Context: an optimization exercise on an open-source flow, tuned for small area and a short achievable clock period. The choices shown serve that exercise and are no tape-out recipe.
RTL that was checked went through simulation tests only; none was proved equivalent to the original.
The series may have gaps, and a smaller design here may also do less where the tests do not look.
No functional check of the RTL was part of runs 12 and 13.
No driver is modelled on the clock port, so clocking that relies on it looks cheaper here than on a real chip.

===== flow/config.mk =====
export PLATFORM = sky130hd
export DESIGN_NAME = fir_32nd
export DESIGN_NICKNAME = fir_32nd
export VERILOG_FILES = /design/flow/design.v
export SDC_FILE = /design/flow/constraint.sdc
export NUM_CORES = 4
export LEC_CHECK = 0
export CAP_MARGIN = 20
export CORE_MARGIN = 2
export CORE_UTILIZATION = 45
export CTS_CLUSTER_DIAMETER = 120
export CTS_CLUSTER_SIZE = 40
export SLEW_MARGIN = 20
export SYNTH_HIERARCHICAL = 1

===== flow/constraint.sdc =====
create_clock -name core_clock -period 15.0 [get_ports {clk}]
set_input_delay 3.0000 -clock core_clock [delete_from_list [all_inputs] [get_ports {clk}]]
set_output_delay 3.0000 -clock core_clock [all_outputs]
set_load 0.01 [all_outputs]

===== flow/design.v =====
module fir_32nd (
    input clk,
    input reset,
    input signed [15:0] data_in,
    output reg signed [15:0] filtered_output
);
  reg [15:0] x0;
  reg [15:0] x1;
  reg [15:0] x2;
  reg [15:0] x3;
  reg [15:0] x4;
  reg [15:0] x5;
  reg [15:0] x6;
  reg [15:0] x7;
  reg [15:0] x8;
  reg [15:0] x9;
  reg [15:0] x10;
  reg [15:0] x11;
  reg [15:0] x12;
  reg [15:0] x13;
  reg [15:0] x14;
  reg [15:0] x15;
  reg [15:0] x16;
  reg [15:0] x17;
  reg [15:0] x18;
  reg [15:0] x19;
  reg [15:0] x20;
  reg [16:0] p5;
  reg [16:0] p6;
  reg [16:0] p7;
  reg [16:0] p8;
  reg [16:0] p9;
  reg [16:0] p10;
  reg [16:0] p11;
  reg [16:0] p12;
  reg [16:0] p13;
  reg [16:0] p14;
  reg [16:0] p15;
  reg [17:0] G6;
  reg [17:0] G7;
  reg [17:0] G8;
  reg [17:0] G14;
  reg [17:0] G15;
  reg [28:0] R1a;
  reg [28:0] R1b;
  reg [30:0] R2a;
  reg [30:0] R2b;
  reg [0:0] v1_;
  reg [0:0] v2_;
  wire s0, c0;
  fir_ha us0 (x0[1], x0[2], s0, c0);
  wire s1, c1;
  fir_fa us1 (x0[2], x0[3], x1[2], s1, c1);
  wire s2, c2;
  fir_fa us2 (x0[3], x0[4], x1[3], s2, c2);
  wire s3, c3;
  fir_ha us3 (x0[8], x1[8], s3, c3);
  wire s4, c4;
  fir_fa us4 (x0[4], x0[5], x1[4], s4, c4);
  wire s5, c5;
  fir_fa us5 (x0[9], x1[9], x1[11], s5, c5);
  wire s6, c6;
  fir_ha us6 (x1[5], x2[1], s6, c6);
  wire s7, c7;
  fir_fa us7 (x0[5], x0[6], x1[5], s7, c7);
  wire s8, c8;
  fir_fa us8 (x1[6], x2[2], x15[4], s8, c8);
  wire s9, c9;
  fir_fa us9 (x0[10], x1[10], x1[12], s9, c9);
  wire s10, c10;
  fir_ha us10 (x16[11], x17[12], s10, c10);
  wire s11, c11;
  fir_fa us11 (x0[6], x0[7], x1[6], s11, c11);
  wire s12, c12;
  fir_fa us12 (x1[7], x2[3], x15[5], s12, c12);
  wire s13, c13;
  fir_fa us13 (x0[11], x1[11], x1[13], s13, c13);
  wire s14, c14;
  fir_fa us14 (x16[12], x17[13], x17[5], s14, c14);
  wire s15, c15;
  fir_fa us15 (x0[7], x0[8], x1[7], s15, c15);
  wire s16, c16;
  fir_fa us16 (x1[8], x2[4], x15[6], s16, c16);
  wire s17, c17;
  fir_fa us17 (x0[12], x1[12], x1[14], s17, c17);
  wire s18, c18;
  fir_fa us18 (x16[13], x17[14], x17[6], s18, c18);
  wire s19, c19;
  fir_fa us19 (x0[8], x0[9], x1[8], s19, c19);
  wire s20, c20;
  fir_fa us20 (x1[9], x1[15], x2[5], s20, c20);
  wire s21, c21;
  fir_fa us21 (x0[13], x1[13], x2[13], s21, c21);
  wire s22, c22;
  fir_fa us22 (x15[15], x15[7], x16[14], s22, c22);
  wire s23, c23;
  fir_fa us23 (x0[9], x0[10], x1[9], s23, c23);
  wire s24, c24;
  fir_fa us24 (x0[14], x1[14], x2[14], s24, c24);
  wire s25, c25;
  fir_ha us25 (x1[10], x2[6], s25, c25);
  wire s26, c26;
  fir_ha us26 (x0[10], x0[11], s26, c26);
  wire s27, c27;
  fir_fa us27 (x0[4], x1[4], x1[6], s27, c27);
  wire s28, c28;
  fir_fa us28 (x0[5], x1[5], x1[7], s28, c28);
  wire s29, c29;
  fir_fa us29 (x0[0], x0[1], x1[0], s29, c29);
  wire s30, c30;
  fir_fa us30 (x2[5], x2[3], x2[0], s30, c30);
  wire s31, c31;
  fir_fa us31 (x0[6], x1[6], x1[8], s31, c31);
  wire s32, c32;
  fir_fa us32 (x1[1], x1[2], x15[0], s32, c32);
  wire s33, c33;
  fir_fa us33 (x2[6], x2[4], x2[1], s33, c33);
  wire s34, c34;
  fir_fa us34 (x16[7], x17[8], x17[0], s34, c34);
  wire s35, c35;
  fir_ha us35 (x3[7], x15[8], s35, c35);
  wire s36, c36;
  fir_fa us36 (x0[7], x1[7], x1[9], s36, c36);
  wire s37, c37;
  fir_fa us37 (x1[3], x15[1], x16[8], s37, c37);
  wire s38, c38;
  fir_fa us38 (x2[7], x2[5], x2[2], s38, c38);
  wire s39, c39;
  fir_fa us39 (x17[9], x17[1], p8[9], s39, c39);
  wire s40, c40;
  fir_fa us40 (x3[8], x15[9], x15[5], s40, c40);
  wire s41, c41;
  fir_ha us41 (p15[8], c0, s41, c41);
  wire s42, c42;
  fir_fa us42 (x1[4], x2[0], x15[2], s42, c42);
  wire s43, c43;
  fir_fa us43 (x1[10], x2[8], x2[6], s43, c43);
  wire s44, c44;
  fir_fa us44 (x16[9], x17[10], x17[2], s44, c44);
  wire s45, c45;
  fir_fa us45 (x2[3], x3[9], x15[10], s45, c45);
  wire s46, c46;
  fir_fa us46 (p8[10], p15[9], c1, s46, c46);
  wire s47, c47;
  fir_fa us47 (x15[6], x17[6], s3, s47, c47);
  wire s48, c48;
  fir_fa us48 (x15[3], x16[10], x17[11], s48, c48);
  wire s49, c49;
  fir_fa us49 (x2[9], x2[7], x2[4], s49, c49);
  wire s50, c50;
  fir_fa us50 (x17[3], p8[11], p12[0], s50, c50);
  wire s51, c51;
  fir_fa us51 (x3[10], x15[11], x15[7], s51, c51);
  wire s52, c52;
  fir_fa us52 (p15[10], s6, c2, s52, c52);
  wire s53, c53;
  fir_fa us53 (x17[7], c3, s5, s53, c53);
  wire s54, c54;
  fir_fa us54 (x17[4], p8[12], p8[0], s54, c54);
  wire s55, c55;
  fir_fa us55 (x2[10], x2[8], x2[5], s55, c55);
  wire s56, c56;
  fir_fa us56 (p12[1], p15[11], c6, s56, c56);
  wire s57, c57;
  fir_fa us57 (x3[11], x15[12], x15[8], s57, c57);
  wire s58, c58;
  fir_fa us58 (s10, c4, s7, s58, c58);
  wire s59, c59;
  fir_fa us59 (x17[8], c5, s9, s59, c59);
  wire s60, c60;
  fir_fa us60 (p8[13], p8[1], p12[2], s60, c60);
  wire s61, c61;
  fir_fa us61 (x2[11], x2[9], x2[6], s61, c61);
  wire s62, c62;
  fir_fa us62 (p15[12], c10, c7, s62, c62);
  wire s63, c63;
  fir_fa us63 (x3[12], x15[13], x15[9], s63, c63);
  wire s64, c64;
  fir_fa us64 (c8, s11, s12, s64, c64);
  wire s65, c65;
  fir_fa us65 (x17[9], c9, s13, s65, c65);
  wire s66, c66;
  fir_fa us66 (p8[14], p8[2], p12[3], s66, c66);
  wire s67, c67;
  fir_fa us67 (x2[12], x2[10], x2[7], s67, c67);
  wire s68, c68;
  fir_fa us68 (p15[13], c11, c12, s68, c68);
  wire s69, c69;
  fir_fa us69 (x3[13], x15[14], x15[10], s69, c69);
  wire s70, c70;
  fir_fa us70 (c14, s15, s16, s70, c70);
  wire s71, c71;
  fir_fa us71 (x17[10], c13, s17, s71, c71);
  wire s72, c72;
  fir_fa us72 (x17[7], p8[15], p8[3], s72, c72);
  wire s73, c73;
  fir_fa us73 (p12[4], p15[14], c15, s73, c73);
  wire s74, c74;
  fir_fa us74 (x2[11], x2[8], x3[14], s74, c74);
  wire s75, c75;
  fir_fa us75 (c16, c18, s19, s75, c75);
  wire s76, c76;
  fir_fa us76 (x15[11], x17[15], x17[11], s76, c76);
  wire i77 = ~c17;
  wire s78, c78;
  fir_fa us78 (s20, s22, i77, s78, c78);
  wire s79, c79;
  fir_fa us79 (x3[15], x15[8], x17[8], s79, c79);
  wire s80, c80;
  fir_fa us80 (p8[4], p12[5], p15[15], s80, c80);
  wire s81, c81;
  fir_fa us81 (x2[12], x2[9], x15[12], s81, c81);
  wire s82, c82;
  fir_fa us82 (s25, c19, c20, s82, c82);
  wire s83, c83;
  fir_fa us83 (x16[15], x17[12], p8[16], s83, c83);
  wire i84 = ~c21;
  wire s85, c85;
  fir_fa us85 (c22, s23, i84, s85, c85);
  wire s86, c86;
  fir_fa us86 (x0[15], x1[10], x1[11], s86, c86);
  wire s87, c87;
  fir_fa us87 (x1[15], x2[15], x2[7], s87, c87);
  wire s88, c88;
  fir_fa us88 (x15[9], x17[9], p8[5], s88, c88);
  wire s89, c89;
  fir_fa us89 (x2[13], x2[10], x15[13], s89, c89);
  wire s90, c90;
  fir_fa us90 (p12[6], c25, s26, s90, c90);
  wire s91, c91;
  fir_fa us91 (x17[13], p15[16], c24, s91, c91);
  wire s92, c92;
  fir_fa us92 (x0[11], x0[12], x1[11], s92, c92);
  wire s93, c93;
  fir_fa us93 (x1[12], x2[8], x15[10], s93, c93);
  wire s94, c94;
  fir_fa us94 (x17[10], p8[6], p12[7], s94, c94);
  wire s95, c95;
  fir_ha us95 (x2[14], x2[11], s95, c95);
  wire s96, c96;
  fir_fa us96 (x0[12], x0[13], x1[12], s96, c96);
  wire s97, c97;
  fir_fa us97 (x1[13], x2[15], x2[9], s97, c97);
  wire s98, c98;
  fir_ha us98 (x0[0], x1[0], s98, c98);
  wire s99, c99;
  fir_fa us99 (x0[1], x1[1], x1[3], s99, c99);
  wire s100, c100;
  fir_fa us100 (x0[2], x1[2], x1[4], s100, c100);
  wire s101, c101;
  fir_fa us101 (x2[2], x2[0], x3[3], s101, c101);
  wire s102, c102;
  fir_ha us102 (x16[3], x17[4], s102, c102);
  wire s103, c103;
  fir_fa us103 (x0[3], x1[3], x1[5], s103, c103);
  wire s104, c104;
  fir_fa us104 (x2[3], x2[1], x3[4], s104, c104);
  wire s105, c105;
  fir_fa us105 (x16[4], x17[5], p8[5], s105, c105);
  wire s106, c106;
  fir_ha us106 (x15[5], x15[1], s106, c106);
  wire s107, c107;
  fir_fa us107 (x2[4], x2[2], x3[5], s107, c107);
  wire s108, c108;
  fir_fa us108 (x0[0], x1[0], x16[5], s108, c108);
  wire s109, c109;
  fir_fa us109 (x15[6], x15[2], x17[2], s109, c109);
  wire s110, c110;
  fir_fa us110 (x17[6], p8[6], p15[5], s110, c110);
  wire s111, c111;
  fir_fa us111 (x3[6], x15[7], x15[3], s111, c111);
  wire s112, c112;
  fir_fa us112 (x1[1], x16[6], x17[7], s112, c112);
  wire s113, c113;
  fir_fa us113 (x17[3], c27, s28, s113, c113);
  wire s114, c114;
  fir_fa us114 (p8[7], p15[6], s29, s114, c114);
  wire s115, c115;
  fir_fa us115 (x15[4], x17[4], s35, s115, c115);
  wire s116, c116;
  fir_fa us116 (p8[8], p15[7], s0, s116, c116);
  wire s117, c117;
  fir_fa us117 (c28, c30, s31, s117, c117);
  wire s118, c118;
  fir_fa us118 (c29, s32, s34, s118, c118);
  wire s119, c119;
  fir_fa us119 (x17[5], c35, c31, s119, c119);
  wire s120, c120;
  fir_fa us120 (c32, c34, s37, s120, c120);
  wire s121, c121;
  fir_fa us121 (c33, s36, s38, s121, c121);
  wire s122, c122;
  fir_fa us122 (s39, s1, s41, s122, c122);
  wire s123, c123;
  fir_fa us123 (c37, c39, s42, s123, c123);
  wire s124, c124;
  fir_fa us124 (c36, c38, c40, s124, c124);
  wire s125, c125;
  fir_fa us125 (s44, s2, c41, s125, c125);
  wire s126, c126;
  fir_fa us126 (s43, s45, s47, s126, c126);
  wire s127, c127;
  fir_fa us127 (c42, c44, s48, s127, c127);
  wire s128, c128;
  fir_fa us128 (c43, c45, s49, s128, c128);
  wire s129, c129;
  fir_fa us129 (s50, s4, c46, s129, c129);
  wire s130, c130;
  fir_fa us130 (s51, c47, s53, s130, c130);
  wire s131, c131;
  fir_fa us131 (c48, c50, s54, s131, c131);
  wire s132, c132;
  fir_fa us132 (c49, c51, s55, s132, c132);
  wire s133, c133;
  fir_fa us133 (s8, s56, c52, s133, c133);
  wire s134, c134;
  fir_fa us134 (s57, c53, s59, s134, c134);
  wire s135, c135;
  fir_fa us135 (c54, s60, s14, s135, c135);
  wire s136, c136;
  fir_fa us136 (c55, c57, s61, s136, c136);
  wire s137, c137;
  fir_fa us137 (c56, c58, s62, s137, c137);
  wire s138, c138;
  fir_fa us138 (s63, c59, s65, s138, c138);
  wire s139, c139;
  fir_fa us139 (c60, s66, s18, s139, c139);
  wire s140, c140;
  fir_fa us140 (c61, c63, s67, s140, c140);
  wire s141, c141;
  fir_fa us141 (c62, c64, s68, s141, c141);
  wire s142, c142;
  fir_fa us142 (s69, c65, s71, s142, c142);
  wire s143, c143;
  fir_fa us143 (c66, s72, c68, s143, c143);
  wire s144, c144;
  fir_fa us144 (c67, c69, s74, s144, c144);
  wire s145, c145;
  fir_fa us145 (c70, s73, s75, s145, c145);
  wire s146, c146;
  fir_fa us146 (s76, s21, c71, s146, c146);
  wire s147, c147;
  fir_fa us147 (c72, s79, s80, s147, c147);
  wire s148, c148;
  fir_fa us148 (c73, c75, s82, s148, c148);
  wire s149, c149;
  fir_fa us149 (c74, c76, s81, s149, c149);
  wire i150 = ~s83;
  wire s151, c151;
  fir_fa us151 (c78, s85, i150, s151, c151);
  wire s152, c152;
  fir_fa us152 (c79, c80, s86, s152, c152);
  wire s153, c153;
  fir_fa us153 (s87, s88, c23, s153, c153);
  wire s154, c154;
  fir_fa us154 (c81, c83, s89, s154, c154);
  wire s155, c155;
  fir_fa us155 (s90, c82, c85, s155, c155);
  wire s156, c156;
  fir_fa us156 (c26, c86, c87, s156, c156);
  wire s157, c157;
  fir_fa us157 (c88, s92, s93, s157, c157);
  wire s158, c158;
  fir_fa us158 (x15[14], x17[14], s95, s158, c158);
  wire i159 = ~c89;
  wire s160, c160;
  fir_fa us160 (s94, c90, i159, s160, c160);
  wire s161, c161;
  fir_fa us161 (x15[15], x15[11], x17[15], s161, c161);
  wire s162, c162;
  fir_fa us162 (x17[11], p8[7], p12[8], s162, c162);
  wire s163, c163;
  fir_fa us163 (c92, c93, c94, s163, c163);
  wire i164 = ~x2[12];
  wire s165, c165;
  fir_fa us165 (s96, s97, i164, s165, c165);
  wire s166, c166;
  fir_fa us166 (x0[13], x0[14], x1[13], s166, c166);
  wire s167, c167;
  fir_fa us167 (x1[14], x2[10], x15[12], s167, c167);
  wire s168, c168;
  fir_fa us168 (x17[12], p8[8], p12[9], s168, c168);
  wire s169, c169;
  fir_ha us169 (c96, c97, s169, c169);
  wire s170, c170;
  fir_fa us170 (x0[14], x1[14], x2[11], s170, c170);
  wire s171, c171;
  fir_fa us171 (x15[13], x17[13], p8[9], s171, c171);
  wire s172, c172;
  fir_ha us172 (x0[15], x1[15], s172, c172);
  wire s173, c173;
  fir_fa us173 (x2[15], x2[12], x15[14], s173, c173);
  wire s174, c174;
  fir_ha us174 (x16[0], x17[1], s174, c174);
  wire s175, c175;
  fir_fa us175 (x1[2], x2[0], x3[1], s175, c175);
  wire s176, c176;
  fir_fa us176 (x16[1], x17[2], p8[2], s176, c176);
  wire s177, c177;
  fir_fa us177 (x2[1], x3[2], x15[3], s177, c177);
  wire s178, c178;
  fir_fa us178 (x16[2], x17[3], p8[3], s178, c178);
  wire s179, c179;
  fir_ha us179 (c98, s99, s179, c179);
  wire s180, c180;
  fir_fa us180 (x15[4], x15[0], x17[0], s180, c180);
  wire s181, c181;
  fir_fa us181 (p8[4], p15[3], s102, s181, c181);
  wire s182, c182;
  fir_fa us182 (c99, s100, s101, s182, c182);
  wire s183, c183;
  fir_fa us183 (x17[1], s106, c100, s183, c183);
  wire s184, c184;
  fir_fa us184 (p15[4], c102, s105, s184, c184);
  wire s185, c185;
  fir_fa us185 (c101, s103, s104, s185, c185);
  wire s186, c186;
  fir_fa us186 (c106, c103, c104, s186, c186);
  wire s187, c187;
  fir_fa us187 (c105, s108, s110, s187, c187);
  wire s188, c188;
  fir_fa us188 (s107, s109, s27, s188, c188);
  wire s189, c189;
  fir_fa us189 (c107, c109, s111, s189, c189);
  wire s190, c190;
  fir_fa us190 (c108, c110, s112, s190, c190);
  wire i191 = ~s114;
  wire s192, c192;
  fir_fa us192 (s30, s113, i191, s192, c192);
  wire s193, c193;
  fir_fa us193 (c111, s33, s115, s193, c193);
  wire s194, c194;
  fir_fa us194 (c112, s116, c114, s194, c194);
  wire i195 = ~s118;
  wire s196, c196;
  fir_fa us196 (c113, s117, i195, s196, c196);
  wire s197, c197;
  fir_fa us197 (s40, c115, c117, s197, c197);
  wire s198, c198;
  fir_fa us198 (c116, c118, s120, s198, c198);
  wire i199 = ~s122;
  wire s200, c200;
  fir_fa us200 (s119, s121, i199, s200, c200);
  wire s201, c201;
  fir_fa us201 (c120, s123, s46, s201, c201);
  wire s202, c202;
  fir_fa us202 (c119, c121, s124, s202, c202);
  wire i203 = ~s126;
  wire s204, c204;
  fir_fa us204 (s125, c122, i203, s204, c204);
  wire s205, c205;
  fir_fa us205 (c123, s127, s52, s205, c205);
  wire s206, c206;
  fir_fa us206 (c124, s128, c126, s206, c206);
  wire i207 = ~s130;
  wire s208, c208;
  fir_fa us208 (c125, s129, i207, s208, c208);
  wire s209, c209;
  fir_fa us209 (c127, s131, s58, s209, c209);
  wire s210, c210;
  fir_fa us210 (c128, s132, c130, s210, c210);
  wire i211 = ~s134;
  wire s212, c212;
  fir_fa us212 (c129, s133, i211, s212, c212);
  wire s213, c213;
  fir_fa us213 (c131, s135, s64, s213, c213);
  wire s214, c214;
  fir_fa us214 (c132, s136, c134, s214, c214);
  wire i215 = ~s138;
  wire s216, c216;
  fir_fa us216 (c133, s137, i215, s216, c216);
  wire s217, c217;
  fir_fa us217 (c135, s139, s70, s217, c217);
  wire s218, c218;
  fir_fa us218 (c136, s140, c138, s218, c218);
  wire i219 = ~s142;
  wire s220, c220;
  fir_fa us220 (c137, s141, i219, s220, c220);
  wire s221, c221;
  fir_fa us221 (c139, s78, c141, s221, c221);
  wire s222, c222;
  fir_fa us222 (c140, s144, c142, s222, c222);
  wire i223 = ~s146;
  wire s224, c224;
  fir_fa us224 (s143, s145, i223, s224, c224);
  wire s225, c225;
  fir_fa us225 (s147, c143, c145, s225, c225);
  wire s226, c226;
  fir_fa us226 (s24, c144, s149, s226, c226);
  wire i227 = ~c146;
  wire s228, c228;
  fir_fa us228 (s148, s151, i227, s228, c228);
  wire s229, c229;
  fir_fa us229 (c147, s152, s153, s229, c229);
  wire s230, c230;
  fir_fa us230 (c148, c151, s155, s230, c230);
  wire s231, c231;
  fir_fa us231 (c149, s154, s91, s231, c231);
  wire s232, c232;
  fir_fa us232 (c152, c153, s156, s232, c232);
  wire s233, c233;
  fir_fa us233 (s157, s160, c155, s233, c233);
  wire s234, c234;
  fir_fa us234 (s158, c154, c91, s234, c234);
  wire s235, c235;
  fir_fa us235 (s161, s162, c156, s235, c235);
  wire s236, c236;
  fir_fa us236 (c157, s163, s165, s236, c236);
  wire i237 = ~c160;
  wire s238, c238;
  fir_fa us238 (c95, c158, i237, s238, c238);
  wire s239, c239;
  fir_fa us239 (c161, c162, s166, s239, c239);
  wire s240, c240;
  fir_fa us240 (s167, s168, s169, s240, c240);
  wire i241 = ~x2[13];
  wire s242, c242;
  fir_fa us242 (c163, c165, i241, s242, c242);
  wire s243, c243;
  fir_fa us243 (p12[10], c166, c167, s243, c243);
  wire s244, c244;
  fir_fa us244 (c168, s170, s171, s244, c244);
  wire i245 = ~c169;
  wire s246, c246;
  fir_fa us246 (x2[14], s172, i245, s246, c246);
  wire s247, c247;
  fir_fa us247 (x17[14], p8[10], p12[11], s247, c247);
  wire s248, c248;
  fir_fa us248 (c170, c171, s173, s248, c248);
  wire s249, c249;
  fir_fa us249 (x0[15], x1[15], c172, s249, c249);
  wire s250, c250;
  fir_fa us250 (x2[13], p8[11], p12[12], s250, c250);
  wire s251, c251;
  fir_ha us251 (x15[15], x17[15], s251, c251);
  wire s252, c252;
  fir_fa us252 (p8[1], p15[0], s174, s252, c252);
  wire s253, c253;
  fir_fa us253 (p15[1], c174, s176, s253, c253);
  wire s254, c254;
  fir_ha us254 (x15[2], s98, s254, c254);
  wire s255, c255;
  fir_fa us255 (p15[2], c176, s178, s255, c255);
  wire s256, c256;
  fir_fa us256 (c175, s177, s179, s256, c256);
  wire s257, c257;
  fir_fa us257 (c177, s180, c179, s257, c257);
  wire i258 = ~s182;
  wire s259, c259;
  fir_fa us259 (c178, s181, i258, s259, c259);
  wire s260, c260;
  fir_fa us260 (c180, c182, s183, s260, c260);
  wire i261 = ~s185;
  wire s262, c262;
  fir_fa us262 (c181, s184, i261, s262, c262);
  wire s263, c263;
  fir_fa us263 (c183, c185, s186, s263, c263);
  wire i264 = ~s188;
  wire s265, c265;
  fir_fa us265 (c184, s187, i264, s265, c265);
  wire s266, c266;
  fir_fa us266 (c186, c188, s189, s266, c266);
  wire i267 = ~s192;
  wire s268, c268;
  fir_fa us268 (c187, s190, i267, s268, c268);
  wire s269, c269;
  fir_fa us269 (c189, s193, c192, s269, c269);
  wire i270 = ~s196;
  wire s271, c271;
  fir_fa us271 (c190, s194, i270, s271, c271);
  wire s272, c272;
  fir_fa us272 (c193, s197, c196, s272, c272);
  wire i273 = ~s200;
  wire s274, c274;
  fir_fa us274 (c194, s198, i273, s274, c274);
  wire s275, c275;
  fir_fa us275 (c198, s201, s204, s275, c275);
  wire s276, c276;
  fir_fa us276 (c197, s202, c200, s276, c276);
  wire s277, c277;
  fir_fa us277 (c201, s205, c204, s277, c277);
  wire i278 = ~s208;
  wire s279, c279;
  fir_fa us279 (c202, s206, i278, s279, c279);
  wire s280, c280;
  fir_fa us280 (c205, s209, c208, s280, c280);
  wire i281 = ~s212;
  wire s282, c282;
  fir_fa us282 (c206, s210, i281, s282, c282);
  wire s283, c283;
  fir_fa us283 (c209, s213, c212, s283, c283);
  wire i284 = ~s216;
  wire s285, c285;
  fir_fa us285 (c210, s214, i284, s285, c285);
  wire s286, c286;
  fir_fa us286 (c213, s217, c216, s286, c286);
  wire i287 = ~s220;
  wire s288, c288;
  fir_fa us288 (c214, s218, i287, s288, c288);
  wire s289, c289;
  fir_fa us289 (c217, s221, c220, s289, c289);
  wire i290 = ~s224;
  wire s291, c291;
  fir_fa us291 (c218, s222, i290, s291, c291);
  wire s292, c292;
  fir_fa us292 (c221, s225, c224, s292, c292);
  wire i293 = ~s228;
  wire s294, c294;
  fir_fa us294 (s226, c222, i293, s294, c294);
  wire s295, c295;
  fir_fa us295 (s229, c225, c228, s295, c295);
  wire i296 = ~s230;
  wire s297, c297;
  fir_fa us297 (c226, s231, i296, s297, c297);
  wire s298, c298;
  fir_fa us298 (c229, s232, c230, s298, c298);
  wire i299 = ~s233;
  wire s300, c300;
  fir_fa us300 (c231, s234, i299, s300, c300);
  wire s301, c301;
  fir_fa us301 (c232, s235, s236, s301, c301);
  wire i302 = ~c233;
  wire s303, c303;
  fir_fa us303 (c234, s238, i302, s303, c303);
  wire s304, c304;
  fir_fa us304 (s239, s240, c235, s304, c304);
  wire i305 = ~c238;
  wire s306, c306;
  fir_fa us306 (c236, s242, i305, s306, c306);
  wire s307, c307;
  fir_fa us307 (c239, s243, s244, s307, c307);
  wire i308 = ~s246;
  wire s309, c309;
  fir_fa us309 (c240, c242, i308, s309, c309);
  wire s310, c310;
  fir_fa us310 (s247, c243, c244, s310, c310);
  wire i311 = ~s248;
  wire s312, c312;
  fir_fa us312 (s249, c246, i311, s312, c312);
  wire s313, c313;
  fir_fa us313 (c247, s250, c173, s313, c313);
  wire i314 = ~c248;
  wire s315, c315;
  fir_fa us315 (s251, c249, i314, s315, c315);
  wire s316, c316;
  fir_fa us316 (x2[14], p8[12], p12[13], s316, c316);
  wire i317 = ~c251;
  wire s318, c318;
  fir_ha us318 (c250, i317, s318, c318);
  wire s319, c319;
  fir_ha us319 (p8[13], p12[14], s319, c319);
  wire s320, c320;
  fir_ha us320 (x17[0], p8[0], s320, c320);
  wire s321, c321;
  fir_fa us321 (x1[1], x3[0], x15[1], s321, c321);
  wire i322 = ~s175;
  wire s323, c323;
  fir_fa us323 (c252, s253, i322, s323, c323);
  wire i324 = ~c254;
  wire s325, c325;
  fir_fa us325 (c253, s255, i324, s325, c325);
  wire i326 = ~s257;
  wire s327, c327;
  fir_fa us327 (c255, s259, i326, s327, c327);
  wire i328 = ~c257;
  wire s329, c329;
  fir_fa us329 (c259, s262, i328, s329, c329);
  wire i330 = ~c260;
  wire s331, c331;
  fir_fa us331 (c262, s265, i330, s331, c331);
  wire i332 = ~c263;
  wire s333, c333;
  fir_fa us333 (c265, s268, i332, s333, c333);
  wire i334 = ~c266;
  wire s335, c335;
  fir_fa us335 (c268, s271, i334, s335, c335);
  wire i336 = ~c269;
  wire s337, c337;
  fir_fa us337 (c271, s274, i336, s337, c337);
  wire i338 = ~c272;
  wire s339, c339;
  fir_fa us339 (c274, s275, i338, s339, c339);
  wire i340 = ~c276;
  wire s341, c341;
  fir_fa us341 (c275, s277, i340, s341, c341);
  wire i342 = ~c279;
  wire s343, c343;
  fir_fa us343 (c277, s280, i342, s343, c343);
  wire i344 = ~c282;
  wire s345, c345;
  fir_fa us345 (c280, s283, i344, s345, c345);
  wire i346 = ~c285;
  wire s347, c347;
  fir_fa us347 (c283, s286, i346, s347, c347);
  wire i348 = ~c288;
  wire s349, c349;
  fir_fa us349 (c286, s289, i348, s349, c349);
  wire i350 = ~c291;
  wire s351, c351;
  fir_fa us351 (c289, s292, i350, s351, c351);
  wire i352 = ~c294;
  wire s353, c353;
  fir_fa us353 (c292, s295, i352, s353, c353);
  wire i354 = ~c297;
  wire s355, c355;
  fir_fa us355 (c295, s298, i354, s355, c355);
  wire i356 = ~c300;
  wire s357, c357;
  fir_fa us357 (s301, c298, i356, s357, c357);
  wire s358, c358;
  fir_fa us358 (c301, s304, s306, s358, c358);
  wire s359, c359;
  fir_fa us359 (s307, c304, s309, s359, c359);
  wire s360, c360;
  fir_fa us360 (c307, s310, c309, s360, c360);
  wire i361 = ~s315;
  wire s362, c362;
  fir_fa us362 (s313, c310, i361, s362, c362);
  wire s363, c363;
  fir_fa us363 (s316, s318, c313, s363, c363);
  wire s364, c364;
  fir_fa us364 (s319, c316, c318, s364, c364);
  wire s365, c365;
  fir_ha us365 (p8[14], p12[15], s365, c365);
  wire s366, c366;
  fir_ha us366 (x1[0], x15[0], s366, c366);
  wire i367 = ~s321;
  wire s368, c368;
  fir_fa us368 (c320, s252, i367, s368, c368);
  wire i369 = ~s323;
  wire s370, c370;
  fir_fa us370 (c321, s254, i369, s370, c370);
  wire i371 = ~s256;
  wire s372, c372;
  fir_fa us372 (c323, s325, i371, s372, c372);
  wire i373 = ~c256;
  wire s374, c374;
  fir_fa us374 (c325, s327, i373, s374, c374);
  wire i375 = ~s260;
  wire s376, c376;
  fir_fa us376 (c327, s329, i375, s376, c376);
  wire i377 = ~s263;
  wire s378, c378;
  fir_fa us378 (c329, s331, i377, s378, c378);
  wire i379 = ~s266;
  wire s380, c380;
  fir_fa us380 (c331, s333, i379, s380, c380);
  wire i381 = ~s269;
  wire s382, c382;
  fir_fa us382 (c333, s335, i381, s382, c382);
  wire i383 = ~s272;
  wire s384, c384;
  fir_fa us384 (c335, s337, i383, s384, c384);
  wire i385 = ~s276;
  wire s386, c386;
  fir_fa us386 (c337, s339, i385, s386, c386);
  wire i387 = ~s279;
  wire s388, c388;
  fir_fa us388 (c339, s341, i387, s388, c388);
  wire i389 = ~s282;
  wire s390, c390;
  fir_fa us390 (c341, s343, i389, s390, c390);
  wire i391 = ~s285;
  wire s392, c392;
  fir_fa us392 (c343, s345, i391, s392, c392);
  wire i393 = ~s288;
  wire s394, c394;
  fir_fa us394 (c345, s347, i393, s394, c394);
  wire i395 = ~s291;
  wire s396, c396;
  fir_fa us396 (c347, s349, i395, s396, c396);
  wire i397 = ~s294;
  wire s398, c398;
  fir_fa us398 (c349, s351, i397, s398, c398);
  wire i399 = ~s297;
  wire s400, c400;
  fir_fa us400 (c351, s353, i399, s400, c400);
  wire i401 = ~s300;
  wire s402, c402;
  fir_fa us402 (c353, s355, i401, s402, c402);
  wire i403 = ~s303;
  wire s404, c404;
  fir_fa us404 (c355, s357, i403, s404, c404);
  wire i405 = ~c303;
  wire s406, c406;
  fir_fa us406 (s358, c357, i405, s406, c406);
  wire s407, c407;
  fir_fa us407 (c306, s359, c358, s407, c407);
  wire i408 = ~s312;
  wire s409, c409;
  fir_fa us409 (c359, s360, i408, s409, c409);
  wire i410 = ~c312;
  wire s411, c411;
  fir_fa us411 (s362, c360, i410, s411, c411);
  wire i412 = ~c315;
  wire s413, c413;
  fir_fa us413 (s363, c362, i412, s413, c413);
  wire i414 = ~x2[15];
  wire s415, c415;
  fir_fa us415 (s364, c363, i414, s415, c415);
  wire s416, c416;
  fir_fa us416 (c319, s365, c364, s416, c416);
  wire i417 = ~p12[16];
  wire s418, c418;
  fir_fa us418 (p8[15], c365, i417, s418, c418);
  wire s419, c419;
  fir_ha us419 (G6[1], G6[2], s419, c419);
  wire s420, c420;
  fir_fa us420 (G6[0], G6[2], G6[3], s420, c420);
  wire s421, c421;
  fir_fa us421 (G6[5], G7[1], G7[3], s421, c421);
  wire s422, c422;
  fir_fa us422 (G6[1], G6[3], G6[4], s422, c422);
  wire s423, c423;
  fir_fa us423 (G6[6], G7[0], G7[2], s423, c423);
  wire s424, c424;
  fir_fa us424 (G7[4], G7[7], G8[6], s424, c424);
  wire s425, c425;
  fir_ha us425 (G14[0], G14[2], s425, c425);
  wire s426, c426;
  fir_fa us426 (G6[0], G6[2], G6[4], s426, c426);
  wire s427, c427;
  fir_fa us427 (G6[5], G6[7], G7[0], s427, c427);
  wire s428, c428;
  fir_fa us428 (G7[1], G7[3], G7[5], s428, c428);
  wire s429, c429;
  fir_fa us429 (G7[8], G8[7], G14[1], s429, c429);
  wire s430, c430;
  fir_fa us430 (G14[3], G14[6], G14[7], s430, c430);
  wire s431, c431;
  fir_ha us431 (G14[11], G15[2], s431, c431);
  wire s432, c432;
  fir_fa us432 (G6[1], G6[3], G6[5], s432, c432);
  wire s433, c433;
  fir_fa us433 (G6[6], G6[8], G7[1], s433, c433);
  wire s434, c434;
  fir_fa us434 (G7[2], G7[4], G7[6], s434, c434);
  wire s435, c435;
  fir_fa us435 (G7[9], G8[8], G8[0], s435, c435);
  wire s436, c436;
  fir_fa us436 (G14[2], G14[4], G14[7], s436, c436);
  wire s437, c437;
  fir_fa us437 (G14[8], G14[12], G15[3], s437, c437);
  wire s438, c438;
  fir_fa us438 (G6[12], G7[11], G8[12], s438, c438);
  wire s439, c439;
  fir_fa us439 (G6[2], G6[4], G6[6], s439, c439);
  wire s440, c440;
  fir_fa us440 (G6[7], G6[9], G7[2], s440, c440);
  wire s441, c441;
  fir_fa us441 (G7[3], G7[5], G7[7], s441, c441);
  wire s442, c442;
  fir_fa us442 (G7[10], G8[9], G8[1], s442, c442);
  wire s443, c443;
  fir_fa us443 (G14[3], G14[5], G14[8], s443, c443);
  wire s444, c444;
  fir_fa us444 (G14[9], G14[13], G15[4], s444, c444);
  wire s445, c445;
  fir_fa us445 (G6[13], G7[12], G8[13], s445, c445);
  wire s446, c446;
  fir_ha us446 (G15[6], G15[7], s446, c446);
  wire s447, c447;
  fir_fa us447 (G6[3], G6[5], G6[7], s447, c447);
  wire s448, c448;
  fir_fa us448 (G6[8], G6[10], G7[3], s448, c448);
  wire s449, c449;
  fir_fa us449 (G7[4], G7[6], G7[8], s449, c449);
  wire s450, c450;
  fir_fa us450 (G7[11], G8[10], G8[2], s450, c450);
  wire s451, c451;
  fir_fa us451 (G14[4], G14[6], G14[9], s451, c451);
  wire s452, c452;
  fir_fa us452 (G14[10], G14[14], G15[5], s452, c452);
  wire s453, c453;
  fir_fa us453 (G6[14], G7[13], G8[14], s453, c453);
  wire s454, c454;
  fir_fa us454 (G15[7], G15[8], R1a[14], s454, c454);
  wire s455, c455;
  fir_fa us455 (G6[4], G6[6], G6[8], s455, c455);
  wire s456, c456;
  fir_fa us456 (G6[9], G6[11], G7[4], s456, c456);
  wire s457, c457;
  fir_fa us457 (G7[5], G7[7], G7[9], s457, c457);
  wire s458, c458;
  fir_fa us458 (G7[12], G8[11], G8[3], s458, c458);
  wire s459, c459;
  fir_fa us459 (G14[5], G14[7], G14[10], s459, c459);
  wire s460, c460;
  fir_fa us460 (G14[11], G14[15], G15[6], s460, c460);
  wire s461, c461;
  fir_fa us461 (G6[15], G7[14], G8[15], s461, c461);
  wire s462, c462;
  fir_fa us462 (G15[8], G15[9], R1a[15], s462, c462);
  wire s463, c463;
  fir_fa us463 (G6[5], G6[7], G6[9], s463, c463);
  wire s464, c464;
  fir_fa us464 (G6[10], G6[12], G7[5], s464, c464);
  wire s465, c465;
  fir_fa us465 (G7[6], G7[8], G7[10], s465, c465);
  wire s466, c466;
  fir_fa us466 (G7[13], G8[12], G8[4], s466, c466);
  wire s467, c467;
  fir_fa us467 (G14[6], G14[8], G14[11], s467, c467);
  wire s468, c468;
  fir_fa us468 (G14[12], G14[16], G15[7], s468, c468);
  wire s469, c469;
  fir_fa us469 (G6[16], G7[15], G8[16], s469, c469);
  wire s470, c470;
  fir_fa us470 (G15[9], G15[10], R1a[16], s470, c470);
  wire s471, c471;
  fir_fa us471 (G6[6], G6[8], G6[10], s471, c471);
  wire s472, c472;
  fir_fa us472 (G6[11], G6[13], G6[17], s472, c472);
  wire s473, c473;
  fir_fa us473 (G7[6], G7[7], G7[9], s473, c473);
  wire s474, c474;
  fir_fa us474 (G7[11], G7[14], G8[17], s474, c474);
  wire s475, c475;
  fir_fa us475 (G8[13], G8[5], G14[7], s475, c475);
  wire s476, c476;
  fir_fa us476 (G14[9], G14[12], G14[13], s476, c476);
  wire s477, c477;
  fir_fa us477 (G15[8], G15[10], G15[11], s477, c477);
  wire s478, c478;
  fir_fa us478 (G7[16], G8[9], G14[17], s478, c478);
  wire s479, c479;
  fir_fa us479 (G6[7], G6[9], G6[11], s479, c479);
  wire s480, c480;
  fir_fa us480 (G6[12], G6[14], G7[7], s480, c480);
  wire s481, c481;
  fir_fa us481 (G7[8], G7[10], G7[12], s481, c481);
  wire s482, c482;
  fir_fa us482 (G7[15], G7[17], G8[14], s482, c482);
  wire s483, c483;
  fir_fa us483 (G8[6], G14[8], G14[10], s483, c483);
  wire s484, c484;
  fir_fa us484 (G14[13], G14[14], G15[9], s484, c484);
  wire s485, c485;
  fir_ha us485 (G15[11], G15[12], s485, c485);
  wire s486, c486;
  fir_fa us486 (G6[8], G6[10], G6[12], s486, c486);
  wire s487, c487;
  fir_fa us487 (G6[13], G6[15], G7[8], s487, c487);
  wire s488, c488;
  fir_fa us488 (G7[9], G7[11], G7[13], s488, c488);
  wire s489, c489;
  fir_fa us489 (G7[16], G8[15], G8[7], s489, c489);
  wire s490, c490;
  fir_fa us490 (G14[9], G14[11], G14[14], s490, c490);
  wire s491, c491;
  fir_fa us491 (G6[9], G6[11], G6[13], s491, c491);
  wire s492, c492;
  fir_fa us492 (G6[14], G6[16], G7[9], s492, c492);
  wire s493, c493;
  fir_fa us493 (G7[10], G7[12], G7[14], s493, c493);
  wire s494, c494;
  fir_fa us494 (G8[16], G8[8], G14[10], s494, c494);
  wire s495, c495;
  fir_fa us495 (G6[10], G6[12], G6[14], s495, c495);
  wire s496, c496;
  fir_fa us496 (G6[15], G7[10], G7[11], s496, c496);
  wire s497, c497;
  fir_fa us497 (G7[13], G7[15], G8[9], s497, c497);
  wire s498, c498;
  fir_fa us498 (G6[11], G6[13], G6[15], s498, c498);
  wire s499, c499;
  fir_fa us499 (G6[0], G6[2], G7[0], s499, c499);
  wire s500, c500;
  fir_fa us500 (G6[0], G6[1], G6[3], s500, c500);
  wire s501, c501;
  fir_fa us501 (G7[1], G7[4], G8[3], s501, c501);
  wire s502, c502;
  fir_ha us502 (G14[2], G14[3], s502, c502);
  wire s503, c503;
  fir_fa us503 (G6[4], G7[0], G7[2], s503, c503);
  wire s504, c504;
  fir_fa us504 (G7[5], G8[4], G14[0], s504, c504);
  wire s505, c505;
  fir_fa us505 (G14[3], G14[4], G14[8], s505, c505);
  wire s506, c506;
  fir_fa us506 (G15[1], G15[2], R1a[8], s506, c506);
  wire s507, c507;
  fir_ha us507 (G6[8], G7[7], s507, c507);
  wire s508, c508;
  fir_fa us508 (G7[6], G8[5], G14[1], s508, c508);
  wire s509, c509;
  fir_fa us509 (G14[4], G14[5], G14[9], s509, c509);
  wire s510, c510;
  fir_fa us510 (G15[0], G15[2], G15[3], s510, c510);
  wire s511, c511;
  fir_fa us511 (R1a[9], R1b[9], c419, s511, c511);
  wire s512, c512;
  fir_fa us512 (G6[9], G7[8], G8[9], s512, c512);
  wire s513, c513;
  fir_ha us513 (s420, s421, s513, c513);
  wire s514, c514;
  fir_fa us514 (G14[5], G14[6], G14[10], s514, c514);
  wire s515, c515;
  fir_fa us515 (G15[1], G15[3], G15[4], s515, c515);
  wire s516, c516;
  fir_fa us516 (R1a[10], R1b[10], s425, s516, c516);
  wire s517, c517;
  fir_fa us517 (c420, c421, s422, s517, c517);
  wire s518, c518;
  fir_fa us518 (G6[10], G7[9], G8[10], s518, c518);
  wire i519 = ~G8[2];
  wire s520, c520;
  fir_fa us520 (s423, s424, i519, s520, c520);
  wire s521, c521;
  fir_fa us521 (G15[4], G15[5], R1a[11], s521, c521);
  wire s522, c522;
  fir_fa us522 (R1b[11], c425, s431, s522, c522);
  wire s523, c523;
  fir_fa us523 (c422, c423, c424, s523, c523);
  wire s524, c524;
  fir_fa us524 (s426, s427, s428, s524, c524);
  wire s525, c525;
  fir_fa us525 (G6[11], G7[10], G8[11], s525, c525);
  wire i526 = ~G8[3];
  wire s527, c527;
  fir_fa us527 (s429, s430, i526, s527, c527);
  wire s528, c528;
  fir_fa us528 (G15[5], G15[6], R1a[12], s528, c528);
  wire s529, c529;
  fir_fa us529 (R1b[12], c431, c426, s529, c529);
  wire s530, c530;
  fir_fa us530 (c427, c428, c429, s530, c530);
  wire s531, c531;
  fir_fa us531 (c430, s432, s433, s531, c531);
  wire s532, c532;
  fir_fa us532 (s434, s435, s436, s532, c532);
  wire s533, c533;
  fir_fa us533 (G8[4], G15[11], s438, s533, c533);
  wire s534, c534;
  fir_fa us534 (R1a[13], R1b[13], s446, s534, c534);
  wire s535, c535;
  fir_fa us535 (c432, c433, c434, s535, c535);
  wire s536, c536;
  fir_fa us536 (c435, c436, c437, s536, c536);
  wire s537, c537;
  fir_fa us537 (s439, s440, s441, s537, c537);
  wire s538, c538;
  fir_fa us538 (G8[5], G15[12], c438, s538, c538);
  wire s539, c539;
  fir_fa us539 (s442, s443, s444, s539, c539);
  wire s540, c540;
  fir_fa us540 (R1b[14], c446, c439, s540, c540);
  wire s541, c541;
  fir_fa us541 (c440, c441, c442, s541, c541);
  wire s542, c542;
  fir_fa us542 (c443, c444, s447, s542, c542);
  wire s543, c543;
  fir_fa us543 (s448, s449, s450, s543, c543);
  wire s544, c544;
  fir_fa us544 (G8[6], G15[13], c445, s544, c544);
  wire s545, c545;
  fir_fa us545 (s451, s452, s454, s545, c545);
  wire s546, c546;
  fir_fa us546 (R1b[15], c447, c448, s546, c546);
  wire s547, c547;
  fir_fa us547 (c449, c450, c451, s547, c547);
  wire s548, c548;
  fir_fa us548 (c452, c454, s455, s548, c548);
  wire s549, c549;
  fir_fa us549 (s456, s457, s458, s549, c549);
  wire s550, c550;
  fir_fa us550 (G8[7], G15[14], c453, s550, c550);
  wire s551, c551;
  fir_fa us551 (s459, s460, s462, s551, c551);
  wire s552, c552;
  fir_fa us552 (R1b[16], c455, c456, s552, c552);
  wire s553, c553;
  fir_fa us553 (c457, c458, c459, s553, c553);
  wire s554, c554;
  fir_fa us554 (c460, c462, s463, s554, c554);
  wire s555, c555;
  fir_fa us555 (s464, s465, s466, s555, c555);
  wire s556, c556;
  fir_fa us556 (G8[8], G15[15], c461, s556, c556);
  wire s557, c557;
  fir_fa us557 (s467, s468, s470, s557, c557);
  wire s558, c558;
  fir_fa us558 (R1a[17], R1b[17], c463, s558, c558);
  wire s559, c559;
  fir_fa us559 (c464, c465, c466, s559, c559);
  wire s560, c560;
  fir_fa us560 (c467, c468, c470, s560, c560);
  wire s561, c561;
  fir_fa us561 (s471, s472, s473, s561, c561);
  wire s562, c562;
  fir_fa us562 (s474, s475, s476, s562, c562);
  wire s563, c563;
  fir_fa us563 (G15[16], c469, s478, s563, c563);
  wire s564, c564;
  fir_fa us564 (G15[17], R1a[18], R1b[18], s564, c564);
  wire s565, c565;
  fir_fa us565 (s485, c471, c472, s565, c565);
  wire s566, c566;
  fir_fa us566 (c473, c474, c475, s566, c566);
  wire s567, c567;
  fir_fa us567 (c476, c477, s479, s567, c567);
  wire s568, c568;
  fir_fa us568 (s480, s481, s482, s568, c568);
  wire i569 = ~G8[10];
  wire s570, c570;
  fir_fa us570 (s483, s484, i569, s570, c570);
  wire s571, c571;
  fir_fa us571 (G14[15], G15[10], G15[12], s571, c571);
  wire s572, c572;
  fir_fa us572 (G15[13], R1a[19], R1b[19], s572, c572);
  wire s573, c573;
  fir_fa us573 (c485, c479, c480, s573, c573);
  wire s574, c574;
  fir_fa us574 (c481, c482, c483, s574, c574);
  wire s575, c575;
  fir_fa us575 (c484, s486, s487, s575, c575);
  wire s576, c576;
  fir_fa us576 (s488, s489, s490, s576, c576);
  wire s577, c577;
  fir_fa us577 (G14[12], G14[15], G14[16], s577, c577);
  wire s578, c578;
  fir_fa us578 (G15[11], G15[13], G15[14], s578, c578);
  wire s579, c579;
  fir_fa us579 (R1a[20], R1b[20], c486, s579, c579);
  wire s580, c580;
  fir_fa us580 (c487, c488, c489, s580, c580);
  wire s581, c581;
  fir_fa us581 (c490, s491, s492, s581, c581);
  wire i582 = ~G7[17];
  wire s583, c583;
  fir_fa us583 (s493, s494, i582, s583, c583);
  wire s584, c584;
  fir_fa us584 (G14[11], G14[13], G14[16], s584, c584);
  wire s585, c585;
  fir_fa us585 (G15[12], G15[14], G15[15], s585, c585);
  wire s586, c586;
  fir_fa us586 (R1a[21], R1b[21], c491, s586, c586);
  wire s587, c587;
  fir_fa us587 (c492, c493, c494, s587, c587);
  wire s588, c588;
  fir_fa us588 (G6[17], G8[17], G8[13], s588, c588);
  wire s589, c589;
  fir_fa us589 (s495, s496, s497, s589, c589);
  wire s590, c590;
  fir_fa us590 (G6[16], G7[11], G7[12], s590, c590);
  wire s591, c591;
  fir_fa us591 (G7[14], G7[16], G8[10], s591, c591);
  wire s592, c592;
  fir_fa us592 (G14[12], G14[14], G15[13], s592, c592);
  wire s593, c593;
  fir_fa us593 (G15[15], G15[16], R1a[22], s593, c593);
  wire s594, c594;
  fir_fa us594 (R1b[22], c495, c496, s594, c594);
  wire i595 = ~G8[14];
  wire s596, c596;
  fir_fa us596 (c497, s498, i595, s596, c596);
  wire s597, c597;
  fir_fa us597 (G6[12], G6[14], G6[16], s597, c597);
  wire s598, c598;
  fir_fa us598 (G7[12], G7[13], G7[15], s598, c598);
  wire s599, c599;
  fir_fa us599 (G8[11], G14[13], G14[15], s599, c599);
  wire s600, c600;
  fir_fa us600 (G15[14], G15[16], R1a[23], s600, c600);
  wire s601, c601;
  fir_fa us601 (G6[17], G7[17], G8[15], s601, c601);
  wire s602, c602;
  fir_ha us602 (R1b[23], c498, s602, c602);
  wire s603, c603;
  fir_fa us603 (G6[13], G6[15], G7[13], s603, c603);
  wire s604, c604;
  fir_fa us604 (G7[14], G7[16], G8[12], s604, c604);
  wire s605, c605;
  fir_fa us605 (G14[14], G14[16], G15[15], s605, c605);
  wire s606, c606;
  fir_ha us606 (G6[17], G8[16], s606, c606);
  wire s607, c607;
  fir_fa us607 (G6[14], G6[16], G7[14], s607, c607);
  wire s608, c608;
  fir_ha us608 (G7[15], G8[17], s608, c608);
  wire s609, c609;
  fir_fa us609 (G6[0], G7[1], G8[0], s609, c609);
  wire s610, c610;
  fir_fa us610 (G6[1], G7[2], G8[1], s610, c610);
  wire s611, c611;
  fir_fa us611 (G14[0], G14[1], G14[5], s611, c611);
  wire s612, c612;
  fir_fa us612 (G7[3], G8[2], G14[1], s612, c612);
  wire s613, c613;
  fir_fa us613 (G14[2], G14[6], G15[0], s613, c613);
  wire s614, c614;
  fir_fa us614 (G6[6], G7[5], G8[6], s614, c614);
  wire s615, c615;
  fir_fa us615 (G14[7], G15[0], G15[1], s615, c615);
  wire s616, c616;
  fir_fa us616 (R1a[7], R1b[7], s502, s616, c616);
  wire s617, c617;
  fir_fa us617 (G6[7], G7[6], G8[7], s617, c617);
  wire s618, c618;
  fir_ha us618 (c499, s500, s618, c618);
  wire s619, c619;
  fir_fa us619 (R1b[8], c502, s419, s619, c619);
  wire s620, c620;
  fir_fa us620 (c500, c501, s503, s620, c620);
  wire s621, c621;
  fir_fa us621 (G8[8], G8[0], G15[7], s621, c621);
  wire s622, c622;
  fir_fa us622 (s504, s505, s506, s622, c622);
  wire s623, c623;
  fir_fa us623 (c503, c504, c505, s623, c623);
  wire s624, c624;
  fir_fa us624 (c506, s508, s509, s624, c624);
  wire s625, c625;
  fir_fa us625 (G8[1], G15[8], c507, s625, c625);
  wire s626, c626;
  fir_fa us626 (s510, s511, s513, s626, c626);
  wire s627, c627;
  fir_fa us627 (c508, c509, c510, s627, c627);
  wire s628, c628;
  fir_fa us628 (s514, s515, c511, s628, c628);
  wire s629, c629;
  fir_fa us629 (c513, s516, s517, s629, c629);
  wire s630, c630;
  fir_fa us630 (G15[9], c512, s518, s630, c630);
  wire s631, c631;
  fir_fa us631 (c514, c515, s521, s631, c631);
  wire s632, c632;
  fir_fa us632 (c516, s522, c517, s632, c632);
  wire s633, c633;
  fir_fa us633 (c520, s523, s524, s633, c633);
  wire s634, c634;
  fir_fa us634 (G15[10], c518, s525, s634, c634);
  wire s635, c635;
  fir_fa us635 (c521, s528, s437, s635, c635);
  wire s636, c636;
  fir_fa us636 (c522, c523, c524, s636, c636);
  wire s637, c637;
  fir_fa us637 (c527, s529, s530, s637, c637);
  wire i638 = ~c525;
  wire s639, c639;
  fir_fa us639 (s531, s532, i638, s639, c639);
  wire s640, c640;
  fir_fa us640 (c528, s534, c529, s640, c640);
  wire s641, c641;
  fir_fa us641 (c530, c531, c532, s641, c641);
  wire s642, c642;
  fir_fa us642 (s535, s536, s537, s642, c642);
  wire s643, c643;
  fir_fa us643 (s445, c533, s538, s643, c643);
  wire s644, c644;
  fir_fa us644 (c534, c535, c536, s644, c644);
  wire s645, c645;
  fir_fa us645 (c537, c539, s540, s645, c645);
  wire s646, c646;
  fir_fa us646 (s541, s542, s543, s646, c646);
  wire s647, c647;
  fir_fa us647 (s453, c538, s544, s647, c647);
  wire s648, c648;
  fir_fa us648 (c540, c541, c542, s648, c648);
  wire s649, c649;
  fir_fa us649 (c543, c545, s546, s649, c649);
  wire s650, c650;
  fir_fa us650 (s547, s548, s549, s650, c650);
  wire s651, c651;
  fir_fa us651 (s461, c544, s550, s651, c651);
  wire s652, c652;
  fir_fa us652 (c546, c547, c548, s652, c652);
  wire s653, c653;
  fir_fa us653 (c549, c551, s552, s653, c653);
  wire s654, c654;
  fir_fa us654 (s553, s554, s555, s654, c654);
  wire s655, c655;
  fir_fa us655 (s469, c550, s556, s655, c655);
  wire s656, c656;
  fir_fa us656 (s477, c552, c553, s656, c656);
  wire s657, c657;
  fir_fa us657 (c554, c555, c557, s657, c657);
  wire s658, c658;
  fir_fa us658 (s558, s559, s560, s658, c658);
  wire i659 = ~c556;
  wire s660, c660;
  fir_fa us660 (s561, s562, i659, s660, c660);
  wire s661, c661;
  fir_fa us661 (s564, c558, c559, s661, c661);
  wire s662, c662;
  fir_fa us662 (c560, c561, c562, s662, c662);
  wire s663, c663;
  fir_fa us663 (s565, s566, s567, s663, c663);
  wire i664 = ~c478;
  wire s665, c665;
  fir_fa us665 (s568, s570, i664, s665, c665);
  wire s666, c666;
  fir_fa us666 (c564, s571, s572, s666, c666);
  wire s667, c667;
  fir_fa us667 (c565, c566, c567, s667, c667);
  wire s668, c668;
  fir_fa us668 (c568, c570, s573, s668, c668);
  wire s669, c669;
  fir_fa us669 (s574, s575, s576, s669, c669);
  wire s670, c670;
  fir_fa us670 (c571, c572, s577, s670, c670);
  wire s671, c671;
  fir_fa us671 (s578, c573, c574, s671, c671);
  wire s672, c672;
  fir_fa us672 (c575, c576, s579, s672, c672);
  wire s673, c673;
  fir_fa us673 (s580, s581, s583, s673, c673);
  wire s674, c674;
  fir_fa us674 (c577, c578, s584, s674, c674);
  wire s675, c675;
  fir_fa us675 (s585, c579, c580, s675, c675);
  wire s676, c676;
  fir_fa us676 (c581, c583, s586, s676, c676);
  wire i677 = ~G14[17];
  wire s678, c678;
  fir_fa us678 (s587, s589, i677, s678, c678);
  wire s679, c679;
  fir_fa us679 (c584, c585, s590, s679, c679);
  wire s680, c680;
  fir_fa us680 (s591, s592, s593, s680, c680);
  wire s681, c681;
  fir_fa us681 (c586, c587, c589, s681, c681);
  wire i682 = ~G14[17];
  wire s683, c683;
  fir_fa us683 (s594, s596, i682, s683, c683);
  wire s684, c684;
  fir_fa us684 (c590, c591, c592, s684, c684);
  wire s685, c685;
  fir_fa us685 (c593, s597, s598, s685, c685);
  wire s686, c686;
  fir_fa us686 (s599, s600, s602, s686, c686);
  wire i687 = ~G15[17];
  wire s688, c688;
  fir_fa us688 (c594, c596, i687, s688, c688);
  wire s689, c689;
  fir_fa us689 (R1a[24], R1b[24], c597, s689, c689);
  wire s690, c690;
  fir_fa us690 (c598, c599, c600, s690, c690);
  wire s691, c691;
  fir_fa us691 (s603, s604, s605, s691, c691);
  wire s692, c692;
  fir_fa us692 (G15[17], s606, c601, s692, c692);
  wire s693, c693;
  fir_fa us693 (G8[13], G14[15], G15[16], s693, c693);
  wire s694, c694;
  fir_fa us694 (R1a[25], R1b[25], s608, s694, c694);
  wire s695, c695;
  fir_fa us695 (c603, c604, c605, s695, c695);
  wire s696, c696;
  fir_fa us696 (G7[17], G14[17], c606, s696, c696);
  wire s697, c697;
  fir_fa us697 (G6[15], G7[15], G7[16], s697, c697);
  wire s698, c698;
  fir_fa us698 (G8[14], G14[16], R1a[26], s698, c698);
  wire s699, c699;
  fir_fa us699 (R1b[26], c608, c607, s699, c699);
  wire s700, c700;
  fir_ha us700 (G6[16], G7[16], s700, c700);
  wire s701, c701;
  fir_ha us701 (G6[1], G7[0], s701, c701);
  wire s702, c702;
  fir_fa us702 (G6[2], G7[1], G8[2], s702, c702);
  wire s703, c703;
  fir_fa us703 (G6[3], G7[2], G8[3], s703, c703);
  wire s704, c704;
  fir_ha us704 (G7[0], G14[3], s704, c704);
  wire s705, c705;
  fir_fa us705 (G14[0], G14[4], R1a[4], s705, c705);
  wire s706, c706;
  fir_fa us706 (G6[4], G7[3], G8[4], s706, c706);
  wire s707, c707;
  fir_ha us707 (R1b[4], s609, s707, c707);
  wire s708, c708;
  fir_fa us708 (R1a[5], R1b[5], c609, s708, c708);
  wire s709, c709;
  fir_fa us709 (G6[5], G7[4], G8[5], s709, c709);
  wire i710 = ~G15[4];
  wire s711, c711;
  fir_fa us711 (s610, s611, i710, s711, c711);
  wire s712, c712;
  fir_fa us712 (R1a[6], R1b[6], c610, s712, c712);
  wire s713, c713;
  fir_fa us713 (c611, s612, s613, s713, c713);
  wire i714 = ~s499;
  wire s715, c715;
  fir_fa us715 (G15[5], s614, i714, s715, c715);
  wire s716, c716;
  fir_fa us716 (c612, c613, s615, s716, c716);
  wire s717, c717;
  fir_fa us717 (s501, s616, s618, s717, c717);
  wire s718, c718;
  fir_fa us718 (G15[6], c614, s617, s718, c718);
  wire s719, c719;
  fir_fa us719 (c615, c618, c616, s719, c719);
  wire s720, c720;
  fir_fa us720 (s619, s620, s622, s720, c720);
  wire s721, c721;
  fir_fa us721 (s507, c617, s621, s721, c721);
  wire s722, c722;
  fir_fa us722 (c619, c620, c622, s722, c722);
  wire s723, c723;
  fir_fa us723 (s623, s624, s626, s723, c723);
  wire s724, c724;
  fir_fa us724 (c621, s512, s625, s724, c724);
  wire s725, c725;
  fir_fa us725 (c623, c624, s627, s725, c725);
  wire s726, c726;
  fir_fa us726 (s520, s628, c626, s726, c726);
  wire i727 = ~s629;
  wire s728, c728;
  fir_fa us728 (c625, s630, i727, s728, c728);
  wire s729, c729;
  fir_fa us729 (c627, s631, s527, s729, c729);
  wire s730, c730;
  fir_fa us730 (c628, c629, s632, s730, c730);
  wire i731 = ~s633;
  wire s732, c732;
  fir_fa us732 (c630, s634, i731, s732, c732);
  wire s733, c733;
  fir_fa us733 (c631, s635, c632, s733, c733);
  wire s734, c734;
  fir_fa us734 (c633, s636, s637, s734, c734);
  wire i735 = ~s639;
  wire s736, c736;
  fir_fa us736 (c634, s533, i735, s736, c736);
  wire s737, c737;
  fir_fa us737 (c635, s539, c636, s737, c737);
  wire s738, c738;
  fir_fa us738 (c637, c639, s640, s738, c738);
  wire i739 = ~s643;
  wire s740, c740;
  fir_fa us740 (s641, s642, i739, s740, c740);
  wire s741, c741;
  fir_fa us741 (s545, c640, c641, s741, c741);
  wire s742, c742;
  fir_fa us742 (c642, s644, s645, s742, c742);
  wire i743 = ~s646;
  wire s744, c744;
  fir_fa us744 (c643, s647, i743, s744, c744);
  wire s745, c745;
  fir_fa us745 (s551, c644, c645, s745, c745);
  wire s746, c746;
  fir_fa us746 (c646, s648, s649, s746, c746);
  wire i747 = ~s650;
  wire s748, c748;
  fir_fa us748 (c647, s651, i747, s748, c748);
  wire s749, c749;
  fir_fa us749 (s557, c648, c649, s749, c749);
  wire s750, c750;
  fir_fa us750 (c650, s652, s653, s750, c750);
  wire i751 = ~s654;
  wire s752, c752;
  fir_fa us752 (c651, s655, i751, s752, c752);
  wire s753, c753;
  fir_fa us753 (c652, c653, c654, s753, c753);
  wire s754, c754;
  fir_fa us754 (s656, s657, s658, s754, c754);
  wire i755 = ~s660;
  wire s756, c756;
  fir_fa us756 (s563, c655, i755, s756, c756);
  wire s757, c757;
  fir_fa us757 (c656, c657, c658, s757, c757);
  wire s758, c758;
  fir_fa us758 (s661, s662, s663, s758, c758);
  wire i759 = ~c563;
  wire s760, c760;
  fir_fa us760 (s665, c660, i759, s760, c760);
  wire s761, c761;
  fir_fa us761 (s666, c661, c662, s761, c761);
  wire s762, c762;
  fir_fa us762 (c663, c665, s667, s762, c762);
  wire i763 = ~G8[11];
  wire s764, c764;
  fir_fa us764 (s668, s669, i763, s764, c764);
  wire s765, c765;
  fir_fa us765 (c666, s670, c667, s765, c765);
  wire s766, c766;
  fir_fa us766 (c668, c669, s671, s766, c766);
  wire i767 = ~G8[12];
  wire s768, c768;
  fir_fa us768 (s672, s673, i767, s768, c768);
  wire s769, c769;
  fir_fa us769 (c670, s674, c671, s769, c769);
  wire s770, c770;
  fir_fa us770 (c672, c673, s675, s770, c770);
  wire i771 = ~s588;
  wire s772, c772;
  fir_fa us772 (s676, s678, i771, s772, c772);
  wire s773, c773;
  fir_fa us773 (c674, s679, s680, s773, c773);
  wire s774, c774;
  fir_fa us774 (c675, c676, c678, s774, c774);
  wire i775 = ~c588;
  wire s776, c776;
  fir_fa us776 (s681, s683, i775, s776, c776);
  wire s777, c777;
  fir_fa us777 (c679, c680, s684, s777, c777);
  wire s778, c778;
  fir_fa us778 (s685, s686, c681, s778, c778);
  wire i779 = ~s601;
  wire s780, c780;
  fir_fa us780 (c683, s688, i779, s780, c780);
  wire s781, c781;
  fir_fa us781 (c602, c684, c685, s781, c781);
  wire s782, c782;
  fir_fa us782 (s689, s690, s691, s782, c782);
  wire i783 = ~s692;
  wire s784, c784;
  fir_fa us784 (c686, c688, i783, s784, c784);
  wire s785, c785;
  fir_fa us785 (s693, s607, s694, s785, c785);
  wire s786, c786;
  fir_fa us786 (c689, c690, c691, s786, c786);
  wire i787 = ~s695;
  wire s788, c788;
  fir_fa us788 (s696, c692, i787, s788, c788);
  wire s789, c789;
  fir_fa us789 (c693, s697, s698, s789, c789);
  wire s790, c790;
  fir_fa us790 (c694, c695, s699, s790, c790);
  wire s791, c791;
  fir_fa us791 (G6[17], G15[17], c696, s791, c791);
  wire s792, c792;
  fir_fa us792 (G8[15], R1a[27], R1b[27], s792, c792);
  wire s793, c793;
  fir_fa us793 (s700, c697, c698, s793, c793);
  wire i794 = ~c699;
  wire s795, c795;
  fir_fa us795 (G7[17], G14[17], i794, s795, c795);
  wire s796, c796;
  fir_fa us796 (G8[16], R1a[28], c700, s796, c796);
  wire s797, c797;
  fir_ha us797 (G6[17], G7[17], s797, c797);
  wire s798, c798;
  fir_ha us798 (G6[0], G8[0], s798, c798);
  wire s799, c799;
  fir_fa us799 (G8[1], G15[0], R1a[1], s799, c799);
  wire s800, c800;
  fir_ha us800 (G14[1], R1b[1], s800, c800);
  wire s801, c801;
  fir_fa us801 (G15[1], R1b[2], c701, s801, c801);
  wire i802 = ~s702;
  wire s803, c803;
  fir_fa us803 (G14[2], R1a[2], i802, s803, c803);
  wire s804, c804;
  fir_fa us804 (G15[2], R1a[3], c702, s804, c804);
  wire i805 = ~s703;
  wire s806, c806;
  fir_fa us806 (R1b[3], s704, i805, s806, c806);
  wire s807, c807;
  fir_fa us807 (c704, s705, s707, s807, c807);
  wire s808, c808;
  fir_fa us808 (G15[3], c703, s706, s808, c808);
  wire s809, c809;
  fir_fa us809 (c705, c707, s708, s809, c809);
  wire i810 = ~s711;
  wire s811, c811;
  fir_fa us811 (c706, s709, i810, s811, c811);
  wire s812, c812;
  fir_fa us812 (c708, c711, s712, s812, c812);
  wire i813 = ~s713;
  wire s814, c814;
  fir_fa us814 (c709, s715, i813, s814, c814);
  wire s815, c815;
  fir_fa us815 (c712, c713, s716, s815, c815);
  wire i816 = ~s717;
  wire s817, c817;
  fir_fa us817 (s718, c715, i816, s817, c817);
  wire s818, c818;
  fir_fa us818 (c716, c717, s719, s818, c818);
  wire i819 = ~s720;
  wire s820, c820;
  fir_fa us820 (c718, s721, i819, s820, c820);
  wire s821, c821;
  fir_fa us821 (c719, c720, s722, s821, c821);
  wire i822 = ~s723;
  wire s823, c823;
  fir_fa us823 (c721, s724, i822, s823, c823);
  wire s824, c824;
  fir_fa us824 (c722, s725, c723, s824, c824);
  wire i825 = ~s726;
  wire s826, c826;
  fir_fa us826 (c724, s728, i825, s826, c826);
  wire s827, c827;
  fir_fa us827 (c725, s729, c726, s827, c827);
  wire i828 = ~s730;
  wire s829, c829;
  fir_fa us829 (c728, s732, i828, s829, c829);
  wire s830, c830;
  fir_fa us830 (c729, c730, s733, s830, c830);
  wire i831 = ~s734;
  wire s832, c832;
  fir_fa us832 (c732, s736, i831, s832, c832);
  wire s833, c833;
  fir_fa us833 (c733, c734, s737, s833, c833);
  wire i834 = ~c736;
  wire s835, c835;
  fir_fa us835 (s738, s740, i834, s835, c835);
  wire s836, c836;
  fir_fa us836 (c737, c738, s741, s836, c836);
  wire i837 = ~s744;
  wire s838, c838;
  fir_fa us838 (s742, c740, i837, s838, c838);
  wire s839, c839;
  fir_fa us839 (c741, c742, s745, s839, c839);
  wire i840 = ~s746;
  wire s841, c841;
  fir_fa us841 (c744, s748, i840, s841, c841);
  wire s842, c842;
  fir_fa us842 (c745, c746, s749, s842, c842);
  wire i843 = ~s750;
  wire s844, c844;
  fir_fa us844 (c748, s752, i843, s844, c844);
  wire s845, c845;
  fir_fa us845 (c749, c750, s753, s845, c845);
  wire i846 = ~s754;
  wire s847, c847;
  fir_fa us847 (c752, s756, i846, s847, c847);
  wire s848, c848;
  fir_fa us848 (c753, c754, s757, s848, c848);
  wire i849 = ~c756;
  wire s850, c850;
  fir_fa us850 (s758, s760, i849, s850, c850);
  wire s851, c851;
  fir_fa us851 (c757, c758, s761, s851, c851);
  wire s852, c852;
  fir_fa us852 (s762, s764, c760, s852, c852);
  wire s853, c853;
  fir_fa us853 (c761, c762, c764, s853, c853);
  wire s854, c854;
  fir_fa us854 (s765, s766, s768, s854, c854);
  wire s855, c855;
  fir_fa us855 (c765, c766, c768, s855, c855);
  wire s856, c856;
  fir_fa us856 (s769, s770, s772, s856, c856);
  wire s857, c857;
  fir_fa us857 (s773, c769, c770, s857, c857);
  wire s858, c858;
  fir_fa us858 (c772, s774, s776, s858, c858);
  wire s859, c859;
  fir_fa us859 (c773, s777, c774, s859, c859);
  wire s860, c860;
  fir_fa us860 (c776, s778, s780, s860, c860);
  wire s861, c861;
  fir_fa us861 (c777, s781, s782, s861, c861);
  wire s862, c862;
  fir_fa us862 (c778, c780, s784, s862, c862);
  wire s863, c863;
  fir_fa us863 (s785, c781, c782, s863, c863);
  wire i864 = ~s788;
  wire s865, c865;
  fir_fa us865 (s786, c784, i864, s865, c865);
  wire s866, c866;
  fir_fa us866 (s789, c785, c786, s866, c866);
  wire i867 = ~s790;
  wire s868, c868;
  fir_fa us868 (s791, c788, i867, s868, c868);
  wire s869, c869;
  fir_fa us869 (s792, c789, s793, s869, c869);
  wire i870 = ~c790;
  wire s871, c871;
  fir_fa us871 (c791, s795, i870, s871, c871);
  wire s872, c872;
  fir_fa us872 (c792, s796, c793, s872, c872);
  wire s873, c873;
  fir_fa us873 (R1b[28], s797, c795, s873, c873);
  wire s874, c874;
  fir_ha us874 (G8[17], c797, s874, c874);
  wire s875, c875;
  fir_ha us875 (G14[0], R1b[0], s875, c875);
  wire s876, c876;
  fir_fa us876 (c798, s701, s799, s876, c876);
  wire i877 = ~c799;
  wire s878, c878;
  fir_fa us878 (c800, s803, i877, s878, c878);
  wire i879 = ~c801;
  wire s880, c880;
  fir_fa us880 (c803, s806, i879, s880, c880);
  wire i881 = ~c804;
  wire s882, c882;
  fir_fa us882 (c806, s807, i881, s882, c882);
  wire i883 = ~c808;
  wire s884, c884;
  fir_fa us884 (c807, s809, i883, s884, c884);
  wire i885 = ~c811;
  wire s886, c886;
  fir_fa us886 (c809, s812, i885, s886, c886);
  wire i887 = ~c814;
  wire s888, c888;
  fir_fa us888 (c812, s815, i887, s888, c888);
  wire i889 = ~c817;
  wire s890, c890;
  fir_fa us890 (c815, s818, i889, s890, c890);
  wire i891 = ~c820;
  wire s892, c892;
  fir_fa us892 (c818, s821, i891, s892, c892);
  wire i893 = ~c823;
  wire s894, c894;
  fir_fa us894 (c821, s824, i893, s894, c894);
  wire i895 = ~c826;
  wire s896, c896;
  fir_fa us896 (c824, s827, i895, s896, c896);
  wire i897 = ~c829;
  wire s898, c898;
  fir_fa us898 (c827, s830, i897, s898, c898);
  wire s899, c899;
  fir_fa us899 (c830, s833, s835, s899, c899);
  wire s900, c900;
  fir_fa us900 (c833, s836, c835, s900, c900);
  wire s901, c901;
  fir_fa us901 (c836, s839, c838, s901, c901);
  wire i902 = ~c841;
  wire s903, c903;
  fir_fa us903 (c839, s842, i902, s903, c903);
  wire i904 = ~c844;
  wire s905, c905;
  fir_fa us905 (c842, s845, i904, s905, c905);
  wire s906, c906;
  fir_fa us906 (c845, s848, s850, s906, c906);
  wire s907, c907;
  fir_fa us907 (c848, s851, s852, s907, c907);
  wire s908, c908;
  fir_fa us908 (c851, s853, s854, s908, c908);
  wire s909, c909;
  fir_fa us909 (c853, c854, s855, s909, c909);
  wire s910, c910;
  fir_fa us910 (c855, c856, s857, s910, c910);
  wire s911, c911;
  fir_fa us911 (c857, c858, s859, s911, c911);
  wire s912, c912;
  fir_fa us912 (s861, c859, c860, s912, c912);
  wire s913, c913;
  fir_fa us913 (c861, s863, c862, s913, c913);
  wire s914, c914;
  fir_fa us914 (c863, s866, c865, s914, c914);
  wire i915 = ~c868;
  wire s916, c916;
  fir_fa us916 (s869, c866, i915, s916, c916);
  wire i917 = ~c871;
  wire s918, c918;
  fir_fa us918 (c869, s872, i917, s918, c918);
  wire i919 = ~s874;
  wire s920, c920;
  fir_fa us920 (c796, c872, i919, s920, c920);
  wire s921, c921;
  fir_ha us921 (R1a[0], s798, s921, c921);
  wire i922 = ~s876;
  wire s923, c923;
  fir_fa us923 (c875, s800, i922, s923, c923);
  wire i924 = ~s878;
  wire s925, c925;
  fir_fa us925 (s801, c876, i924, s925, c925);
  wire i926 = ~s804;
  wire s927, c927;
  fir_fa us927 (c878, s880, i926, s927, c927);
  wire i928 = ~s808;
  wire s929, c929;
  fir_fa us929 (c880, s882, i928, s929, c929);
  wire i930 = ~s811;
  wire s931, c931;
  fir_fa us931 (c882, s884, i930, s931, c931);
  wire i932 = ~s814;
  wire s933, c933;
  fir_fa us933 (c884, s886, i932, s933, c933);
  wire i934 = ~s817;
  wire s935, c935;
  fir_fa us935 (c886, s888, i934, s935, c935);
  wire i936 = ~s820;
  wire s937, c937;
  fir_fa us937 (c888, s890, i936, s937, c937);
  wire i938 = ~s823;
  wire s939, c939;
  fir_fa us939 (c890, s892, i938, s939, c939);
  wire i940 = ~s826;
  wire s941, c941;
  fir_fa us941 (c892, s894, i940, s941, c941);
  wire i942 = ~s829;
  wire s943, c943;
  fir_fa us943 (c894, s896, i942, s943, c943);
  wire i944 = ~s832;
  wire s945, c945;
  fir_fa us945 (c896, s898, i944, s945, c945);
  wire i946 = ~c832;
  wire s947, c947;
  fir_fa us947 (c898, s899, i946, s947, c947);
  wire s948, c948;
  fir_fa us948 (s838, c899, s900, s948, c948);
  wire i949 = ~s841;
  wire s950, c950;
  fir_fa us950 (c900, s901, i949, s950, c950);
  wire i951 = ~s844;
  wire s952, c952;
  fir_fa us952 (c901, s903, i951, s952, c952);
  wire i953 = ~s847;
  wire s954, c954;
  fir_fa us954 (c903, s905, i953, s954, c954);
  wire i955 = ~c847;
  wire s956, c956;
  fir_fa us956 (c905, s906, i955, s956, c956);
  wire s957, c957;
  fir_fa us957 (c850, s907, c906, s957, c957);
  wire s958, c958;
  fir_fa us958 (c852, s908, c907, s958, c958);
  wire s959, c959;
  fir_fa us959 (s856, c908, s909, s959, c959);
  wire s960, c960;
  fir_fa us960 (s858, c909, s910, s960, c960);
  wire s961, c961;
  fir_fa us961 (s860, c910, s911, s961, c961);
  wire s962, c962;
  fir_fa us962 (s862, c911, s912, s962, c962);
  wire s963, c963;
  fir_fa us963 (s865, c912, s913, s963, c963);
  wire i964 = ~s868;
  wire s965, c965;
  fir_fa us965 (c913, s914, i964, s965, c965);
  wire i966 = ~s871;
  wire s967, c967;
  fir_fa us967 (s916, c914, i966, s967, c967);
  wire i968 = ~s873;
  wire s969, c969;
  fir_fa us969 (c916, s918, i968, s969, c969);
  wire i970 = ~c873;
  wire s971, c971;
  fir_fa us971 (s920, c918, i970, s971, c971);
  wire i972 = ~c874;
  wire s973, c973;
  fir_ha us973 (c920, i972, s973, c973);
  wire s974, c974;
  fir_ha us974 (p6[0], x1[10], s974, c974);
  wire s975, c975;
  fir_fa us975 (p6[1], x1[11], R2a[12], s975, c975);
  wire s976, c976;
  fir_fa us976 (p6[2], x1[12], R2a[13], s976, c976);
  wire s977, c977;
  fir_fa us977 (p6[3], x1[13], R2a[14], s977, c977);
  wire s978, c978;
  fir_fa us978 (p6[4], x1[14], R2a[15], s978, c978);
  wire s979, c979;
  fir_fa us979 (p6[5], R2a[16], R2b[16], s979, c979);
  wire s980, c980;
  fir_ha us980 (p6[6], R2a[17], s980, c980);
  wire s981, c981;
  fir_ha us981 (p6[7], R2a[18], s981, c981);
  wire s982, c982;
  fir_ha us982 (p6[8], R2a[19], s982, c982);
  wire s983, c983;
  fir_ha us983 (p6[9], R2a[20], s983, c983);
  wire s984, c984;
  fir_ha us984 (p6[10], R2a[21], s984, c984);
  wire s985, c985;
  fir_ha us985 (p6[11], R2a[22], s985, c985);
  wire s986, c986;
  fir_ha us986 (p6[12], R2a[23], s986, c986);
  wire s987, c987;
  fir_ha us987 (p6[13], R2a[24], s987, c987);
  wire s988, c988;
  fir_ha us988 (p6[14], R2a[25], s988, c988);
  wire s989, c989;
  fir_ha us989 (p6[15], R2a[26], s989, c989);
  wire s990, c990;
  fir_ha us990 (R2a[27], R2b[27], s990, c990);
  wire s991, c991;
  fir_ha us991 (x1[0], R2b[1], s991, c991);
  wire i992 = ~R2b[2];
  wire s993, c993;
  fir_fa us993 (x1[1], R2a[2], i992, s993, c993);
  wire i994 = ~R2a[3];
  wire s995, c995;
  fir_fa us995 (x1[2], R2b[3], i994, s995, c995);
  wire s996, c996;
  fir_fa us996 (x1[3], R2a[4], R2b[4], s996, c996);
  wire s997, c997;
  fir_fa us997 (x1[4], R2a[5], R2b[5], s997, c997);
  wire s998, c998;
  fir_fa us998 (x1[5], R2a[6], R2b[6], s998, c998);
  wire s999, c999;
  fir_fa us999 (x1[6], R2a[7], R2b[7], s999, c999);
  wire s1000, c1000;
  fir_fa us1000 (x1[7], R2a[8], R2b[8], s1000, c1000);
  wire s1001, c1001;
  fir_fa us1001 (x1[8], R2a[9], R2b[9], s1001, c1001);
  wire s1002, c1002;
  fir_fa us1002 (x1[9], R2a[10], R2b[10], s1002, c1002);
  wire s1003, c1003;
  fir_fa us1003 (R2a[11], R2b[11], s974, s1003, c1003);
  wire s1004, c1004;
  fir_fa us1004 (R2b[12], c974, s975, s1004, c1004);
  wire s1005, c1005;
  fir_fa us1005 (R2b[13], c975, s976, s1005, c1005);
  wire s1006, c1006;
  fir_fa us1006 (R2b[14], c976, s977, s1006, c1006);
  wire s1007, c1007;
  fir_fa us1007 (R2b[15], c977, s978, s1007, c1007);
  wire i1008 = ~x1[15];
  wire s1009, c1009;
  fir_fa us1009 (c978, s979, i1008, s1009, c1009);
  wire s1010, c1010;
  fir_fa us1010 (R2b[17], s980, c979, s1010, c1010);
  wire s1011, c1011;
  fir_fa us1011 (R2b[18], c980, s981, s1011, c1011);
  wire s1012, c1012;
  fir_fa us1012 (R2b[19], c981, s982, s1012, c1012);
  wire s1013, c1013;
  fir_fa us1013 (R2b[20], c982, s983, s1013, c1013);
  wire s1014, c1014;
  fir_fa us1014 (R2b[21], c983, s984, s1014, c1014);
  wire s1015, c1015;
  fir_fa us1015 (R2b[22], c984, s985, s1015, c1015);
  wire s1016, c1016;
  fir_fa us1016 (R2b[23], c985, s986, s1016, c1016);
  wire s1017, c1017;
  fir_fa us1017 (R2b[24], c986, s987, s1017, c1017);
  wire s1018, c1018;
  fir_fa us1018 (R2b[25], c987, s988, s1018, c1018);
  wire s1019, c1019;
  fir_fa us1019 (R2b[26], c988, s989, s1019, c1019);
  wire i1020 = ~p6[16];
  wire s1021, c1021;
  fir_fa us1021 (c989, s990, i1020, s1021, c1021);
  wire s1022, c1022;
  fir_fa us1022 (R2a[28], R2b[28], c990, s1022, c1022);
  wire s1023, c1023;
  fir_ha us1023 (R2a[29], R2b[29], s1023, c1023);
  wire s1024, c1024;
  fir_ha us1024 (R2a[30], R2b[30], s1024, c1024);
  wire i1025 = ~R2a[0];
  wire i1026 = ~R2a[1];
  wire [30:0] fa_ = {c1023, c1022, c1021, c1019, c1018, c1017, c1016, c1015, c1014, c1013, c1012, c1011, c1010, c1009, c1007, c1006, c1005, c1004, c1003, c1002, c1001, c1000, c999, c998, c997, c996, c995, c993, c991, s991, i1025};
  wire [30:0] fb_ = {s1024, s1023, s1022, s1021, s1019, s1018, s1017, s1016, s1015, s1014, s1013, s1012, s1011, s1010, s1009, s1007, s1006, s1005, s1004, s1003, s1002, s1001, s1000, s999, s998, s997, s996, s995, s993, i1026, R2b[0]};
  wire [30:0] fk_ = 31'd1207483281;
  wire [30:0] fs_ = fa_ ^ fb_ ^ fk_;
  wire [30:0] fc_ = (fa_ & fb_) | (fa_ & fk_) | (fb_ & fk_);
  wire [30:0] fsum = fs_ + {fc_[29:0], 1'b0};
  always @(posedge clk or posedge reset) begin
    if (reset) begin
      x0 <= 16'd0;
      x1 <= 16'd0;
      x2 <= 16'd0;
      x3 <= 16'd0;
      x4 <= 16'd0;
      x5 <= 16'd0;
      x6 <= 16'd0;
      x7 <= 16'd0;
      x8 <= 16'd0;
      x9 <= 16'd0;
      x10 <= 16'd0;
      x11 <= 16'd0;
      x12 <= 16'd0;
      x13 <= 16'd0;
      x14 <= 16'd0;
      x15 <= 16'd0;
      x16 <= 16'd0;
      x17 <= 16'd0;
      x18 <= 16'd0;
      x19 <= 16'd0;
      x20 <= 16'd0;
      p5 <= 17'd0;
      p6 <= 17'd0;
      p7 <= 17'd0;
      p8 <= 17'd0;
      p9 <= 17'd0;
      p10 <= 17'd0;
      p11 <= 17'd0;
      p12 <= 17'd0;
      p13 <= 17'd0;
      p14 <= 17'd0;
      p15 <= 17'd0;
      v1_ <= 1'd0;
      v2_ <= 1'd0;
      filtered_output <= 16'd0;
    end else begin
      x0 <= data_in;
      x1 <= x0;
      x2 <= x1;
      x3 <= x2;
      x4 <= x3;
      x5 <= x4;
      x6 <= x5;
      x7 <= x6;
      x8 <= x7;
      x9 <= x8;
      x10 <= x9;
      x11 <= x10;
      x12 <= x11;
      x13 <= x12;
      x14 <= x13;
      x15 <= x14;
      x16 <= x15;
      x17 <= x16;
      x18 <= x17;
      x19 <= x18;
      x20 <= x19;
      p5 <= {x4[15], x4} + {x20[15], x20};
      p6 <= p5;
      p7 <= p6;
      p8 <= p7;
      p9 <= p8;
      p10 <= p9;
      p11 <= p10;
      p12 <= p11;
      p13 <= p12;
      p14 <= p13;
      p15 <= p14;
      v1_ <= 1'b1;
      v2_ <= v1_;
      filtered_output <= v2_ ? fsum[30:15] : 16'd0;
    end
  end
  always @(posedge clk) begin
    G6 <= {{1{p5[16]}}, p5} + {{1{p11[16]}}, p11};
    G7 <= {{1{p6[16]}}, p6} + {{1{p10[16]}}, p10};
    G8 <= {{1{p7[16]}}, p7} + {{1{p9[16]}}, p9};
    G14 <= {{1{p13[16]}}, p13} + {{2{x19[15]}}, x19} + {{2{x3[15]}}, x3};
    G15 <= {{1{p14[16]}}, p14} + {{2{x18[15]}}, x18};
    R1a <= {c418, c416, c415, c413, c411, c409, c407, c406, c404, c402, c400, c398, c396, c394, c392, c390, c388, c386, c384, c382, c380, c378, c376, c374, c372, c370, c368, c366, s366};
    R1b <= {p8[16], s418, s416, s415, s413, s411, s409, s407, s406, s404, s402, s400, s398, s396, s394, s392, s390, s388, s386, s384, s382, s380, s378, s376, s374, s372, s370, s368, s320};
    R2a <= {c971, c969, c967, c965, c963, c962, c961, c960, c959, c958, c957, c956, c954, c952, c950, c948, c947, c945, c943, c941, c939, c937, c935, c933, c931, c929, c927, c925, c923, c921, s921};
    R2b <= {s973, s971, s969, s967, s965, s963, s962, s961, s960, s959, s958, s957, s956, s954, s952, s950, s948, s947, s945, s943, s941, s939, s937, s935, s933, s931, s929, s927, s925, s923, s875};
  end
endmodule
module fir_fa (input a, input b, input c, output s, output co);
  assign s = a ^ b ^ c;
  assign co = (a & b) | (a & c) | (b & c);
endmodule
module fir_ha (input a, input b, output s, output co);
  assign s = a ^ b;
  assign co = a & b;
endmodule

===== flow/flow/run.sh =====
#!/bin/bash
# Own flow: the standard synthesis, then the standard ORFS steps with
# buf_4 port buffers, no delay cells in buffering, a fanout limit that
# turns the reset net into a buffer tree, and a larger setup margin so
# timing repair works on the paths that set the achieved period.
set -e
H=$PWD/flow/hook.tcl
bash standard.sh synth > synth.log 2>&1
bash standard.sh SETUP_SLACK_MARGIN=11 BUFFER_PORTS_ARGS="-buffer_cell sky130_fd_sc_hd__buf_4" \
  PRE_GLOBAL_PLACE_TCL=$H PRE_RESIZE_TCL=$H PRE_CTS_TCL=$H PRE_GLOBAL_ROUTE_TCL=$H finish > layout.log 2>&1

===== flow/flow/hook.tcl =====
# Keep delay cells out of buffering and sizing; split high-fanout nets (the reset net).
set_dont_use [get_lib_cells {sky130_fd_sc_hd__clkdlybuf4s* sky130_fd_sc_hd__dlygate4sd* sky130_fd_sc_hd__dlymetal6s*}]
set_max_fanout 16 [current_design]

===== flow/standard.sh =====
#!/bin/bash
# synth_recipe.tcl (not shown) runs the flow's synth.tcl, then flattens the netlist and writes it again
# the make line also repeats each setting of config.mk as NAME=value (left out here)
make -C /OpenROAD-flow-scripts/flow DESIGN_CONFIG=/design/flow/config.mk WORK_HOME=/design/flow/orfs CLKGATE_MAP_FILE= SYNTH_SCRIPT=/design/flow/synth_recipe.tcl "${@:-finish}"

==> summary.txt, run 1 <==
largest cells by area after synthesis=fa_1 39%, dfrtp_1 33%, dfxtp_1 10%; I/O Buffers=33; critical path's top delay family=adder cells; post-route setup TNS=0 ns; post-synth top area cell=fa_1; CLK BUF=96; sequential area share after synthesis=42.8%; max layer used=met5; vias post-DR=21237; final setup fails=0; Seq area share=38.8%; top post-synthesis cells by count=814 x fa_1, 541 x dfrtp_1, 272 x inv_1; CP max stage cell=fa_1; largest net degree at the start of global routing=18; post-synth top area share=39.3%; cts bufs inserted=53; core area=91500 um2; ClkCell Share=3.43%; CP startpoint=x1[9]; category of the most critical setup path=flip-flop to flip-flop; CP required=15.50 ns; vias per cell=5.16; Die Height=308 um; gr usage total=24.0%; Detailed Routing Iterations Pass 1=5; Die Wd=308 um; FMAX=237 MHz; fraction of area in multi-input gates=49.6%; number of max-cap violations=0; clk sinks=751; outcome=complete, no violations; Hold Startpoint=x14[10]; met1 wire length=47300 um; RSZ-0062 raised after global routing=yes; # diodes=1; RePlAce Congestion=0.951; clk slew on worst S/H paths=0.08 ns; Seq cells=751; hpwl dp=89800 um; DRC=0; most common cell after layout, fill and taps aside=fa_1; P&R area growth vs syn=12.0%; Max Slew Vio Count=0; I/O pins=34; number of global-route vias before repair=24625; commonest cells after routing, fill and taps aside=719 x fa_1, 505 x dfrtp_1, 253 x inv_1; cells after synthesis=2630; Crit path top cell by count=fa_1; asr flop ratio synth=72.0%; clock latency (worst-skew pair)=0.64 ns; nets=3933; CP cell instances=buf_6, buf_8, fa_1, fa_1, fa_1, inv_2, fa_1, fa_2, fa_1, fa_1; syn_nets=3680; period utilization=28.1%; Yosys reg bits=751; Post-synth EDFFs=0; Non-clock buffering overhead=2.75%; Setup Skew=0.0465 ns; crit-path max FO=4; first-pass GRT wire length=162000 um; worst path arrival time=4.71 ns; startpoint type of the worst setup path=flip-flop; Register Area=18000 um2; wire length per cell=26.3 um
==> run 1: layer usage <==
metal,vias up,global-route usage (%)
met5,-,0
met4,14,6.84
met3,195,5.20
met2,640,38.0
met1,11494,33.8
li1,8894,-
==> run 1: metrics by stage <==
stage / setup slack (ns) / utilization, % / cell area [um2] / hold slack (ns)
floorplan: 4.64 / - / 41500 / 0.331
global placement: 8.67 / 47.4 / 43400 / 0.331
detailed placement: 8.49 / 47.4 / 43400 / 0.335
CTS: 10.77 / 50.1 / 45800 / 0.341
global route: 10.69 / 50.8 / 46400 / 0.350
finish: 10.79 / 50.8 / 46500 / 0.336
==> run 1: modules after synthesis (local to each module, per instance) <==
module    cell area (um2)  cells inside  times used
fir_fa               20.0             1         791
fir_ha               12.5             1          61
fir_32nd            24900          1778           1
==> run 1: state kept, by name, indices dropped and copies added (netlist names), 18 cells and up <==
name	flops
R1a	29
R1b	29
G14	18
G8	18
G6	18
R2b	31
R2a	31
G15	18
G7	18
==> run 1: cells by family (layout without fill, tap and decap cells) <==
family | count (synthesis) | in the layout | share of synthesized area (%)
simple gates | 218 | 218 | 2.58
mux | 3 | 3 | 0.0724
fa+ha+maj | 1032 | 1032 | 45.9
flops | 751 | 751 | 42.8
buf+inv | 278 | 576 | 2.52
other cells | 1 | 2 | 0.00904
xor+xnor | 96 | 96 | 2.03
compound gates | 251 | 251 | 4.17
==> run 1: what timing repair did <==
| action | CTS | global route |
|---|---|---|
| setup endpoints to repair | 477 | 177 |
| gates resized for setup | 282 | 118 |
| buffers inserted | 52 | 74 |
| hold buffers | 0 | 0 |
| pin swaps | 51 | 106 |
==> run 1: worst paths after layout <==
path	slack [ns]	end	depth (start not counted)
max	10.79	R1b[12]	10
min	0.34	x15[10]	0
max reg2reg	10.79	R1b[12]	10
min reg2reg	0.34	x15[10]	0
max in group asynchronous	11.22	p10[0]	7
min in group asynchronous	2.49	x4[9]	3
run_1/top_view.png
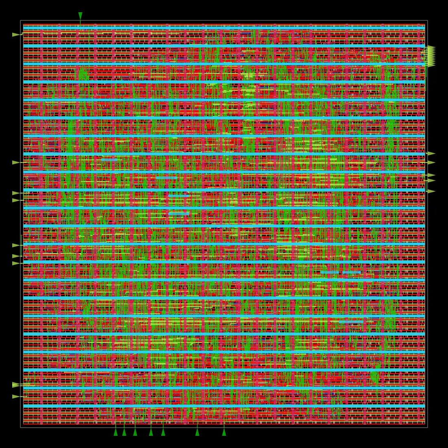
Finished Layout Cells: 4115
Util after Layout: 50.8%
Die ar.: 94600 um2
Routed WL: 108000 um
fin area: 46500 um2

run_1/clock_wires.png
Bar = 100 um.
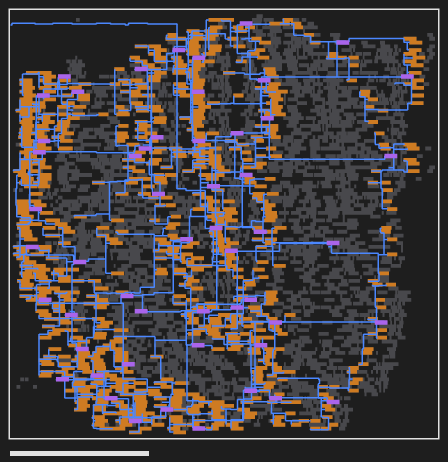
Purple shows clock-net drivers, count 53. Orange shows flip-flops, count 751. Blue shows clock wires, length 8910 um.
There are 54 routed clock nets.

run_1/floorplan.png
Bar = 100 um. Pins as bars on the die edge.
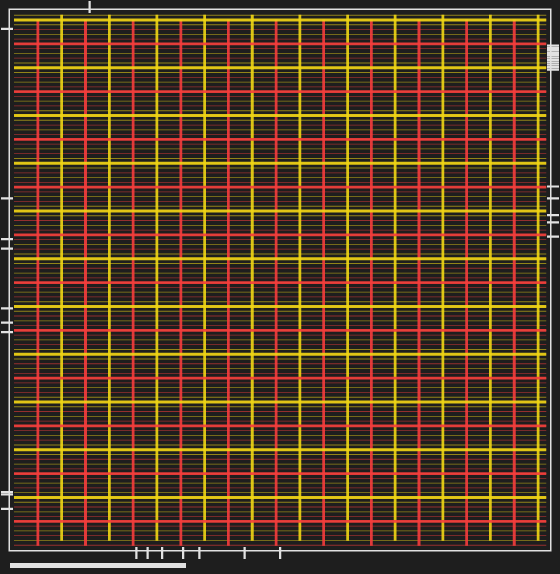
Red shows VSS. Yellow shows VDD.
22 straps on met4. 112 met1 rails follow the rows.

run_1/m1.png
Bar = 100 um. Supply wires on this layer in gray.
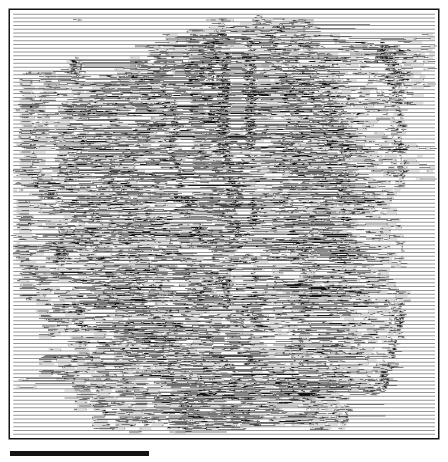

==> run 2: changes to the inputs <==
--- a/flow/config.mk
+++ b/flow/config.mk
@@ -8,5 +8,5 @@
 export CAP_MARGIN = 20
 export CORE_MARGIN = 2
-export CORE_UTILIZATION = 45
+export CORE_UTILIZATION = 60
 export CTS_CLUSTER_DIAMETER = 120
 export CTS_CLUSTER_SIZE = 40
run_2/m1.png
Bar = 100 um. Supply wires on this layer in gray.
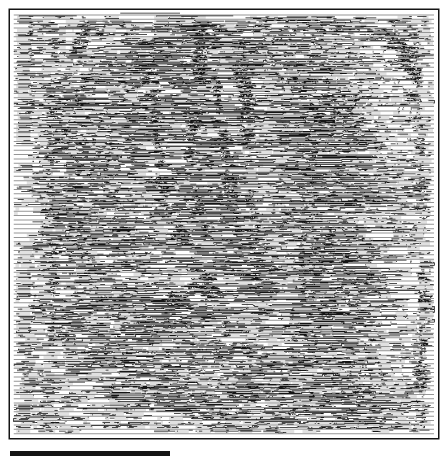
3673 nets have wire on it. The layer carries 45.6 mm of wire.
global routing usage on met1: 45.9%
vias post-DR: 21416
Routed WL: 106000 um

run_2/floorplan.png
Bar = 100 um. Pins as bars on the die edge.
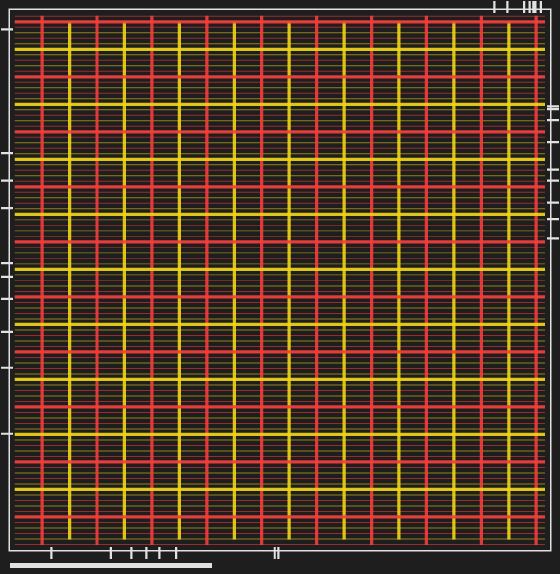
Yellow shows VDD. Red shows VSS.
The core has 96 rows. 19 straps on met5. 97 met1 rails follow the rows. 19 straps on met4.

run_2/clock_wires.png
Bar = 100 um.
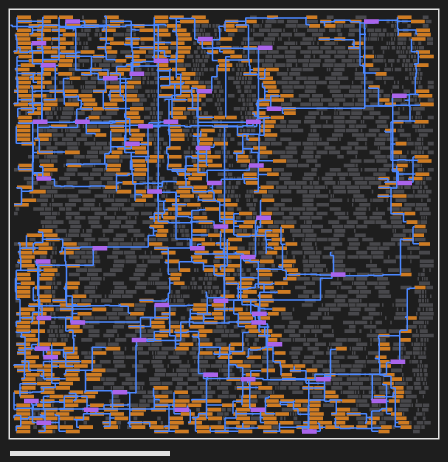
Purple shows clock-net drivers, count 53. Orange shows flip-flops, count 751. Blue shows clock wires, length 8550 um.
There are 54 routed clock nets.

run_2/top_view.png
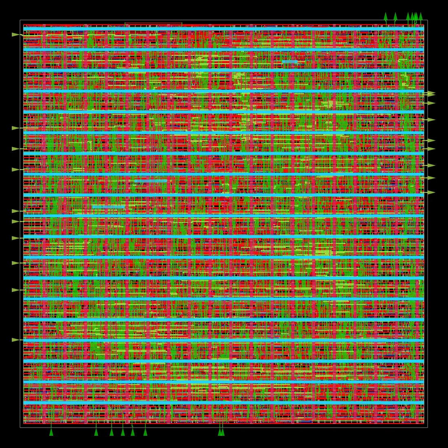
Die ar.: 71300 um2
Die Height: 267 um
Cell Rows: 96

==> run 2 against run 1 <==
  * Maximum frequency up 1.2%
  * Die area down 25%
  * Critical path depth up 1
  * Still clean on timing, DRC and antenna
  * Synthesized area unchanged
  * Count of clock-buffer cells in the layout down 2
  * Sequential share of layout area up 0.43 points
  * Setup slack better by 0.050 ns
  * Highest routed layer unchanged
  * Sequential cell count unchanged
  * Via count up 0.84%
==> summary.txt, run 2 <==
crit-path max FO=4 (unchanged); I/O Buffers=33 (unchanged); commonest cells after routing, fill and taps aside=715 x fa_1, 509 x dfrtp_1, 253 x inv_1 (was 719 x fa_1, 505 x dfrtp_1, 253 x inv_1); Levels on crit path=11 (was 10); CP startpoint=x1[9] (unchanged); Util after Layout=67.1% (was 50.8%); hold depth=0 (unchanged); largest net degree at the start of global routing=18 (unchanged); most common cell after layout, fill and taps aside=fa_1 (unchanged); global route hottest layer=met2 (unchanged); category of the most critical setup path=flip-flop to flip-flop (unchanged); top post-synthesis cells by count=814 x fa_1, 541 x dfrtp_1, 272 x inv_1 (unchanged); P&R area growth vs syn=10.7% (was 12.0%); cells after synthesis=2630 (unchanged); outcome=complete, no violations (unchanged); period utilization=27.7% (was 28.1%); Setup Skew=0.0254 ns (was 0.0465 ns); syn_nets=3680 (unchanged); RSZ-0062 raised after global routing=yes (unchanged); Largest regs=R2a x31, R2b x31 (unchanged); sequential area share after synthesis=42.8% (unchanged); hpwl dp=87500 um (was 89800 um); nets=3896 (was 3933); asr flop ratio synth=72.0% (unchanged); critical path's top delay family=adder cells (unchanged); Max Slew Vio Count=0 (unchanged); cts bufs inserted=53 (unchanged); number of max-cap violations=0 (unchanged); Post-synth EDFFs=0 (unchanged); post-synth top area share=39.3% (unchanged); met3 Use GR=7.14% (was 5.20%); largest cells by area after synthesis=fa_1 39%, dfrtp_1 33%, dfxtp_1 10% (unchanged); Worst R2R Path Depth=11 (was 10); core area=68500 um2 (was 91500 um2); I/O pins=34 (unchanged); first-pass GRT wire length=159000 um (was 162000 um); clock latency (worst-skew pair)=0.63 ns (was 0.64 ns); Crit path top cell by count=fa_2 (was fa_1); FMAX=240 MHz (was 237 MHz); Register Area=18000 um2 (about the same); gr usage total=31.8% (was 24.0%); GR Util met2=49.6% (was 38.0%); RePlAce Congestion=0.951 (about the same); wire length per cell=28.0 um (was 26.3 um); CP required=15.55 ns (was 15.50 ns); Hold Startpoint=x11[2] (was x14[10]); clk slew on worst S/H paths=0.08 ns (about the same); clk sinks=751 (unchanged); number of global-route vias before repair=24555 (was 24625); DRC=0 (unchanged); layout cell share with drive strength beyond 1=15.2% (was 15.1%); final setup fails=0 (unchanged); CP cell instances=buf_2, fa_1, fa_2, fa_1, inv_1, fa_2, inv_1, fa_2, inv_2, fa_2, fa_2 (was buf_6, buf_8, fa_1, fa_1, fa_1, inv_2, fa_1, fa_2, fa_1, fa_1); final worst slack=10.84 ns (was 10.79 ns); startpoint type of the worst setup path=flip-flop (unchanged); CP max stage cell=fa_1 (unchanged)
run 2: final cells by class:
cell class	count	area share, %
inverters	272	2.23
flip-flops and latches	751	39.3
clock inverters	3	0.0818
repair buffers	167	2.41
diodes	1	0.00545
clock buffers	94	3.29
multi-input cells	1601	50.3
well taps	882	2.40
run 2: logic make-up after synthesis:
logic type / synth area share [%]
adders and majority gates: 45.9
DFF: 42.8
buffers and inverters: 2.52
AOI/OAI and AO/OA: 4.17
and+or+nand+nor: 2.58
xor gates and xnor gates: 2.03
muxes: 0.0724
other: 0.00904
run 2: final timing paths:
| check | to | slack, ns |
|---|---|---|
| setup reg to reg | R1b[12] | 10.84 |
| setup / recovery | R1b[12] | 10.84 |
| hold reg to reg | x12[2] | 0.34 |
| max in group asynchronous | p8[16] | 11.19 |
| min in group asynchronous | x11[7] | 2.30 |
| hold / removal | x12[2] | 0.34 |
run 2: timing repair:
action / 4_1_cts / 5_1_grt
pin swaps: 77 / 73
gates resized for setup: 277 / 106
setup buffers: 52 / 39
endpoints found under the setup margin: 483 / 194
hold buffers: 0 / 0
run 2: worst reg2reg max path, stage by stage (launching register included):
cell and delay (ns):
dfrtp_4 0.49, buf_2 0.15, fa_1 0.53, fa_2 0.45, fa_1 0.49, inv_1 0.05, fa_2 0.51, inv_1 0.05
fa_2 0.34, inv_2 0.07, fa_2 0.45, fa_2 0.53
run 2: stage by stage:
step	hold slack, ns	instance area [um2]
6_report	0.340	45900
5_1_grt	0.348	45900
4_1_cts	0.344	45400
3_5_place_dp	0.335	43000
3_3_place_gp	0.332	43000
2_1_floorplan	0.331	41500
run 2: per-module statistics from Yosys, one instance, submodules excluded:
| module | flops+latches | cells |
|---|---|---|
| fir_32nd | 751 | 1778 |
| fir_fa | 0 | 1 |
| fir_ha | 0 | 1 |
run 2: per-layer routing:
metal / part of all wire (%) / wire length (um)
met1: 43 / 45600
met3: 7.4 / 7790
met2: 46 / 49100
met5: 0.043 / 46
met4: 3.0 / 3190
run_2/gates.png
Bar = 100 um.
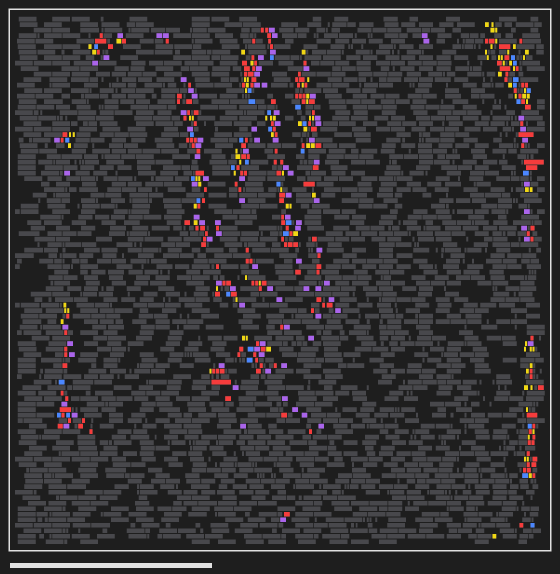

==> run 3: changes to the inputs <==
--- a/flow/config.mk
+++ b/flow/config.mk
@@ -8,7 +8,8 @@
 export CAP_MARGIN = 20
 export CORE_MARGIN = 2
-export CORE_UTILIZATION = 60
+export CORE_UTILIZATION = 75
 export CTS_CLUSTER_DIAMETER = 120
 export CTS_CLUSTER_SIZE = 40
 export SLEW_MARGIN = 20
 export SYNTH_HIERARCHICAL = 1
+export TNS_END_PERCENT = 5
run_3/gates.png
Bar = 50 um.
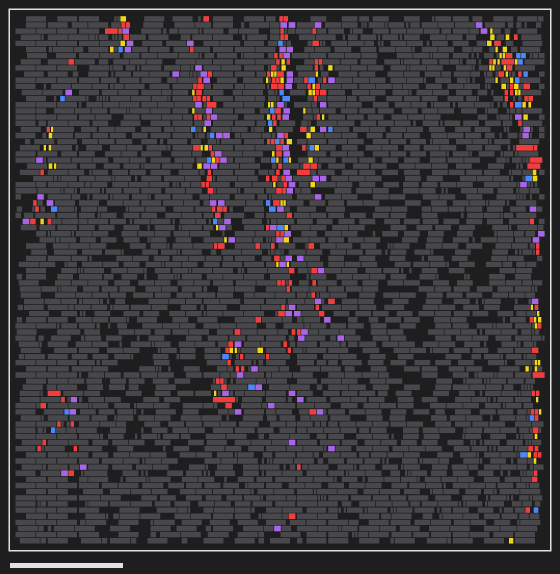
Blue shows and/or cells, cells 35, most used and3_1, where all over the die. Red shows aoi and oai cells, cells 188, most used a21oi_1, where all over the die. Purple shows xor and xnor cells, cells 96, most used xnor2_1. Yellow shows nand cells, cells 97, most used nand2_1.

run_3/top_view.png
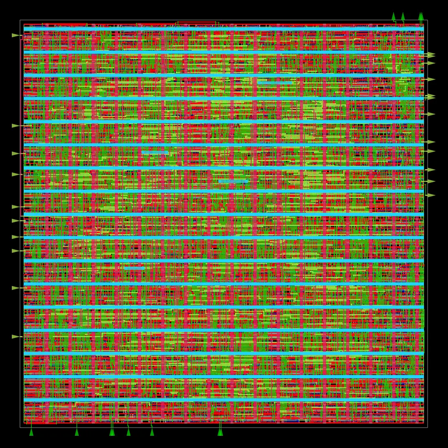
Util after Layout: 81.3%
Die ar.: 57200 um2
Routed WL: 106000 um
I/O pins: 34

==> run 3 against run 2 <==
  * Setup slack worse by 0.015 ns
  * Critical endpoint is now R2b[15]
  * Count of clock-buffer cells in the layout down 1
  * Synthesized cell count unchanged
  * Core utilization up 14 points
  * Die area down 20%
  * Sequential cell count unchanged
  * Global-route usage up 8.5 points
  * Routed wire length up 0.30%
  * Synthesized area unchanged
  * Highest routed layer unchanged
  * Via count up 3.1%
==> summary.txt, run 3 <==
Hold Path End=x9[0] (was x12[2]); RePlAce Congestion=0.990 (was 0.951); Hold Startpoint=x8[0] (was x11[2]); startpoint type of the worst setup path=flip-flop (unchanged); outcome=complete, no violations (unchanged); R2R Setup Slk=10.82 ns (was 10.84 ns); met2 wire len=49700 um (was 49100 um); reg2reg end=R2b[15] (was R1b[12]); post-route setup TNS=0 ns (unchanged); cells after synthesis=2630 (unchanged); crit-path max FO=4 (unchanged); top post-synthesis cells by count=814 x fa_1, 541 x dfrtp_1, 272 x inv_1 (unchanged); Finished Layout Cells=3520 (was 3771); DRC=0 (unchanged); fin area=44600 um2 (was 45900 um2); commonest cells after routing, fill and taps aside=814 x fa_1, 520 x dfrtp_1, 270 x inv_1 (was 715 x fa_1, 509 x dfrtp_1, 253 x inv_1); hold depth=0 (unchanged); Crit path top cell by count=fa_1 (was fa_2); cts bufs inserted=52 (was 53); CP required=15.51 ns (was 15.55 ns); CP cell instances=fa_1, fa_1, fa_1, inv_1, fa_1, inv_1, fa_1, fa_1, fa_1 (was buf_2, fa_1, fa_2, fa_1, inv_1, fa_2, inv_1, fa_2, inv_2, fa_2, fa_2); max layer used=met5 (unchanged); CP max stage cell=dfxtp_1 (was fa_1); Register Area=17900 um2 (was 18000 um2); number of global-route vias before repair=25646 (was 24555); FMAX=239 MHz (was 240 MHz); routed wl met3=11600 um (was 7790 um); Yosys reg bits=751 (unchanged); first-pass GRT wire length=161000 um (was 159000 um); final worst slack=10.82 ns (was 10.84 ns); global route hottest layer=met2 (unchanged); hpwl dp=85500 um (was 87500 um); post-synth top area share=39.3% (unchanged); met1 wire length=39700 um (was 45600 um); Die Wd=239 um (was 267 um); post-synth top area cell=fa_1 (unchanged); Initial DRC Count=1917 (was 1603); asr flop ratio synth=72.0% (unchanged); number of max-cap violations=0 (unchanged); placed cell area=42800 um2 (was 43000 um2); clk slew on worst S/H paths=0.09 ns (was 0.08 ns); Largest regs=R2a x31, R2b x31 (unchanged); P&R area growth vs syn=7.59% (was 10.7%); category of the most critical setup path=flip-flop to flip-flop (unchanged); GR Util met2=62.5% (was 49.6%); Setup Skew=0.0186 ns (was 0.0254 ns); most common cell after layout, fill and taps aside=fa_1 (unchanged); met3 Use GR=11.8% (was 7.14%); Max Slew Vio Count=0 (unchanged); period utilization=27.8% (was 27.7%); syn_nets=3680 (unchanged); worst path arrival time=4.68 ns (was 4.72 ns); vias per cell=6.27 (was 5.68); core area=54900 um2 (was 68500 um2); sequential area share after synthesis=42.8% (unchanged); clock latency (worst-skew pair)=0.62 ns (was 0.63 ns); largest cells by area after synthesis=fa_1 39%, dfrtp_1 33%, dfxtp_1 10% (unchanged); Cell Rows=86 (was 96); Die Height=239 um (was 267 um); gr usage total=40.3% (was 31.8%); largest net degree at the start of global routing=18 (unchanged); clk sinks=751 (unchanged); I/O Buffers=33 (unchanged); layout cell share with drive strength beyond 1=8.75% (was 15.2%); RSZ-0062 raised after global routing=yes (unchanged); Detailed Routing Iterations Pass 1=5 (unchanged); wire length per cell=30.1 um (was 28.0 um); final setup fails=0 (unchanged); nets=3821 (was 3896); Place WS=8.65 ns (was 8.35 ns); hold_ws=0.343 ns (was 0.340 ns); Worst R2R Path Depth=9 (was 11); Post-synth EDFFs=0 (unchanged); hold buffer count at cts=0 (unchanged)
run_3/clock_wires.png
Bar = 50 um.
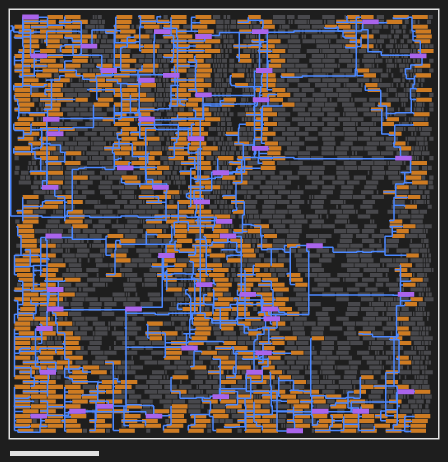
Purple shows clock-net drivers, count 52. Blue shows clock wires, length 8080 um. Orange shows flip-flops, count 751.
There are 53 routed clock nets. Position of the flops: all over the die.

run_3/m1.png
Bar = 50 um. Supply wires on this layer in gray.
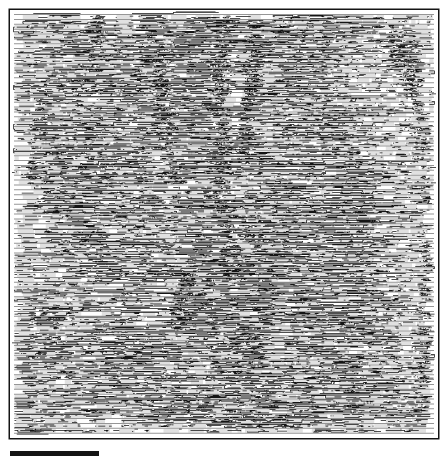
The layer carries 39.7 mm of wire. The layer holds 37% of the routed length. The longest straight run is 89.7 um.
global routing usage on met1: 55.6%
vias post-DR: 22075

==> run 3: cell types whose count changed in the layout (fill, tap and decap cells not counted), moves of 19 or more <==
| cell | change |
|---|---|
| fa_1 | +99 |
| buf_1 | -34 |
| dfxtp_4 | -38 |
| buf_6 | -37 |
| fa_2 | -99 |
| buf_2 | -19 |
| dfxtp_2 | +27 |
==> run 3: worst max-delay path by stage <==
stage | slack, ns | cells after the start | to | start
CTS | 10.80 | 7 | R2b[18] | G7[15]
global route | 10.77 | 7 | p7[15] | reset
floorplan | 4.64 | 1 | filtered_output[0] | reset
global placement | 8.95 | 7 | p11[0] | reset
finish | 10.82 | 9 | R2b[15] | G8[10]
detailed placement | 8.65 | 7 | p6[0] | reset
==> run 3: cells by family (layout without fill, tap and decap cells) <==
kind of cell | Yosys count | after routing | synth area share (%)
DFF | 751 | 751 | 42.8
buffers and inverters | 278 | 459 | 2.52
AOI/OAI and AO/OA | 251 | 251 | 4.17
muxes | 3 | 3 | 0.0724
adders and majority gates | 1032 | 1032 | 45.9
xor gates and xnor gates | 96 | 96 | 2.03
and+or+nand+nor | 218 | 218 | 2.58
other | 1 | 6 | 0.00904
==> run 3: worst max-delay path: cells and delay by family, from the launching register on <==
kind       cells  cell delay, ns
flops          1            0.62
fa+ha+maj      7            3.33
buf+inv        2            0.10
==> run 3: cell type report <==
class / count / share of cell area (%)
Sequential cell: 751 / 40.1
Clock inverter: 1 / 0.0364
Inverter: 272 / 2.30
Clock buffer: 93 / 3.36
Timing Repair Buffer: 93 / 1.29
Multi-Input combinational cell: 1601 / 50.9
Antenna cell: 5 / 0.0280
Tap cell: 704 / 1.97
==> run 3: Yosys stat by module, one instance, submodules excluded <==
module | cells | flops+latches
fir_fa | 1 | 0
fir_32nd | 1778 | 751
fir_ha | 1 | 0
==> run 3: timing repair <==
action,4_1_cts,5_1_grt
gates cloned,0,0
endpoints found under the setup margin,427,266
resized for setup,100,61
setup buffers,10,7
pin swaps,0,2
run_3/floorplan.png
Bar = 50 um. Pins as bars on the die edge.
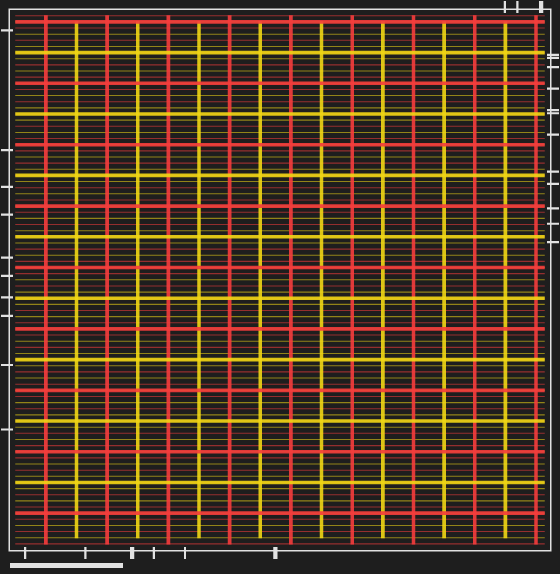

==> run 4: changes to the inputs <==
--- a/flow/config.mk
+++ b/flow/config.mk
@@ -8,8 +8,8 @@
 export CAP_MARGIN = 20
 export CORE_MARGIN = 2
-export CORE_UTILIZATION = 75
+export CORE_UTILIZATION = 65
 export CTS_CLUSTER_DIAMETER = 120
 export CTS_CLUSTER_SIZE = 40
 export SLEW_MARGIN = 20
 export SYNTH_HIERARCHICAL = 1
-export TNS_END_PERCENT = 5
+export TNS_END_PERCENT = 0
run_4/floorplan.png
Bar = 100 um. Pins as bars on the die edge.
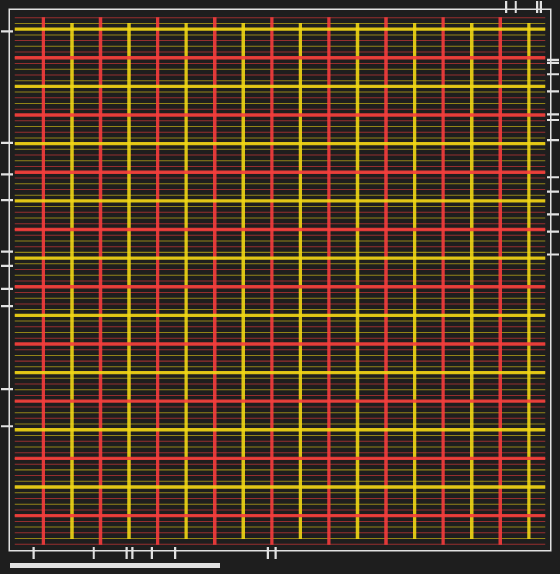
Red shows VSS. Yellow shows VDD.
18 straps on met4. 34 signal pins sit on the boundary. The core has 92 rows.

run_4/clock_wires.png
Bar = 100 um.
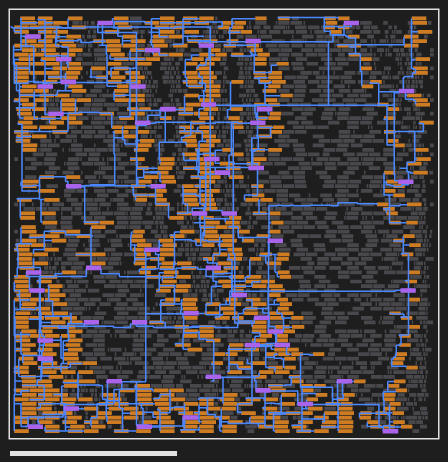
Orange shows flip-flops, count 751. Purple shows clock-net drivers, count 52. Blue shows clock wires, length 8100 um.
Position of the flops: all over the die.

run_4/m1.png
Bar = 100 um. Supply wires on this layer in gray.
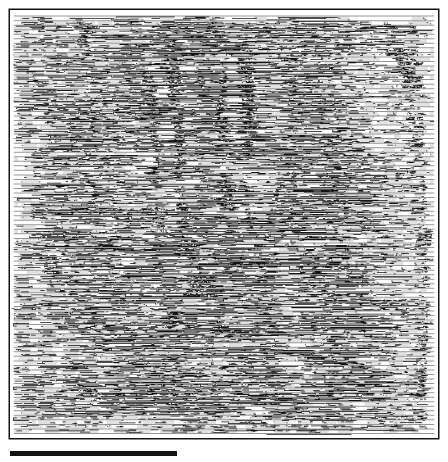
3577 nets have wire on it. The layer carries 43.8 mm of wire. The wires run mostly horizontal. The longest straight run is 80.5 um.

run_4/top_view.png
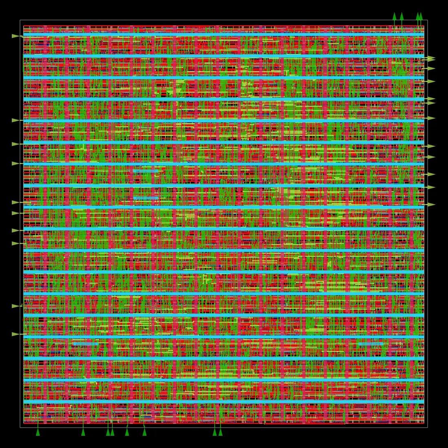
Finished Layout Cells: 3657
Routed WL: 102000 um

==> run 4 against run 3 <==
  * Synthesized area stayed put
  * Worst hold slack about the same
  * Die area is 15% higher
  * Highest routed layer unchanged
  * Still clean
  * Critical endpoint is now R1a[13]
  * Via count fell by 3.7%
==> summary.txt, run 4 <==
outcome=complete, no violations (unchanged); Initial DRC Count=1879 (was 1917); largest cells by area after synthesis=fa_1 39%, dfrtp_1 33%, dfxtp_1 10% (unchanged); GRT overflow=0 (unchanged); crit path time final=4.18 ns (about the same); hold buffer count at cts=0 (unchanged); post-synth top area cell=fa_1 (unchanged); Yosys reg bits=751 (unchanged); I/O Buffers=33 (unchanged); Setup Skew=0.0304 ns (was 0.0186 ns); top post-synthesis cells by count=814 x fa_1, 541 x dfrtp_1, 272 x inv_1 (unchanged); Max Slew Vio Count=0 (unchanged); nets=3818 (was 3821); Die Height=257 um (was 239 um); Place WS=8.56 ns (was 8.65 ns); worst path arrival time=4.65 ns (was 4.68 ns); cells after synthesis=2630 (unchanged); CP required=15.47 ns (was 15.51 ns); endpoint class of the critical path=flip-flop (unchanged); CP peak stage delay=0.60 ns (was 0.62 ns); Largest regs=R2a x31, R2b x31 (unchanged); worst hold path type=flip-flop to flip-flop (unchanged); Die ar.=65900 um2 (was 57200 um2); cts bufs inserted=52 (unchanged); final worst slack=10.82 ns (about the same); placed cell area=42900 um2 (was 42800 um2); asr flop ratio synth=72.0% (unchanged); DRC=0 (unchanged); CP max stage cell=dfrtp_4 (was dfxtp_1); largest net degree at the start of global routing=18 (unchanged); Die Wd=257 um (was 239 um); Util after Layout=70.9% (was 81.3%); Cell variety after synth=64 (unchanged); wire length per cell=28.0 um (was 30.1 um); number of max-cap violations=0 (unchanged); Syn Area/Cell=15.8 um2 (unchanged); fin area=44700 um2 (was 44600 um2); first-pass GRT wire length=155000 um (was 161000 um); RePlAce Congestion=0.957 (was 0.990); layout cell share with drive strength beyond 1=8.36% (was 8.75%); sequential area share after synthesis=42.8% (unchanged); period utilization=27.8% (about the same); Initial Utilization=65.8% (was 75.6%); startpoint type of the worst setup path=flip-flop (unchanged); gr usage total=33.1% (was 40.3%); synth warn=7 (unchanged); post-synthesis cell area=41500 um2 (unchanged); Post-synth EDFFs=0 (unchanged); clk slew on worst S/H paths=0.09 ns (about the same); clock latency (worst-skew pair)=0.62 ns (about the same); Hold Vio Cnt, Final=0 (unchanged); max_slew headroom=43.6% (was 43.4%); Detailed Routing Iterations Pass 1=5 (unchanged); vias post-DR=21251 (was 22075); RSZ-0062 raised after global routing=yes (unchanged); crit-path max FO=6 (was 4); initial antenna violation count=6 (was 10); hold_ws=0.343 ns (about the same); syn_nets=3680 (unchanged); Crit path top cell by count=fa_1 (unchanged); final setup fails=0 (unchanged); post-synth top area share=39.3% (unchanged); Routed Antenna Nets=0 (unchanged); category of the most critical setup path=flip-flop to flip-flop (unchanged); dpl cells=3544 (was 3404); clk sinks=751 (unchanged); number of global-route vias before repair=24531 (was 25646); most numerous cell in the Yosys netlist=fa_1 (unchanged); hpwl dp=85300 um (was 85500 um); Synth Flop Type=dfrtp_1 (unchanged); CP cell instances=fa_1, fa_1, fa_1, inv_1, fa_1, inv_1, fa_1, inv_1, fa_1, fa_1 (was fa_1, fa_1, fa_1, inv_1, fa_1, inv_1, fa_1, fa_1, fa_1); I/O pins=34 (unchanged); FMAX=240 MHz (was 239 MHz); TritonCTS clock tree=done (unchanged); commonest cells after routing, fill and taps aside=814 x fa_1, 523 x dfrtp_1, 271 x inv_1 (was 814 x fa_1, 520 x dfrtp_1, 270 x inv_1); pin slew with the least headroom to its limit=0.846 ns (was 0.849 ns); Cell Rows=92 (was 86); core area=63100 um2 (was 54900 um2); vias per cell=5.81 (was 6.27); P&R area growth vs syn=7.85% (was 7.59%); post-route setup TNS=0 ns (unchanged); most common cell after layout, fill and taps aside=fa_1 (unchanged)
run 4: cell count changes in the layout (fill, tap and decap cells not counted), moves of 2 or more:
cell and delta:
buf_1 +3, buf_6 -2, clkbuf_1 +2, clkbuf_2 -2
dfrtp_1 +3, dfrtp_4 -2, dfxtp_2 -3, dfxtp_4 +3
diode_2 -4, inv_6 +2
run 4: per-layer routing:
layer  routed length (um)  vias to the layer above  GRT usage [%]
met5                   55                        -              0
li1                     -                     8662              -
met2                48000                      748           51.6
met4                 2870                        8           8.69
met1                43800                    11657           48.6
met3                 7610                      176           7.17
run 4: cells by family (layout without fill, tap and decap cells):
family | Yosys count | count (layout) | synth area share, %
adders and majority gates | 1032 | 1032 | 45.9
DFF | 751 | 751 | 42.8
buffers and inverters | 278 | 458 | 2.52
AOI/OAI and AO/OA | 251 | 251 | 4.17
and+or+nand+nor | 218 | 218 | 2.58
xor gates and xnor gates | 96 | 96 | 2.03
muxes | 3 | 3 | 0.0724
other | 1 | 2 | 0.00904
run 4: critical path, delay by kind of cell, from the launching register on:
kind                       cells  cell delay, ns
DFF                            1            0.60
adders and majority gates      7            3.23
buffers and inverters          3            0.19
run 4: worst paths after layout:
path	startpoint	cells after the start	slack, ns	end
min in group asynchronous	reset	3	2.53	x10[3]
hold reg to reg	x8[4]	0	0.34	x9[4]
setup reg to reg	x1[11]	10	10.82	R1a[13]
setup / recovery	x1[11]	10	10.82	R1a[13]
hold / removal	x8[4]	0	0.34	x9[4]
max in group asynchronous	reset	7	11.00	x9[1]
run 4: modules after synthesis (local to each module, per instance):
module / flops+latches / times used / cell area (um2) / cells inside
fir_ha: 0 / 61 / 12.5 / 1
fir_32nd: 751 / 1 / 24900 / 1778
fir_fa: 0 / 791 / 20.0 / 1
run 4: final cells by class:
type,instances,area [um2]
multi-input cells,1601,22700
fillers,4165,18300
clock inverters,2,17.5
flip-flops and latches,751,17900
inverters,272,1020
repair buffers,90,539
well taps,846,1060
diodes,1,2.50
clock buffers,94,1480
run 4: repair_timing:
item / in CTS / in global routing
gates resized for setup: 96 / 55
setup buffers: 0 / 16
endpoints found under the setup margin: 451 / 299
run_4/gates.png
Bar = 100 um.
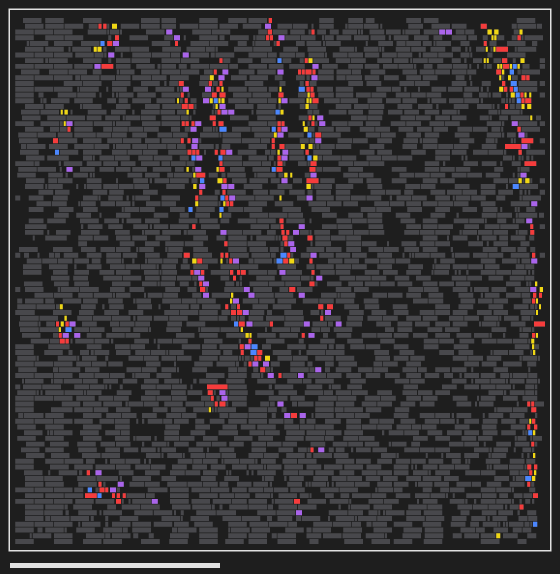

==> run 5: changes to the inputs <==
--- a/flow/config.mk
+++ b/flow/config.mk
@@ -8,8 +8,8 @@
 export CAP_MARGIN = 20
 export CORE_MARGIN = 2
-export CORE_UTILIZATION = 65
+export CORE_UTILIZATION = 60
 export CTS_CLUSTER_DIAMETER = 120
 export CTS_CLUSTER_SIZE = 40
 export SLEW_MARGIN = 20
 export SYNTH_HIERARCHICAL = 1
-export TNS_END_PERCENT = 0
+export TNS_END_PERCENT = 5
run_5/gates.png
Bar = 100 um.
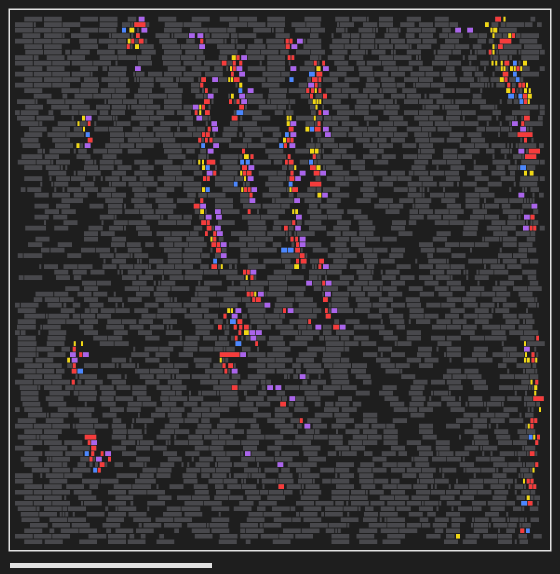
Purple shows xor and xnor cells, cells 96, most used xnor2_1. Yellow shows nand cells, cells 97, most used nand2_1. Blue shows and/or cells, cells 35, most used and3_1, where all over the die. Red shows aoi and oai cells, cells 188, most used a21oi_1, where all over the die.
fraction of area in multi-input gates: 50.4%
Finished Layout Cells: 3721

run_5/m1.png
Bar = 100 um. Supply wires on this layer in gray.
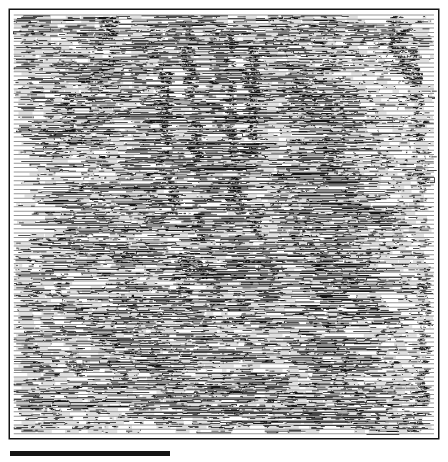
The wires run mostly horizontal. The layer holds 41% of the routed length.

==> run 5 against run 4 <==
  * Still clean
  * Via count fell by 1.6%
  * Routed wire length rose by 2.7%
  * Maximum frequency up 0.61%
  * First-iteration DRC count fell by 18%
  * Core utilization down 5.0 points
  * Critical path depth fell by 9
  * Sequential cell count is the same
  * Final area increased by 0.92%
  * Critical endpoint is now filtered_output[12]
==> summary.txt, run 5 <==
hold depth=0 (unchanged); crit path time final=4.15 ns (was 4.18 ns); Detailed Routing Iterations Pass 1=5 (unchanged); vias per cell=5.62 (was 5.81); worst path arrival time=1.15 ns (was 4.65 ns); final setup fails=0 (unchanged); clk slew on worst S/H paths=0.08 ns (was 0.09 ns); nets=3844 (was 3818); number of max-cap violations=0 (unchanged); R2R Setup Slk=10.87 ns (was 10.82 ns); cells after synthesis=2630 (unchanged); Synth Flop Type=dfrtp_1 (unchanged); gr usage total=31.7% (was 33.1%); hold_ws=0.340 ns (was 0.343 ns); initial antenna violation count=5 (was 6); Levels on crit path=1 (was 10); post-synth top area cell=fa_1 (unchanged); Max Slew Vio Count=0 (unchanged); top post-synthesis cells by count=814 x fa_1, 541 x dfrtp_1, 272 x inv_1 (unchanged); Initial DRC Count=1545 (was 1879); placed cell area=43000 um2 (was 42900 um2); category of the most critical setup path=flip-flop to primary output (was flip-flop to flip-flop); Initial Utilization=60.6% (was 65.8%); syn_nets=3680 (unchanged); CP peak stage delay=0.39 ns (was 0.60 ns); hpwl dp=87600 um (was 85300 um); CP Buf/Inv Count=1 (was 3); asr flop ratio synth=72.0% (unchanged); most numerous cell in the Yosys netlist=fa_1 (unchanged); vias post-DR=20906 (was 21251); I/O pins=34 (unchanged); Syn Area/Cell=15.8 um2 (unchanged); Setup Skew=0.0326 ns (was 0.0304 ns); Worst R2R Path Depth=10 (unchanged); clock latency (worst-skew pair)=0.64 ns (was 0.62 ns); RSZ-0062 raised after global routing=yes (unchanged); clk sinks=751 (unchanged); crit-path max FO=1 (was 6); TritonCTS clock tree=done (unchanged); CP required=12.00 ns (was 15.47 ns); GRT overflow=0 (unchanged); Hold Vio Cnt, Final=0 (unchanged); fillers=4807 (was 4165); cts bufs inserted=53 (was 52); Post-synth EDFFs=0 (unchanged); sequential area share after synthesis=42.8% (unchanged); FMAX=241 MHz (was 240 MHz); P&R area growth vs syn=8.84% (was 7.85%); largest cells by area after synthesis=fa_1 39%, dfrtp_1 33%, dfxtp_1 10% (unchanged); post-route setup TNS=0 ns (unchanged); largest net degree at the start of global routing=18 (unchanged); Cell Rows=96 (was 92); first-pass GRT wire length=156000 um (was 155000 um); endpoint class of the critical path=primary output (was flip-flop); max_slew headroom=44.3% (was 43.6%); Routed WL=105000 um (was 102000 um); outcome=complete, no violations (unchanged); RePlAce Congestion=0.975 (was 0.957)
run_5/top_view.png
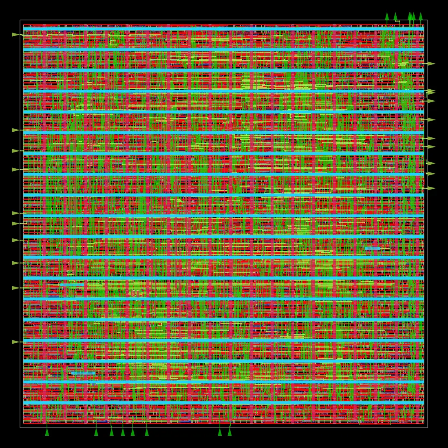
Die Wd: 267 um
Die ar.: 71300 um2
Util after Layout: 65.9%
fin area: 45200 um2

run_5/floorplan.png
Bar = 100 um. Pins as bars on the die edge.
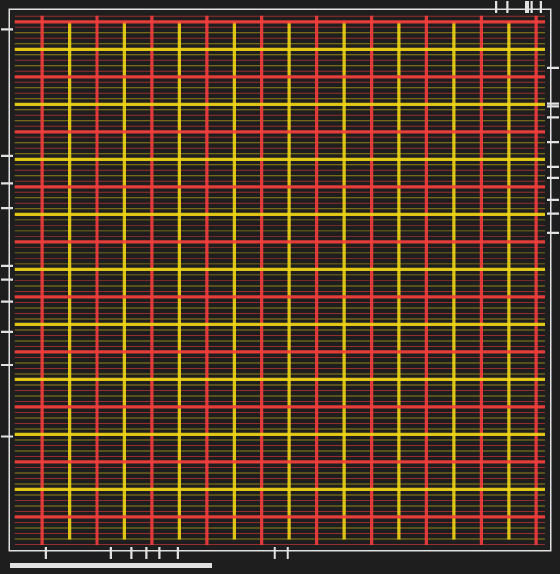
Red shows VSS. Yellow shows VDD.
19 straps on met5. The core has 96 rows. 34 signal pins sit on the boundary. 97 met1 rails follow the rows.
core area: 68500 um2

[run 5: cell counts after synthesis]
Identical to the previous run, type by type.
[run 5: per-layer routing]
metal	global-route usage, %	part of all wire, %	vias up
met5	0	0.033	-
met1	43.6	41	11253
met2	49.2	47	752
met3	10.5	9.4	161
met4	8.69	2.9	6
li1	-	-	8734
[run 5: layout make-up]
cell class / instances / area, um2 / share of cell area (%)
multi-input combinational: 1601 / 22800 / 50.4
sequential: 751 / 18000 / 39.8
clock buffer: 90 / 1470 / 3.24
tap: 882 / 1100 / 2.44
inverter: 272 / 1020 / 2.27
timing repair buffer: 115 / 698 / 1.55
clock inverter: 7 / 111 / 0.247
antenna: 3 / 7.51 / 0.0166
[run 5: final timing paths]
check                                     from             endpoint
min reg2reg                            x14[12]              x15[12]
max reg2reg                             x1[12]              R1b[15]
min                                    x14[12]              x15[12]
max in group asynchronous                reset                x1[7]
max                        filtered_output[12]  filtered_output[12]
min in group asynchronous                reset               x17[6]
[run 5: timing repair]
item	4_1_cts	5_1_grt
gates resized for setup	109	99
pin swaps	0	17
hold buffers	0	0
endpoints found under the setup margin	422	263
setup buffers	11	29
[run 5: Yosys stat by module, one instance, submodules excluded]
module / cell area (um2) / cells inside
fir_ha: 12.5 / 1
fir_fa: 20.0 / 1
fir_32nd: 24900 / 1778
[run 5: worst register-to-register path: stages (launching register included)]
cell	delay, ns
dfrtp_4	0.53
fa_1	0.54
fa_1	0.43
fa_1	0.52
inv_1	0.08
fa_1	0.49
inv_1	0.05
fa_1	0.36
inv_1	0.08
fa_1	0.43
fa_1	0.48
[run 5: kinds of logic after synthesis]
| family | Yosys count | synth area share (%) |
|---|---|---|
| compound gates | 251 | 4.17 |
| xor+xnor | 96 | 2.03 |
| fa+ha+maj | 1032 | 45.9 |
| buf+inv | 278 | 2.52 |
| flops | 751 | 42.8 |
| mux | 3 | 0.0724 |
| other cells | 1 | 0.00904 |
| simple gates | 218 | 2.58 |
run_5/clock_wires.png
Bar = 100 um.
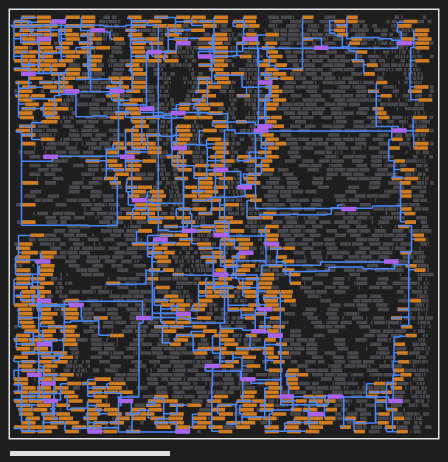

==> run 6: changes to the inputs <==
--- a/flow/config.mk
+++ b/flow/config.mk
@@ -9,4 +9,5 @@
 export CORE_MARGIN = 2
 export CORE_UTILIZATION = 60
+export CTS_BUF_LIST = sky130_fd_sc_hd__clkbuf_8
 export CTS_CLUSTER_DIAMETER = 120
 export CTS_CLUSTER_SIZE = 40
run_6/clock_wires.png
Bar = 100 um.
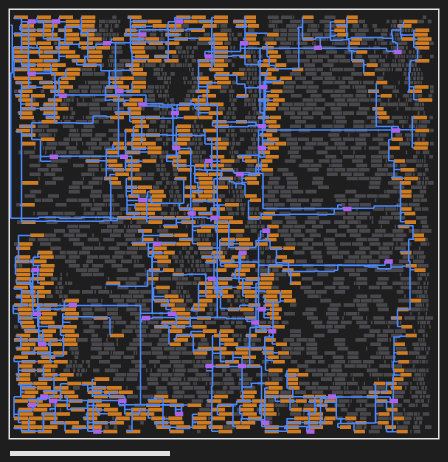
Purple shows clock-net drivers, count 53. Orange shows flip-flops, count 751. Blue shows clock wires, length 8340 um.
Position of the flops: all over the die. There are 54 routed clock nets.

run_6/top_view.png
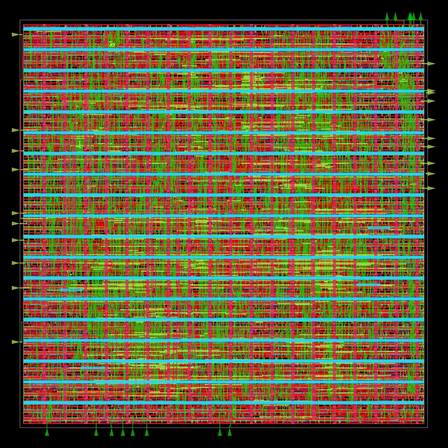
Util after Layout: 64.5%
Finished Layout Cells: 3688
fin area: 44200 um2
Routed WL: 104000 um

==> run 6 against run 5 <==
  * Die area is the same
  * Final area shrank 2.2%
  * Setup slack lost 0.098 ns
  * Critical path type is now flip-flop to flip-flop
==> summary.txt, run 6 <==
largest net degree at the start of global routing=18 (unchanged); number of max-cap violations=0 (unchanged); clk sinks=751 (unchanged); post-synth top area cell=fa_1 (unchanged); Setup Skew=0.0410 ns (was 0.0326 ns); outcome=complete, no violations (unchanged); Hold Vio Cnt, Final=0 (unchanged); placed cell area=43000 um2 (unchanged); P&R area growth vs syn=6.50% (was 8.84%); Die Height=267 um (unchanged); GRT overflow=0 (unchanged); nets=3812 (was 3844); Levels on crit path=7 (was 1); cts bufs inserted=53 (unchanged); crit path time final=4.25 ns (was 4.15 ns); wire length per cell=28.3 um (was 28.2 um); most numerous cell in the Yosys netlist=fa_1 (unchanged); period utilization=28.3% (was 27.7%); post-synthesis mux area share=0.0724% (unchanged); clock latency (worst-skew pair)=0.72 ns (was 0.64 ns); gr usage total=31.5% (was 31.7%); CP required=15.60 ns (was 12.00 ns); Synth Area in Compound Gates=4.17% (unchanged); reg2reg end=R2b[18] (was R1b[15]); Worst R2R Start=G14[16] (was x1[12]); initial antenna violation count=8 (was 5); max_slew headroom=44.6% (was 44.3%); Synth Area in Adders=45.9% (unchanged); worst hold path type=flip-flop to flip-flop (unchanged); vias per cell=5.66 (was 5.62); synth warn=7 (unchanged); sequential area share after synthesis=42.8% (unchanged); FMAX=235 MHz (was 241 MHz); number of global-route vias before repair=23894 (was 24066); Cell Rows=96 (unchanged); CP max stage cell=dfxtp_1 (was dfrtp_1); R2R Setup Slk=10.75 ns (was 10.87 ns); CP cell instances=fa_1, fa_1, fa_1, fa_1, fa_1, fa_1, fa_1 (was buf_6); category of the most critical setup path=flip-flop to flip-flop (was flip-flop to primary output); Critical Path End=R2b[18] (was filtered_output[12]); layout cell share with drive strength beyond 1=7.85% (was 9.59%); I/O Buffers=33 (unchanged); largest cells by area after synthesis=fa_1 39%, dfrtp_1 33%, dfxtp_1 10% (unchanged); cells after synthesis=2630 (unchanged); Crit path top cell by count=fa_1; RePlAce Congestion=0.975 (unchanged); Place WS=8.59 ns (unchanged); core area=68500 um2 (unchanged); Routed Antenna Nets=0 (unchanged); Initial Utilization=60.6% (unchanged); Simple-Gate Fraction of Synth Area=2.58% (unchanged)
run_6/gates.png
Bar = 100 um.
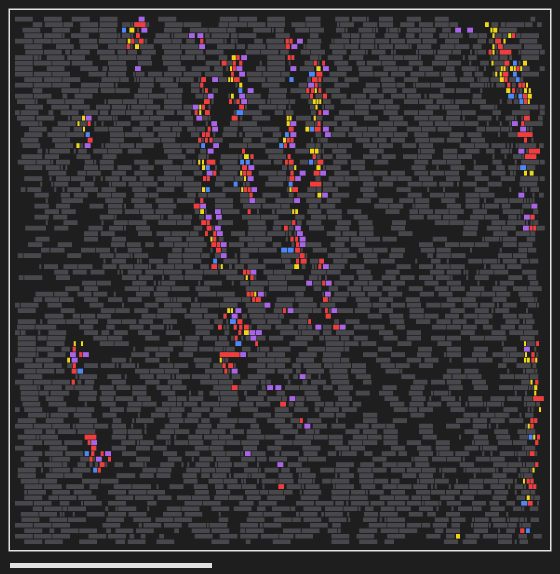
Blue shows and/or cells, cells 35, most used and3_1, where all over the die. Red shows aoi and oai cells, cells 188, most used a21oi_1, where all over the die. Yellow shows nand cells, cells 97, most used nand2_1. Purple shows xor and xnor cells, cells 96, most used xnor2_1.
most common cell after layout, fill and taps aside: fa_1
fraction of area in multi-input gates: 51.4%

run_6/m1.png
Bar = 100 um. Supply wires on this layer in gray.
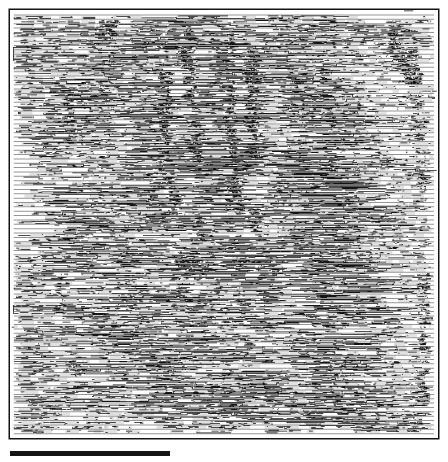
The wires run mostly horizontal. The longest straight run is 95.7 um. The layer carries 44.0 mm of wire.

-- run 6: cell counts after synthesis --
Identical to the previous run, type by type.
-- run 6: stage by stage --
stage	hold WS, ns	std cells
floorplan	0.331	2630
global placement	0.332	3581
detailed placement	0.335	3581
CTS	0.347	3678
global route	0.351	3687
finish	0.344	3688
-- run 6: repair_timing --
item	CTS	global route
setup endpoints to repair	407	292
gates cloned	0	0
buffers inserted	0	8
hold buffers	0	0
pin swaps	0	2
gates resized for setup	74	45
-- run 6: cell type report --
cell class	count	area, um2
repair buffers	83	520
well taps	882	1100
diodes	2	5.00
inverters	272	1020
fillers	4933	24300
multi-input cells	1601	22700
flip-flops and latches	751	17800
clock buffers	53	729
clock inverters	44	239
-- run 6: logic make-up after synthesis --
group                      after synthesis
buffers and inverters                  278
DFF                                    751
and+or+nand+nor                        218
xor gates and xnor gates                96
AOI/OAI and AO/OA                      251
other                                    1
muxes                                    3
adders and majority gates             1032
-- run 6: how the worst min path moves through the flow --
stage                  from      end  cells past startpoint
CTS                  x12[5]   x13[5]                      0
global route         x12[5]   x13[5]                      0
global placement      x5[0]    x6[0]                      0
finish              x14[12]  x15[12]                      0
floorplan               v1_      v2_                      0
detailed placement    x9[3]   x10[3]                      0
-- run 6: modules after synthesis, one instance, submodules excluded --
| module | area, um2 | cells inside | copies in the design | flops+latches |
|---|---|---|---|---|
| fir_32nd | 24900 | 1778 | 1 | 751 |
| fir_ha | 12.5 | 1 | 61 | 0 |
| fir_fa | 20.0 | 1 | 791 | 0 |
-- run 6: layer usage --
layer / track usage (%) / vias to the layer above / routed length [um]
met1: 44.2 / 11330 / 44000
met3: 9.60 / 157 / 9020
met5: 0 / - / 53
met4: 8.09 / 8 / 2930
met2: 49.0 / 716 / 48400
li1: - / 8649 / -
-- run 6: worst reg2reg max path: stages (launching register included) --
cell,delay (ns)
dfxtp_1,0.69
fa_1,0.54
fa_1,0.43
fa_1,0.48
fa_1,0.44
fa_1,0.63
fa_1,0.47
fa_1,0.45
==> run 7: changes to the inputs <==
==> flow/flow/run.sh (replaced) <==
#!/bin/bash
# Own flow: the standard synthesis, then the standard ORFS steps with
# buf_4 port buffers, no delay cells in buffering, the reset net rebuilt
# as a balanced buffer tree after placement (flow/reset_tree.tcl), and a
# larger setup margin so timing repair works on the paths that set the
# achieved period.
set -e
H=$PWD/flow/hook.tcl
bash standard.sh synth > synth.log 2>&1
bash standard.sh SETUP_SLACK_MARGIN=11 BUFFER_PORTS_ARGS="-buffer_cell sky130_fd_sc_hd__buf_4" \
  PRE_GLOBAL_PLACE_TCL=$H PRE_RESIZE_TCL=$H POST_RESIZE_TCL=$PWD/flow/reset_tree.tcl PRE_CTS_TCL=$H PRE_GLOBAL_ROUTE_TCL=$H finish > layout.log 2>&1
==> flow/flow/hook.tcl (replaced) <==
# Keep delay cells out of buffering and sizing.
set_dont_use [get_lib_cells {sky130_fd_sc_hd__clkdlybuf4s* sky130_fd_sc_hd__dlygate4sd* sky130_fd_sc_hd__dlymetal6s*}]
==> flow/flow/reset_tree.tcl (new file) <==
# Rebuild the asynchronous reset net as a balanced two-level buffer tree.
# The reset port's buffer drives the inverter that makes the active-low
# RESET_B/SET_B signal; every buffer below that inverter is removed and
# the flip-flops are re-clustered by recursive bisection of their
# locations: leaf buffers drive up to LEAF pins, mid buffers drive up to
# MID leaf buffers, and the inverter drives the mid buffers.
set LEAF 20
set MID 8
set block [ord::get_db_block]
set db [ord::get_db]

proc is_async_pin {it} {
  set n [[$it getMTerm] getName]
  return [expr {$n eq "RESET_B" || $n eq "SET_B"}]
}
proc is_buf {inst} {
  set m [[$inst getMaster] getName]
  return [expr {[string match "sky130_fd_sc_hd__buf_*" $m] || [string match "sky130_fd_sc_hd__clkbuf_*" $m]}]
}
proc out_iterm {inst} {
  foreach it [$inst getITerms] {
    if {[$it isOutputSignal]} { return $it }
  }
  return ""
}

# root: the net driven by the inverter fed from the reset port's buffer
set rport [$block findBTerm reset]
set pnet [$rport getNet]
set root ""
set inv ""
foreach it [$pnet getITerms] {
  set b [$it getInst]
  set bo [out_iterm $b]
  if {$bo eq ""} continue
  foreach it2 [[$bo getNet] getITerms] {
    if {[$it2 isInputSignal]} {
      set m [[[$it2 getInst] getMaster] getName]
      if {[string match "*inv*" $m]} { set inv [$it2 getInst]; set root [[out_iterm $inv] getNet] }
    }
  }
}
if {$root eq ""} { puts "reset_tree: root not found"; return }

# collect sinks and the buffers between the root and the sinks
set sinks {}
set bufs {}
set nets {}
proc walk {net} {
  global sinks bufs nets
  foreach it [$net getITerms] {
    if {![$it isInputSignal]} continue
    set inst [$it getInst]
    if {[is_async_pin $it]} {
      lappend sinks $it
    } elseif {[is_buf $inst]} {
      lappend bufs $inst
      set o [[out_iterm $inst] getNet]
      lappend nets $o
      walk $o
    } else {
      puts "reset_tree: unexpected load [$inst getName]/[[$it getMTerm] getName]"
    }
  }
}
walk $root
puts "reset_tree: [llength $sinks] sinks, removing [llength $bufs] buffers"
foreach it $sinks { $it disconnect }
foreach b $bufs { odb::dbInst_destroy $b }
foreach n $nets { odb::dbNet_destroy $n }

proc loc {it} {
  set bb [[$it getInst] getBBox]
  return [list [expr {([$bb xMin] + [$bb xMax]) / 2}] [expr {([$bb yMin] + [$bb yMax]) / 2}]]
}
# recursive bisection of {x y payload} items into groups of at most n
proc bisect {items n} {
  if {[llength $items] <= $n} { return [list $items] }
  set xs [lsort -integer [lmap i $items {lindex $i 0}]]
  set ys [lsort -integer [lmap i $items {lindex $i 1}]]
  set k [expr {([lindex $xs end] - [lindex $xs 0]) >= ([lindex $ys end] - [lindex $ys 0]) ? 0 : 1}]
  set s [lsort -integer -index $k $items]
  set h [expr {[llength $s] / 2}]
  return [concat [bisect [lrange $s 0 [expr {$h - 1}]] $n] [bisect [lrange $s $h end] $n]]
}
proc centroid {grp} {
  set sx 0; set sy 0
  foreach i $grp { incr sx [lindex $i 0]; incr sy [lindex $i 1] }
  set c [llength $grp]
  return [list [expr {$sx / $c}] [expr {$sy / $c}]]
}
set cnt 0
proc add_buf {master xy innet} {
  global block db cnt
  set name "rsttree_$cnt"
  incr cnt
  set inst [odb::dbInst_create $block [$db findMaster $master] $name]
  $inst setLocation [lindex $xy 0] [lindex $xy 1]
  $inst setPlacementStatus PLACED
  set net [odb::dbNet_create $block "${name}_o"]
  [$inst findITerm A] connect $innet
  [$inst findITerm X] connect $net
  return [list $inst $net]
}

set items [lmap it $sinks {concat [loc $it] [list $it]}]
set leaves {}
foreach grp [bisect $items $LEAF] {
  set xy [centroid $grp]
  lassign [add_buf sky130_fd_sc_hd__buf_4 $xy $root] inst net
  foreach i $grp { [lindex $i 2] connect $net }
  lappend leaves [concat $xy [list $inst]]
}
foreach grp [bisect $leaves $MID] {
  set xy [centroid $grp]
  lassign [add_buf sky130_fd_sc_hd__buf_8 $xy $root] inst net
  foreach i $grp {
    set a [[lindex $i 2] findITerm A]
    $a disconnect
    $a connect $net
  }
}
$inv swapMaster [$db findMaster sky130_fd_sc_hd__inv_8]
puts "reset_tree: built [llength $leaves] leaf buffers, $cnt buffers in all"
--- a/flow/config.mk
+++ b/flow/config.mk
@@ -9,5 +9,4 @@
 export CORE_MARGIN = 2
 export CORE_UTILIZATION = 60
-export CTS_BUF_LIST = sky130_fd_sc_hd__clkbuf_8
 export CTS_CLUSTER_DIAMETER = 120
 export CTS_CLUSTER_SIZE = 40
==> run 7 against run 6 <==
  * The flow now stops in 3_4_place_resized
  * Synthesized cell count unchanged
  * Synthesized area unchanged
==> summary.txt, run 7 <==
top post-synthesis cells by count=814 x fa_1, 541 x dfrtp_1, 272 x inv_1 (unchanged); Initial Utilization=60.6% (unchanged); Yosys reg bits=751 (unchanged); syn_nets=3680 (unchanged); tool error=Error: resize.tcl, 39 divide by zero; post-synth top area cell=fa_1 (unchanged); asr flop ratio synth=72.0% (unchanged); I/O pins=34 (unchanged); largest cells by area after synthesis=fa_1 39%, dfrtp_1 33%, dfxtp_1 10% (unchanged); post-synth top area share=39.3% (unchanged); sequential area share after synthesis=42.8% (unchanged); Synth Flop Type=dfrtp_1 (unchanged); Die Height=267 um (unchanged); Die Wd=267 um (unchanged); Last stage=3_4_place_resized; outcome=did not finish (was complete, no violations); Cell Rows=96 (unchanged); most numerous cell in the Yosys netlist=fa_1 (unchanged); I/O Buffers=33 (unchanged); Post-synth EDFFs=0 (unchanged); Syn Area/Cell=15.8 um2 (unchanged); Cell variety after synth=64 (unchanged); post-synthesis cell area=41500 um2 (unchanged); synth warn=7 (unchanged); cells after synthesis=2630 (unchanged); RePlAce Congestion=0.970 (was 0.975)
==> run 7: cell counts after synthesis <==
No cell type changed its count.
==> run 7: worst max path at each step <==
stage	start	cells after the start	slack [ns]	end
after global placement	reset	5	8.94	x3[15]
after floorplan	reset	1	4.64	filtered_output[0]
==> run 7: stage by stage <==
stage          instance area, um2  hold WS [ns]  setup slack (ns)  instances
2_1_floorplan               41500         0.331              4.64       2630
3_3_place_gp                42900         0.331              8.94       3546
==> run 7: per-module statistics from Yosys (local to each module, per instance) <==
module | flip-flops and latches | area [um2]
fir_ha | 0 | 12.5
fir_32nd | 751 | 24900
fir_fa | 0 | 20.0
==> run 7: kinds of logic after synthesis <==
| group | Yosys count | synth area share, % |
|---|---|---|
| multiplexers | 3 | 0.0724 |
| buffers and inverters | 278 | 2.52 |
| adder cells (fa/ha/maj) | 1032 | 45.9 |
| XOR/XNOR | 96 | 2.03 |
| other | 1 | 0.00904 |
| flip-flops | 751 | 42.8 |
| AO/OA/AOI/OAI | 251 | 4.17 |
| AND/OR/NAND/NOR | 218 | 2.58 |
==> run 8: changes to the inputs <==
--- a/flow/flow/reset_tree.tcl
+++ b/flow/flow/reset_tree.tcl
@@ -5,8 +5,10 @@
 # locations: leaf buffers drive up to LEAF pins, mid buffers drive up to
 # MID leaf buffers, and the inverter drives the mid buffers.
-set LEAF 20
-set MID 8
-set block [ord::get_db_block]
-set db [ord::get_db]
+# (This file is sourced from inside a proc: keep state in ::rt.)
+namespace eval rt {}
+set ::rt::LEAF 20
+set ::rt::MID 8
+set ::rt::block [ord::get_db_block]
+set ::rt::db [ord::get_db]
 
 proc is_async_pin {it} {
@@ -26,5 +28,5 @@
 
 # root: the net driven by the inverter fed from the reset port's buffer
-set rport [$block findBTerm reset]
+set rport [$::rt::block findBTerm reset]
 set pnet [$rport getNet]
 set root ""
@@ -44,19 +46,18 @@
 
 # collect sinks and the buffers between the root and the sinks
-set sinks {}
-set bufs {}
-set nets {}
-proc walk {net} {
-  global sinks bufs nets
+set ::rt::sinks {}
+set ::rt::bufs {}
+set ::rt::nets {}
+proc ::rt::walk {net} {
   foreach it [$net getITerms] {
     if {![$it isInputSignal]} continue
     set inst [$it getInst]
     if {[is_async_pin $it]} {
-      lappend sinks $it
+      lappend ::rt::sinks $it
     } elseif {[is_buf $inst]} {
-      lappend bufs $inst
+      lappend ::rt::bufs $inst
       set o [[out_iterm $inst] getNet]
-      lappend nets $o
-      walk $o
+      lappend ::rt::nets $o
+      ::rt::walk $o
     } else {
       puts "reset_tree: unexpected load [$inst getName]/[[$it getMTerm] getName]"
@@ -64,9 +65,11 @@
   }
 }
-walk $root
-puts "reset_tree: [llength $sinks] sinks, removing [llength $bufs] buffers"
+::rt::walk $root
+set sinks $::rt::sinks
+puts "reset_tree: [llength $sinks] sinks, removing [llength $::rt::bufs] buffers"
+if {[llength $sinks] == 0} { return }
 foreach it $sinks { $it disconnect }
-foreach b $bufs { odb::dbInst_destroy $b }
-foreach n $nets { odb::dbNet_destroy $n }
+foreach b $::rt::bufs { odb::dbInst_destroy $b }
+foreach n $::rt::nets { odb::dbNet_destroy $n }
 
 proc loc {it} {
@@ -90,13 +93,12 @@
   return [list [expr {$sx / $c}] [expr {$sy / $c}]]
 }
-set cnt 0
+set ::rt::cnt 0
 proc add_buf {master xy innet} {
-  global block db cnt
-  set name "rsttree_$cnt"
-  incr cnt
-  set inst [odb::dbInst_create $block [$db findMaster $master] $name]
+  set name "rsttree_$::rt::cnt"
+  incr ::rt::cnt
+  set inst [odb::dbInst_create $::rt::block [$::rt::db findMaster $master] $name]
   $inst setLocation [lindex $xy 0] [lindex $xy 1]
   $inst setPlacementStatus PLACED
-  set net [odb::dbNet_create $block "${name}_o"]
+  set net [odb::dbNet_create $::rt::block "${name}_o"]
   [$inst findITerm A] connect $innet
   [$inst findITerm X] connect $net
@@ -106,5 +108,5 @@
 set items [lmap it $sinks {concat [loc $it] [list $it]}]
 set leaves {}
-foreach grp [bisect $items $LEAF] {
+foreach grp [bisect $items $::rt::LEAF] {
   set xy [centroid $grp]
   lassign [add_buf sky130_fd_sc_hd__buf_4 $xy $root] inst net
@@ -112,5 +114,5 @@
   lappend leaves [concat $xy [list $inst]]
 }
-foreach grp [bisect $leaves $MID] {
+foreach grp [bisect $leaves $::rt::MID] {
   set xy [centroid $grp]
   lassign [add_buf sky130_fd_sc_hd__buf_8 $xy $root] inst net
@@ -121,4 +123,4 @@
   }
 }
-$inv swapMaster [$db findMaster sky130_fd_sc_hd__inv_8]
-puts "reset_tree: built [llength $leaves] leaf buffers, $cnt buffers in all"
+$inv swapMaster [$::rt::db findMaster sky130_fd_sc_hd__inv_8]
+puts "reset_tree: built [llength $leaves] leaf buffers, $::rt::cnt buffers in all"
--- a/flow/config.mk
+++ b/flow/config.mk
@@ -10,5 +10,5 @@
 export CORE_UTILIZATION = 60
 export CTS_CLUSTER_DIAMETER = 120
-export CTS_CLUSTER_SIZE = 40
+export CTS_CLUSTER_SIZE = 16
 export SLEW_MARGIN = 20
 export SYNTH_HIERARCHICAL = 1
run_8/top_view.png
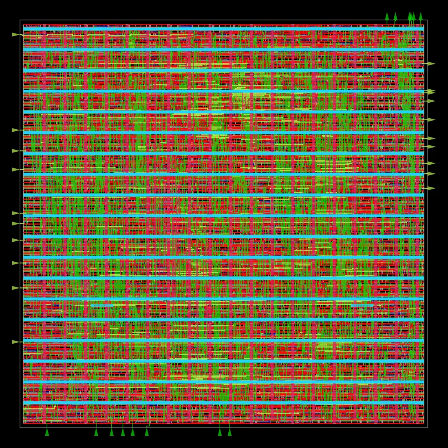
Finished Layout Cells: 3703
Routed WL: 104000 um
Util after Layout: 65.9%

run_8/m1.png
Bar = 100 um. Supply wires on this layer in gray.
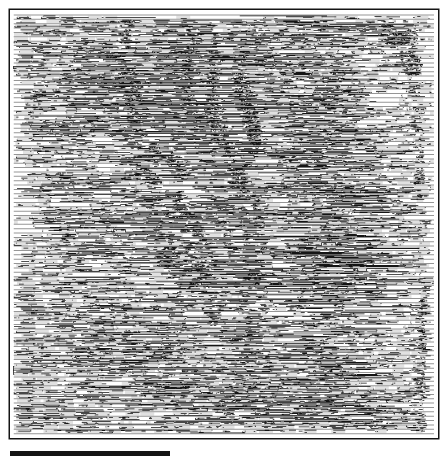
The longest straight run is 117 um. The layer holds 43% of the routed length. The layer carries 44.9 mm of wire. 3618 nets have wire on it. The wires run mostly horizontal.
vias post-DR: 21119
global routing usage on met1: 46.1%

run_8/clock_wires.png
Bar = 100 um.
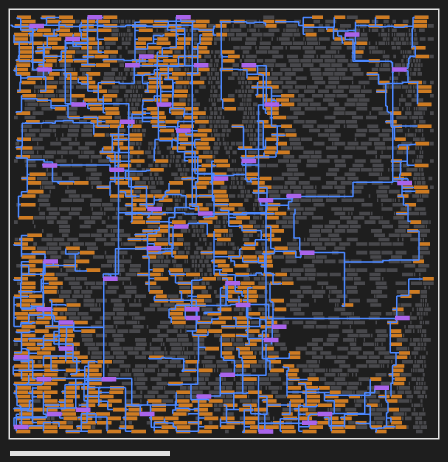
Orange shows flip-flops, count 751. Blue shows clock wires, length 8540 um. Purple shows clock-net drivers, count 53.
Position of the flops: all over the die. There are 54 routed clock nets.

run_8/gates.png
Bar = 100 um.
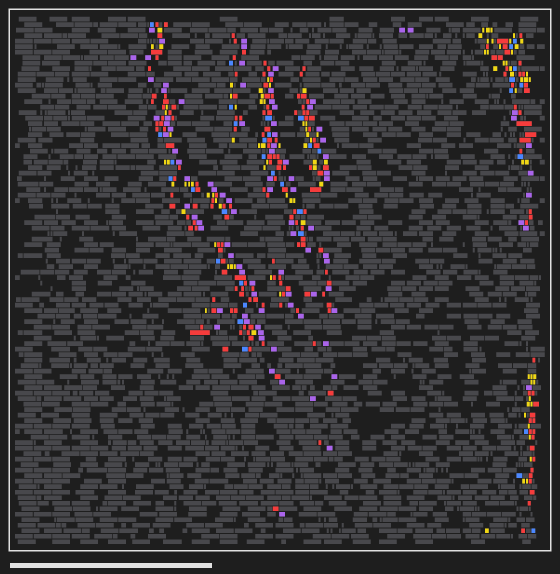
Purple shows xor and xnor cells, cells 96, most used xnor2_1. Blue shows and/or cells, cells 35, most used and3_1. Yellow shows nand cells, cells 97, most used nand2_1, where all over the die. Red shows aoi and oai cells, cells 188, most used a21oi_1, where all over the die.
fraction of area in multi-input gates: 50.4%

==> run 8 against run 7 <==
  * The run now finishes clean
  * Synthesized cell count did not move
  * Synthesized area unchanged
==> summary.txt, run 8 <==
hold_ws=0.336 ns; I/O Buffers=33 (unchanged); Synth Flop Type=dfrtp_1 (unchanged); vias per cell=5.70; Register Area=18000 um2; area of the multi-input gates=22700 um2; number of global-route vias before repair=24465; Hold Startpoint=x7[4]; CP required=15.51 ns; I/O pins=34 (unchanged); wire length per cell=28.1 um; synth warn=7 (unchanged); Post-synth EDFFs=0 (unchanged); Die Height=267 um (unchanged); crit-path max FO=4; XOR/XNOR Fraction of Synth Area=2.03% (unchanged); Routed Antenna Nets=0; Simple-Gate Fraction of Synth Area=2.58% (unchanged); fin area=45100 um2; Yosys reg bits=751 (unchanged); sequential area share after synthesis=42.8% (unchanged); R2R Setup Slk=10.87 ns; post-synth top area cell=fa_1 (unchanged); clock latency (worst-skew pair)=0.66 ns; Syn Area/Cell=15.8 um2 (unchanged); GRT overflow=0; Cell variety after synth=64 (unchanged); category of the most critical setup path=flip-flop to flip-flop; clk slew on worst S/H paths=0.08 ns; largest net degree at the start of global routing=18; final setup fails=0; most common cell after layout, fill and taps aside=fa_1; cells after synthesis=2630 (unchanged); post-route setup TNS=0 ns; top post-synthesis cells by count=814 x fa_1, 541 x dfrtp_1, 272 x inv_1 (unchanged); Die ar.=71300 um2; dpl cells=3575; commonest cells after routing, fill and taps aside=802 x fa_1, 517 x dfrtp_1, 268 x inv_1; RSZ-0062 raised after global routing=yes; Largest regs=R2a x31, R2b x31; asr flop ratio synth=72.0% (unchanged); pin slew with the least headroom to its limit=0.660 ns; number of max-cap violations=0; post-synth top area share=39.3% (unchanged); Detailed Routing Iterations Pass 1=6; Max Slew Vio Count=0; hold depth=0; largest family of logic cells by synthesized area=adder cells (unchanged); Synth Area in Adders=45.9% (unchanged); most numerous cell in the Yosys netlist=fa_1 (unchanged); hpwl dp=87200 um; layout cell share with drive strength beyond 1=9.85%; Initial DRC Count=1737; period utilization=27.6%; Cell Rows=96 (unchanged); Synth Area in Compound Gates=4.17% (unchanged); first-pass GRT wire length=158000 um; nets=3827; fillers=4803; crit path time final=4.13 ns; max_slew headroom=55.6%; core area=68500 um2; Die Wd=267 um (unchanged); outcome=complete, no violations (was did not finish); Hold Path End=x8[4]; Initial Utilization=60.6% (unchanged); clk sinks=751; RePlAce Congestion=0.970 (unchanged); worst path arrival time=4.64 ns; Setup Skew=0.0521 ns; largest cells by area after synthesis=fa_1 39%, dfrtp_1 33%, dfxtp_1 10% (unchanged); Worst R2R Start=x1[12]; reg2reg end=R1b[13]; # diodes=0; TritonCTS clock tree=done; P&R area growth vs syn=8.77%; Worst R2R Path Depth=9; startpoint type of the worst setup path=flip-flop; cts bufs inserted=53; Hold Vio Cnt, Final=0; FMAX=242 MHz; worst hold path type=flip-flop to flip-flop; endpoint class of the critical path=flip-flop; post-synthesis cell area=41500 um2 (unchanged); initial antenna violation count=3; placed cell area=43100 um2; DRC=0; post-synthesis mux area share=0.0724% (unchanged); gr usage total=31.6%; syn_nets=3680 (unchanged)
==> run 8: cell counts after synthesis <==
Identical to the previous run, type by type.
==> run 8: how the worst max path moves through the flow <==
stage	start	endpoint	depth (start not counted)
after global routing	x1[12]	R1b[13]	9
after CTS	filtered_output[15]	filtered_output[15]	1
final	x1[12]	R1b[13]	9
after global placement	reset	x3[15]	5
after detailed placement	x1[14]	R1b[15]	10
after floorplan	reset	filtered_output[0]	1
==> run 8: repair_timing <==
action	4_1_cts	5_1_grt
resized for setup	111	50
hold buffers	0	0
setup endpoints to repair	87	79
pin swaps	10	9
gates cloned	0	0
buffers inserted	21	8
==> run 8: per-module statistics from Yosys, one instance, submodules excluded <==
module / cells / flops+latches
fir_32nd: 1778 / 751
fir_ha: 1 / 0
fir_fa: 1 / 0
==> run 8: logic make-up after synthesis <==
| kind of cell | after synthesis |
|---|---|
| adder cells (fa/ha/maj) | 1032 |
| flip-flops | 751 |
| buffers and inverters | 278 |
| AO/OA/AOI/OAI | 251 |
| AND/OR/NAND/NOR | 218 |
| XOR/XNOR | 96 |
| multiplexers | 3 |
| other | 1 |
==> run 8: stage by stage <==
step | util, % | worst slack (ns)
global placement | 62.6 | 8.94
global route | 65.9 | 10.78
finish | 65.9 | 10.87
detailed placement | 63.0 | 10.55
floorplan | - | 4.64
CTS | 65.7 | 10.84
==> run 8: worst max-delay path, stage by stage, from the launching register on <==
cell	delay, ns
dfrtp_4	0.52
buf_1	0.12
fa_2	0.53
fa_2	0.44
fa_1	0.49
inv_1	0.07
fa_1	0.38
fa_2	0.55
fa_2	0.45
fa_1	0.45
==> run 8: final cells by class, without the clock buffers <==
class / count / share of cell area [%]
tap: 882 / 2.45
buffer: 36 / 0.665
sequential: 751 / 39.8
inverter: 272 / 2.28
clock inverter: 5 / 0.169
timing repair buffer: 62 / 0.948
multi-input combinational: 1601 / 50.4
==> run 8: routing by layer <==
layer / global-route usage, % / routed length (um)
met1: 46.1 / 44900
met2: 49.7 / 49000
met3: 5.83 / 6880
met4: 9.17 / 3360
met5: 0 / 25
--- run 9: outline of the changes from run 8 ---
flow/design.v: 2029 -> 2029 lines; modules unchanged: 2
  fir_32nd: edited, 2021 -> 2021 lines
==> flow/flow/run.sh (replaced) <==
#!/bin/bash
# Own flow: the standard synthesis, then the standard ORFS steps with
# buf_4 port buffers, no delay cells in buffering, the reset net rebuilt
# as a balanced buffer tree after placement (flow/reset_tree.tcl), and a
# larger setup margin so timing repair works on the paths that set the
# achieved period. CTS_ARGS picks smaller leaf clock buffers.
set -e
H=$PWD/flow/hook.tcl
bash standard.sh synth > synth.log 2>&1
bash standard.sh SETUP_SLACK_MARGIN=11 BUFFER_PORTS_ARGS="-buffer_cell sky130_fd_sc_hd__buf_4" \
  PRE_GLOBAL_PLACE_TCL=$H PRE_RESIZE_TCL=$H POST_RESIZE_TCL=$PWD/flow/reset_tree.tcl PRE_CTS_TCL=$H PRE_GLOBAL_ROUTE_TCL=$H \
  CTS_ARGS="-sink_clustering_enable -repair_clock_nets -sink_clustering_size 16 -sink_clustering_max_diameter 120 -dont_use_dummy_load" finish > layout.log 2>&1
run_9/gates.png
Bar = 100 um.
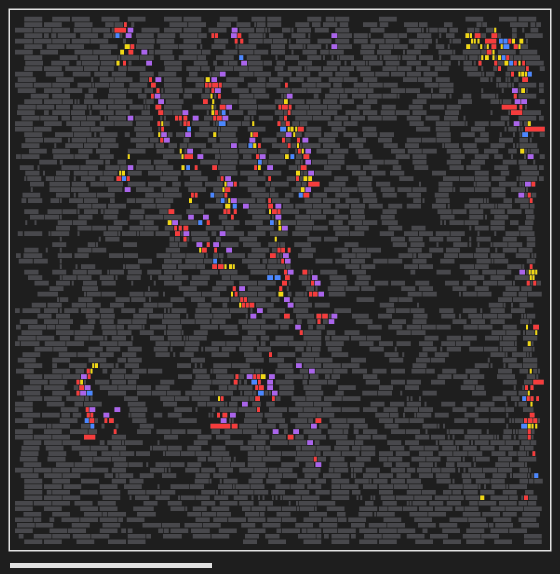
Yellow shows nand cells, cells 97, most used nand2_1, where all over the die. Red shows aoi and oai cells, cells 188, most used a21oi_1, where all over the die. Purple shows xor and xnor cells, cells 96, most used xnor2_1. Blue shows and/or cells, cells 35, most used and3_1, where all over the die.
Finished Layout Cells: 3661
fraction of area in multi-input gates: 50.7%

run_9/floorplan.png
Bar = 100 um. Pins as bars on the die edge.
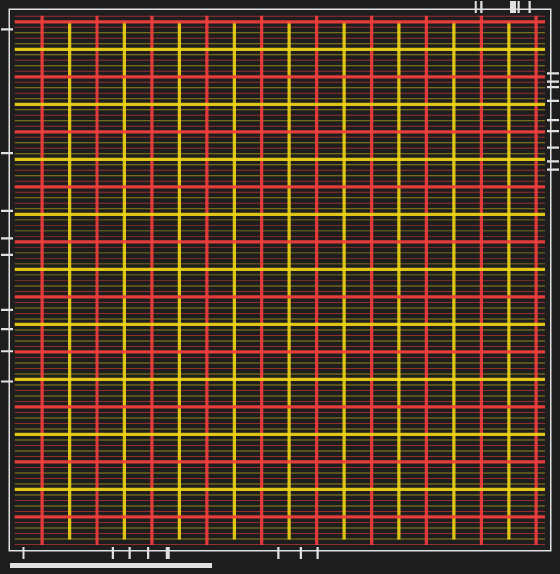
Red shows VSS. Yellow shows VDD.
97 met1 rails follow the rows. 19 straps on met4. 34 signal pins sit on the boundary.

run_9/clock_wires.png
Bar = 100 um.
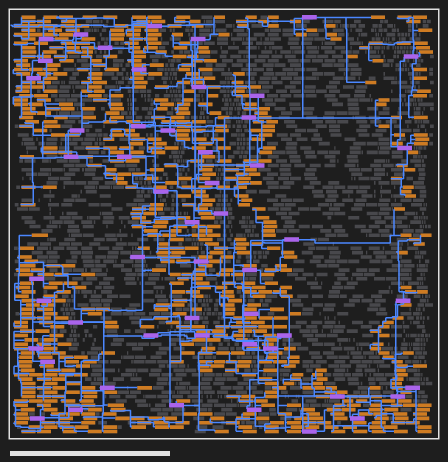
Purple shows clock-net drivers, count 52. Orange shows flip-flops, count 751. Blue shows clock wires, length 8130 um.
There are 53 routed clock nets.
Setup Skew: 0.0504 ns

run_9/top_view.png
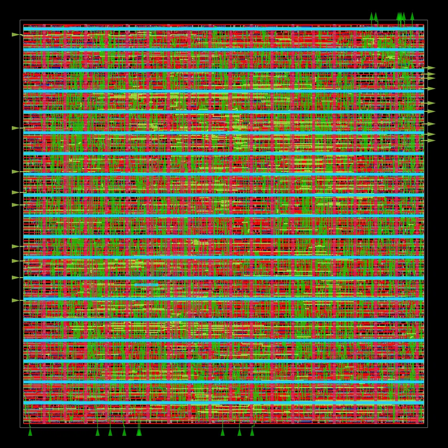
Util after Layout: 65.6%
Routed WL: 107000 um
fin area: 44900 um2

==> run 9 against run 8 <==
  * Sequential cell count did not move
  * Routed wire length grew 3.0%
  * Critical path depth shrank 8
  * First-iteration DRC count shrank 2.6%
  * Final cell count down 1.1%
  * Worst hold slack better by 0.0015 ns
  * Sequential share of layout area rose by 0.21 points
  * Setup slack better by 0.022 ns
  * Synthesized cell count did not move
  * Final area is 0.49% lower
  * Critical endpoint is now filtered_output[14]
==> summary.txt, run 9 <==
outcome=complete, no violations (unchanged); number of max-cap violations=0 (unchanged); worst hold path type=flip-flop to flip-flop (unchanged); cts bufs inserted=52 (was 53); CP max stage cell=dfrtp_1 (was fa_2); asr flop ratio synth=72.0% (unchanged); most numerous cell in the Yosys netlist=fa_1 (unchanged); Initial Utilization=60.6% (unchanged); layout cell share with drive strength beyond 1=9.50% (was 9.85%); clk slew on worst S/H paths=0.07 ns (was 0.08 ns); period utilization=27.4% (was 27.6%); pin slew with the least headroom to its limit=0.665 ns (was 0.660 ns); TritonCTS clock tree=done (unchanged); Hold Path End=x14[9] (was x8[4]); post-synthesis cell area=41500 um2 (unchanged); area of the multi-input gates=22800 um2 (was 22700 um2); Routed Antenna Nets=0 (unchanged); Cell variety after synth=64 (unchanged); sequential area share after synthesis=42.8% (unchanged); CP cell instances=buf_4 (was buf_1, fa_2, fa_2, fa_1, inv_1, fa_1, fa_2, fa_2, fa_1); I/O pins=34 (unchanged); placed cell area=43100 um2 (about the same); crit path time final=4.11 ns (was 4.13 ns); CTS resizes=129 (was 111); hpwl dp=89200 um (was 87200 um); post-route setup TNS=0 ns (unchanged); Cell Rows=96 (unchanged); Synth Flop Type=dfrtp_1 (unchanged); FMAX=243 MHz (was 242 MHz); post-synth top area share=39.3% (unchanged); commonest cells after routing, fill and taps aside=806 x fa_1, 525 x dfrtp_1, 270 x inv_1 (was 802 x fa_1, 517 x dfrtp_1, 268 x inv_1); critical path's top delay family=flip-flops (was adder cells); largest cells by area after synthesis=fa_1 39%, dfrtp_1 33%, dfxtp_1 10% (unchanged); final worst slack=10.89 ns (was 10.87 ns); Yosys reg bits=751 (unchanged); Syn Area/Cell=15.8 um2 (unchanged); hold buffer count at cts=0 (unchanged); Post-synth EDFFs=0 (unchanged); dpl cells=3576 (was 3575); startpoint type of the worst setup path=flip-flop (unchanged); first-pass GRT wire length=159000 um (was 158000 um); R2R Setup Slk=10.90 ns (was 10.87 ns); CP required=12.00 ns (was 15.51 ns); post-synth top area cell=fa_1 (unchanged); fillers=4830 (was 4803); gr usage total=32.2% (was 31.6%); Max Slew Vio Count=0 (unchanged); top post-synthesis cells by count=814 x fa_1, 541 x dfrtp_1, 272 x inv_1 (unchanged); syn_nets=3680 (unchanged); GRT overflow=0 (unchanged); vias per cell=5.74 (was 5.70); Worst R2R Path Depth=11 (was 9); Hold Vio Cnt, Final=0 (unchanged); worst path arrival time=1.11 ns (was 4.64 ns); DRC=0 (unchanged); Register Area=18000 um2 (about the same); CP peak stage delay=0.38 ns (was 0.55 ns); Die Wd=267 um (unchanged); max_slew headroom=55.4% (was 55.6%); Worst R2R Start=x1[12] (unchanged); endpoint class of the critical path=primary output (was flip-flop); category of the most critical setup path=flip-flop to primary output (was flip-flop to flip-flop); cells after synthesis=2630 (unchanged); vias post-DR=21001 (was 21119); Initial DRC Count=1692 (was 1737); Detailed Routing Iterations Pass 1=7 (was 6); Hold Startpoint=x13[9] (was x7[4]); hold depth=0 (unchanged); nets=3830 (was 3827); RSZ-0062 raised after global routing=yes (unchanged); crit-path max FO=1 (was 4); Place WS=10.62 ns (was 10.55 ns); RePlAce Congestion=0.941 (was 0.970); final setup fails=0 (unchanged); clk sinks=751 (unchanged); number of global-route vias before repair=24233 (was 24465); most common cell after layout, fill and taps aside=fa_1 (unchanged); CP Buf/Inv Count=1 (was 2)
run 9: cell counts after synthesis:
No cell type changed its count.
run 9: worst reg2reg max path: stages (launching register included):
cell	delay, ns
dfrtp_4	0.53
buf_1	0.13
fa_1	0.50
fa_1	0.43
fa_1	0.51
inv_1	0.07
fa_1	0.47
inv_1	0.05
fa_1	0.36
inv_1	0.08
fa_1	0.42
fa_1	0.44
run 9: metal layers:
metal	vias up	GRT usage, %	share of wire [%]
li1	8650	-	-
met1	11427	45.9	43
met2	738	49.7	46
met3	184	7.55	7.2
met4	2	10.7	3.9
met5	-	0	0.012
run 9: cell families after synthesis:
logic type / Yosys count / synth area share [%]
and+or+nand+nor: 218 / 2.58
DFF: 751 / 42.8
other: 1 / 0.00904
muxes: 3 / 0.0724
xor gates and xnor gates: 96 / 2.03
buffers and inverters: 278 / 2.52
AOI/OAI and AO/OA: 251 / 4.17
adders and majority gates: 1032 / 45.9
run 9: worst max-delay path by stage:
stage	startpoint	endpoint	slack, ns	depth (start not counted)
after floorplan	reset	filtered_output[0]	4.64	1
after global placement	reset	filtered_output[13]	9.49	4
after detailed placement	G6[7]	R2b[17]	10.62	9
after CTS	filtered_output[10]	filtered_output[10]	10.87	1
after global routing	x1[12]	R1b[13]	10.81	11
final	filtered_output[14]	filtered_output[14]	10.89	1
run 9: Yosys stat by module, one instance, submodules excluded:
module	copies in the design	cells inside	flops+latches
fir_32nd	1	1778	751
fir_ha	61	1	0
fir_fa	791	1	0
run 9: final cells by class, without the clock buffers:
| type | count | area share, % |
|---|---|---|
| Multi-Input combinational cell | 1601 | 50.7 |
| Inverter | 272 | 2.29 |
| Sequential cell | 751 | 40.0 |
| Timing Repair Buffer | 66 | 0.986 |
| Antenna cell | 1 | 0.00557 |
| Tap cell | 882 | 2.46 |
| Buffer | 36 | 0.669 |
run 9: stage by stage:
step	utilization, %	hold WS [ns]
global placement	62.6	0.332
detailed placement	63.0	0.335
global route	65.6	0.347
finish	65.6	0.338
CTS	65.3	0.341
floorplan	-	0.331
run_9/m1.png
Bar = 100 um. Supply wires on this layer in gray.
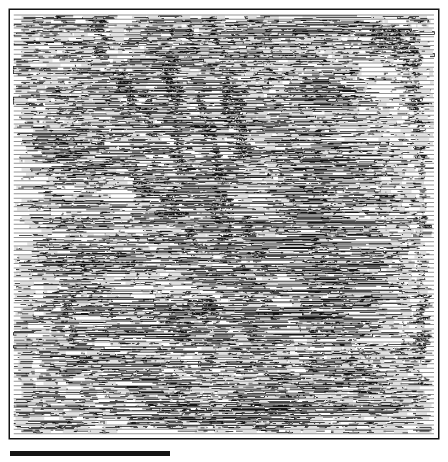

==> run 10: changes to the inputs <==
--- a/flow/flow/run.sh
+++ b/flow/flow/run.sh
@@ -10,3 +10,3 @@
 bash standard.sh SETUP_SLACK_MARGIN=11 BUFFER_PORTS_ARGS="-buffer_cell sky130_fd_sc_hd__buf_4" \
   PRE_GLOBAL_PLACE_TCL=$H PRE_RESIZE_TCL=$H POST_RESIZE_TCL=$PWD/flow/reset_tree.tcl PRE_CTS_TCL=$H PRE_GLOBAL_ROUTE_TCL=$H \
-  CTS_ARGS="-sink_clustering_enable -repair_clock_nets -sink_clustering_size 16 -sink_clustering_max_diameter 120 -dont_use_dummy_load" finish > layout.log 2>&1
+  CTS_ARGS="-sink_clustering_enable -repair_clock_nets -sink_clustering_size 12 -sink_clustering_max_diameter 100 -sink_clustering_buffer sky130_fd_sc_hd__clkbuf_8 -root_buf sky130_fd_sc_hd__clkbuf_16 -buf_list sky130_fd_sc_hd__clkbuf_16 -dont_use_dummy_load" finish > layout.log 2>&1
--- a/flow/config.mk
+++ b/flow/config.mk
@@ -8,5 +8,5 @@
 export CAP_MARGIN = 20
 export CORE_MARGIN = 2
-export CORE_UTILIZATION = 60
+export CORE_UTILIZATION = 70
 export CTS_CLUSTER_DIAMETER = 120
 export CTS_CLUSTER_SIZE = 16
run_10/m1.png
Bar = 50 um. Supply wires on this layer in gray.
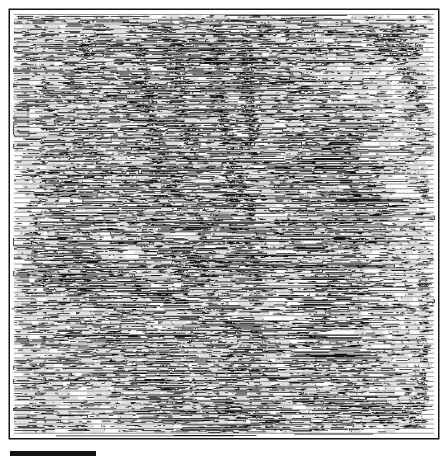
The layer holds 40% of the routed length. The wires run mostly horizontal.

run_10/top_view.png
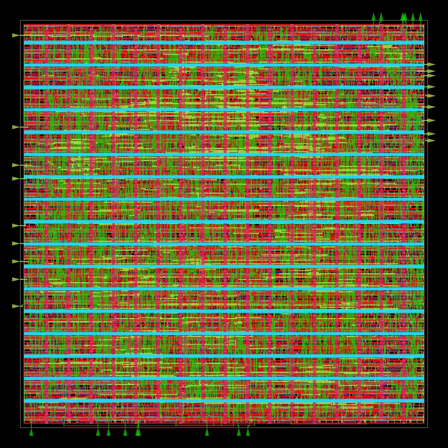
Routed WL: 104000 um
Die ar.: 61200 um2
Die Wd: 247 um

run_10/clock_wires.png
Bar = 50 um.
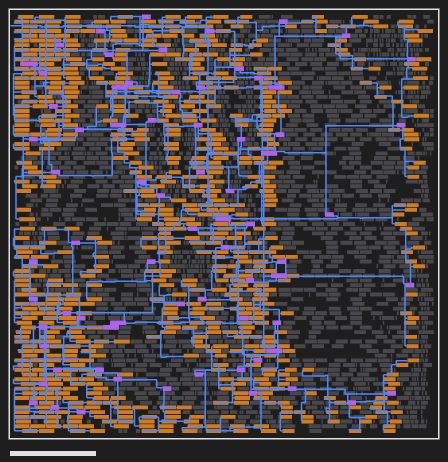
Orange shows flip-flops, count 751. Blue shows clock wires, length 8300 um. Purple shows clock-net drivers, count 73.
There are 74 routed clock nets. Position of the flops: all over the die.
clock latency (worst-skew pair): 0.57 ns

run_10/floorplan.png
Bar = 50 um. Pins as bars on the die edge.
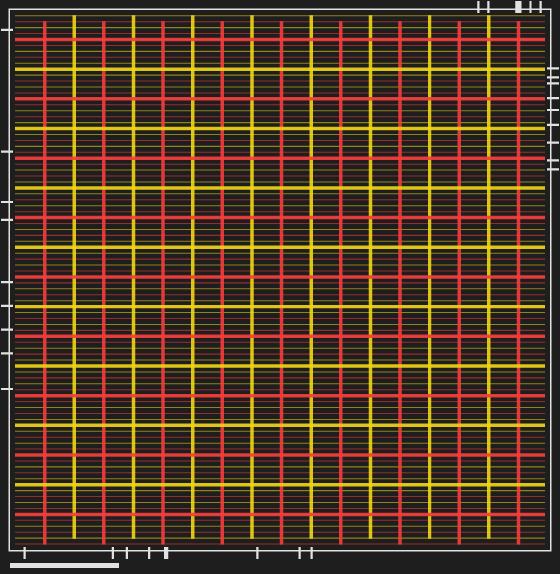
Red shows VSS. Yellow shows VDD.
17 straps on met5. 17 straps on met4.

==> run 10 against run 9 <==
  * Critical path depth increased by 6
  * Sequential share of layout area increased by 0.26 points
  * Via count increased by 3.1%
  * Maximum frequency increased by 0.41%
  * Global-route usage increased by 4.7 points
  * Clock skew decreased by 0.015 ns
  * Synthesized cell count unchanged
  * Largest cell class unchanged
  * Worst hold slack got worse by 0.024 ns
==> summary.txt, run 10 <==
crit-path max FO=6 (was 1); pin slew with the least headroom to its limit=0.640 ns (was 0.665 ns); Max Slew Vio Count=0 (unchanged); GRT overflow=0 (unchanged); fillers=3422 (was 4830); wire length per cell=29.2 um (was 29.3 um); Syn Area/Cell=15.8 um2 (unchanged); I/O Buffers=33 (unchanged); outcome=complete, no violations (unchanged); worst path arrival time=4.54 ns (was 1.11 ns); initial antenna violation count=7 (was 5); worst hold path type=flip-flop to flip-flop (unchanged); Post-synth EDFFs=0 (unchanged); Setup Skew=0.0356 ns (was 0.0504 ns); TritonCTS clock tree=done (unchanged); category of the most critical setup path=flip-flop to flip-flop (was flip-flop to primary output); Cell Rows=89 (was 96); most numerous cell in the Yosys netlist=fa_1 (unchanged); I/O pins=34 (unchanged); hold_ws=0.314 ns (was 0.338 ns); FMAX=244 MHz (was 243 MHz); first-pass GRT wire length=157000 um (was 159000 um); Routed Antenna Nets=0 (unchanged); most common cell after layout, fill and taps aside=fa_1 (unchanged); RePlAce Congestion=1.01 (was 0.941); post-route setup TNS=0 ns (unchanged); clk slew on worst S/H paths=0.08 ns (was 0.07 ns); cts bufs inserted=73 (was 52); hpwl dp=85700 um (was 89200 um); nets=3840 (was 3830); Initial Utilization=70.6% (was 60.6%); max_slew headroom=57.3% (was 55.4%); number of global-route vias before repair=24911 (was 24233); area of the multi-input gates=22800 um2 (about the same); vias post-DR=21662 (was 21001); Detailed Routing Iterations Pass 1=7 (unchanged); syn_nets=3680 (unchanged); Register Area=18000 um2 (about the same); RSZ-0062 raised after global routing=yes (unchanged); period utilization=27.3% (was 27.4%); crit path time final=4.09 ns (was 4.11 ns); asr flop ratio synth=72.0% (unchanged); startpoint type of the worst setup path=flip-flop (unchanged); Largest regs=R2a x31, R2b x31 (unchanged)
run 10: cell counts after synthesis:
Identical to the previous run, type by type.
run 10: worst paths after layout:
kind,slack (ns),to,startpoint,depth (start not counted)
max in group asynchronous,11.93,filtered_output[1],reset,4
max,10.91,R2b[18],G6[6],7
min reg2reg,0.31,x6[5],x5[5],0
min in group asynchronous,2.72,x2[7],reset,4
min,0.31,x6[5],x5[5],0
max reg2reg,10.91,R2b[18],G6[6],7
run 10: cells by family (layout without fill, tap and decap cells):
kind of cell	count (synthesis)	after routing	share of synthesized area, %
DFF	751	751	42.8
muxes	3	3	0.0724
xor gates and xnor gates	96	96	2.03
AOI/OAI and AO/OA	251	251	4.17
other	1	4	0.00904
and+or+nand+nor	218	218	2.58
buffers and inverters	278	436	2.52
adders and majority gates	1032	1032	45.9
run 10: metrics by stage:
step / setup slack (ns) / std cells / area [um2] / utilization [%]
5_1_grt: 10.87 / 3562 / 44600 / 75.8
3_5_place_dp: 10.61 / 3466 / 43000 / 73.1
6_report: 10.91 / 3564 / 44600 / 75.8
2_1_floorplan: 4.64 / 2630 / 41500 / -
4_1_cts: 10.88 / 3544 / 44300 / 75.3
3_3_place_gp: 8.74 / 3437 / 42700 / 72.7
run 10: routing by layer:
layer	part of all wire (%)	track usage, %
met2	47	56.5
met1	40	53.5
met3	9.1	8.61
met5	0	0
met4	3.7	12.7
run 10: layout make-up, without the clock buffers:
type                    count  share of cell area, %
plain buffers              36                  0.674
multi-input cells        1601                   51.2
inverters                 272                   2.31
diodes                      3                 0.0168
repair buffers             55                  0.884
flip-flops and latches    751                   40.3
well taps                 773                   2.17
run 10: worst max-delay path, stage by stage (launching register included):
cell	delay, ns
dfxtp_4	0.42
fa_1	0.46
fa_1	0.62
fa_1	0.47
fa_2	0.56
fa_2	0.49
fa_1	0.54
fa_1	0.40
run 10: modules after synthesis (local to each module, per instance):
module | flops+latches | area (um2) | cells inside
fir_fa | 0 | 20.0 | 1
fir_32nd | 751 | 24900 | 1778
fir_ha | 0 | 12.5 | 1
run 10: what timing repair did:
action | CTS | global route
setup endpoints to repair | 80 | 75
hold buffers | 0 | 0
pin swaps | 0 | 10
resized for setup | 98 | 67
buffers inserted | 5 | 17
run_10/gates.png
Bar = 50 um.
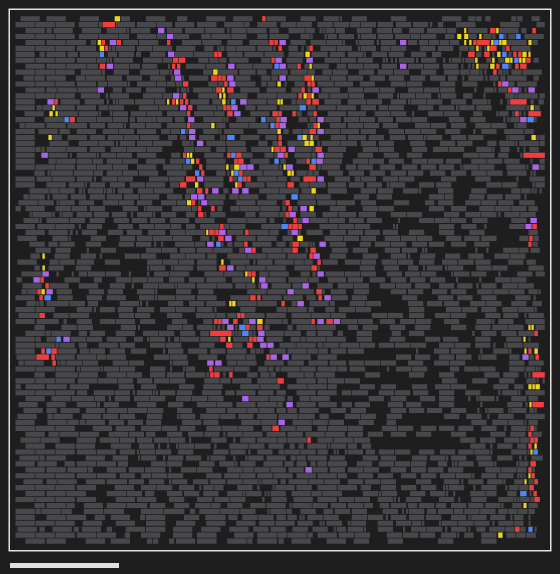

==> run 11: changes to the inputs <==
--- a/flow/config.mk
+++ b/flow/config.mk
@@ -8,5 +8,5 @@
 export CAP_MARGIN = 20
 export CORE_MARGIN = 2
-export CORE_UTILIZATION = 70
+export CORE_UTILIZATION = 60
 export CTS_CLUSTER_DIAMETER = 120
 export CTS_CLUSTER_SIZE = 16
run_11/gates.png
Bar = 100 um.
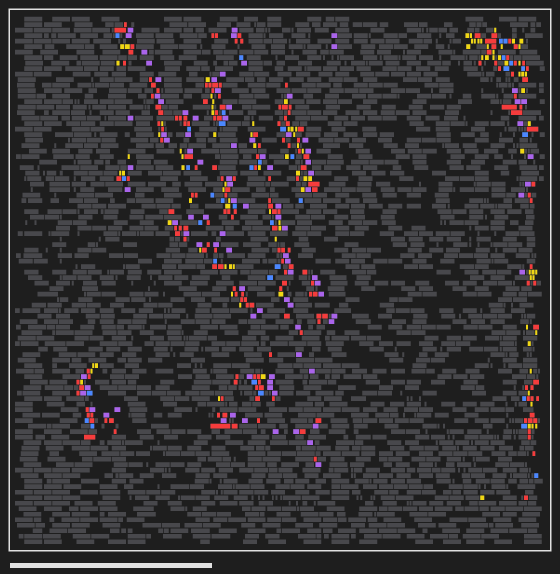
Purple shows xor and xnor cells, cells 96, most used xnor2_1. Blue shows and/or cells, cells 35, most used and3_1, where all over the die. Red shows aoi and oai cells, cells 188, most used a21oi_1, where all over the die. Yellow shows nand cells, cells 97, most used nand2_1, where all over the die.

run_11/clock_wires.png
Bar = 100 um.
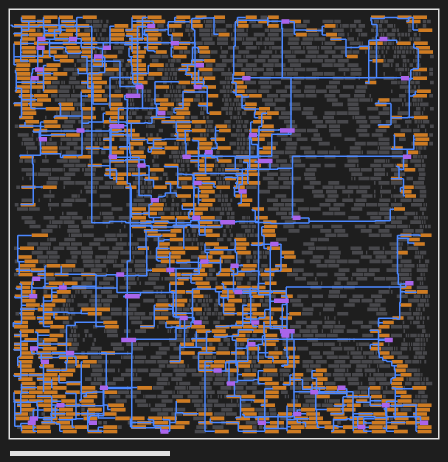
Blue shows clock wires, length 8720 um. Purple shows clock-net drivers, count 73. Orange shows flip-flops, count 751.
There are 74 routed clock nets. Position of the flops: all over the die.

run_11/m1.png
Bar = 100 um. Supply wires on this layer in gray.
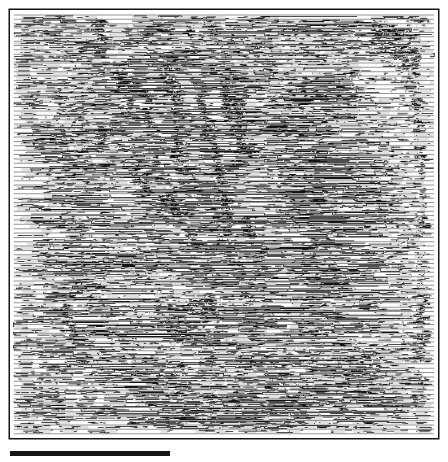
The layer holds 43% of the routed length. The wires run mostly horizontal. 3625 nets have wire on it. The layer carries 46.2 mm of wire. The longest straight run is 95.2 um.
Routed WL: 107000 um
vias post-DR: 20995

run_11/top_view.png
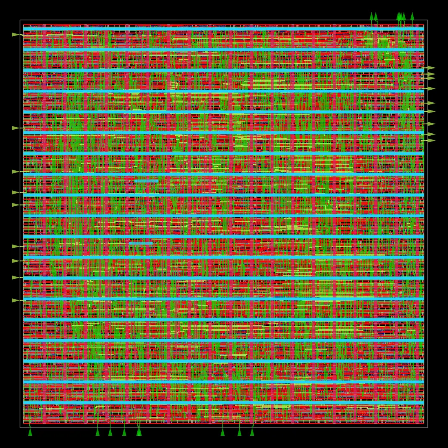
Die ar.: 71300 um2
fin area: 44500 um2
Util after Layout: 65.1%
Die Wd: 267 um

==> run 11 against run 10 <==
  * Die area grew 16%
  * Still clean
  * Sequential share of layout area down 0.060 points
  * Synthesized area is the same
  * Via count shrank 3.1%
  * Clock skew grew 0.026 ns
==> summary.txt, run 11 <==
synth warn=7 (unchanged); post-route setup TNS=0 ns (unchanged); gr usage total=32.2% (was 36.8%); clock latency (worst-skew pair)=0.60 ns (was 0.57 ns); GRT overflow=0 (unchanged); clk sinks=751 (unchanged); post-synthesis cell area=41500 um2 (unchanged); number of max-cap violations=0 (unchanged); startpoint type of the worst setup path=flip-flop (unchanged); placed cell area=43100 um2 (was 43000 um2); wire length per cell=29.1 um (was 29.2 um); P&R area growth vs syn=7.39% (was 7.43%); outcome=complete, no violations (unchanged); Place WS=10.62 ns (was 10.61 ns); hpwl dp=89200 um (was 85700 um); layout cell share with drive strength beyond 1=9.40% (was 10.7%); cts bufs inserted=73 (unchanged); first-pass GRT wire length=159000 um (was 157000 um); most common cell after layout, fill and taps aside=fa_1 (unchanged); FMAX=242 MHz (was 244 MHz); Initial Utilization=60.6% (was 70.6%); Initial DRC Count=1765 (was 1886); Hold Path End=x8[9] (was x6[5]); syn_nets=3680 (unchanged); largest family of logic cells by synthesized area=adder cells (unchanged); critical path's top delay family=adder cells (unchanged); Routed Antenna Nets=0 (unchanged); core area=68500 um2 (was 58800 um2); R2R Setup Slk=10.87 ns (was 10.91 ns); final worst slack=10.87 ns (was 10.91 ns); top post-synthesis cells by count=814 x fa_1, 541 x dfrtp_1, 272 x inv_1 (unchanged); I/O pins=34 (unchanged); Synth Flop Type=dfrtp_1 (unchanged); Register Area=17900 um2 (was 18000 um2); RSZ-0062 raised after global routing=yes (unchanged); CP peak stage delay=0.53 ns (was 0.62 ns); XOR/XNOR Fraction of Synth Area=2.03% (unchanged); RePlAce Congestion=0.941 (was 1.01); worst path arrival time=4.56 ns (was 4.54 ns); CP max stage cell=dfrtp_4 (was fa_1); hold buffer count at cts=0 (unchanged); reg2reg end=R1b[13] (was R2b[18]); CP Buf/Inv Count=4 (was 0); fillers=4864 (was 3422); clk slew on worst S/H paths=0.09 ns (was 0.08 ns); Max Slew Vio Count=0 (unchanged); number of global-route vias before repair=24331 (was 24911); CP required=15.43 ns (was 15.45 ns); Synth Area in Adders=45.9% (unchanged); crit-path max FO=4 (was 6); Worst R2R Start=x1[12] (was G6[6])
-- run 11: changes by cell type in the layout (fill, tap and decap cells not counted), moves of 2 or more --
cell / previous run / this run
clkbuf_2: 3 / 0
dfxtp_4: 29 / 23
ha_1: 215 / 217
buf_1: 10 / 15
dfrtp_2: 16 / 8
dfrtp_1: 517 / 525
fa_2: 12 / 3
inv_1: 267 / 270
inv_2: 4 / 1
fa_1: 802 / 811
buf_6: 7 / 4
dfxtp_1: 138 / 145
ha_4: 3 / 0
-- run 11: cell families (layout without fill, tap and decap cells) --
logic type	Yosys count	count (layout)
buf+inv	278	436
xor+xnor	96	96
compound gates	251	251
mux	3	3
flops	751	751
simple gates	218	218
fa+ha+maj	1032	1032
other cells	1	3
-- run 11: worst max path at each step --
stage                     slack (ns)                   to  cells past startpoint                start
after floorplan                 4.64   filtered_output[0]                      1                reset
after global placement          9.49  filtered_output[13]                      4                reset
after detailed placement       10.62              R2b[17]                      9                G6[7]
after CTS                      10.87  filtered_output[10]                      1  filtered_output[10]
after global routing           10.78              R1b[17]                     11               x1[13]
final                          10.87              R1b[13]                     11               x1[12]
-- run 11: cell type report, without the clock buffers --
type                            count  share of cell area (%)
Multi-Input combinational cell   1601                    51.0
Antenna cell                        2                  0.0112
Sequential cell                   751                    40.2
Buffer                             36                   0.674
Tap cell                          882                    2.48
Inverter                          272                    2.31
Timing Repair Buffer               55                   0.812
-- run 11: what timing repair did --
item,CTS,global route
setup endpoints to repair,79,74
pin swaps,0,4
buffers inserted,3,18
gates resized for setup,101,20
-- run 11: layer usage --
layer	GRT usage [%]	part of all wire (%)
met1	47.0	43
met2	50.1	46
met3	6.14	7.0
met4	9.78	3.2
met5	0	0.025
-- run 11: modules after synthesis (local to each module, per instance) --
module | area, um2 | cells inside | flops+latches
fir_ha | 12.5 | 1 | 0
fir_fa | 20.0 | 1 | 0
fir_32nd | 24900 | 1778 | 751
-- run 11: worst register-to-register path, delay by kind of cell, from the launching register on --
family / cells / cell delay [ns]
adder cells (fa/ha/maj): 7 / 3.13
buffers and inverters: 4 / 0.33
flip-flops: 1 / 0.53
==> run 12: too many edits to list; what changed since run 11 <==
flow/design.v: 2029 -> 2029 lines; modules unchanged: 2
  fir_32nd: edited, 2021 -> 2021 lines
run_12/top_view.png
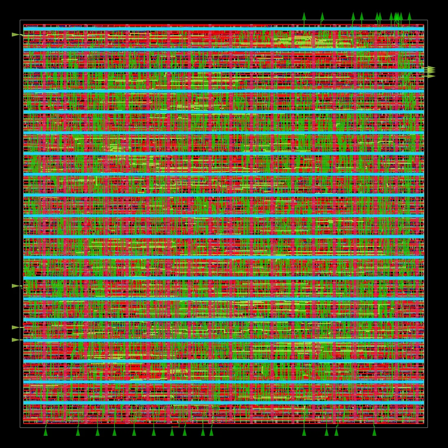
Routed WL: 106000 um
Finished Layout Cells: 3666
Util after Layout: 65.0%
fin area: 44500 um2

run_12/clock_wires.png
Bar = 100 um.
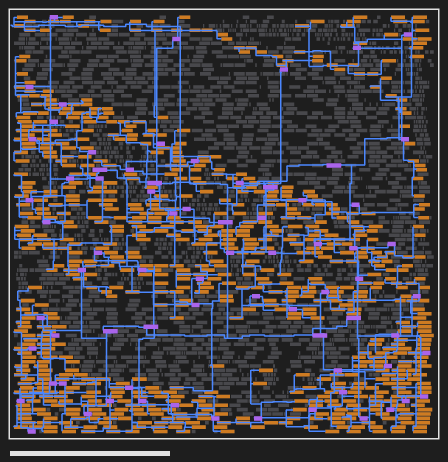
Blue shows clock wires, length 8570 um. Purple shows clock-net drivers, count 73. Orange shows flip-flops, count 751.
Position of the flops: all over the die.

==> run 12 against run 11 <==
  * Clock skew fell by 0.015 ns
  * Routed wire length fell by 0.85%
  * Sequential share of layout area rose by 0.069 points
  * Critical endpoint is now R1b[14]
  * Highest routed layer is now met4
==> summary.txt, run 12 <==
Synth Flop Type=dfrtp_1 (unchanged); Routed Antenna Nets=0 (unchanged); cells after synthesis=2630 (unchanged); FMAX=240 MHz (was 242 MHz); core area=68500 um2 (unchanged); endpoint class of the critical path=flip-flop (unchanged); global routing usage on met1=43.7% (was 47.0%); post-synth top area cell=fa_1 (unchanged); hpwl dp=88000 um (was 89200 um); Cell Rows=96 (unchanged); pin slew with the least headroom to its limit=0.897 ns (was 0.670 ns); placed cell area=43100 um2 (about the same); synth warn=7 (unchanged); Detailed Routing Iterations Pass 1=5 (unchanged); startpoint type of the worst setup path=flip-flop (unchanged); post-synth top area share=39.3% (unchanged); Cell variety after synth=64 (unchanged); most common cell after layout, fill and taps aside=fa_1 (unchanged); commonest cells after routing, fill and taps aside=808 x fa_1, 515 x dfrtp_1, 270 x inv_1 (was 811 x fa_1, 525 x dfrtp_1, 270 x inv_1); Syn Area/Cell=15.8 um2 (unchanged); Largest regs=R2a x31, R2b x31 (unchanged); nets=3835 (was 3840); wire length per cell=28.9 um (was 29.1 um); P&R area growth vs syn=7.26% (was 7.39%); GR Util met2=52.4% (was 50.1%); final setup fails=0 (unchanged); worst hold path type=flip-flop to flip-flop (unchanged); vias per cell=5.72 (about the same); I/O Buffers=33 (unchanged); outcome=complete, no violations (unchanged); post-synthesis cell area=41500 um2 (unchanged); Post-synth EDFFs=0 (unchanged); post-route setup TNS=0 ns (unchanged); cts bufs inserted=73 (unchanged); largest net degree at the start of global routing=18 (unchanged); Die Height=267 um (unchanged); GRT overflow=0 (unchanged); global route hottest layer=met2 (unchanged); worst path arrival time=4.65 ns (was 4.56 ns); RSZ-0062 raised after global routing=yes (unchanged); fillers=4952 (was 4864); period utilization=27.8% (was 27.5%); clk sinks=751 (unchanged); category of the most critical setup path=flip-flop to flip-flop (unchanged); Hold Startpoint=x9[13] (was x7[9]); DRC=0 (unchanged); hold_ws=0.300 ns (was 0.321 ns); asr flop ratio synth=72.0% (unchanged); max_slew headroom=39.8% (was 55.2%); top post-synthesis cells by count=814 x fa_1, 541 x dfrtp_1, 272 x inv_1 (unchanged); Worst R2R Start=x3[12] (was x1[12]); dpl cells=3575 (was 3576); initial antenna violation count=2 (was 4); Initial Utilization=60.6% (unchanged); CP required=15.49 ns (was 15.43 ns); most numerous cell in the Yosys netlist=fa_1 (unchanged); Hold Vio Cnt, Final=0 (unchanged); Setup Skew=0.0466 ns (was 0.0619 ns); crit-path max FO=2 (was 4); syn_nets=3680 (unchanged); RePlAce Congestion=0.947 (was 0.941); CP startpoint=x3[12] (was x1[12]); Die Wd=267 um (unchanged); clock latency (worst-skew pair)=0.60 ns (about the same); number of global-route vias before repair=24404 (was 24331); number of max-cap violations=0 (unchanged); TritonCTS clock tree=done (unchanged); Max Slew Vio Count=0 (unchanged); I/O pins=34 (unchanged); sequential area share after synthesis=42.8% (unchanged); vias post-DR=20952 (was 20995); largest cells by area after synthesis=fa_1 39%, dfrtp_1 33%, dfxtp_1 10% (unchanged); first-pass GRT wire length=160000 um (was 159000 um); Initial DRC Count=1430 (was 1765); gr usage total=32.4% (was 32.2%); Yosys reg bits=751 (unchanged); layout cell share with drive strength beyond 1=9.81% (was 9.40%); clk slew on worst S/H paths=0.08 ns (was 0.09 ns); Die ar.=71300 um2 (unchanged); met3 Use GR=6.23% (was 6.14%); crit path time final=4.16 ns (was 4.13 ns)
run_12/gates.png
Bar = 100 um.
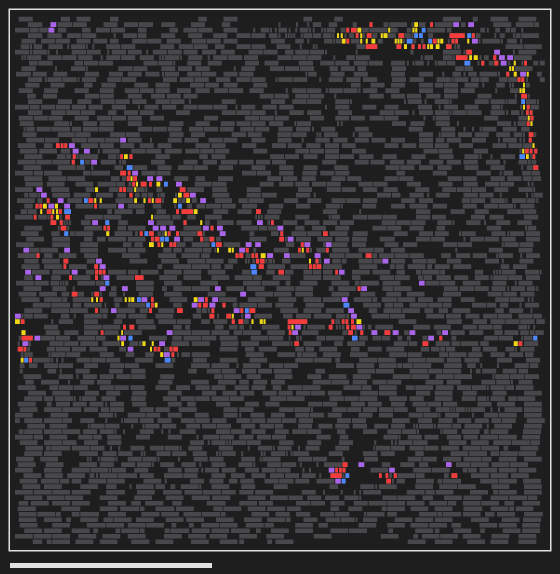
Blue shows and/or cells, cells 35, most used and3_1. Red shows aoi and oai cells, cells 188, most used a21oi_1. Purple shows xor and xnor cells, cells 96, most used xnor2_1. Yellow shows nand cells, cells 97, most used nand2_1.
fraction of area in multi-input gates: 51.0%

run_12/floorplan.png
Bar = 100 um. Pins as bars on the die edge.
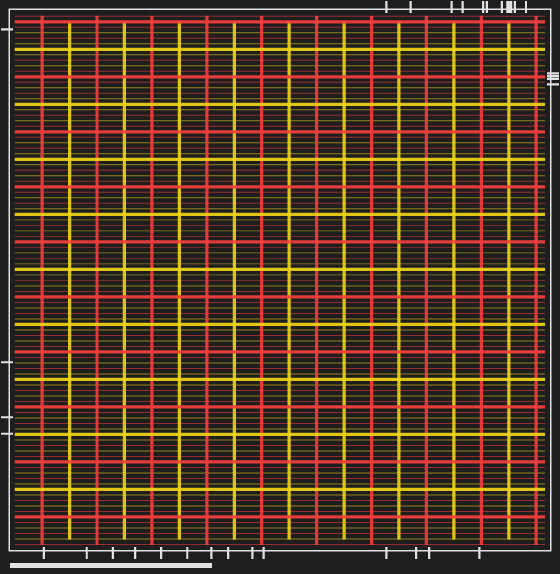
Yellow shows VDD. Red shows VSS.
19 straps on met4. 19 straps on met5.

## run 12: critical path, stage by stage, from the launching register on
cell     delay (ns)
dfrtp_2        0.44
fa_1           0.59
fa_1           0.46
fa_1           0.52
inv_1          0.06
fa_1           0.47
inv_1          0.05
fa_1           0.35
inv_1          0.10
fa_1           0.43
fa_2           0.59
## run 12: per-stage QoR
step / setup WS, ns / utilization [%]
after floorplan: 4.64 / -
after global placement: 8.86 / 62.6
after detailed placement: 10.65 / 63.0
after CTS: 10.85 / 64.9
after global routing: 10.77 / 65.0
final: 10.84 / 65.0
## run 12: timing repair
action / CTS / global route
pin swaps: 1 / 6
setup endpoints to repair: 66 / 64
resized for setup: 121 / 11
buffers inserted: 14 / 3
hold buffers: 0 / 0
## run 12: path summary, 6_finish.rpt
path / endpoint / slack [ns] / cells after the start
worst min register to register: x10[13] / 0.30 / 0
worst min-delay path: x10[13] / 0.30 / 0
min in group asynchronous: x12[12] / 2.72 / 4
max in group asynchronous: p8[0] / 11.93 / 4
worst max-delay path: R1b[14] / 10.84 / 10
worst max register to register: R1b[14] / 10.84 / 10
## run 12: cell families (layout without fill, tap and decap cells)
kind of cell	Yosys count	in the layout	share of synthesized area, %
other cells	1	2	0.00904
xor+xnor	96	96	2.03
buf+inv	278	431	2.52
fa+ha+maj	1032	1032	45.9
simple gates	218	218	2.58
mux	3	3	0.0724
flops	751	751	42.8
compound gates	251	251	4.17
## run 12: metal layers
| metal | part of all wire, % | vias up |
|---|---|---|
| met2 | 48 | 619 |
| li1 | - | 8666 |
| met5 | 0 | - |
| met4 | 5.1 | 0 |
| met3 | 5.6 | 220 |
| met1 | 41 | 11447 |
## run 12: area by class of cell, without the clock buffers
cell class	count	area (um2)	share of cell area [%]
multi-input cells	1601	22700	51.0
repair buffers	50	312	0.700
flip-flops and latches	751	17900	40.3
diodes	1	2.50	0.00562
inverters	272	1030	2.31
well taps	882	1100	2.48
plain buffers	36	300	0.675
run_12/m1.png
Bar = 100 um. Supply wires on this layer in gray.
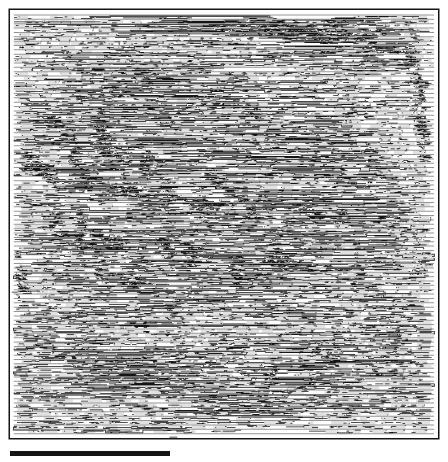

==> run 13: changes to the inputs <==
--- a/flow/flow/run.sh
+++ b/flow/flow/run.sh
@@ -10,3 +10,3 @@
 bash standard.sh SETUP_SLACK_MARGIN=11 BUFFER_PORTS_ARGS="-buffer_cell sky130_fd_sc_hd__buf_4" \
   PRE_GLOBAL_PLACE_TCL=$H PRE_RESIZE_TCL=$H POST_RESIZE_TCL=$PWD/flow/reset_tree.tcl PRE_CTS_TCL=$H PRE_GLOBAL_ROUTE_TCL=$H \
-  CTS_ARGS="-sink_clustering_enable -repair_clock_nets -sink_clustering_size 12 -sink_clustering_max_diameter 100 -sink_clustering_buffer sky130_fd_sc_hd__clkbuf_8 -root_buf sky130_fd_sc_hd__clkbuf_16 -buf_list sky130_fd_sc_hd__clkbuf_16 -dont_use_dummy_load" finish > layout.log 2>&1
+  CTS_ARGS="-sink_clustering_enable -repair_clock_nets -sink_clustering_size 16 -sink_clustering_max_diameter 120 -dont_use_dummy_load" finish > layout.log 2>&1
run_13/m1.png
Bar = 100 um. Supply wires on this layer in gray.
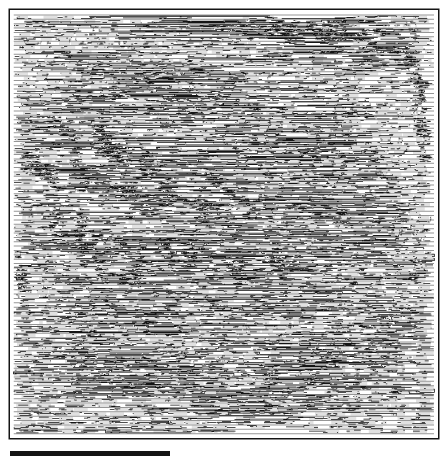
The layer carries 43.1 mm of wire. The layer holds 41% of the routed length.

run_13/gates.png
Bar = 100 um.
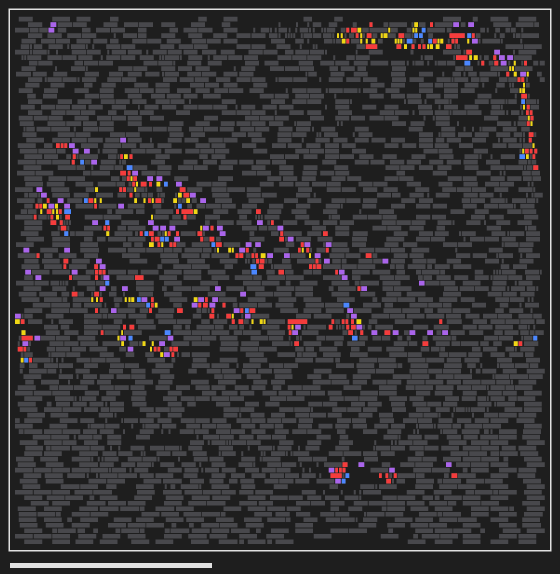
Red shows aoi and oai cells, cells 188, most used a21oi_1. Purple shows xor and xnor cells, cells 96, most used xnor2_1. Blue shows and/or cells, cells 35, most used and3_1. Yellow shows nand cells, cells 97, most used nand2_1.
fraction of area in multi-input gates: 50.9%
Finished Layout Cells: 3643

run_13/clock_wires.png
Bar = 100 um.
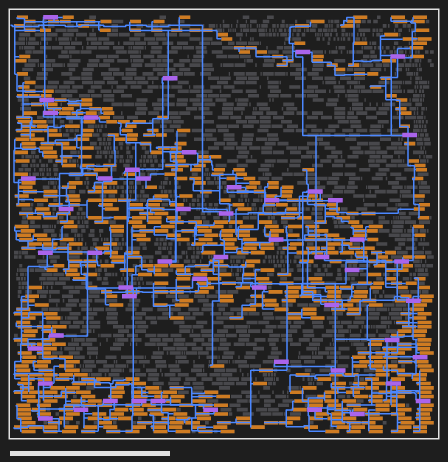
Orange shows flip-flops, count 751. Blue shows clock wires, length 8290 um. Purple shows clock-net drivers, count 52.
Position of the flops: all over the die.

run_13/top_view.png
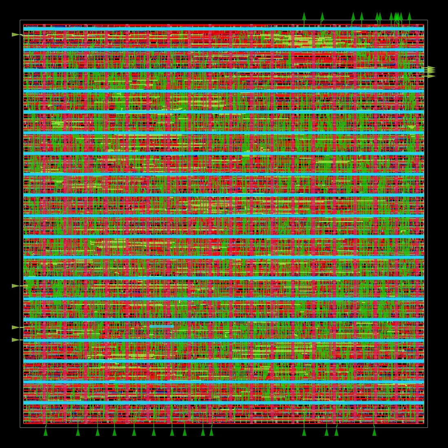
Routed WL: 106000 um
Util after Layout: 65.2%
fin area: 44700 um2

==> run 13 against run 12 <==
  * Sequential cell count unchanged
  * Global-route usage hardly changed
  * Routed wire length is essentially flat
  * Critical path type unchanged
  * Largest cell class unchanged
==> summary.txt, run 13 <==
nets=3813 (was 3835); max_slew headroom=41.6% (was 39.8%); Worst R2R Start=x3[12] (unchanged); largest cells by area after synthesis=fa_1 39%, dfrtp_1 33%, dfxtp_1 10% (unchanged); reg2reg end=R1b[14] (unchanged); Initial Utilization=60.6% (unchanged); top post-synthesis cells by count=814 x fa_1, 541 x dfrtp_1, 272 x inv_1 (unchanged); Synth Flop Type=dfrtp_1 (unchanged); cells after synthesis=2630 (unchanged); first-pass GRT wire length=160000 um (about the same); crit path time final=4.15 ns (was 4.16 ns); I/O pins=34 (unchanged); CTS resizes=110 (was 121); Syn Area/Cell=15.8 um2 (unchanged); startpoint type of the worst setup path=flip-flop (unchanged); post-synth top area cell=fa_1 (unchanged); Max Slew Vio Count=0 (unchanged); most common cell after layout, fill and taps aside=fa_1 (unchanged); Initial DRC Count=1475 (was 1430); Hold Vio Cnt, Final=0 (unchanged); clk slew on worst S/H paths=0.07 ns (was 0.08 ns); GRT overflow=0 (unchanged); Cell Rows=96 (unchanged); placed cell area=43100 um2 (unchanged); cts bufs inserted=52 (was 73); CP startpoint=x3[12] (unchanged); syn_nets=3680 (unchanged); Detailed Routing Iterations Pass 1=5 (unchanged); Critical Path End=R1b[14] (unchanged); fillers=4910 (was 4952); core area=68500 um2 (unchanged); Routed Antenna Nets=0 (unchanged); Die ar.=71300 um2 (unchanged); asr flop ratio synth=72.0% (unchanged); period utilization=27.7% (was 27.8%); post-synth top area share=39.3% (unchanged); initial antenna violation count=4 (was 2); synth warn=7 (unchanged); final setup fails=0 (unchanged); hold buffer count at cts=0 (unchanged); Cell variety after synth=64 (unchanged); Worst R2R Path Depth=10 (unchanged); P&R area growth vs syn=7.69% (was 7.26%); Die Wd=267 um (unchanged); # diodes=0 (was 1); number of global-route vias before repair=24372 (was 24404); Setup Skew=0.0446 ns (was 0.0466 ns); crit-path max FO=2 (unchanged); RePlAce Congestion=0.947 (unchanged); sequential area share after synthesis=42.8% (unchanged); worst path arrival time=4.66 ns (was 4.65 ns); CP required=15.51 ns (was 15.49 ns); number of setup buffers added after CTS=11 (was 14); pin slew with the least headroom to its limit=0.867 ns (was 0.897 ns); Post-synth EDFFs=0 (unchanged); TritonCTS clock tree=done (unchanged); commonest cells after routing, fill and taps aside=806 x fa_1, 508 x dfrtp_1, 268 x inv_1 (was 808 x fa_1, 515 x dfrtp_1, 270 x inv_1); number of max-cap violations=0 (unchanged); Largest regs=R2a x31, R2b x31 (unchanged); post-route setup TNS=0 ns (unchanged); largest net degree at the start of global routing=18 (unchanged); hpwl dp=88000 um (unchanged); gr usage total=32.4% (about the same); Die Height=267 um (unchanged); post-synthesis cell area=41500 um2 (unchanged); vias post-DR=20881 (was 20952); FMAX=241 MHz (was 240 MHz); area of the multi-input gates=22700 um2 (about the same); R2R Setup Slk=10.85 ns (was 10.84 ns); vias per cell=5.73 (was 5.72); outcome=complete, no violations (unchanged); layout cell share with drive strength beyond 1=9.56% (was 9.81%); endpoint class of the critical path=flip-flop (unchanged); Yosys reg bits=751 (unchanged); Register Area=17900 um2 (about the same); worst hold path type=flip-flop to flip-flop (unchanged); I/O Buffers=33 (unchanged); DRC=0 (unchanged); category of the most critical setup path=flip-flop to flip-flop (unchanged); clk sinks=751 (unchanged); RSZ-0062 raised after global routing=yes (unchanged); most numerous cell in the Yosys netlist=fa_1 (unchanged); dpl cells=3575 (unchanged); clock latency (worst-skew pair)=0.62 ns (was 0.60 ns); wire length per cell=29.1 um (was 28.9 um)
==> run 13: cell counts after synthesis <==
No cell type changed its count.
==> run 13: layout make-up, without the clock buffers <==
class / count / area share [%]
flip-flops and latches: 751 / 40.1
plain buffers: 36 / 0.672
inverters: 272 / 2.30
well taps: 882 / 2.47
repair buffers: 49 / 0.706
multi-input cells: 1601 / 50.9
==> run 13: how the worst min path moves through the flow <==
stage	start	end	slack (ns)	cells after the start
after global placement	x8[9]	x9[9]	0.33	0
after detailed placement	x10[3]	x11[3]	0.33	0
after global routing	p14[5]	p15[5]	0.34	0
after CTS	p14[5]	p15[5]	0.34	0
final	x10[8]	x11[8]	0.34	0
after floorplan	v1_	v2_	0.33	0
==> run 13: logic make-up (layout without fill, tap and decap cells) <==
family | count (synthesis) | count (layout) | synth area share (%)
AO/OA/AOI/OAI | 251 | 251 | 4.17
XOR/XNOR | 96 | 96 | 2.03
adder cells (fa/ha/maj) | 1032 | 1032 | 45.9
buffers and inverters | 278 | 409 | 2.52
flip-flops | 751 | 751 | 42.8
multiplexers | 3 | 3 | 0.0724
other | 1 | 1 | 0.00904
AND/OR/NAND/NOR | 218 | 218 | 2.58
==> run 13: per-module statistics from Yosys, one instance, submodules excluded <==
module | cells | flip-flops and latches | cell area, um2 | times used
fir_ha | 1 | 0 | 12.5 | 61
fir_fa | 1 | 0 | 20.0 | 791
fir_32nd | 1778 | 751 | 24900 | 1
==> run 13: metrics by stage <==
step                hold WS [ns]  setup slack (ns)  utilization, %
floorplan                  0.331              4.64               -
global placement           0.331              8.86            62.6
detailed placement         0.335             10.65            63.0
CTS                        0.341             10.85            65.2
global route               0.344             10.76            65.2
finish                     0.344             10.85            65.2
==> run 13: critical path: stages, from the launching register on <==
cell and delay [ns]:
dfrtp_2 0.43, fa_1 0.59, fa_1 0.46, fa_1 0.52, inv_1 0.06, fa_1 0.47, inv_1 0.05, fa_1 0.36
inv_1 0.11, fa_1 0.43, fa_2 0.59
==> run 13: per-layer routing <==
layer  GRT usage (%)  routed length (um)
met2            52.9               51600
met3            5.38                5680
met1            43.7               43100
met4            13.7                5410
met5               0                  13
--- run 14: outline of the changes from run 13 ---
flow/design.v: 2029 -> 2073 lines; modules unchanged: 2
  fir_32nd: edited, 2021 -> 2065 lines
--- a/flow/flow/run.sh
+++ b/flow/flow/run.sh
@@ -10,3 +10,3 @@
 bash standard.sh SETUP_SLACK_MARGIN=11 BUFFER_PORTS_ARGS="-buffer_cell sky130_fd_sc_hd__buf_4" \
   PRE_GLOBAL_PLACE_TCL=$H PRE_RESIZE_TCL=$H POST_RESIZE_TCL=$PWD/flow/reset_tree.tcl PRE_CTS_TCL=$H PRE_GLOBAL_ROUTE_TCL=$H \
-  CTS_ARGS="-sink_clustering_enable -repair_clock_nets -sink_clustering_size 16 -sink_clustering_max_diameter 120 -dont_use_dummy_load" finish > layout.log 2>&1
+  CTS_ARGS="-sink_clustering_enable -repair_clock_nets -sink_clustering_size 12 -sink_clustering_max_diameter 100 -sink_clustering_buffer sky130_fd_sc_hd__clkbuf_8 -root_buf sky130_fd_sc_hd__clkbuf_16 -buf_list sky130_fd_sc_hd__clkbuf_16 -dont_use_dummy_load" finish > layout.log 2>&1
--- a/flow/config.mk
+++ b/flow/config.mk
@@ -8,5 +8,5 @@
 export CAP_MARGIN = 20
 export CORE_MARGIN = 2
-export CORE_UTILIZATION = 60
+export CORE_UTILIZATION = 70
 export CTS_CLUSTER_DIAMETER = 120
 export CTS_CLUSTER_SIZE = 16
run_14/floorplan.png
Bar = 50 um. Pins as bars on the die edge.
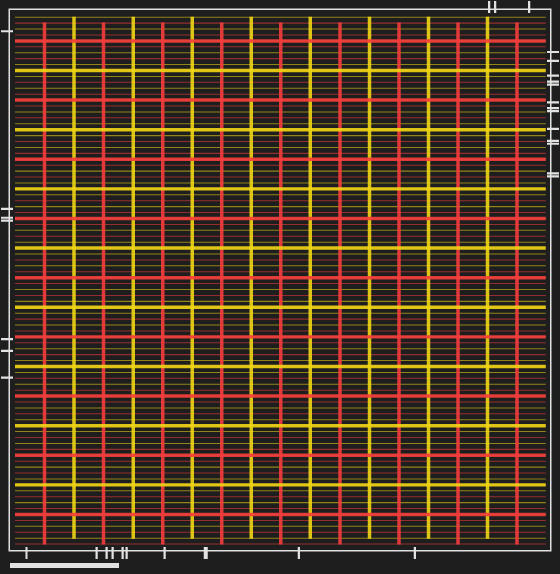
Red shows VSS. Yellow shows VDD.
The core has 89 rows. 17 straps on met5.

run_14/clock_wires.png
Bar = 50 um.
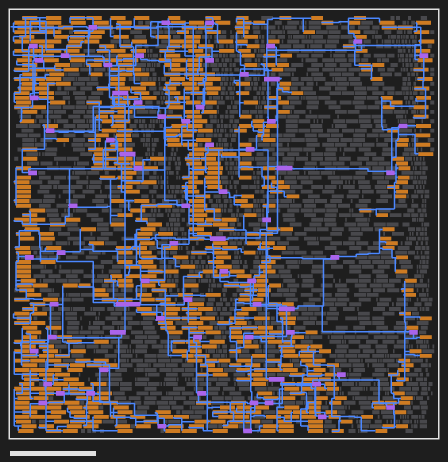
Orange shows flip-flops, count 751. Blue shows clock wires, length 8360 um. Purple shows clock-net drivers, count 72.
There are 73 routed clock nets. Position of the flops: all over the die.

run_14/m1.png
Bar = 50 um. Supply wires on this layer in gray.
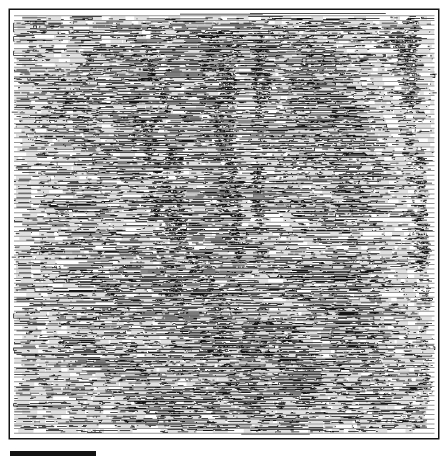
The layer holds 40% of the routed length. The layer carries 41.3 mm of wire. The longest straight run is 93.8 um. 3685 nets have wire on it.

run_14/top_view.png
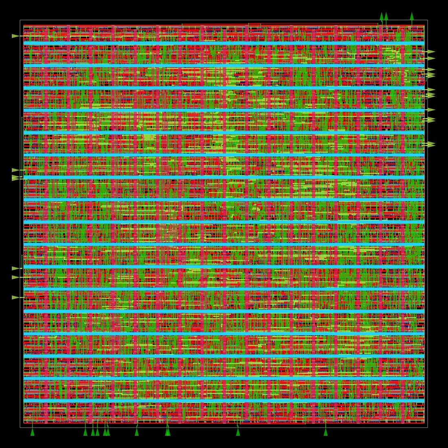
Finished Layout Cells: 3602
Die ar.: 61600 um2
Die Height: 248 um

==> run 14 against run 13 <==
  * Sequential cell count unchanged
  * Die area is 14% lower
  * Critical path type is now flip-flop to primary output
  * Still clean
  * Largest cell class unchanged
  * Routed wire length decreased by 1.9%
==> summary.txt, run 14 <==
Initial Utilization=70.7% (was 60.6%); cts bufs inserted=72 (was 52); hpwl dp=86700 um (was 88000 um); largest cells by area after synthesis=fa_1 39%, dfrtp_1 32%, dfxtp_1 10% (was fa_1 39%, dfrtp_1 33%, dfxtp_1 10%); Syn Area/Cell=15.5 um2 (was 15.8 um2); Register Area=17900 um2 (about the same); vias per cell=6.09 (was 5.73); nets=3878 (was 3813); post-synth top area cell=fa_1 (unchanged); clk sinks=751 (unchanged); I/O Buffers=33 (unchanged); Detailed Routing Iterations Pass 1=5 (unchanged); CP required=12.00 ns (was 15.51 ns); Setup Skew=0.0471 ns (was 0.0446 ns); fillers=3567 (was 4910); startpoint type of the worst setup path=flip-flop (unchanged); max_slew headroom=46.6% (was 41.6%); Cell Rows=89 (was 96); period utilization=27.4% (was 27.7%); worst hold path type=flip-flop to flip-flop (unchanged); critical path's top delay family=flip-flops (was adder cells); outcome=complete, no violations (unchanged); FMAX=243 MHz (was 241 MHz); RePlAce Congestion=0.991 (was 0.947); final worst slack=10.89 ns (was 10.85 ns); CP peak stage delay=0.40 ns (was 0.59 ns); post-route setup TNS=0 ns (unchanged); sequential area share after synthesis=42.5% (was 42.8%); crit-path max FO=1 (was 2); post-synthesis cell area=41700 um2 (was 41500 um2); largest net degree at the start of global routing=18 (unchanged); Routed WL=104000 um (was 106000 um); gr usage total=36.7% (was 32.4%); cells after synthesis=2687 (was 2630); CP Buf/Inv Count=1 (was 3); TritonCTS clock tree=done (unchanged); most numerous cell in the Yosys netlist=fa_1 (unchanged); Max Slew Vio Count=0 (unchanged); category of the most critical setup path=flip-flop to primary output (was flip-flop to flip-flop); number of max-cap violations=0 (unchanged); Post-synth EDFFs=0 (unchanged); Initial DRC Count=1837 (was 1475); most common cell after layout, fill and taps aside=fa_1 (unchanged); CP cell instances=buf_6 (was fa_1, fa_1, fa_1, inv_1, fa_1, inv_1, fa_1, inv_1, fa_1, fa_2); area of the multi-input gates=22800 um2 (was 22700 um2); number of global-route vias before repair=25299 (was 24372); P&R area growth vs syn=6.58% (was 7.69%); hold buffer count at cts=0 (unchanged); Util after Layout=75.3% (was 65.2%); DRC=0 (unchanged); Place WS=10.72 ns (was 10.65 ns); GRT overflow=0 (unchanged); initial antenna violation count=3 (was 4); I/O pins=34 (unchanged); Yosys reg bits=751 (unchanged); final setup fails=0 (unchanged); commonest cells after routing, fill and taps aside=810 x fa_1, 526 x dfrtp_1, 295 x inv_1 (was 806 x fa_1, 508 x dfrtp_1, 268 x inv_1); clk slew on worst S/H paths=0.09 ns (was 0.07 ns); crit path time final=4.11 ns (was 4.15 ns); synth warn=7 (unchanged); RSZ-0062 raised after global routing=yes (unchanged); CP max stage cell=dfrtp_1 (was fa_1); clock latency (worst-skew pair)=0.60 ns (was 0.62 ns); Die Wd=248 um (was 267 um); layout cell share with drive strength beyond 1=8.39% (was 9.56%); asr flop ratio synth=72.0% (unchanged); core area=59000 um2 (was 68500 um2); Cell variety after synth=57 (was 64); endpoint class of the critical path=primary output (was flip-flop); pin slew with the least headroom to its limit=0.795 ns (was 0.867 ns); syn_nets=3737 (was 3680); Hold Vio Cnt, Final=0 (unchanged); wire length per cell=28.8 um (was 29.1 um); worst path arrival time=1.11 ns (was 4.66 ns); top post-synthesis cells by count=814 x fa_1, 541 x dfrtp_1, 296 x inv_1 (was 814 x fa_1, 541 x dfrtp_1, 272 x inv_1); post-synth top area share=39.1% (was 39.3%); vias post-DR=21931 (was 20881); Largest regs=R2a x31, R2b x31 (unchanged); Routed Antenna Nets=0 (unchanged); first-pass GRT wire length=157000 um (was 160000 um); Synth Flop Type=dfrtp_1 (unchanged)
run 14: logic make-up (layout without fill, tap and decap cells):
logic type	after synthesis	count (layout)	share of synthesized area, %
other cells	1	4	0.00899
compound gates	290	290	4.60
fa+ha+maj	1032	1032	45.6
xor+xnor	89	89	1.87
buf+inv	302	441	2.72
simple gates	216	216	2.52
mux	6	6	0.147
flops	751	751	42.5
run 14: what timing repair did:
| item | CTS | global route |
|---|---|---|
| pin swaps | 0 | 9 |
| resized for setup | 60 | 28 |
| cloned | 0 | 0 |
| buffers inserted | 0 | 3 |
| endpoints found under the setup margin | 52 | 65 |
run 14: worst paths after layout:
path | slack [ns] | to | startpoint | cells past startpoint
max in group asynchronous | 11.94 | p7[8] | reset | 4
hold reg to reg | 0.33 | x7[7] | x6[7] | 0
setup reg to reg | 10.89 | R1b[15] | p8[14] | 7
setup / recovery | 10.89 | filtered_output[2] | filtered_output[2] | 1
hold / removal | 0.33 | x7[7] | x6[7] | 0
min in group asynchronous | 2.72 | x8[7] | reset | 4
run 14: layout make-up, without the clock buffers:
type / instances / area share (%)
sequential: 751 / 40.2
timing repair buffer: 37 / 0.608
buffer: 36 / 0.675
antenna: 3 / 0.0169
multi-input combinational: 1634 / 51.4
inverter: 296 / 2.52
tap: 773 / 2.18
run 14: stage by stage:
step | instance area, um2 | hold WS, ns | instances
6_report | 44500 | 0.332 | 3602
3_3_place_gp | 43000 | 0.332 | 3495
3_5_place_dp | 43200 | 0.335 | 3524
2_1_floorplan | 41700 | 0.331 | 2687
4_1_cts | 44400 | 0.336 | 3596
5_1_grt | 44500 | 0.329 | 3599
run 14: Yosys stat by module (local to each module, per instance):
module | cells inside | cell area (um2) | times used
fir_fa | 1 | 20.0 | 791
fir_ha | 1 | 12.5 | 61
fir_32nd | 1835 | 25100 | 1
run 14: per-layer routing:
layer	GRT usage, %	wire length, um	up-vias
met5	0	0	-
met4	15.0	4710	0
met3	8.05	8690	244
met2	57.4	49200	996
met1	51.5	41300	11896
li1	-	-	8795
run_14/gates.png
Bar = 50 um.
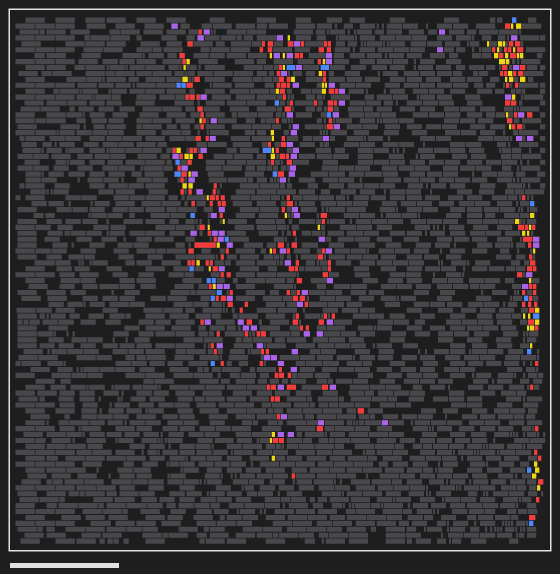

==> run 15: changes to the inputs <==
--- a/flow/config.mk
+++ b/flow/config.mk
@@ -8,5 +8,5 @@
 export CAP_MARGIN = 20
 export CORE_MARGIN = 2
-export CORE_UTILIZATION = 70
+export CORE_UTILIZATION = 60
 export CTS_CLUSTER_DIAMETER = 120
 export CTS_CLUSTER_SIZE = 16
run_15/gates.png
Bar = 100 um.
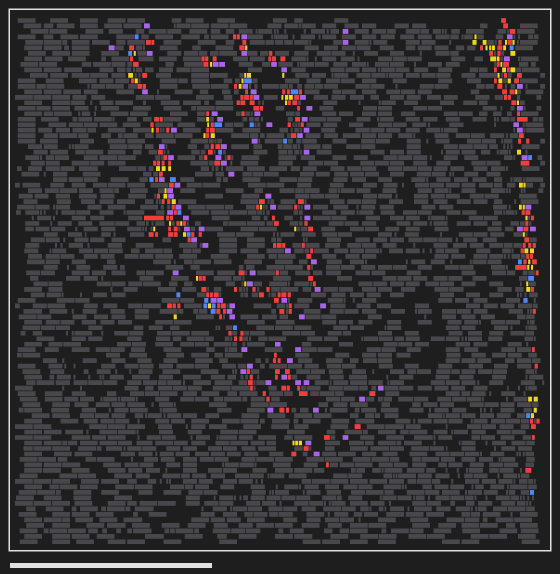
Blue shows and/or cells, cells 25, most used and3_1. Purple shows xor and xnor cells, cells 89, most used xnor2_1. Yellow shows nand cells, cells 76, most used nand2_1. Red shows aoi and oai cells, cells 214, most used a21oi_1.
fraction of area in multi-input gates: 51.2%
Finished Layout Cells: 3756

run_15/floorplan.png
Bar = 100 um. Pins as bars on the die edge.
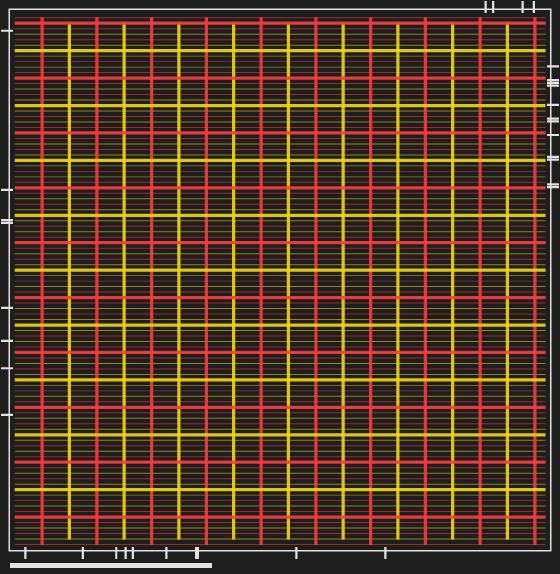
Red shows VSS. Yellow shows VDD.
The core has 96 rows. 19 straps on met4.

run_15/top_view.png
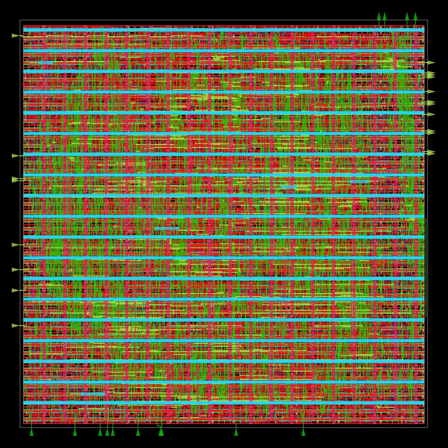
Util after Layout: 65.0%
fin area: 44700 um2
Die Wd: 268 um
Die ar.: 71600 um2
Die Height: 268 um

run_15/clock_wires.png
Bar = 100 um.
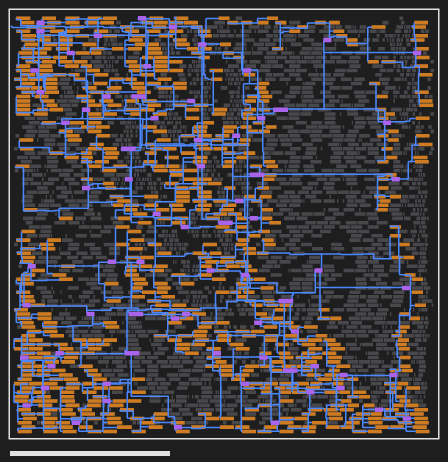
Blue shows clock wires, length 8730 um. Orange shows flip-flops, count 751. Purple shows clock-net drivers, count 72.
There are 73 routed clock nets.

==> run 15 against run 14 <==
  * Worst hold slack improved by 0.0083 ns
  * Die area rose by 16%
  * Final cell count rose by 4.3%
  * Routed wire length rose by 1.6%
  * Sequential share of layout area fell by 0.17 points
  * Global-route usage fell by 4.8 points
  * Core utilization fell by 10 points
  * Critical path depth did not move
  * Synthesized cell count did not move
  * Final area rose by 0.46%
==> summary.txt, run 15 <==
core area=68700 um2 (was 59000 um2); Routed Antenna Nets=0 (unchanged); DRC=0 (unchanged); first-pass GRT wire length=159000 um (was 157000 um); period utilization=27.3% (was 27.4%); asr flop ratio synth=72.0% (unchanged); I/O pins=34 (unchanged); category of the most critical setup path=flip-flop to primary output (unchanged); number of max-cap violations=0 (unchanged); sequential area share after synthesis=42.5% (unchanged); GRT overflow=0 (unchanged); top post-synthesis cells by count=814 x fa_1, 541 x dfrtp_1, 296 x inv_1 (unchanged); dpl cells=3682 (was 3524); final worst slack=10.90 ns (was 10.89 ns); layout cell share with drive strength beyond 1=8.71% (was 8.39%); synth warn=7 (unchanged); R2R Setup Slk=10.94 ns (was 10.89 ns); Setup Skew=0.0439 ns (was 0.0471 ns); cts bufs inserted=72 (unchanged); # diodes=0 (was 3); TritonCTS clock tree=done (unchanged); CP required=12.00 ns (about the same); cells after synthesis=2687 (unchanged); Worst R2R Start=p8[15] (was p8[14]); largest cells by area after synthesis=fa_1 39%, dfrtp_1 32%, dfxtp_1 10% (unchanged); wire length per cell=28.1 um (was 28.8 um); final setup fails=0 (unchanged); post-synth top area share=39.1% (unchanged); largest net degree at the start of global routing=18 (unchanged); worst hold path type=flip-flop to flip-flop (unchanged); vias post-DR=21406 (was 21931); Detailed Routing Iterations Pass 1=7 (was 5); Cell variety after synth=57 (unchanged); Place WS=10.73 ns (was 10.72 ns); gr usage total=32.0% (was 36.7%); Synth Flop Type=dfrtp_1 (unchanged); pin slew with the least headroom to its limit=0.828 ns (was 0.795 ns); most common cell after layout, fill and taps aside=fa_1 (unchanged); most numerous cell in the Yosys netlist=fa_1 (unchanged); clock latency (worst-skew pair)=0.60 ns (about the same); initial antenna violation count=9 (was 3); CP startpoint=filtered_output[12] (was filtered_output[2]); Largest regs=R2a x31, R2b x31 (unchanged); syn_nets=3737 (unchanged); critical path's top delay family=flip-flops (unchanged); startpoint type of the worst setup path=flip-flop (unchanged); Yosys reg bits=751 (unchanged); clk slew on worst S/H paths=0.08 ns (was 0.09 ns); Hold Vio Cnt, Final=0 (unchanged); CP peak stage delay=0.40 ns (about the same); P&R area growth vs syn=7.07% (was 6.58%); Cell Rows=96 (was 89); hold buffer count at cts=0 (unchanged); outcome=complete, no violations (unchanged); crit-path max FO=1 (unchanged); CP cell instances=buf_6 (unchanged); vias per cell=5.70 (was 6.09); Hold Startpoint=x14[3] (was x6[7]); I/O Buffers=33 (unchanged); FMAX=244 MHz (was 243 MHz); RePlAce Congestion=0.945 (was 0.991); Syn Area/Cell=15.5 um2 (unchanged); hpwl dp=88800 um (was 86700 um); CP max stage cell=dfrtp_1 (unchanged)
run 15: cell types whose count changed in the layout (fill, tap and decap cells not counted), moves of 2 or more:
cell,previous run,this run
fa_2,4,2
dfxtp_1,151,146
dfrtp_1,526,523
dfrtp_2,15,18
diode_2,3,0
dfxtp_2,51,57
buf_1,4,2
fa_1,810,812
run 15: worst paths after layout:
check                                       to  cells past startpoint
max reg2reg                            R1a[17]                      7
min reg2reg                             x15[3]                      0
max                        filtered_output[12]                      1
min                                     x15[3]                      0
max in group asynchronous               p11[8]                      4
min in group asynchronous                x7[5]                      4
run 15: what timing repair did:
action,in CTS,in global routing
setup endpoints to repair,51,64
hold endpoints to repair,0,0
gates resized for setup,59,36
pin swaps,0,2
setup buffers,0,2
run 15: layout make-up, without the clock buffers:
type                            count  area, um2
Inverter                          296       1120
Tap cell                          931       1160
Buffer                             36        300
Fill cell                        4998      24000
Multi-Input combinational cell   1634      22900
Sequential cell                   751      17900
Timing Repair Buffer               36        268
run 15: kinds of logic after synthesis:
group / synth area share, %
adders and majority gates: 45.6
muxes: 0.147
DFF: 42.5
AOI/OAI and AO/OA: 4.60
and+or+nand+nor: 2.52
buffers and inverters: 2.72
xor gates and xnor gates: 1.87
other: 0.00899
run 15: metal layers:
layer  up-vias  global-route usage [%]  part of all wire (%)
li1       8811                       -                     -
met4        10                    10.0                   3.6
met1     11627                    45.0                    42
met5         -                       0                 0.050
met3       213                    7.17                   7.1
met2       745                    50.5                    47
run 15: per-module statistics from Yosys (local to each module, per instance):
module	cells inside	copies in the design	cell area [um2]	flip-flops and latches
fir_fa	1	791	20.0	0
fir_ha	1	61	12.5	0
fir_32nd	1835	1	25100	751
run 15: per-stage QoR:
| step | util (%) | hold slack, ns |
|---|---|---|
| after floorplan | - | 0.331 |
| after global placement | 62.8 | 0.331 |
| after detailed placement | 63.2 | 0.335 |
| after CTS | 64.9 | 0.347 |
| after global routing | 65.0 | 0.346 |
| final | 65.0 | 0.341 |
run_15/m1.png
Bar = 100 um. Supply wires on this layer in gray.
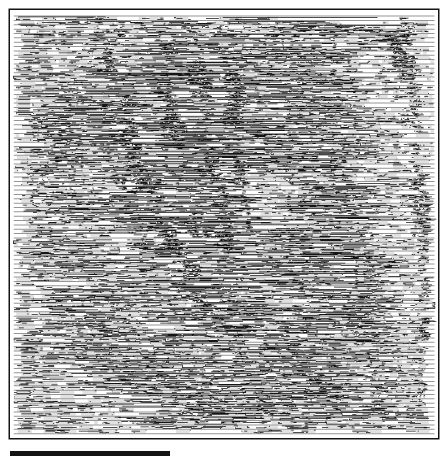

==> run 16: changes to the inputs <==
--- a/flow/config.mk
+++ b/flow/config.mk
@@ -13,3 +13,3 @@
 export SLEW_MARGIN = 20
 export SYNTH_HIERARCHICAL = 1
-export TNS_END_PERCENT = 5
+export TNS_END_PERCENT = 20
run_16/m1.png
Bar = 100 um. Supply wires on this layer in gray.
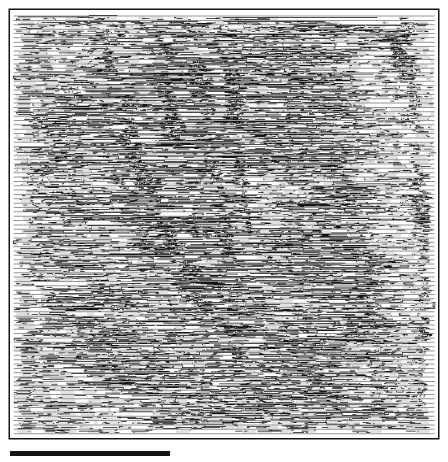
The layer carries 44.8 mm of wire. The layer holds 42% of the routed length. 3676 nets have wire on it.

run_16/top_view.png
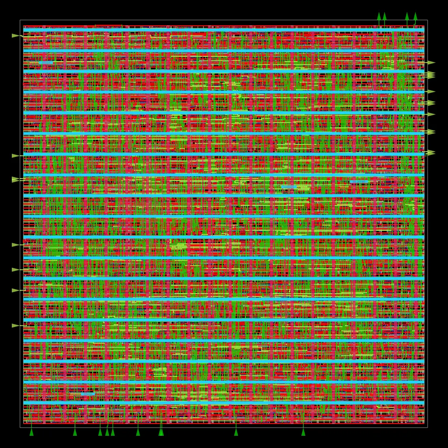
Util after Layout: 65.2%
Finished Layout Cells: 3768
Routed WL: 106000 um
fin area: 44800 um2

==> run 16 against run 15 <==
  * Still clean
  * Die area unchanged
  * Routed wire length up 0.14%
  * Register-to-register slack better by 0.04 ns
  * Critical endpoint unchanged
==> summary.txt, run 16 <==
CP peak stage delay=0.40 ns (about the same); largest cells by area after synthesis=fa_1 39%, dfrtp_1 32%, dfxtp_1 10% (unchanged); Synth Area in Adders=45.6% (unchanged); worst path arrival time=1.10 ns (about the same); CP Buf/Inv Count=1 (unchanged); first-pass GRT wire length=160000 um (was 159000 um); max_slew headroom=43.5% (was 44.8%); Setup Skew=0.0434 ns (was 0.0439 ns); CP startpoint=filtered_output[12] (unchanged); hpwl dp=88800 um (unchanged); post-synthesis mux area share=0.147% (unchanged); CP max stage cell=dfrtp_1 (unchanged); syn_nets=3737 (unchanged); critical path's top delay family=flip-flops (unchanged); clk slew on worst S/H paths=0.08 ns (about the same); number of global-route vias before repair=24741 (was 24736); Die ar.=71600 um2 (unchanged); Die Height=268 um (unchanged); Cell variety after synth=57 (unchanged); endpoint class of the critical path=primary output (unchanged); RSZ-0062 raised after global routing=yes (unchanged); DRC=0 (unchanged); I/O pins=34 (unchanged); TritonCTS clock tree=done (unchanged); top post-synthesis cells by count=814 x fa_1, 541 x dfrtp_1, 296 x inv_1 (unchanged); Detailed Routing Iterations Pass 1=7 (unchanged); most numerous cell in the Yosys netlist=fa_1 (unchanged); cells after synthesis=2687 (unchanged); most common cell after layout, fill and taps aside=fa_1 (unchanged); I/O Buffers=33 (unchanged); post-synthesis cell area=41700 um2 (unchanged); vias post-DR=21416 (was 21406); Simple-Gate Fraction of Synth Area=2.52% (unchanged); vias per cell=5.68 (was 5.70); category of the most critical setup path=flip-flop to primary output (unchanged); Hold Startpoint=x14[3] (unchanged); worst hold path type=flip-flop to flip-flop (unchanged); gr usage total=32.0% (about the same); GRT overflow=0 (unchanged); crit-path max FO=1 (unchanged); initial antenna violation count=8 (was 9); commonest cells after routing, fill and taps aside=804 x fa_1, 517 x dfrtp_1, 295 x inv_1 (was 812 x fa_1, 523 x dfrtp_1, 295 x inv_1); sequential area share after synthesis=42.5% (unchanged); Synth Area in Compound Gates=4.60% (unchanged); CP required=12.00 ns (about the same); number of max-cap violations=0 (unchanged); RePlAce Congestion=0.945 (unchanged); Syn Area/Cell=15.5 um2 (unchanged); wire length per cell=28.1 um (about the same); nets=3888 (was 3877); P&R area growth vs syn=7.32% (was 7.07%); post-route setup TNS=0 ns (unchanged); Largest regs=R2a x31, R2b x31 (unchanged); largest family of logic cells by synthesized area=adder cells (unchanged); CP cell instances=buf_6 (unchanged); Post-synth EDFFs=0 (unchanged); startpoint type of the worst setup path=flip-flop (unchanged); post-synth top area cell=fa_1 (unchanged); largest net degree at the start of global routing=18 (unchanged); Initial Utilization=60.7% (unchanged); Max Slew Vio Count=0 (unchanged); period utilization=27.3% (about the same); clock latency (worst-skew pair)=0.60 ns (about the same); Cell Rows=96 (unchanged); clk sinks=751 (unchanged); crit path time final=4.10 ns (about the same); Yosys reg bits=751 (unchanged); synth warn=7 (unchanged); Worst R2R Start=G15[11] (was p8[15]); post-synth top area share=39.1% (unchanged); final setup fails=0 (unchanged); Synth Flop Type=dfrtp_1 (unchanged); Routed Antenna Nets=0 (unchanged); pin slew with the least headroom to its limit=0.838 ns (was 0.828 ns); layout cell share with drive strength beyond 1=9.52% (was 8.71%); outcome=complete, no violations (unchanged); cts bufs inserted=72 (unchanged); Initial DRC Count=1517 (was 1506)
run_16/clock_wires.png
Bar = 100 um.
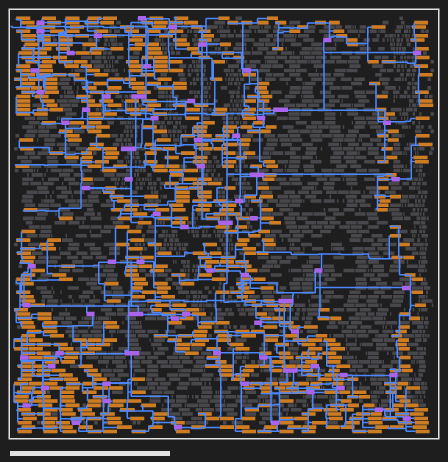
Purple shows clock-net drivers, count 72. Blue shows clock wires, length 8740 um. Orange shows flip-flops, count 751.
There are 73 routed clock nets. Position of the flops: all over the die.

run_16/gates.png
Bar = 100 um.
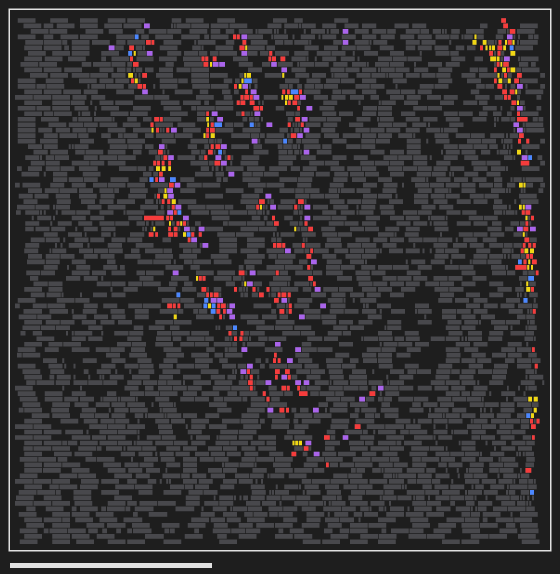
Yellow shows nand cells, cells 76, most used nand2_1. Red shows aoi and oai cells, cells 214, most used a21oi_1. Blue shows and/or cells, cells 25, most used and3_1. Purple shows xor and xnor cells, cells 89, most used xnor2_1.

==> run 16: cell counts after synthesis <==
Identical to the previous run, type by type.
==> run 16: area by class of cell, without the clock buffers <==
| class | instances | area, um2 |
|---|---|---|
| repair buffers | 47 | 309 |
| plain buffers | 36 | 300 |
| inverters | 296 | 1120 |
| fillers | 5003 | 23900 |
| multi-input cells | 1634 | 22900 |
| flip-flops and latches | 751 | 17900 |
| diodes | 1 | 2.50 |
| well taps | 931 | 1160 |
==> run 16: worst paths after layout <==
kind | cells after the start | slack [ns] | end
max in group asynchronous | 4 | 11.95 | p11[8]
worst max register to register | 7 | 10.98 | R2b[18]
min in group asynchronous | 4 | 2.70 | x7[5]
worst max-delay path | 1 | 10.90 | filtered_output[12]
worst min-delay path | 0 | 0.34 | x15[3]
worst min register to register | 0 | 0.34 | x15[3]
==> run 16: repair_timing <==
action,4_1_cts,5_1_grt
setup buffers,5,8
resized for setup,93,35
cloned,0,0
endpoints found under the setup margin,51,58
hold buffers,0,0
pin swaps,5,2
==> run 16: through the flow <==
stage | utilization (%) | instance area, um2 | worst slack [ns] | cells | hold WS, ns
after floorplan | - | 41700 | 4.64 | 2687 | 0.331
after global placement | 62.8 | 43200 | 8.72 | 3652 | 0.331
after detailed placement | 63.2 | 43400 | 10.73 | 3682 | 0.335
after CTS | 65.0 | 44700 | 10.88 | 3759 | 0.347
after global routing | 65.2 | 44800 | 10.87 | 3767 | 0.346
final | 65.2 | 44800 | 10.90 | 3768 | 0.342
==> run 16: layer usage <==
layer	track usage (%)	part of all wire (%)	routed length, um
met5	0	0.031	33
met4	9.69	3.2	3380
met3	6.96	7.1	7460
met2	50.7	47	50100
met1	45.3	42	44800
==> run 16: per-module statistics from Yosys, one instance, submodules excluded <==
module / cells / copies in the design
fir_32nd: 1835 / 1
fir_ha: 1 / 61
fir_fa: 1 / 791
==> run 16: logic make-up after synthesis <==
group / count (synthesis)
mux: 6
simple gates: 216
other cells: 1
xor+xnor: 89
fa+ha+maj: 1032
flops: 751
buf+inv: 302
compound gates: 290
==> run 17: changes to the inputs <==
--- a/flow/flow/run.sh
+++ b/flow/flow/run.sh
@@ -8,5 +8,5 @@
 H=$PWD/flow/hook.tcl
 bash standard.sh synth > synth.log 2>&1
-bash standard.sh SETUP_SLACK_MARGIN=11 BUFFER_PORTS_ARGS="-buffer_cell sky130_fd_sc_hd__buf_4" \
+bash standard.sh SETUP_SLACK_MARGIN=11.2 BUFFER_PORTS_ARGS="-buffer_cell sky130_fd_sc_hd__buf_4" \
   PRE_GLOBAL_PLACE_TCL=$H PRE_RESIZE_TCL=$H POST_RESIZE_TCL=$PWD/flow/reset_tree.tcl PRE_CTS_TCL=$H PRE_GLOBAL_ROUTE_TCL=$H \
   CTS_ARGS="-sink_clustering_enable -repair_clock_nets -sink_clustering_size 12 -sink_clustering_max_diameter 100 -sink_clustering_buffer sky130_fd_sc_hd__clkbuf_8 -root_buf sky130_fd_sc_hd__clkbuf_16 -buf_list sky130_fd_sc_hd__clkbuf_16 -dont_use_dummy_load" finish > layout.log 2>&1
--- a/flow/config.mk
+++ b/flow/config.mk
@@ -13,3 +13,3 @@
 export SLEW_MARGIN = 20
 export SYNTH_HIERARCHICAL = 1
-export TNS_END_PERCENT = 20
+export TNS_END_PERCENT = 5
run_17/gates.png
Bar = 100 um.
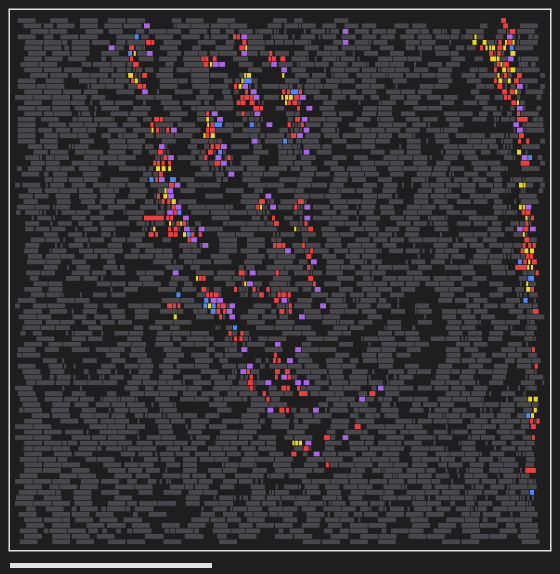
Purple shows xor and xnor cells, cells 89, most used xnor2_1. Red shows aoi and oai cells, cells 214, most used a21oi_1. Blue shows and/or cells, cells 25, most used and3_1. Yellow shows nand cells, cells 76, most used nand2_1.

run_17/m1.png
Bar = 100 um. Supply wires on this layer in gray.
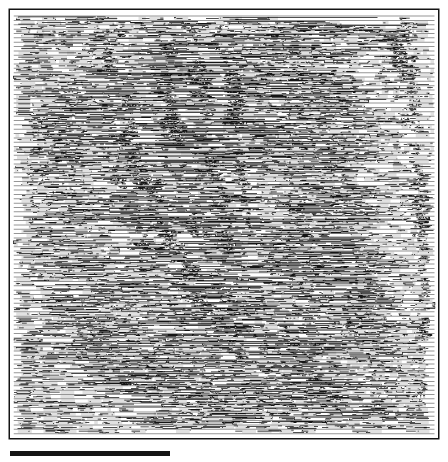
The longest straight run is 132 um. The wires run mostly horizontal. The layer carries 44.4 mm of wire. 3684 nets have wire on it.
Routed WL: 106000 um
global routing usage on met1: 45.0%
vias post-DR: 21477

run_17/top_view.png
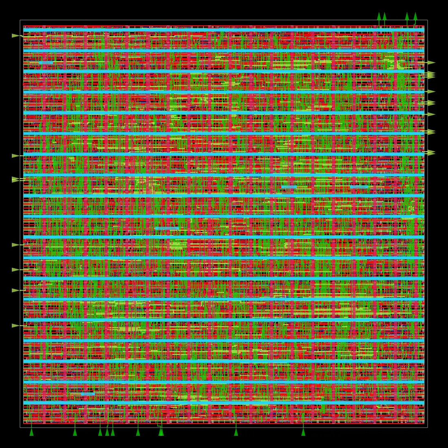
Util after Layout: 65.5%
Finished Layout Cells: 3780
fin area: 45000 um2

run_17/clock_wires.png
Bar = 100 um.
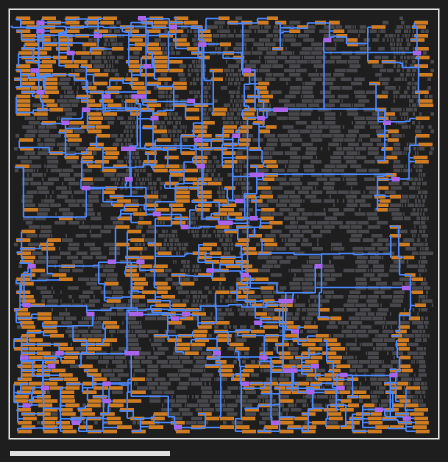
Orange shows flip-flops, count 751. Blue shows clock wires, length 8700 um. Purple shows clock-net drivers, count 72.
There are 73 routed clock nets. Position of the flops: all over the die.
clock latency (worst-skew pair): 0.60 ns
Setup Skew: 0.0421 ns

==> run 17 against run 16 <==
  * Final area increased by 0.51%
  * Highest routed layer unchanged
  * Setup slack got worse by 0.0020 ns
  * Critical path type unchanged
  * Still clean
  * Sequential share of layout area about the same
  * Core utilization increased by 0.33 points
==> summary.txt, run 17 <==
reg2reg end=R1a[17] (was R2b[18]); largest net degree at the start of global routing=18 (unchanged); worst path arrival time=1.10 ns (about the same); post-synth top area share=39.1% (unchanged); largest cells by area after synthesis=fa_1 39%, dfrtp_1 32%, dfxtp_1 10% (unchanged); P&R area growth vs syn=7.87% (was 7.32%); category of the most critical setup path=flip-flop to primary output (unchanged); sequential area share after synthesis=42.5% (unchanged); CP cell instances=buf_6 (unchanged); initial antenna violation count=9 (was 8); post-route setup TNS=0 ns (unchanged); layout cell share with drive strength beyond 1=10.5% (was 9.52%); # diodes=0 (was 1); max_slew headroom=43.8% (was 43.5%); wire length per cell=27.9 um (was 28.1 um); syn_nets=3737 (unchanged); vias per cell=5.68 (about the same); Synth Flop Type=dfrtp_1 (unchanged); worst hold path type=flip-flop to flip-flop (unchanged); Largest regs=R2a x31, R2b x31 (unchanged); fillers=4963 (was 5003); cts bufs inserted=72 (unchanged); I/O pins=34 (unchanged); CP max stage cell=dfrtp_1 (unchanged); Initial DRC Count=1457 (was 1517); crit path time final=4.10 ns (about the same); Cell Rows=96 (unchanged); clk slew on worst S/H paths=0.08 ns (about the same); CP required=12.00 ns (about the same); TritonCTS clock tree=done (unchanged); Levels on crit path=1 (unchanged); RePlAce Congestion=0.945 (unchanged); crit-path max FO=1 (unchanged); hpwl dp=88800 um (unchanged); most numerous cell in the Yosys netlist=fa_1 (unchanged); Detailed Routing Iterations Pass 1=5 (was 7); Die Height=268 um (unchanged); top post-synthesis cells by count=814 x fa_1, 541 x dfrtp_1, 296 x inv_1 (unchanged); post-synthesis cell area=41700 um2 (unchanged); Worst R2R Path Depth=7 (unchanged); Cell variety after synth=57 (unchanged); Worst R2R Start=p8[15] (was G15[11]); pin slew with the least headroom to its limit=0.834 ns (was 0.838 ns); core area=68700 um2 (unchanged); I/O Buffers=33 (unchanged); startpoint type of the worst setup path=flip-flop (unchanged); CP startpoint=filtered_output[12] (unchanged); area of the multi-input gates=22900 um2 (about the same); CP peak stage delay=0.40 ns (about the same); clk sinks=751 (unchanged); CP Buf/Inv Count=1 (unchanged); GRT overflow=0 (unchanged); number of global-route vias before repair=24828 (was 24741); Die ar.=71600 um2 (unchanged); gr usage total=32.0% (about the same); most common cell after layout, fill and taps aside=fa_1 (unchanged); commonest cells after routing, fill and taps aside=795 x fa_1, 518 x dfrtp_1, 294 x inv_1 (was 804 x fa_1, 517 x dfrtp_1, 295 x inv_1); Post-synth EDFFs=0 (unchanged); period utilization=27.3% (about the same); hold_ws=0.341 ns (was 0.342 ns); outcome=complete, no violations (unchanged); RSZ-0062 raised after global routing=yes (unchanged); R2R Setup Slk=10.95 ns (was 10.98 ns); Critical Path End=filtered_output[12] (unchanged); Max Slew Vio Count=0 (unchanged); Die Wd=268 um (unchanged); cells after synthesis=2687 (unchanged); synth warn=7 (unchanged); placed cell area=43400 um2 (unchanged); post-synth top area cell=fa_1 (unchanged); final setup fails=0 (unchanged); number of max-cap violations=0 (unchanged); Yosys reg bits=751 (unchanged); first-pass GRT wire length=160000 um (about the same)
run 17: changes by cell type in the layout (fill, tap and decap cells not counted), sizes merged:
cell      change
inv           -1
buf          +13
clkinvlp      +1
diode         -1
run 17: area by class of cell, without the clock buffers:
type	instances	share of cell area, %
Tap cell	931	2.59
Buffer	36	0.667
Timing Repair Buffer	60	0.912
Inverter	296	2.49
Multi-Input combinational cell	1634	51.0
Sequential cell	751	40.0
run 17: modules after synthesis, one instance, submodules excluded:
module / cells / copies in the design
fir_32nd: 1835 / 1
fir_fa: 1 / 791
fir_ha: 1 / 61
run 17: repair_timing:
item	4_1_cts	5_1_grt
buffers inserted	19	7
pin swaps	10	5
hold buffers	0	0
setup endpoints to repair	77	82
gates resized for setup	126	51
run 17: worst min path at each step:
stage / from / end / slack (ns) / depth (start not counted)
after floorplan: v1_ / v2_ / 0.33 / 0
after global placement: x14[3] / x15[3] / 0.33 / 0
after detailed placement: x10[2] / x11[2] / 0.33 / 0
after CTS: x14[3] / x15[3] / 0.35 / 0
after global routing: x13[7] / x14[7] / 0.35 / 0
final: x14[3] / x15[3] / 0.34 / 0
run 17: kinds of logic after synthesis:
logic type,count (synthesis),share of synthesized area [%]
simple gates,216,2.52
buf+inv,302,2.72
other cells,1,0.00899
compound gates,290,4.60
flops,751,42.5
mux,6,0.147
xor+xnor,89,1.87
fa+ha+maj,1032,45.6
run 17: layer usage:
layer  track usage (%)  share of wire, %
met1              45.0                42
met2              50.7                47
met3              7.26               7.3
met4              9.86               3.3
met5                 0             0.044
run 17: through the flow:
step	setup WS [ns]	utilization, %	instances
2_1_floorplan	4.64	-	2687
3_3_place_gp	8.72	62.8	3652
3_5_place_dp	10.73	63.2	3682
4_1_cts	10.88	65.3	3773
5_1_grt	10.87	65.5	3780
6_report	10.90	65.5	3780

-- what the ideal ports hide --
Ports are ideal in the flow. The routed layouts listed here were re-timed in OpenROAD. Step 1 sets driving cells, clkbuf_16 on the clock port and buf_2 on the other inputs (assumed; they add their load-dependent delay and slew). Step 2 times the ports against the registers' clock, not the clock port: input delays grow and output delays shrink by t, the midpoint of the rising clock arrivals with the driver on. a / b / c = ideal ports / drivers / drivers and shift; a / b = the first two.
run	t (ns)	setup WS [ns]	pins driven straight from the clock port
run 1	0.678	10.788 / 10.788 / 10.577	1
run 2	0.674	10.838 / 10.789 / 10.551	1
run 3	0.673	10.823 / 10.810 / 10.371	1
run 4	0.671	10.825 / 10.793 / 10.368	1
run 5	0.690	10.850 / 10.782 / 10.395	1
run 6	0.754	10.752 / 10.705 / 10.214	1
run 8	0.695	10.868 / 10.818 / 10.868	1
run 9	0.669	10.890 / 10.823 / 10.902	1
run 10	0.623	10.906 / 10.858 / 10.906	1
run 11	0.641	10.870 / 10.829 / 10.870	1
run 12	0.635	10.837 / 10.837 / 10.837	1
run 13	0.663	10.851 / 10.835 / 10.851	1
run 14	0.635	10.886 / 10.824 / 10.891	1
run 15	0.637	10.902 / 10.838 / 10.940	1
run 16	0.639	10.904 / 10.839 / 10.984	1
run 17	0.639	10.902 / 10.837 / 10.948	1
After both steps every run listed still meets setup and hold. For run 6, which loses most, drivers alone change the setup slack by -0.047 ns; drivers and shift together by -0.538 ns. The worst setup slack also covers recovery checks on asynchronous resets.
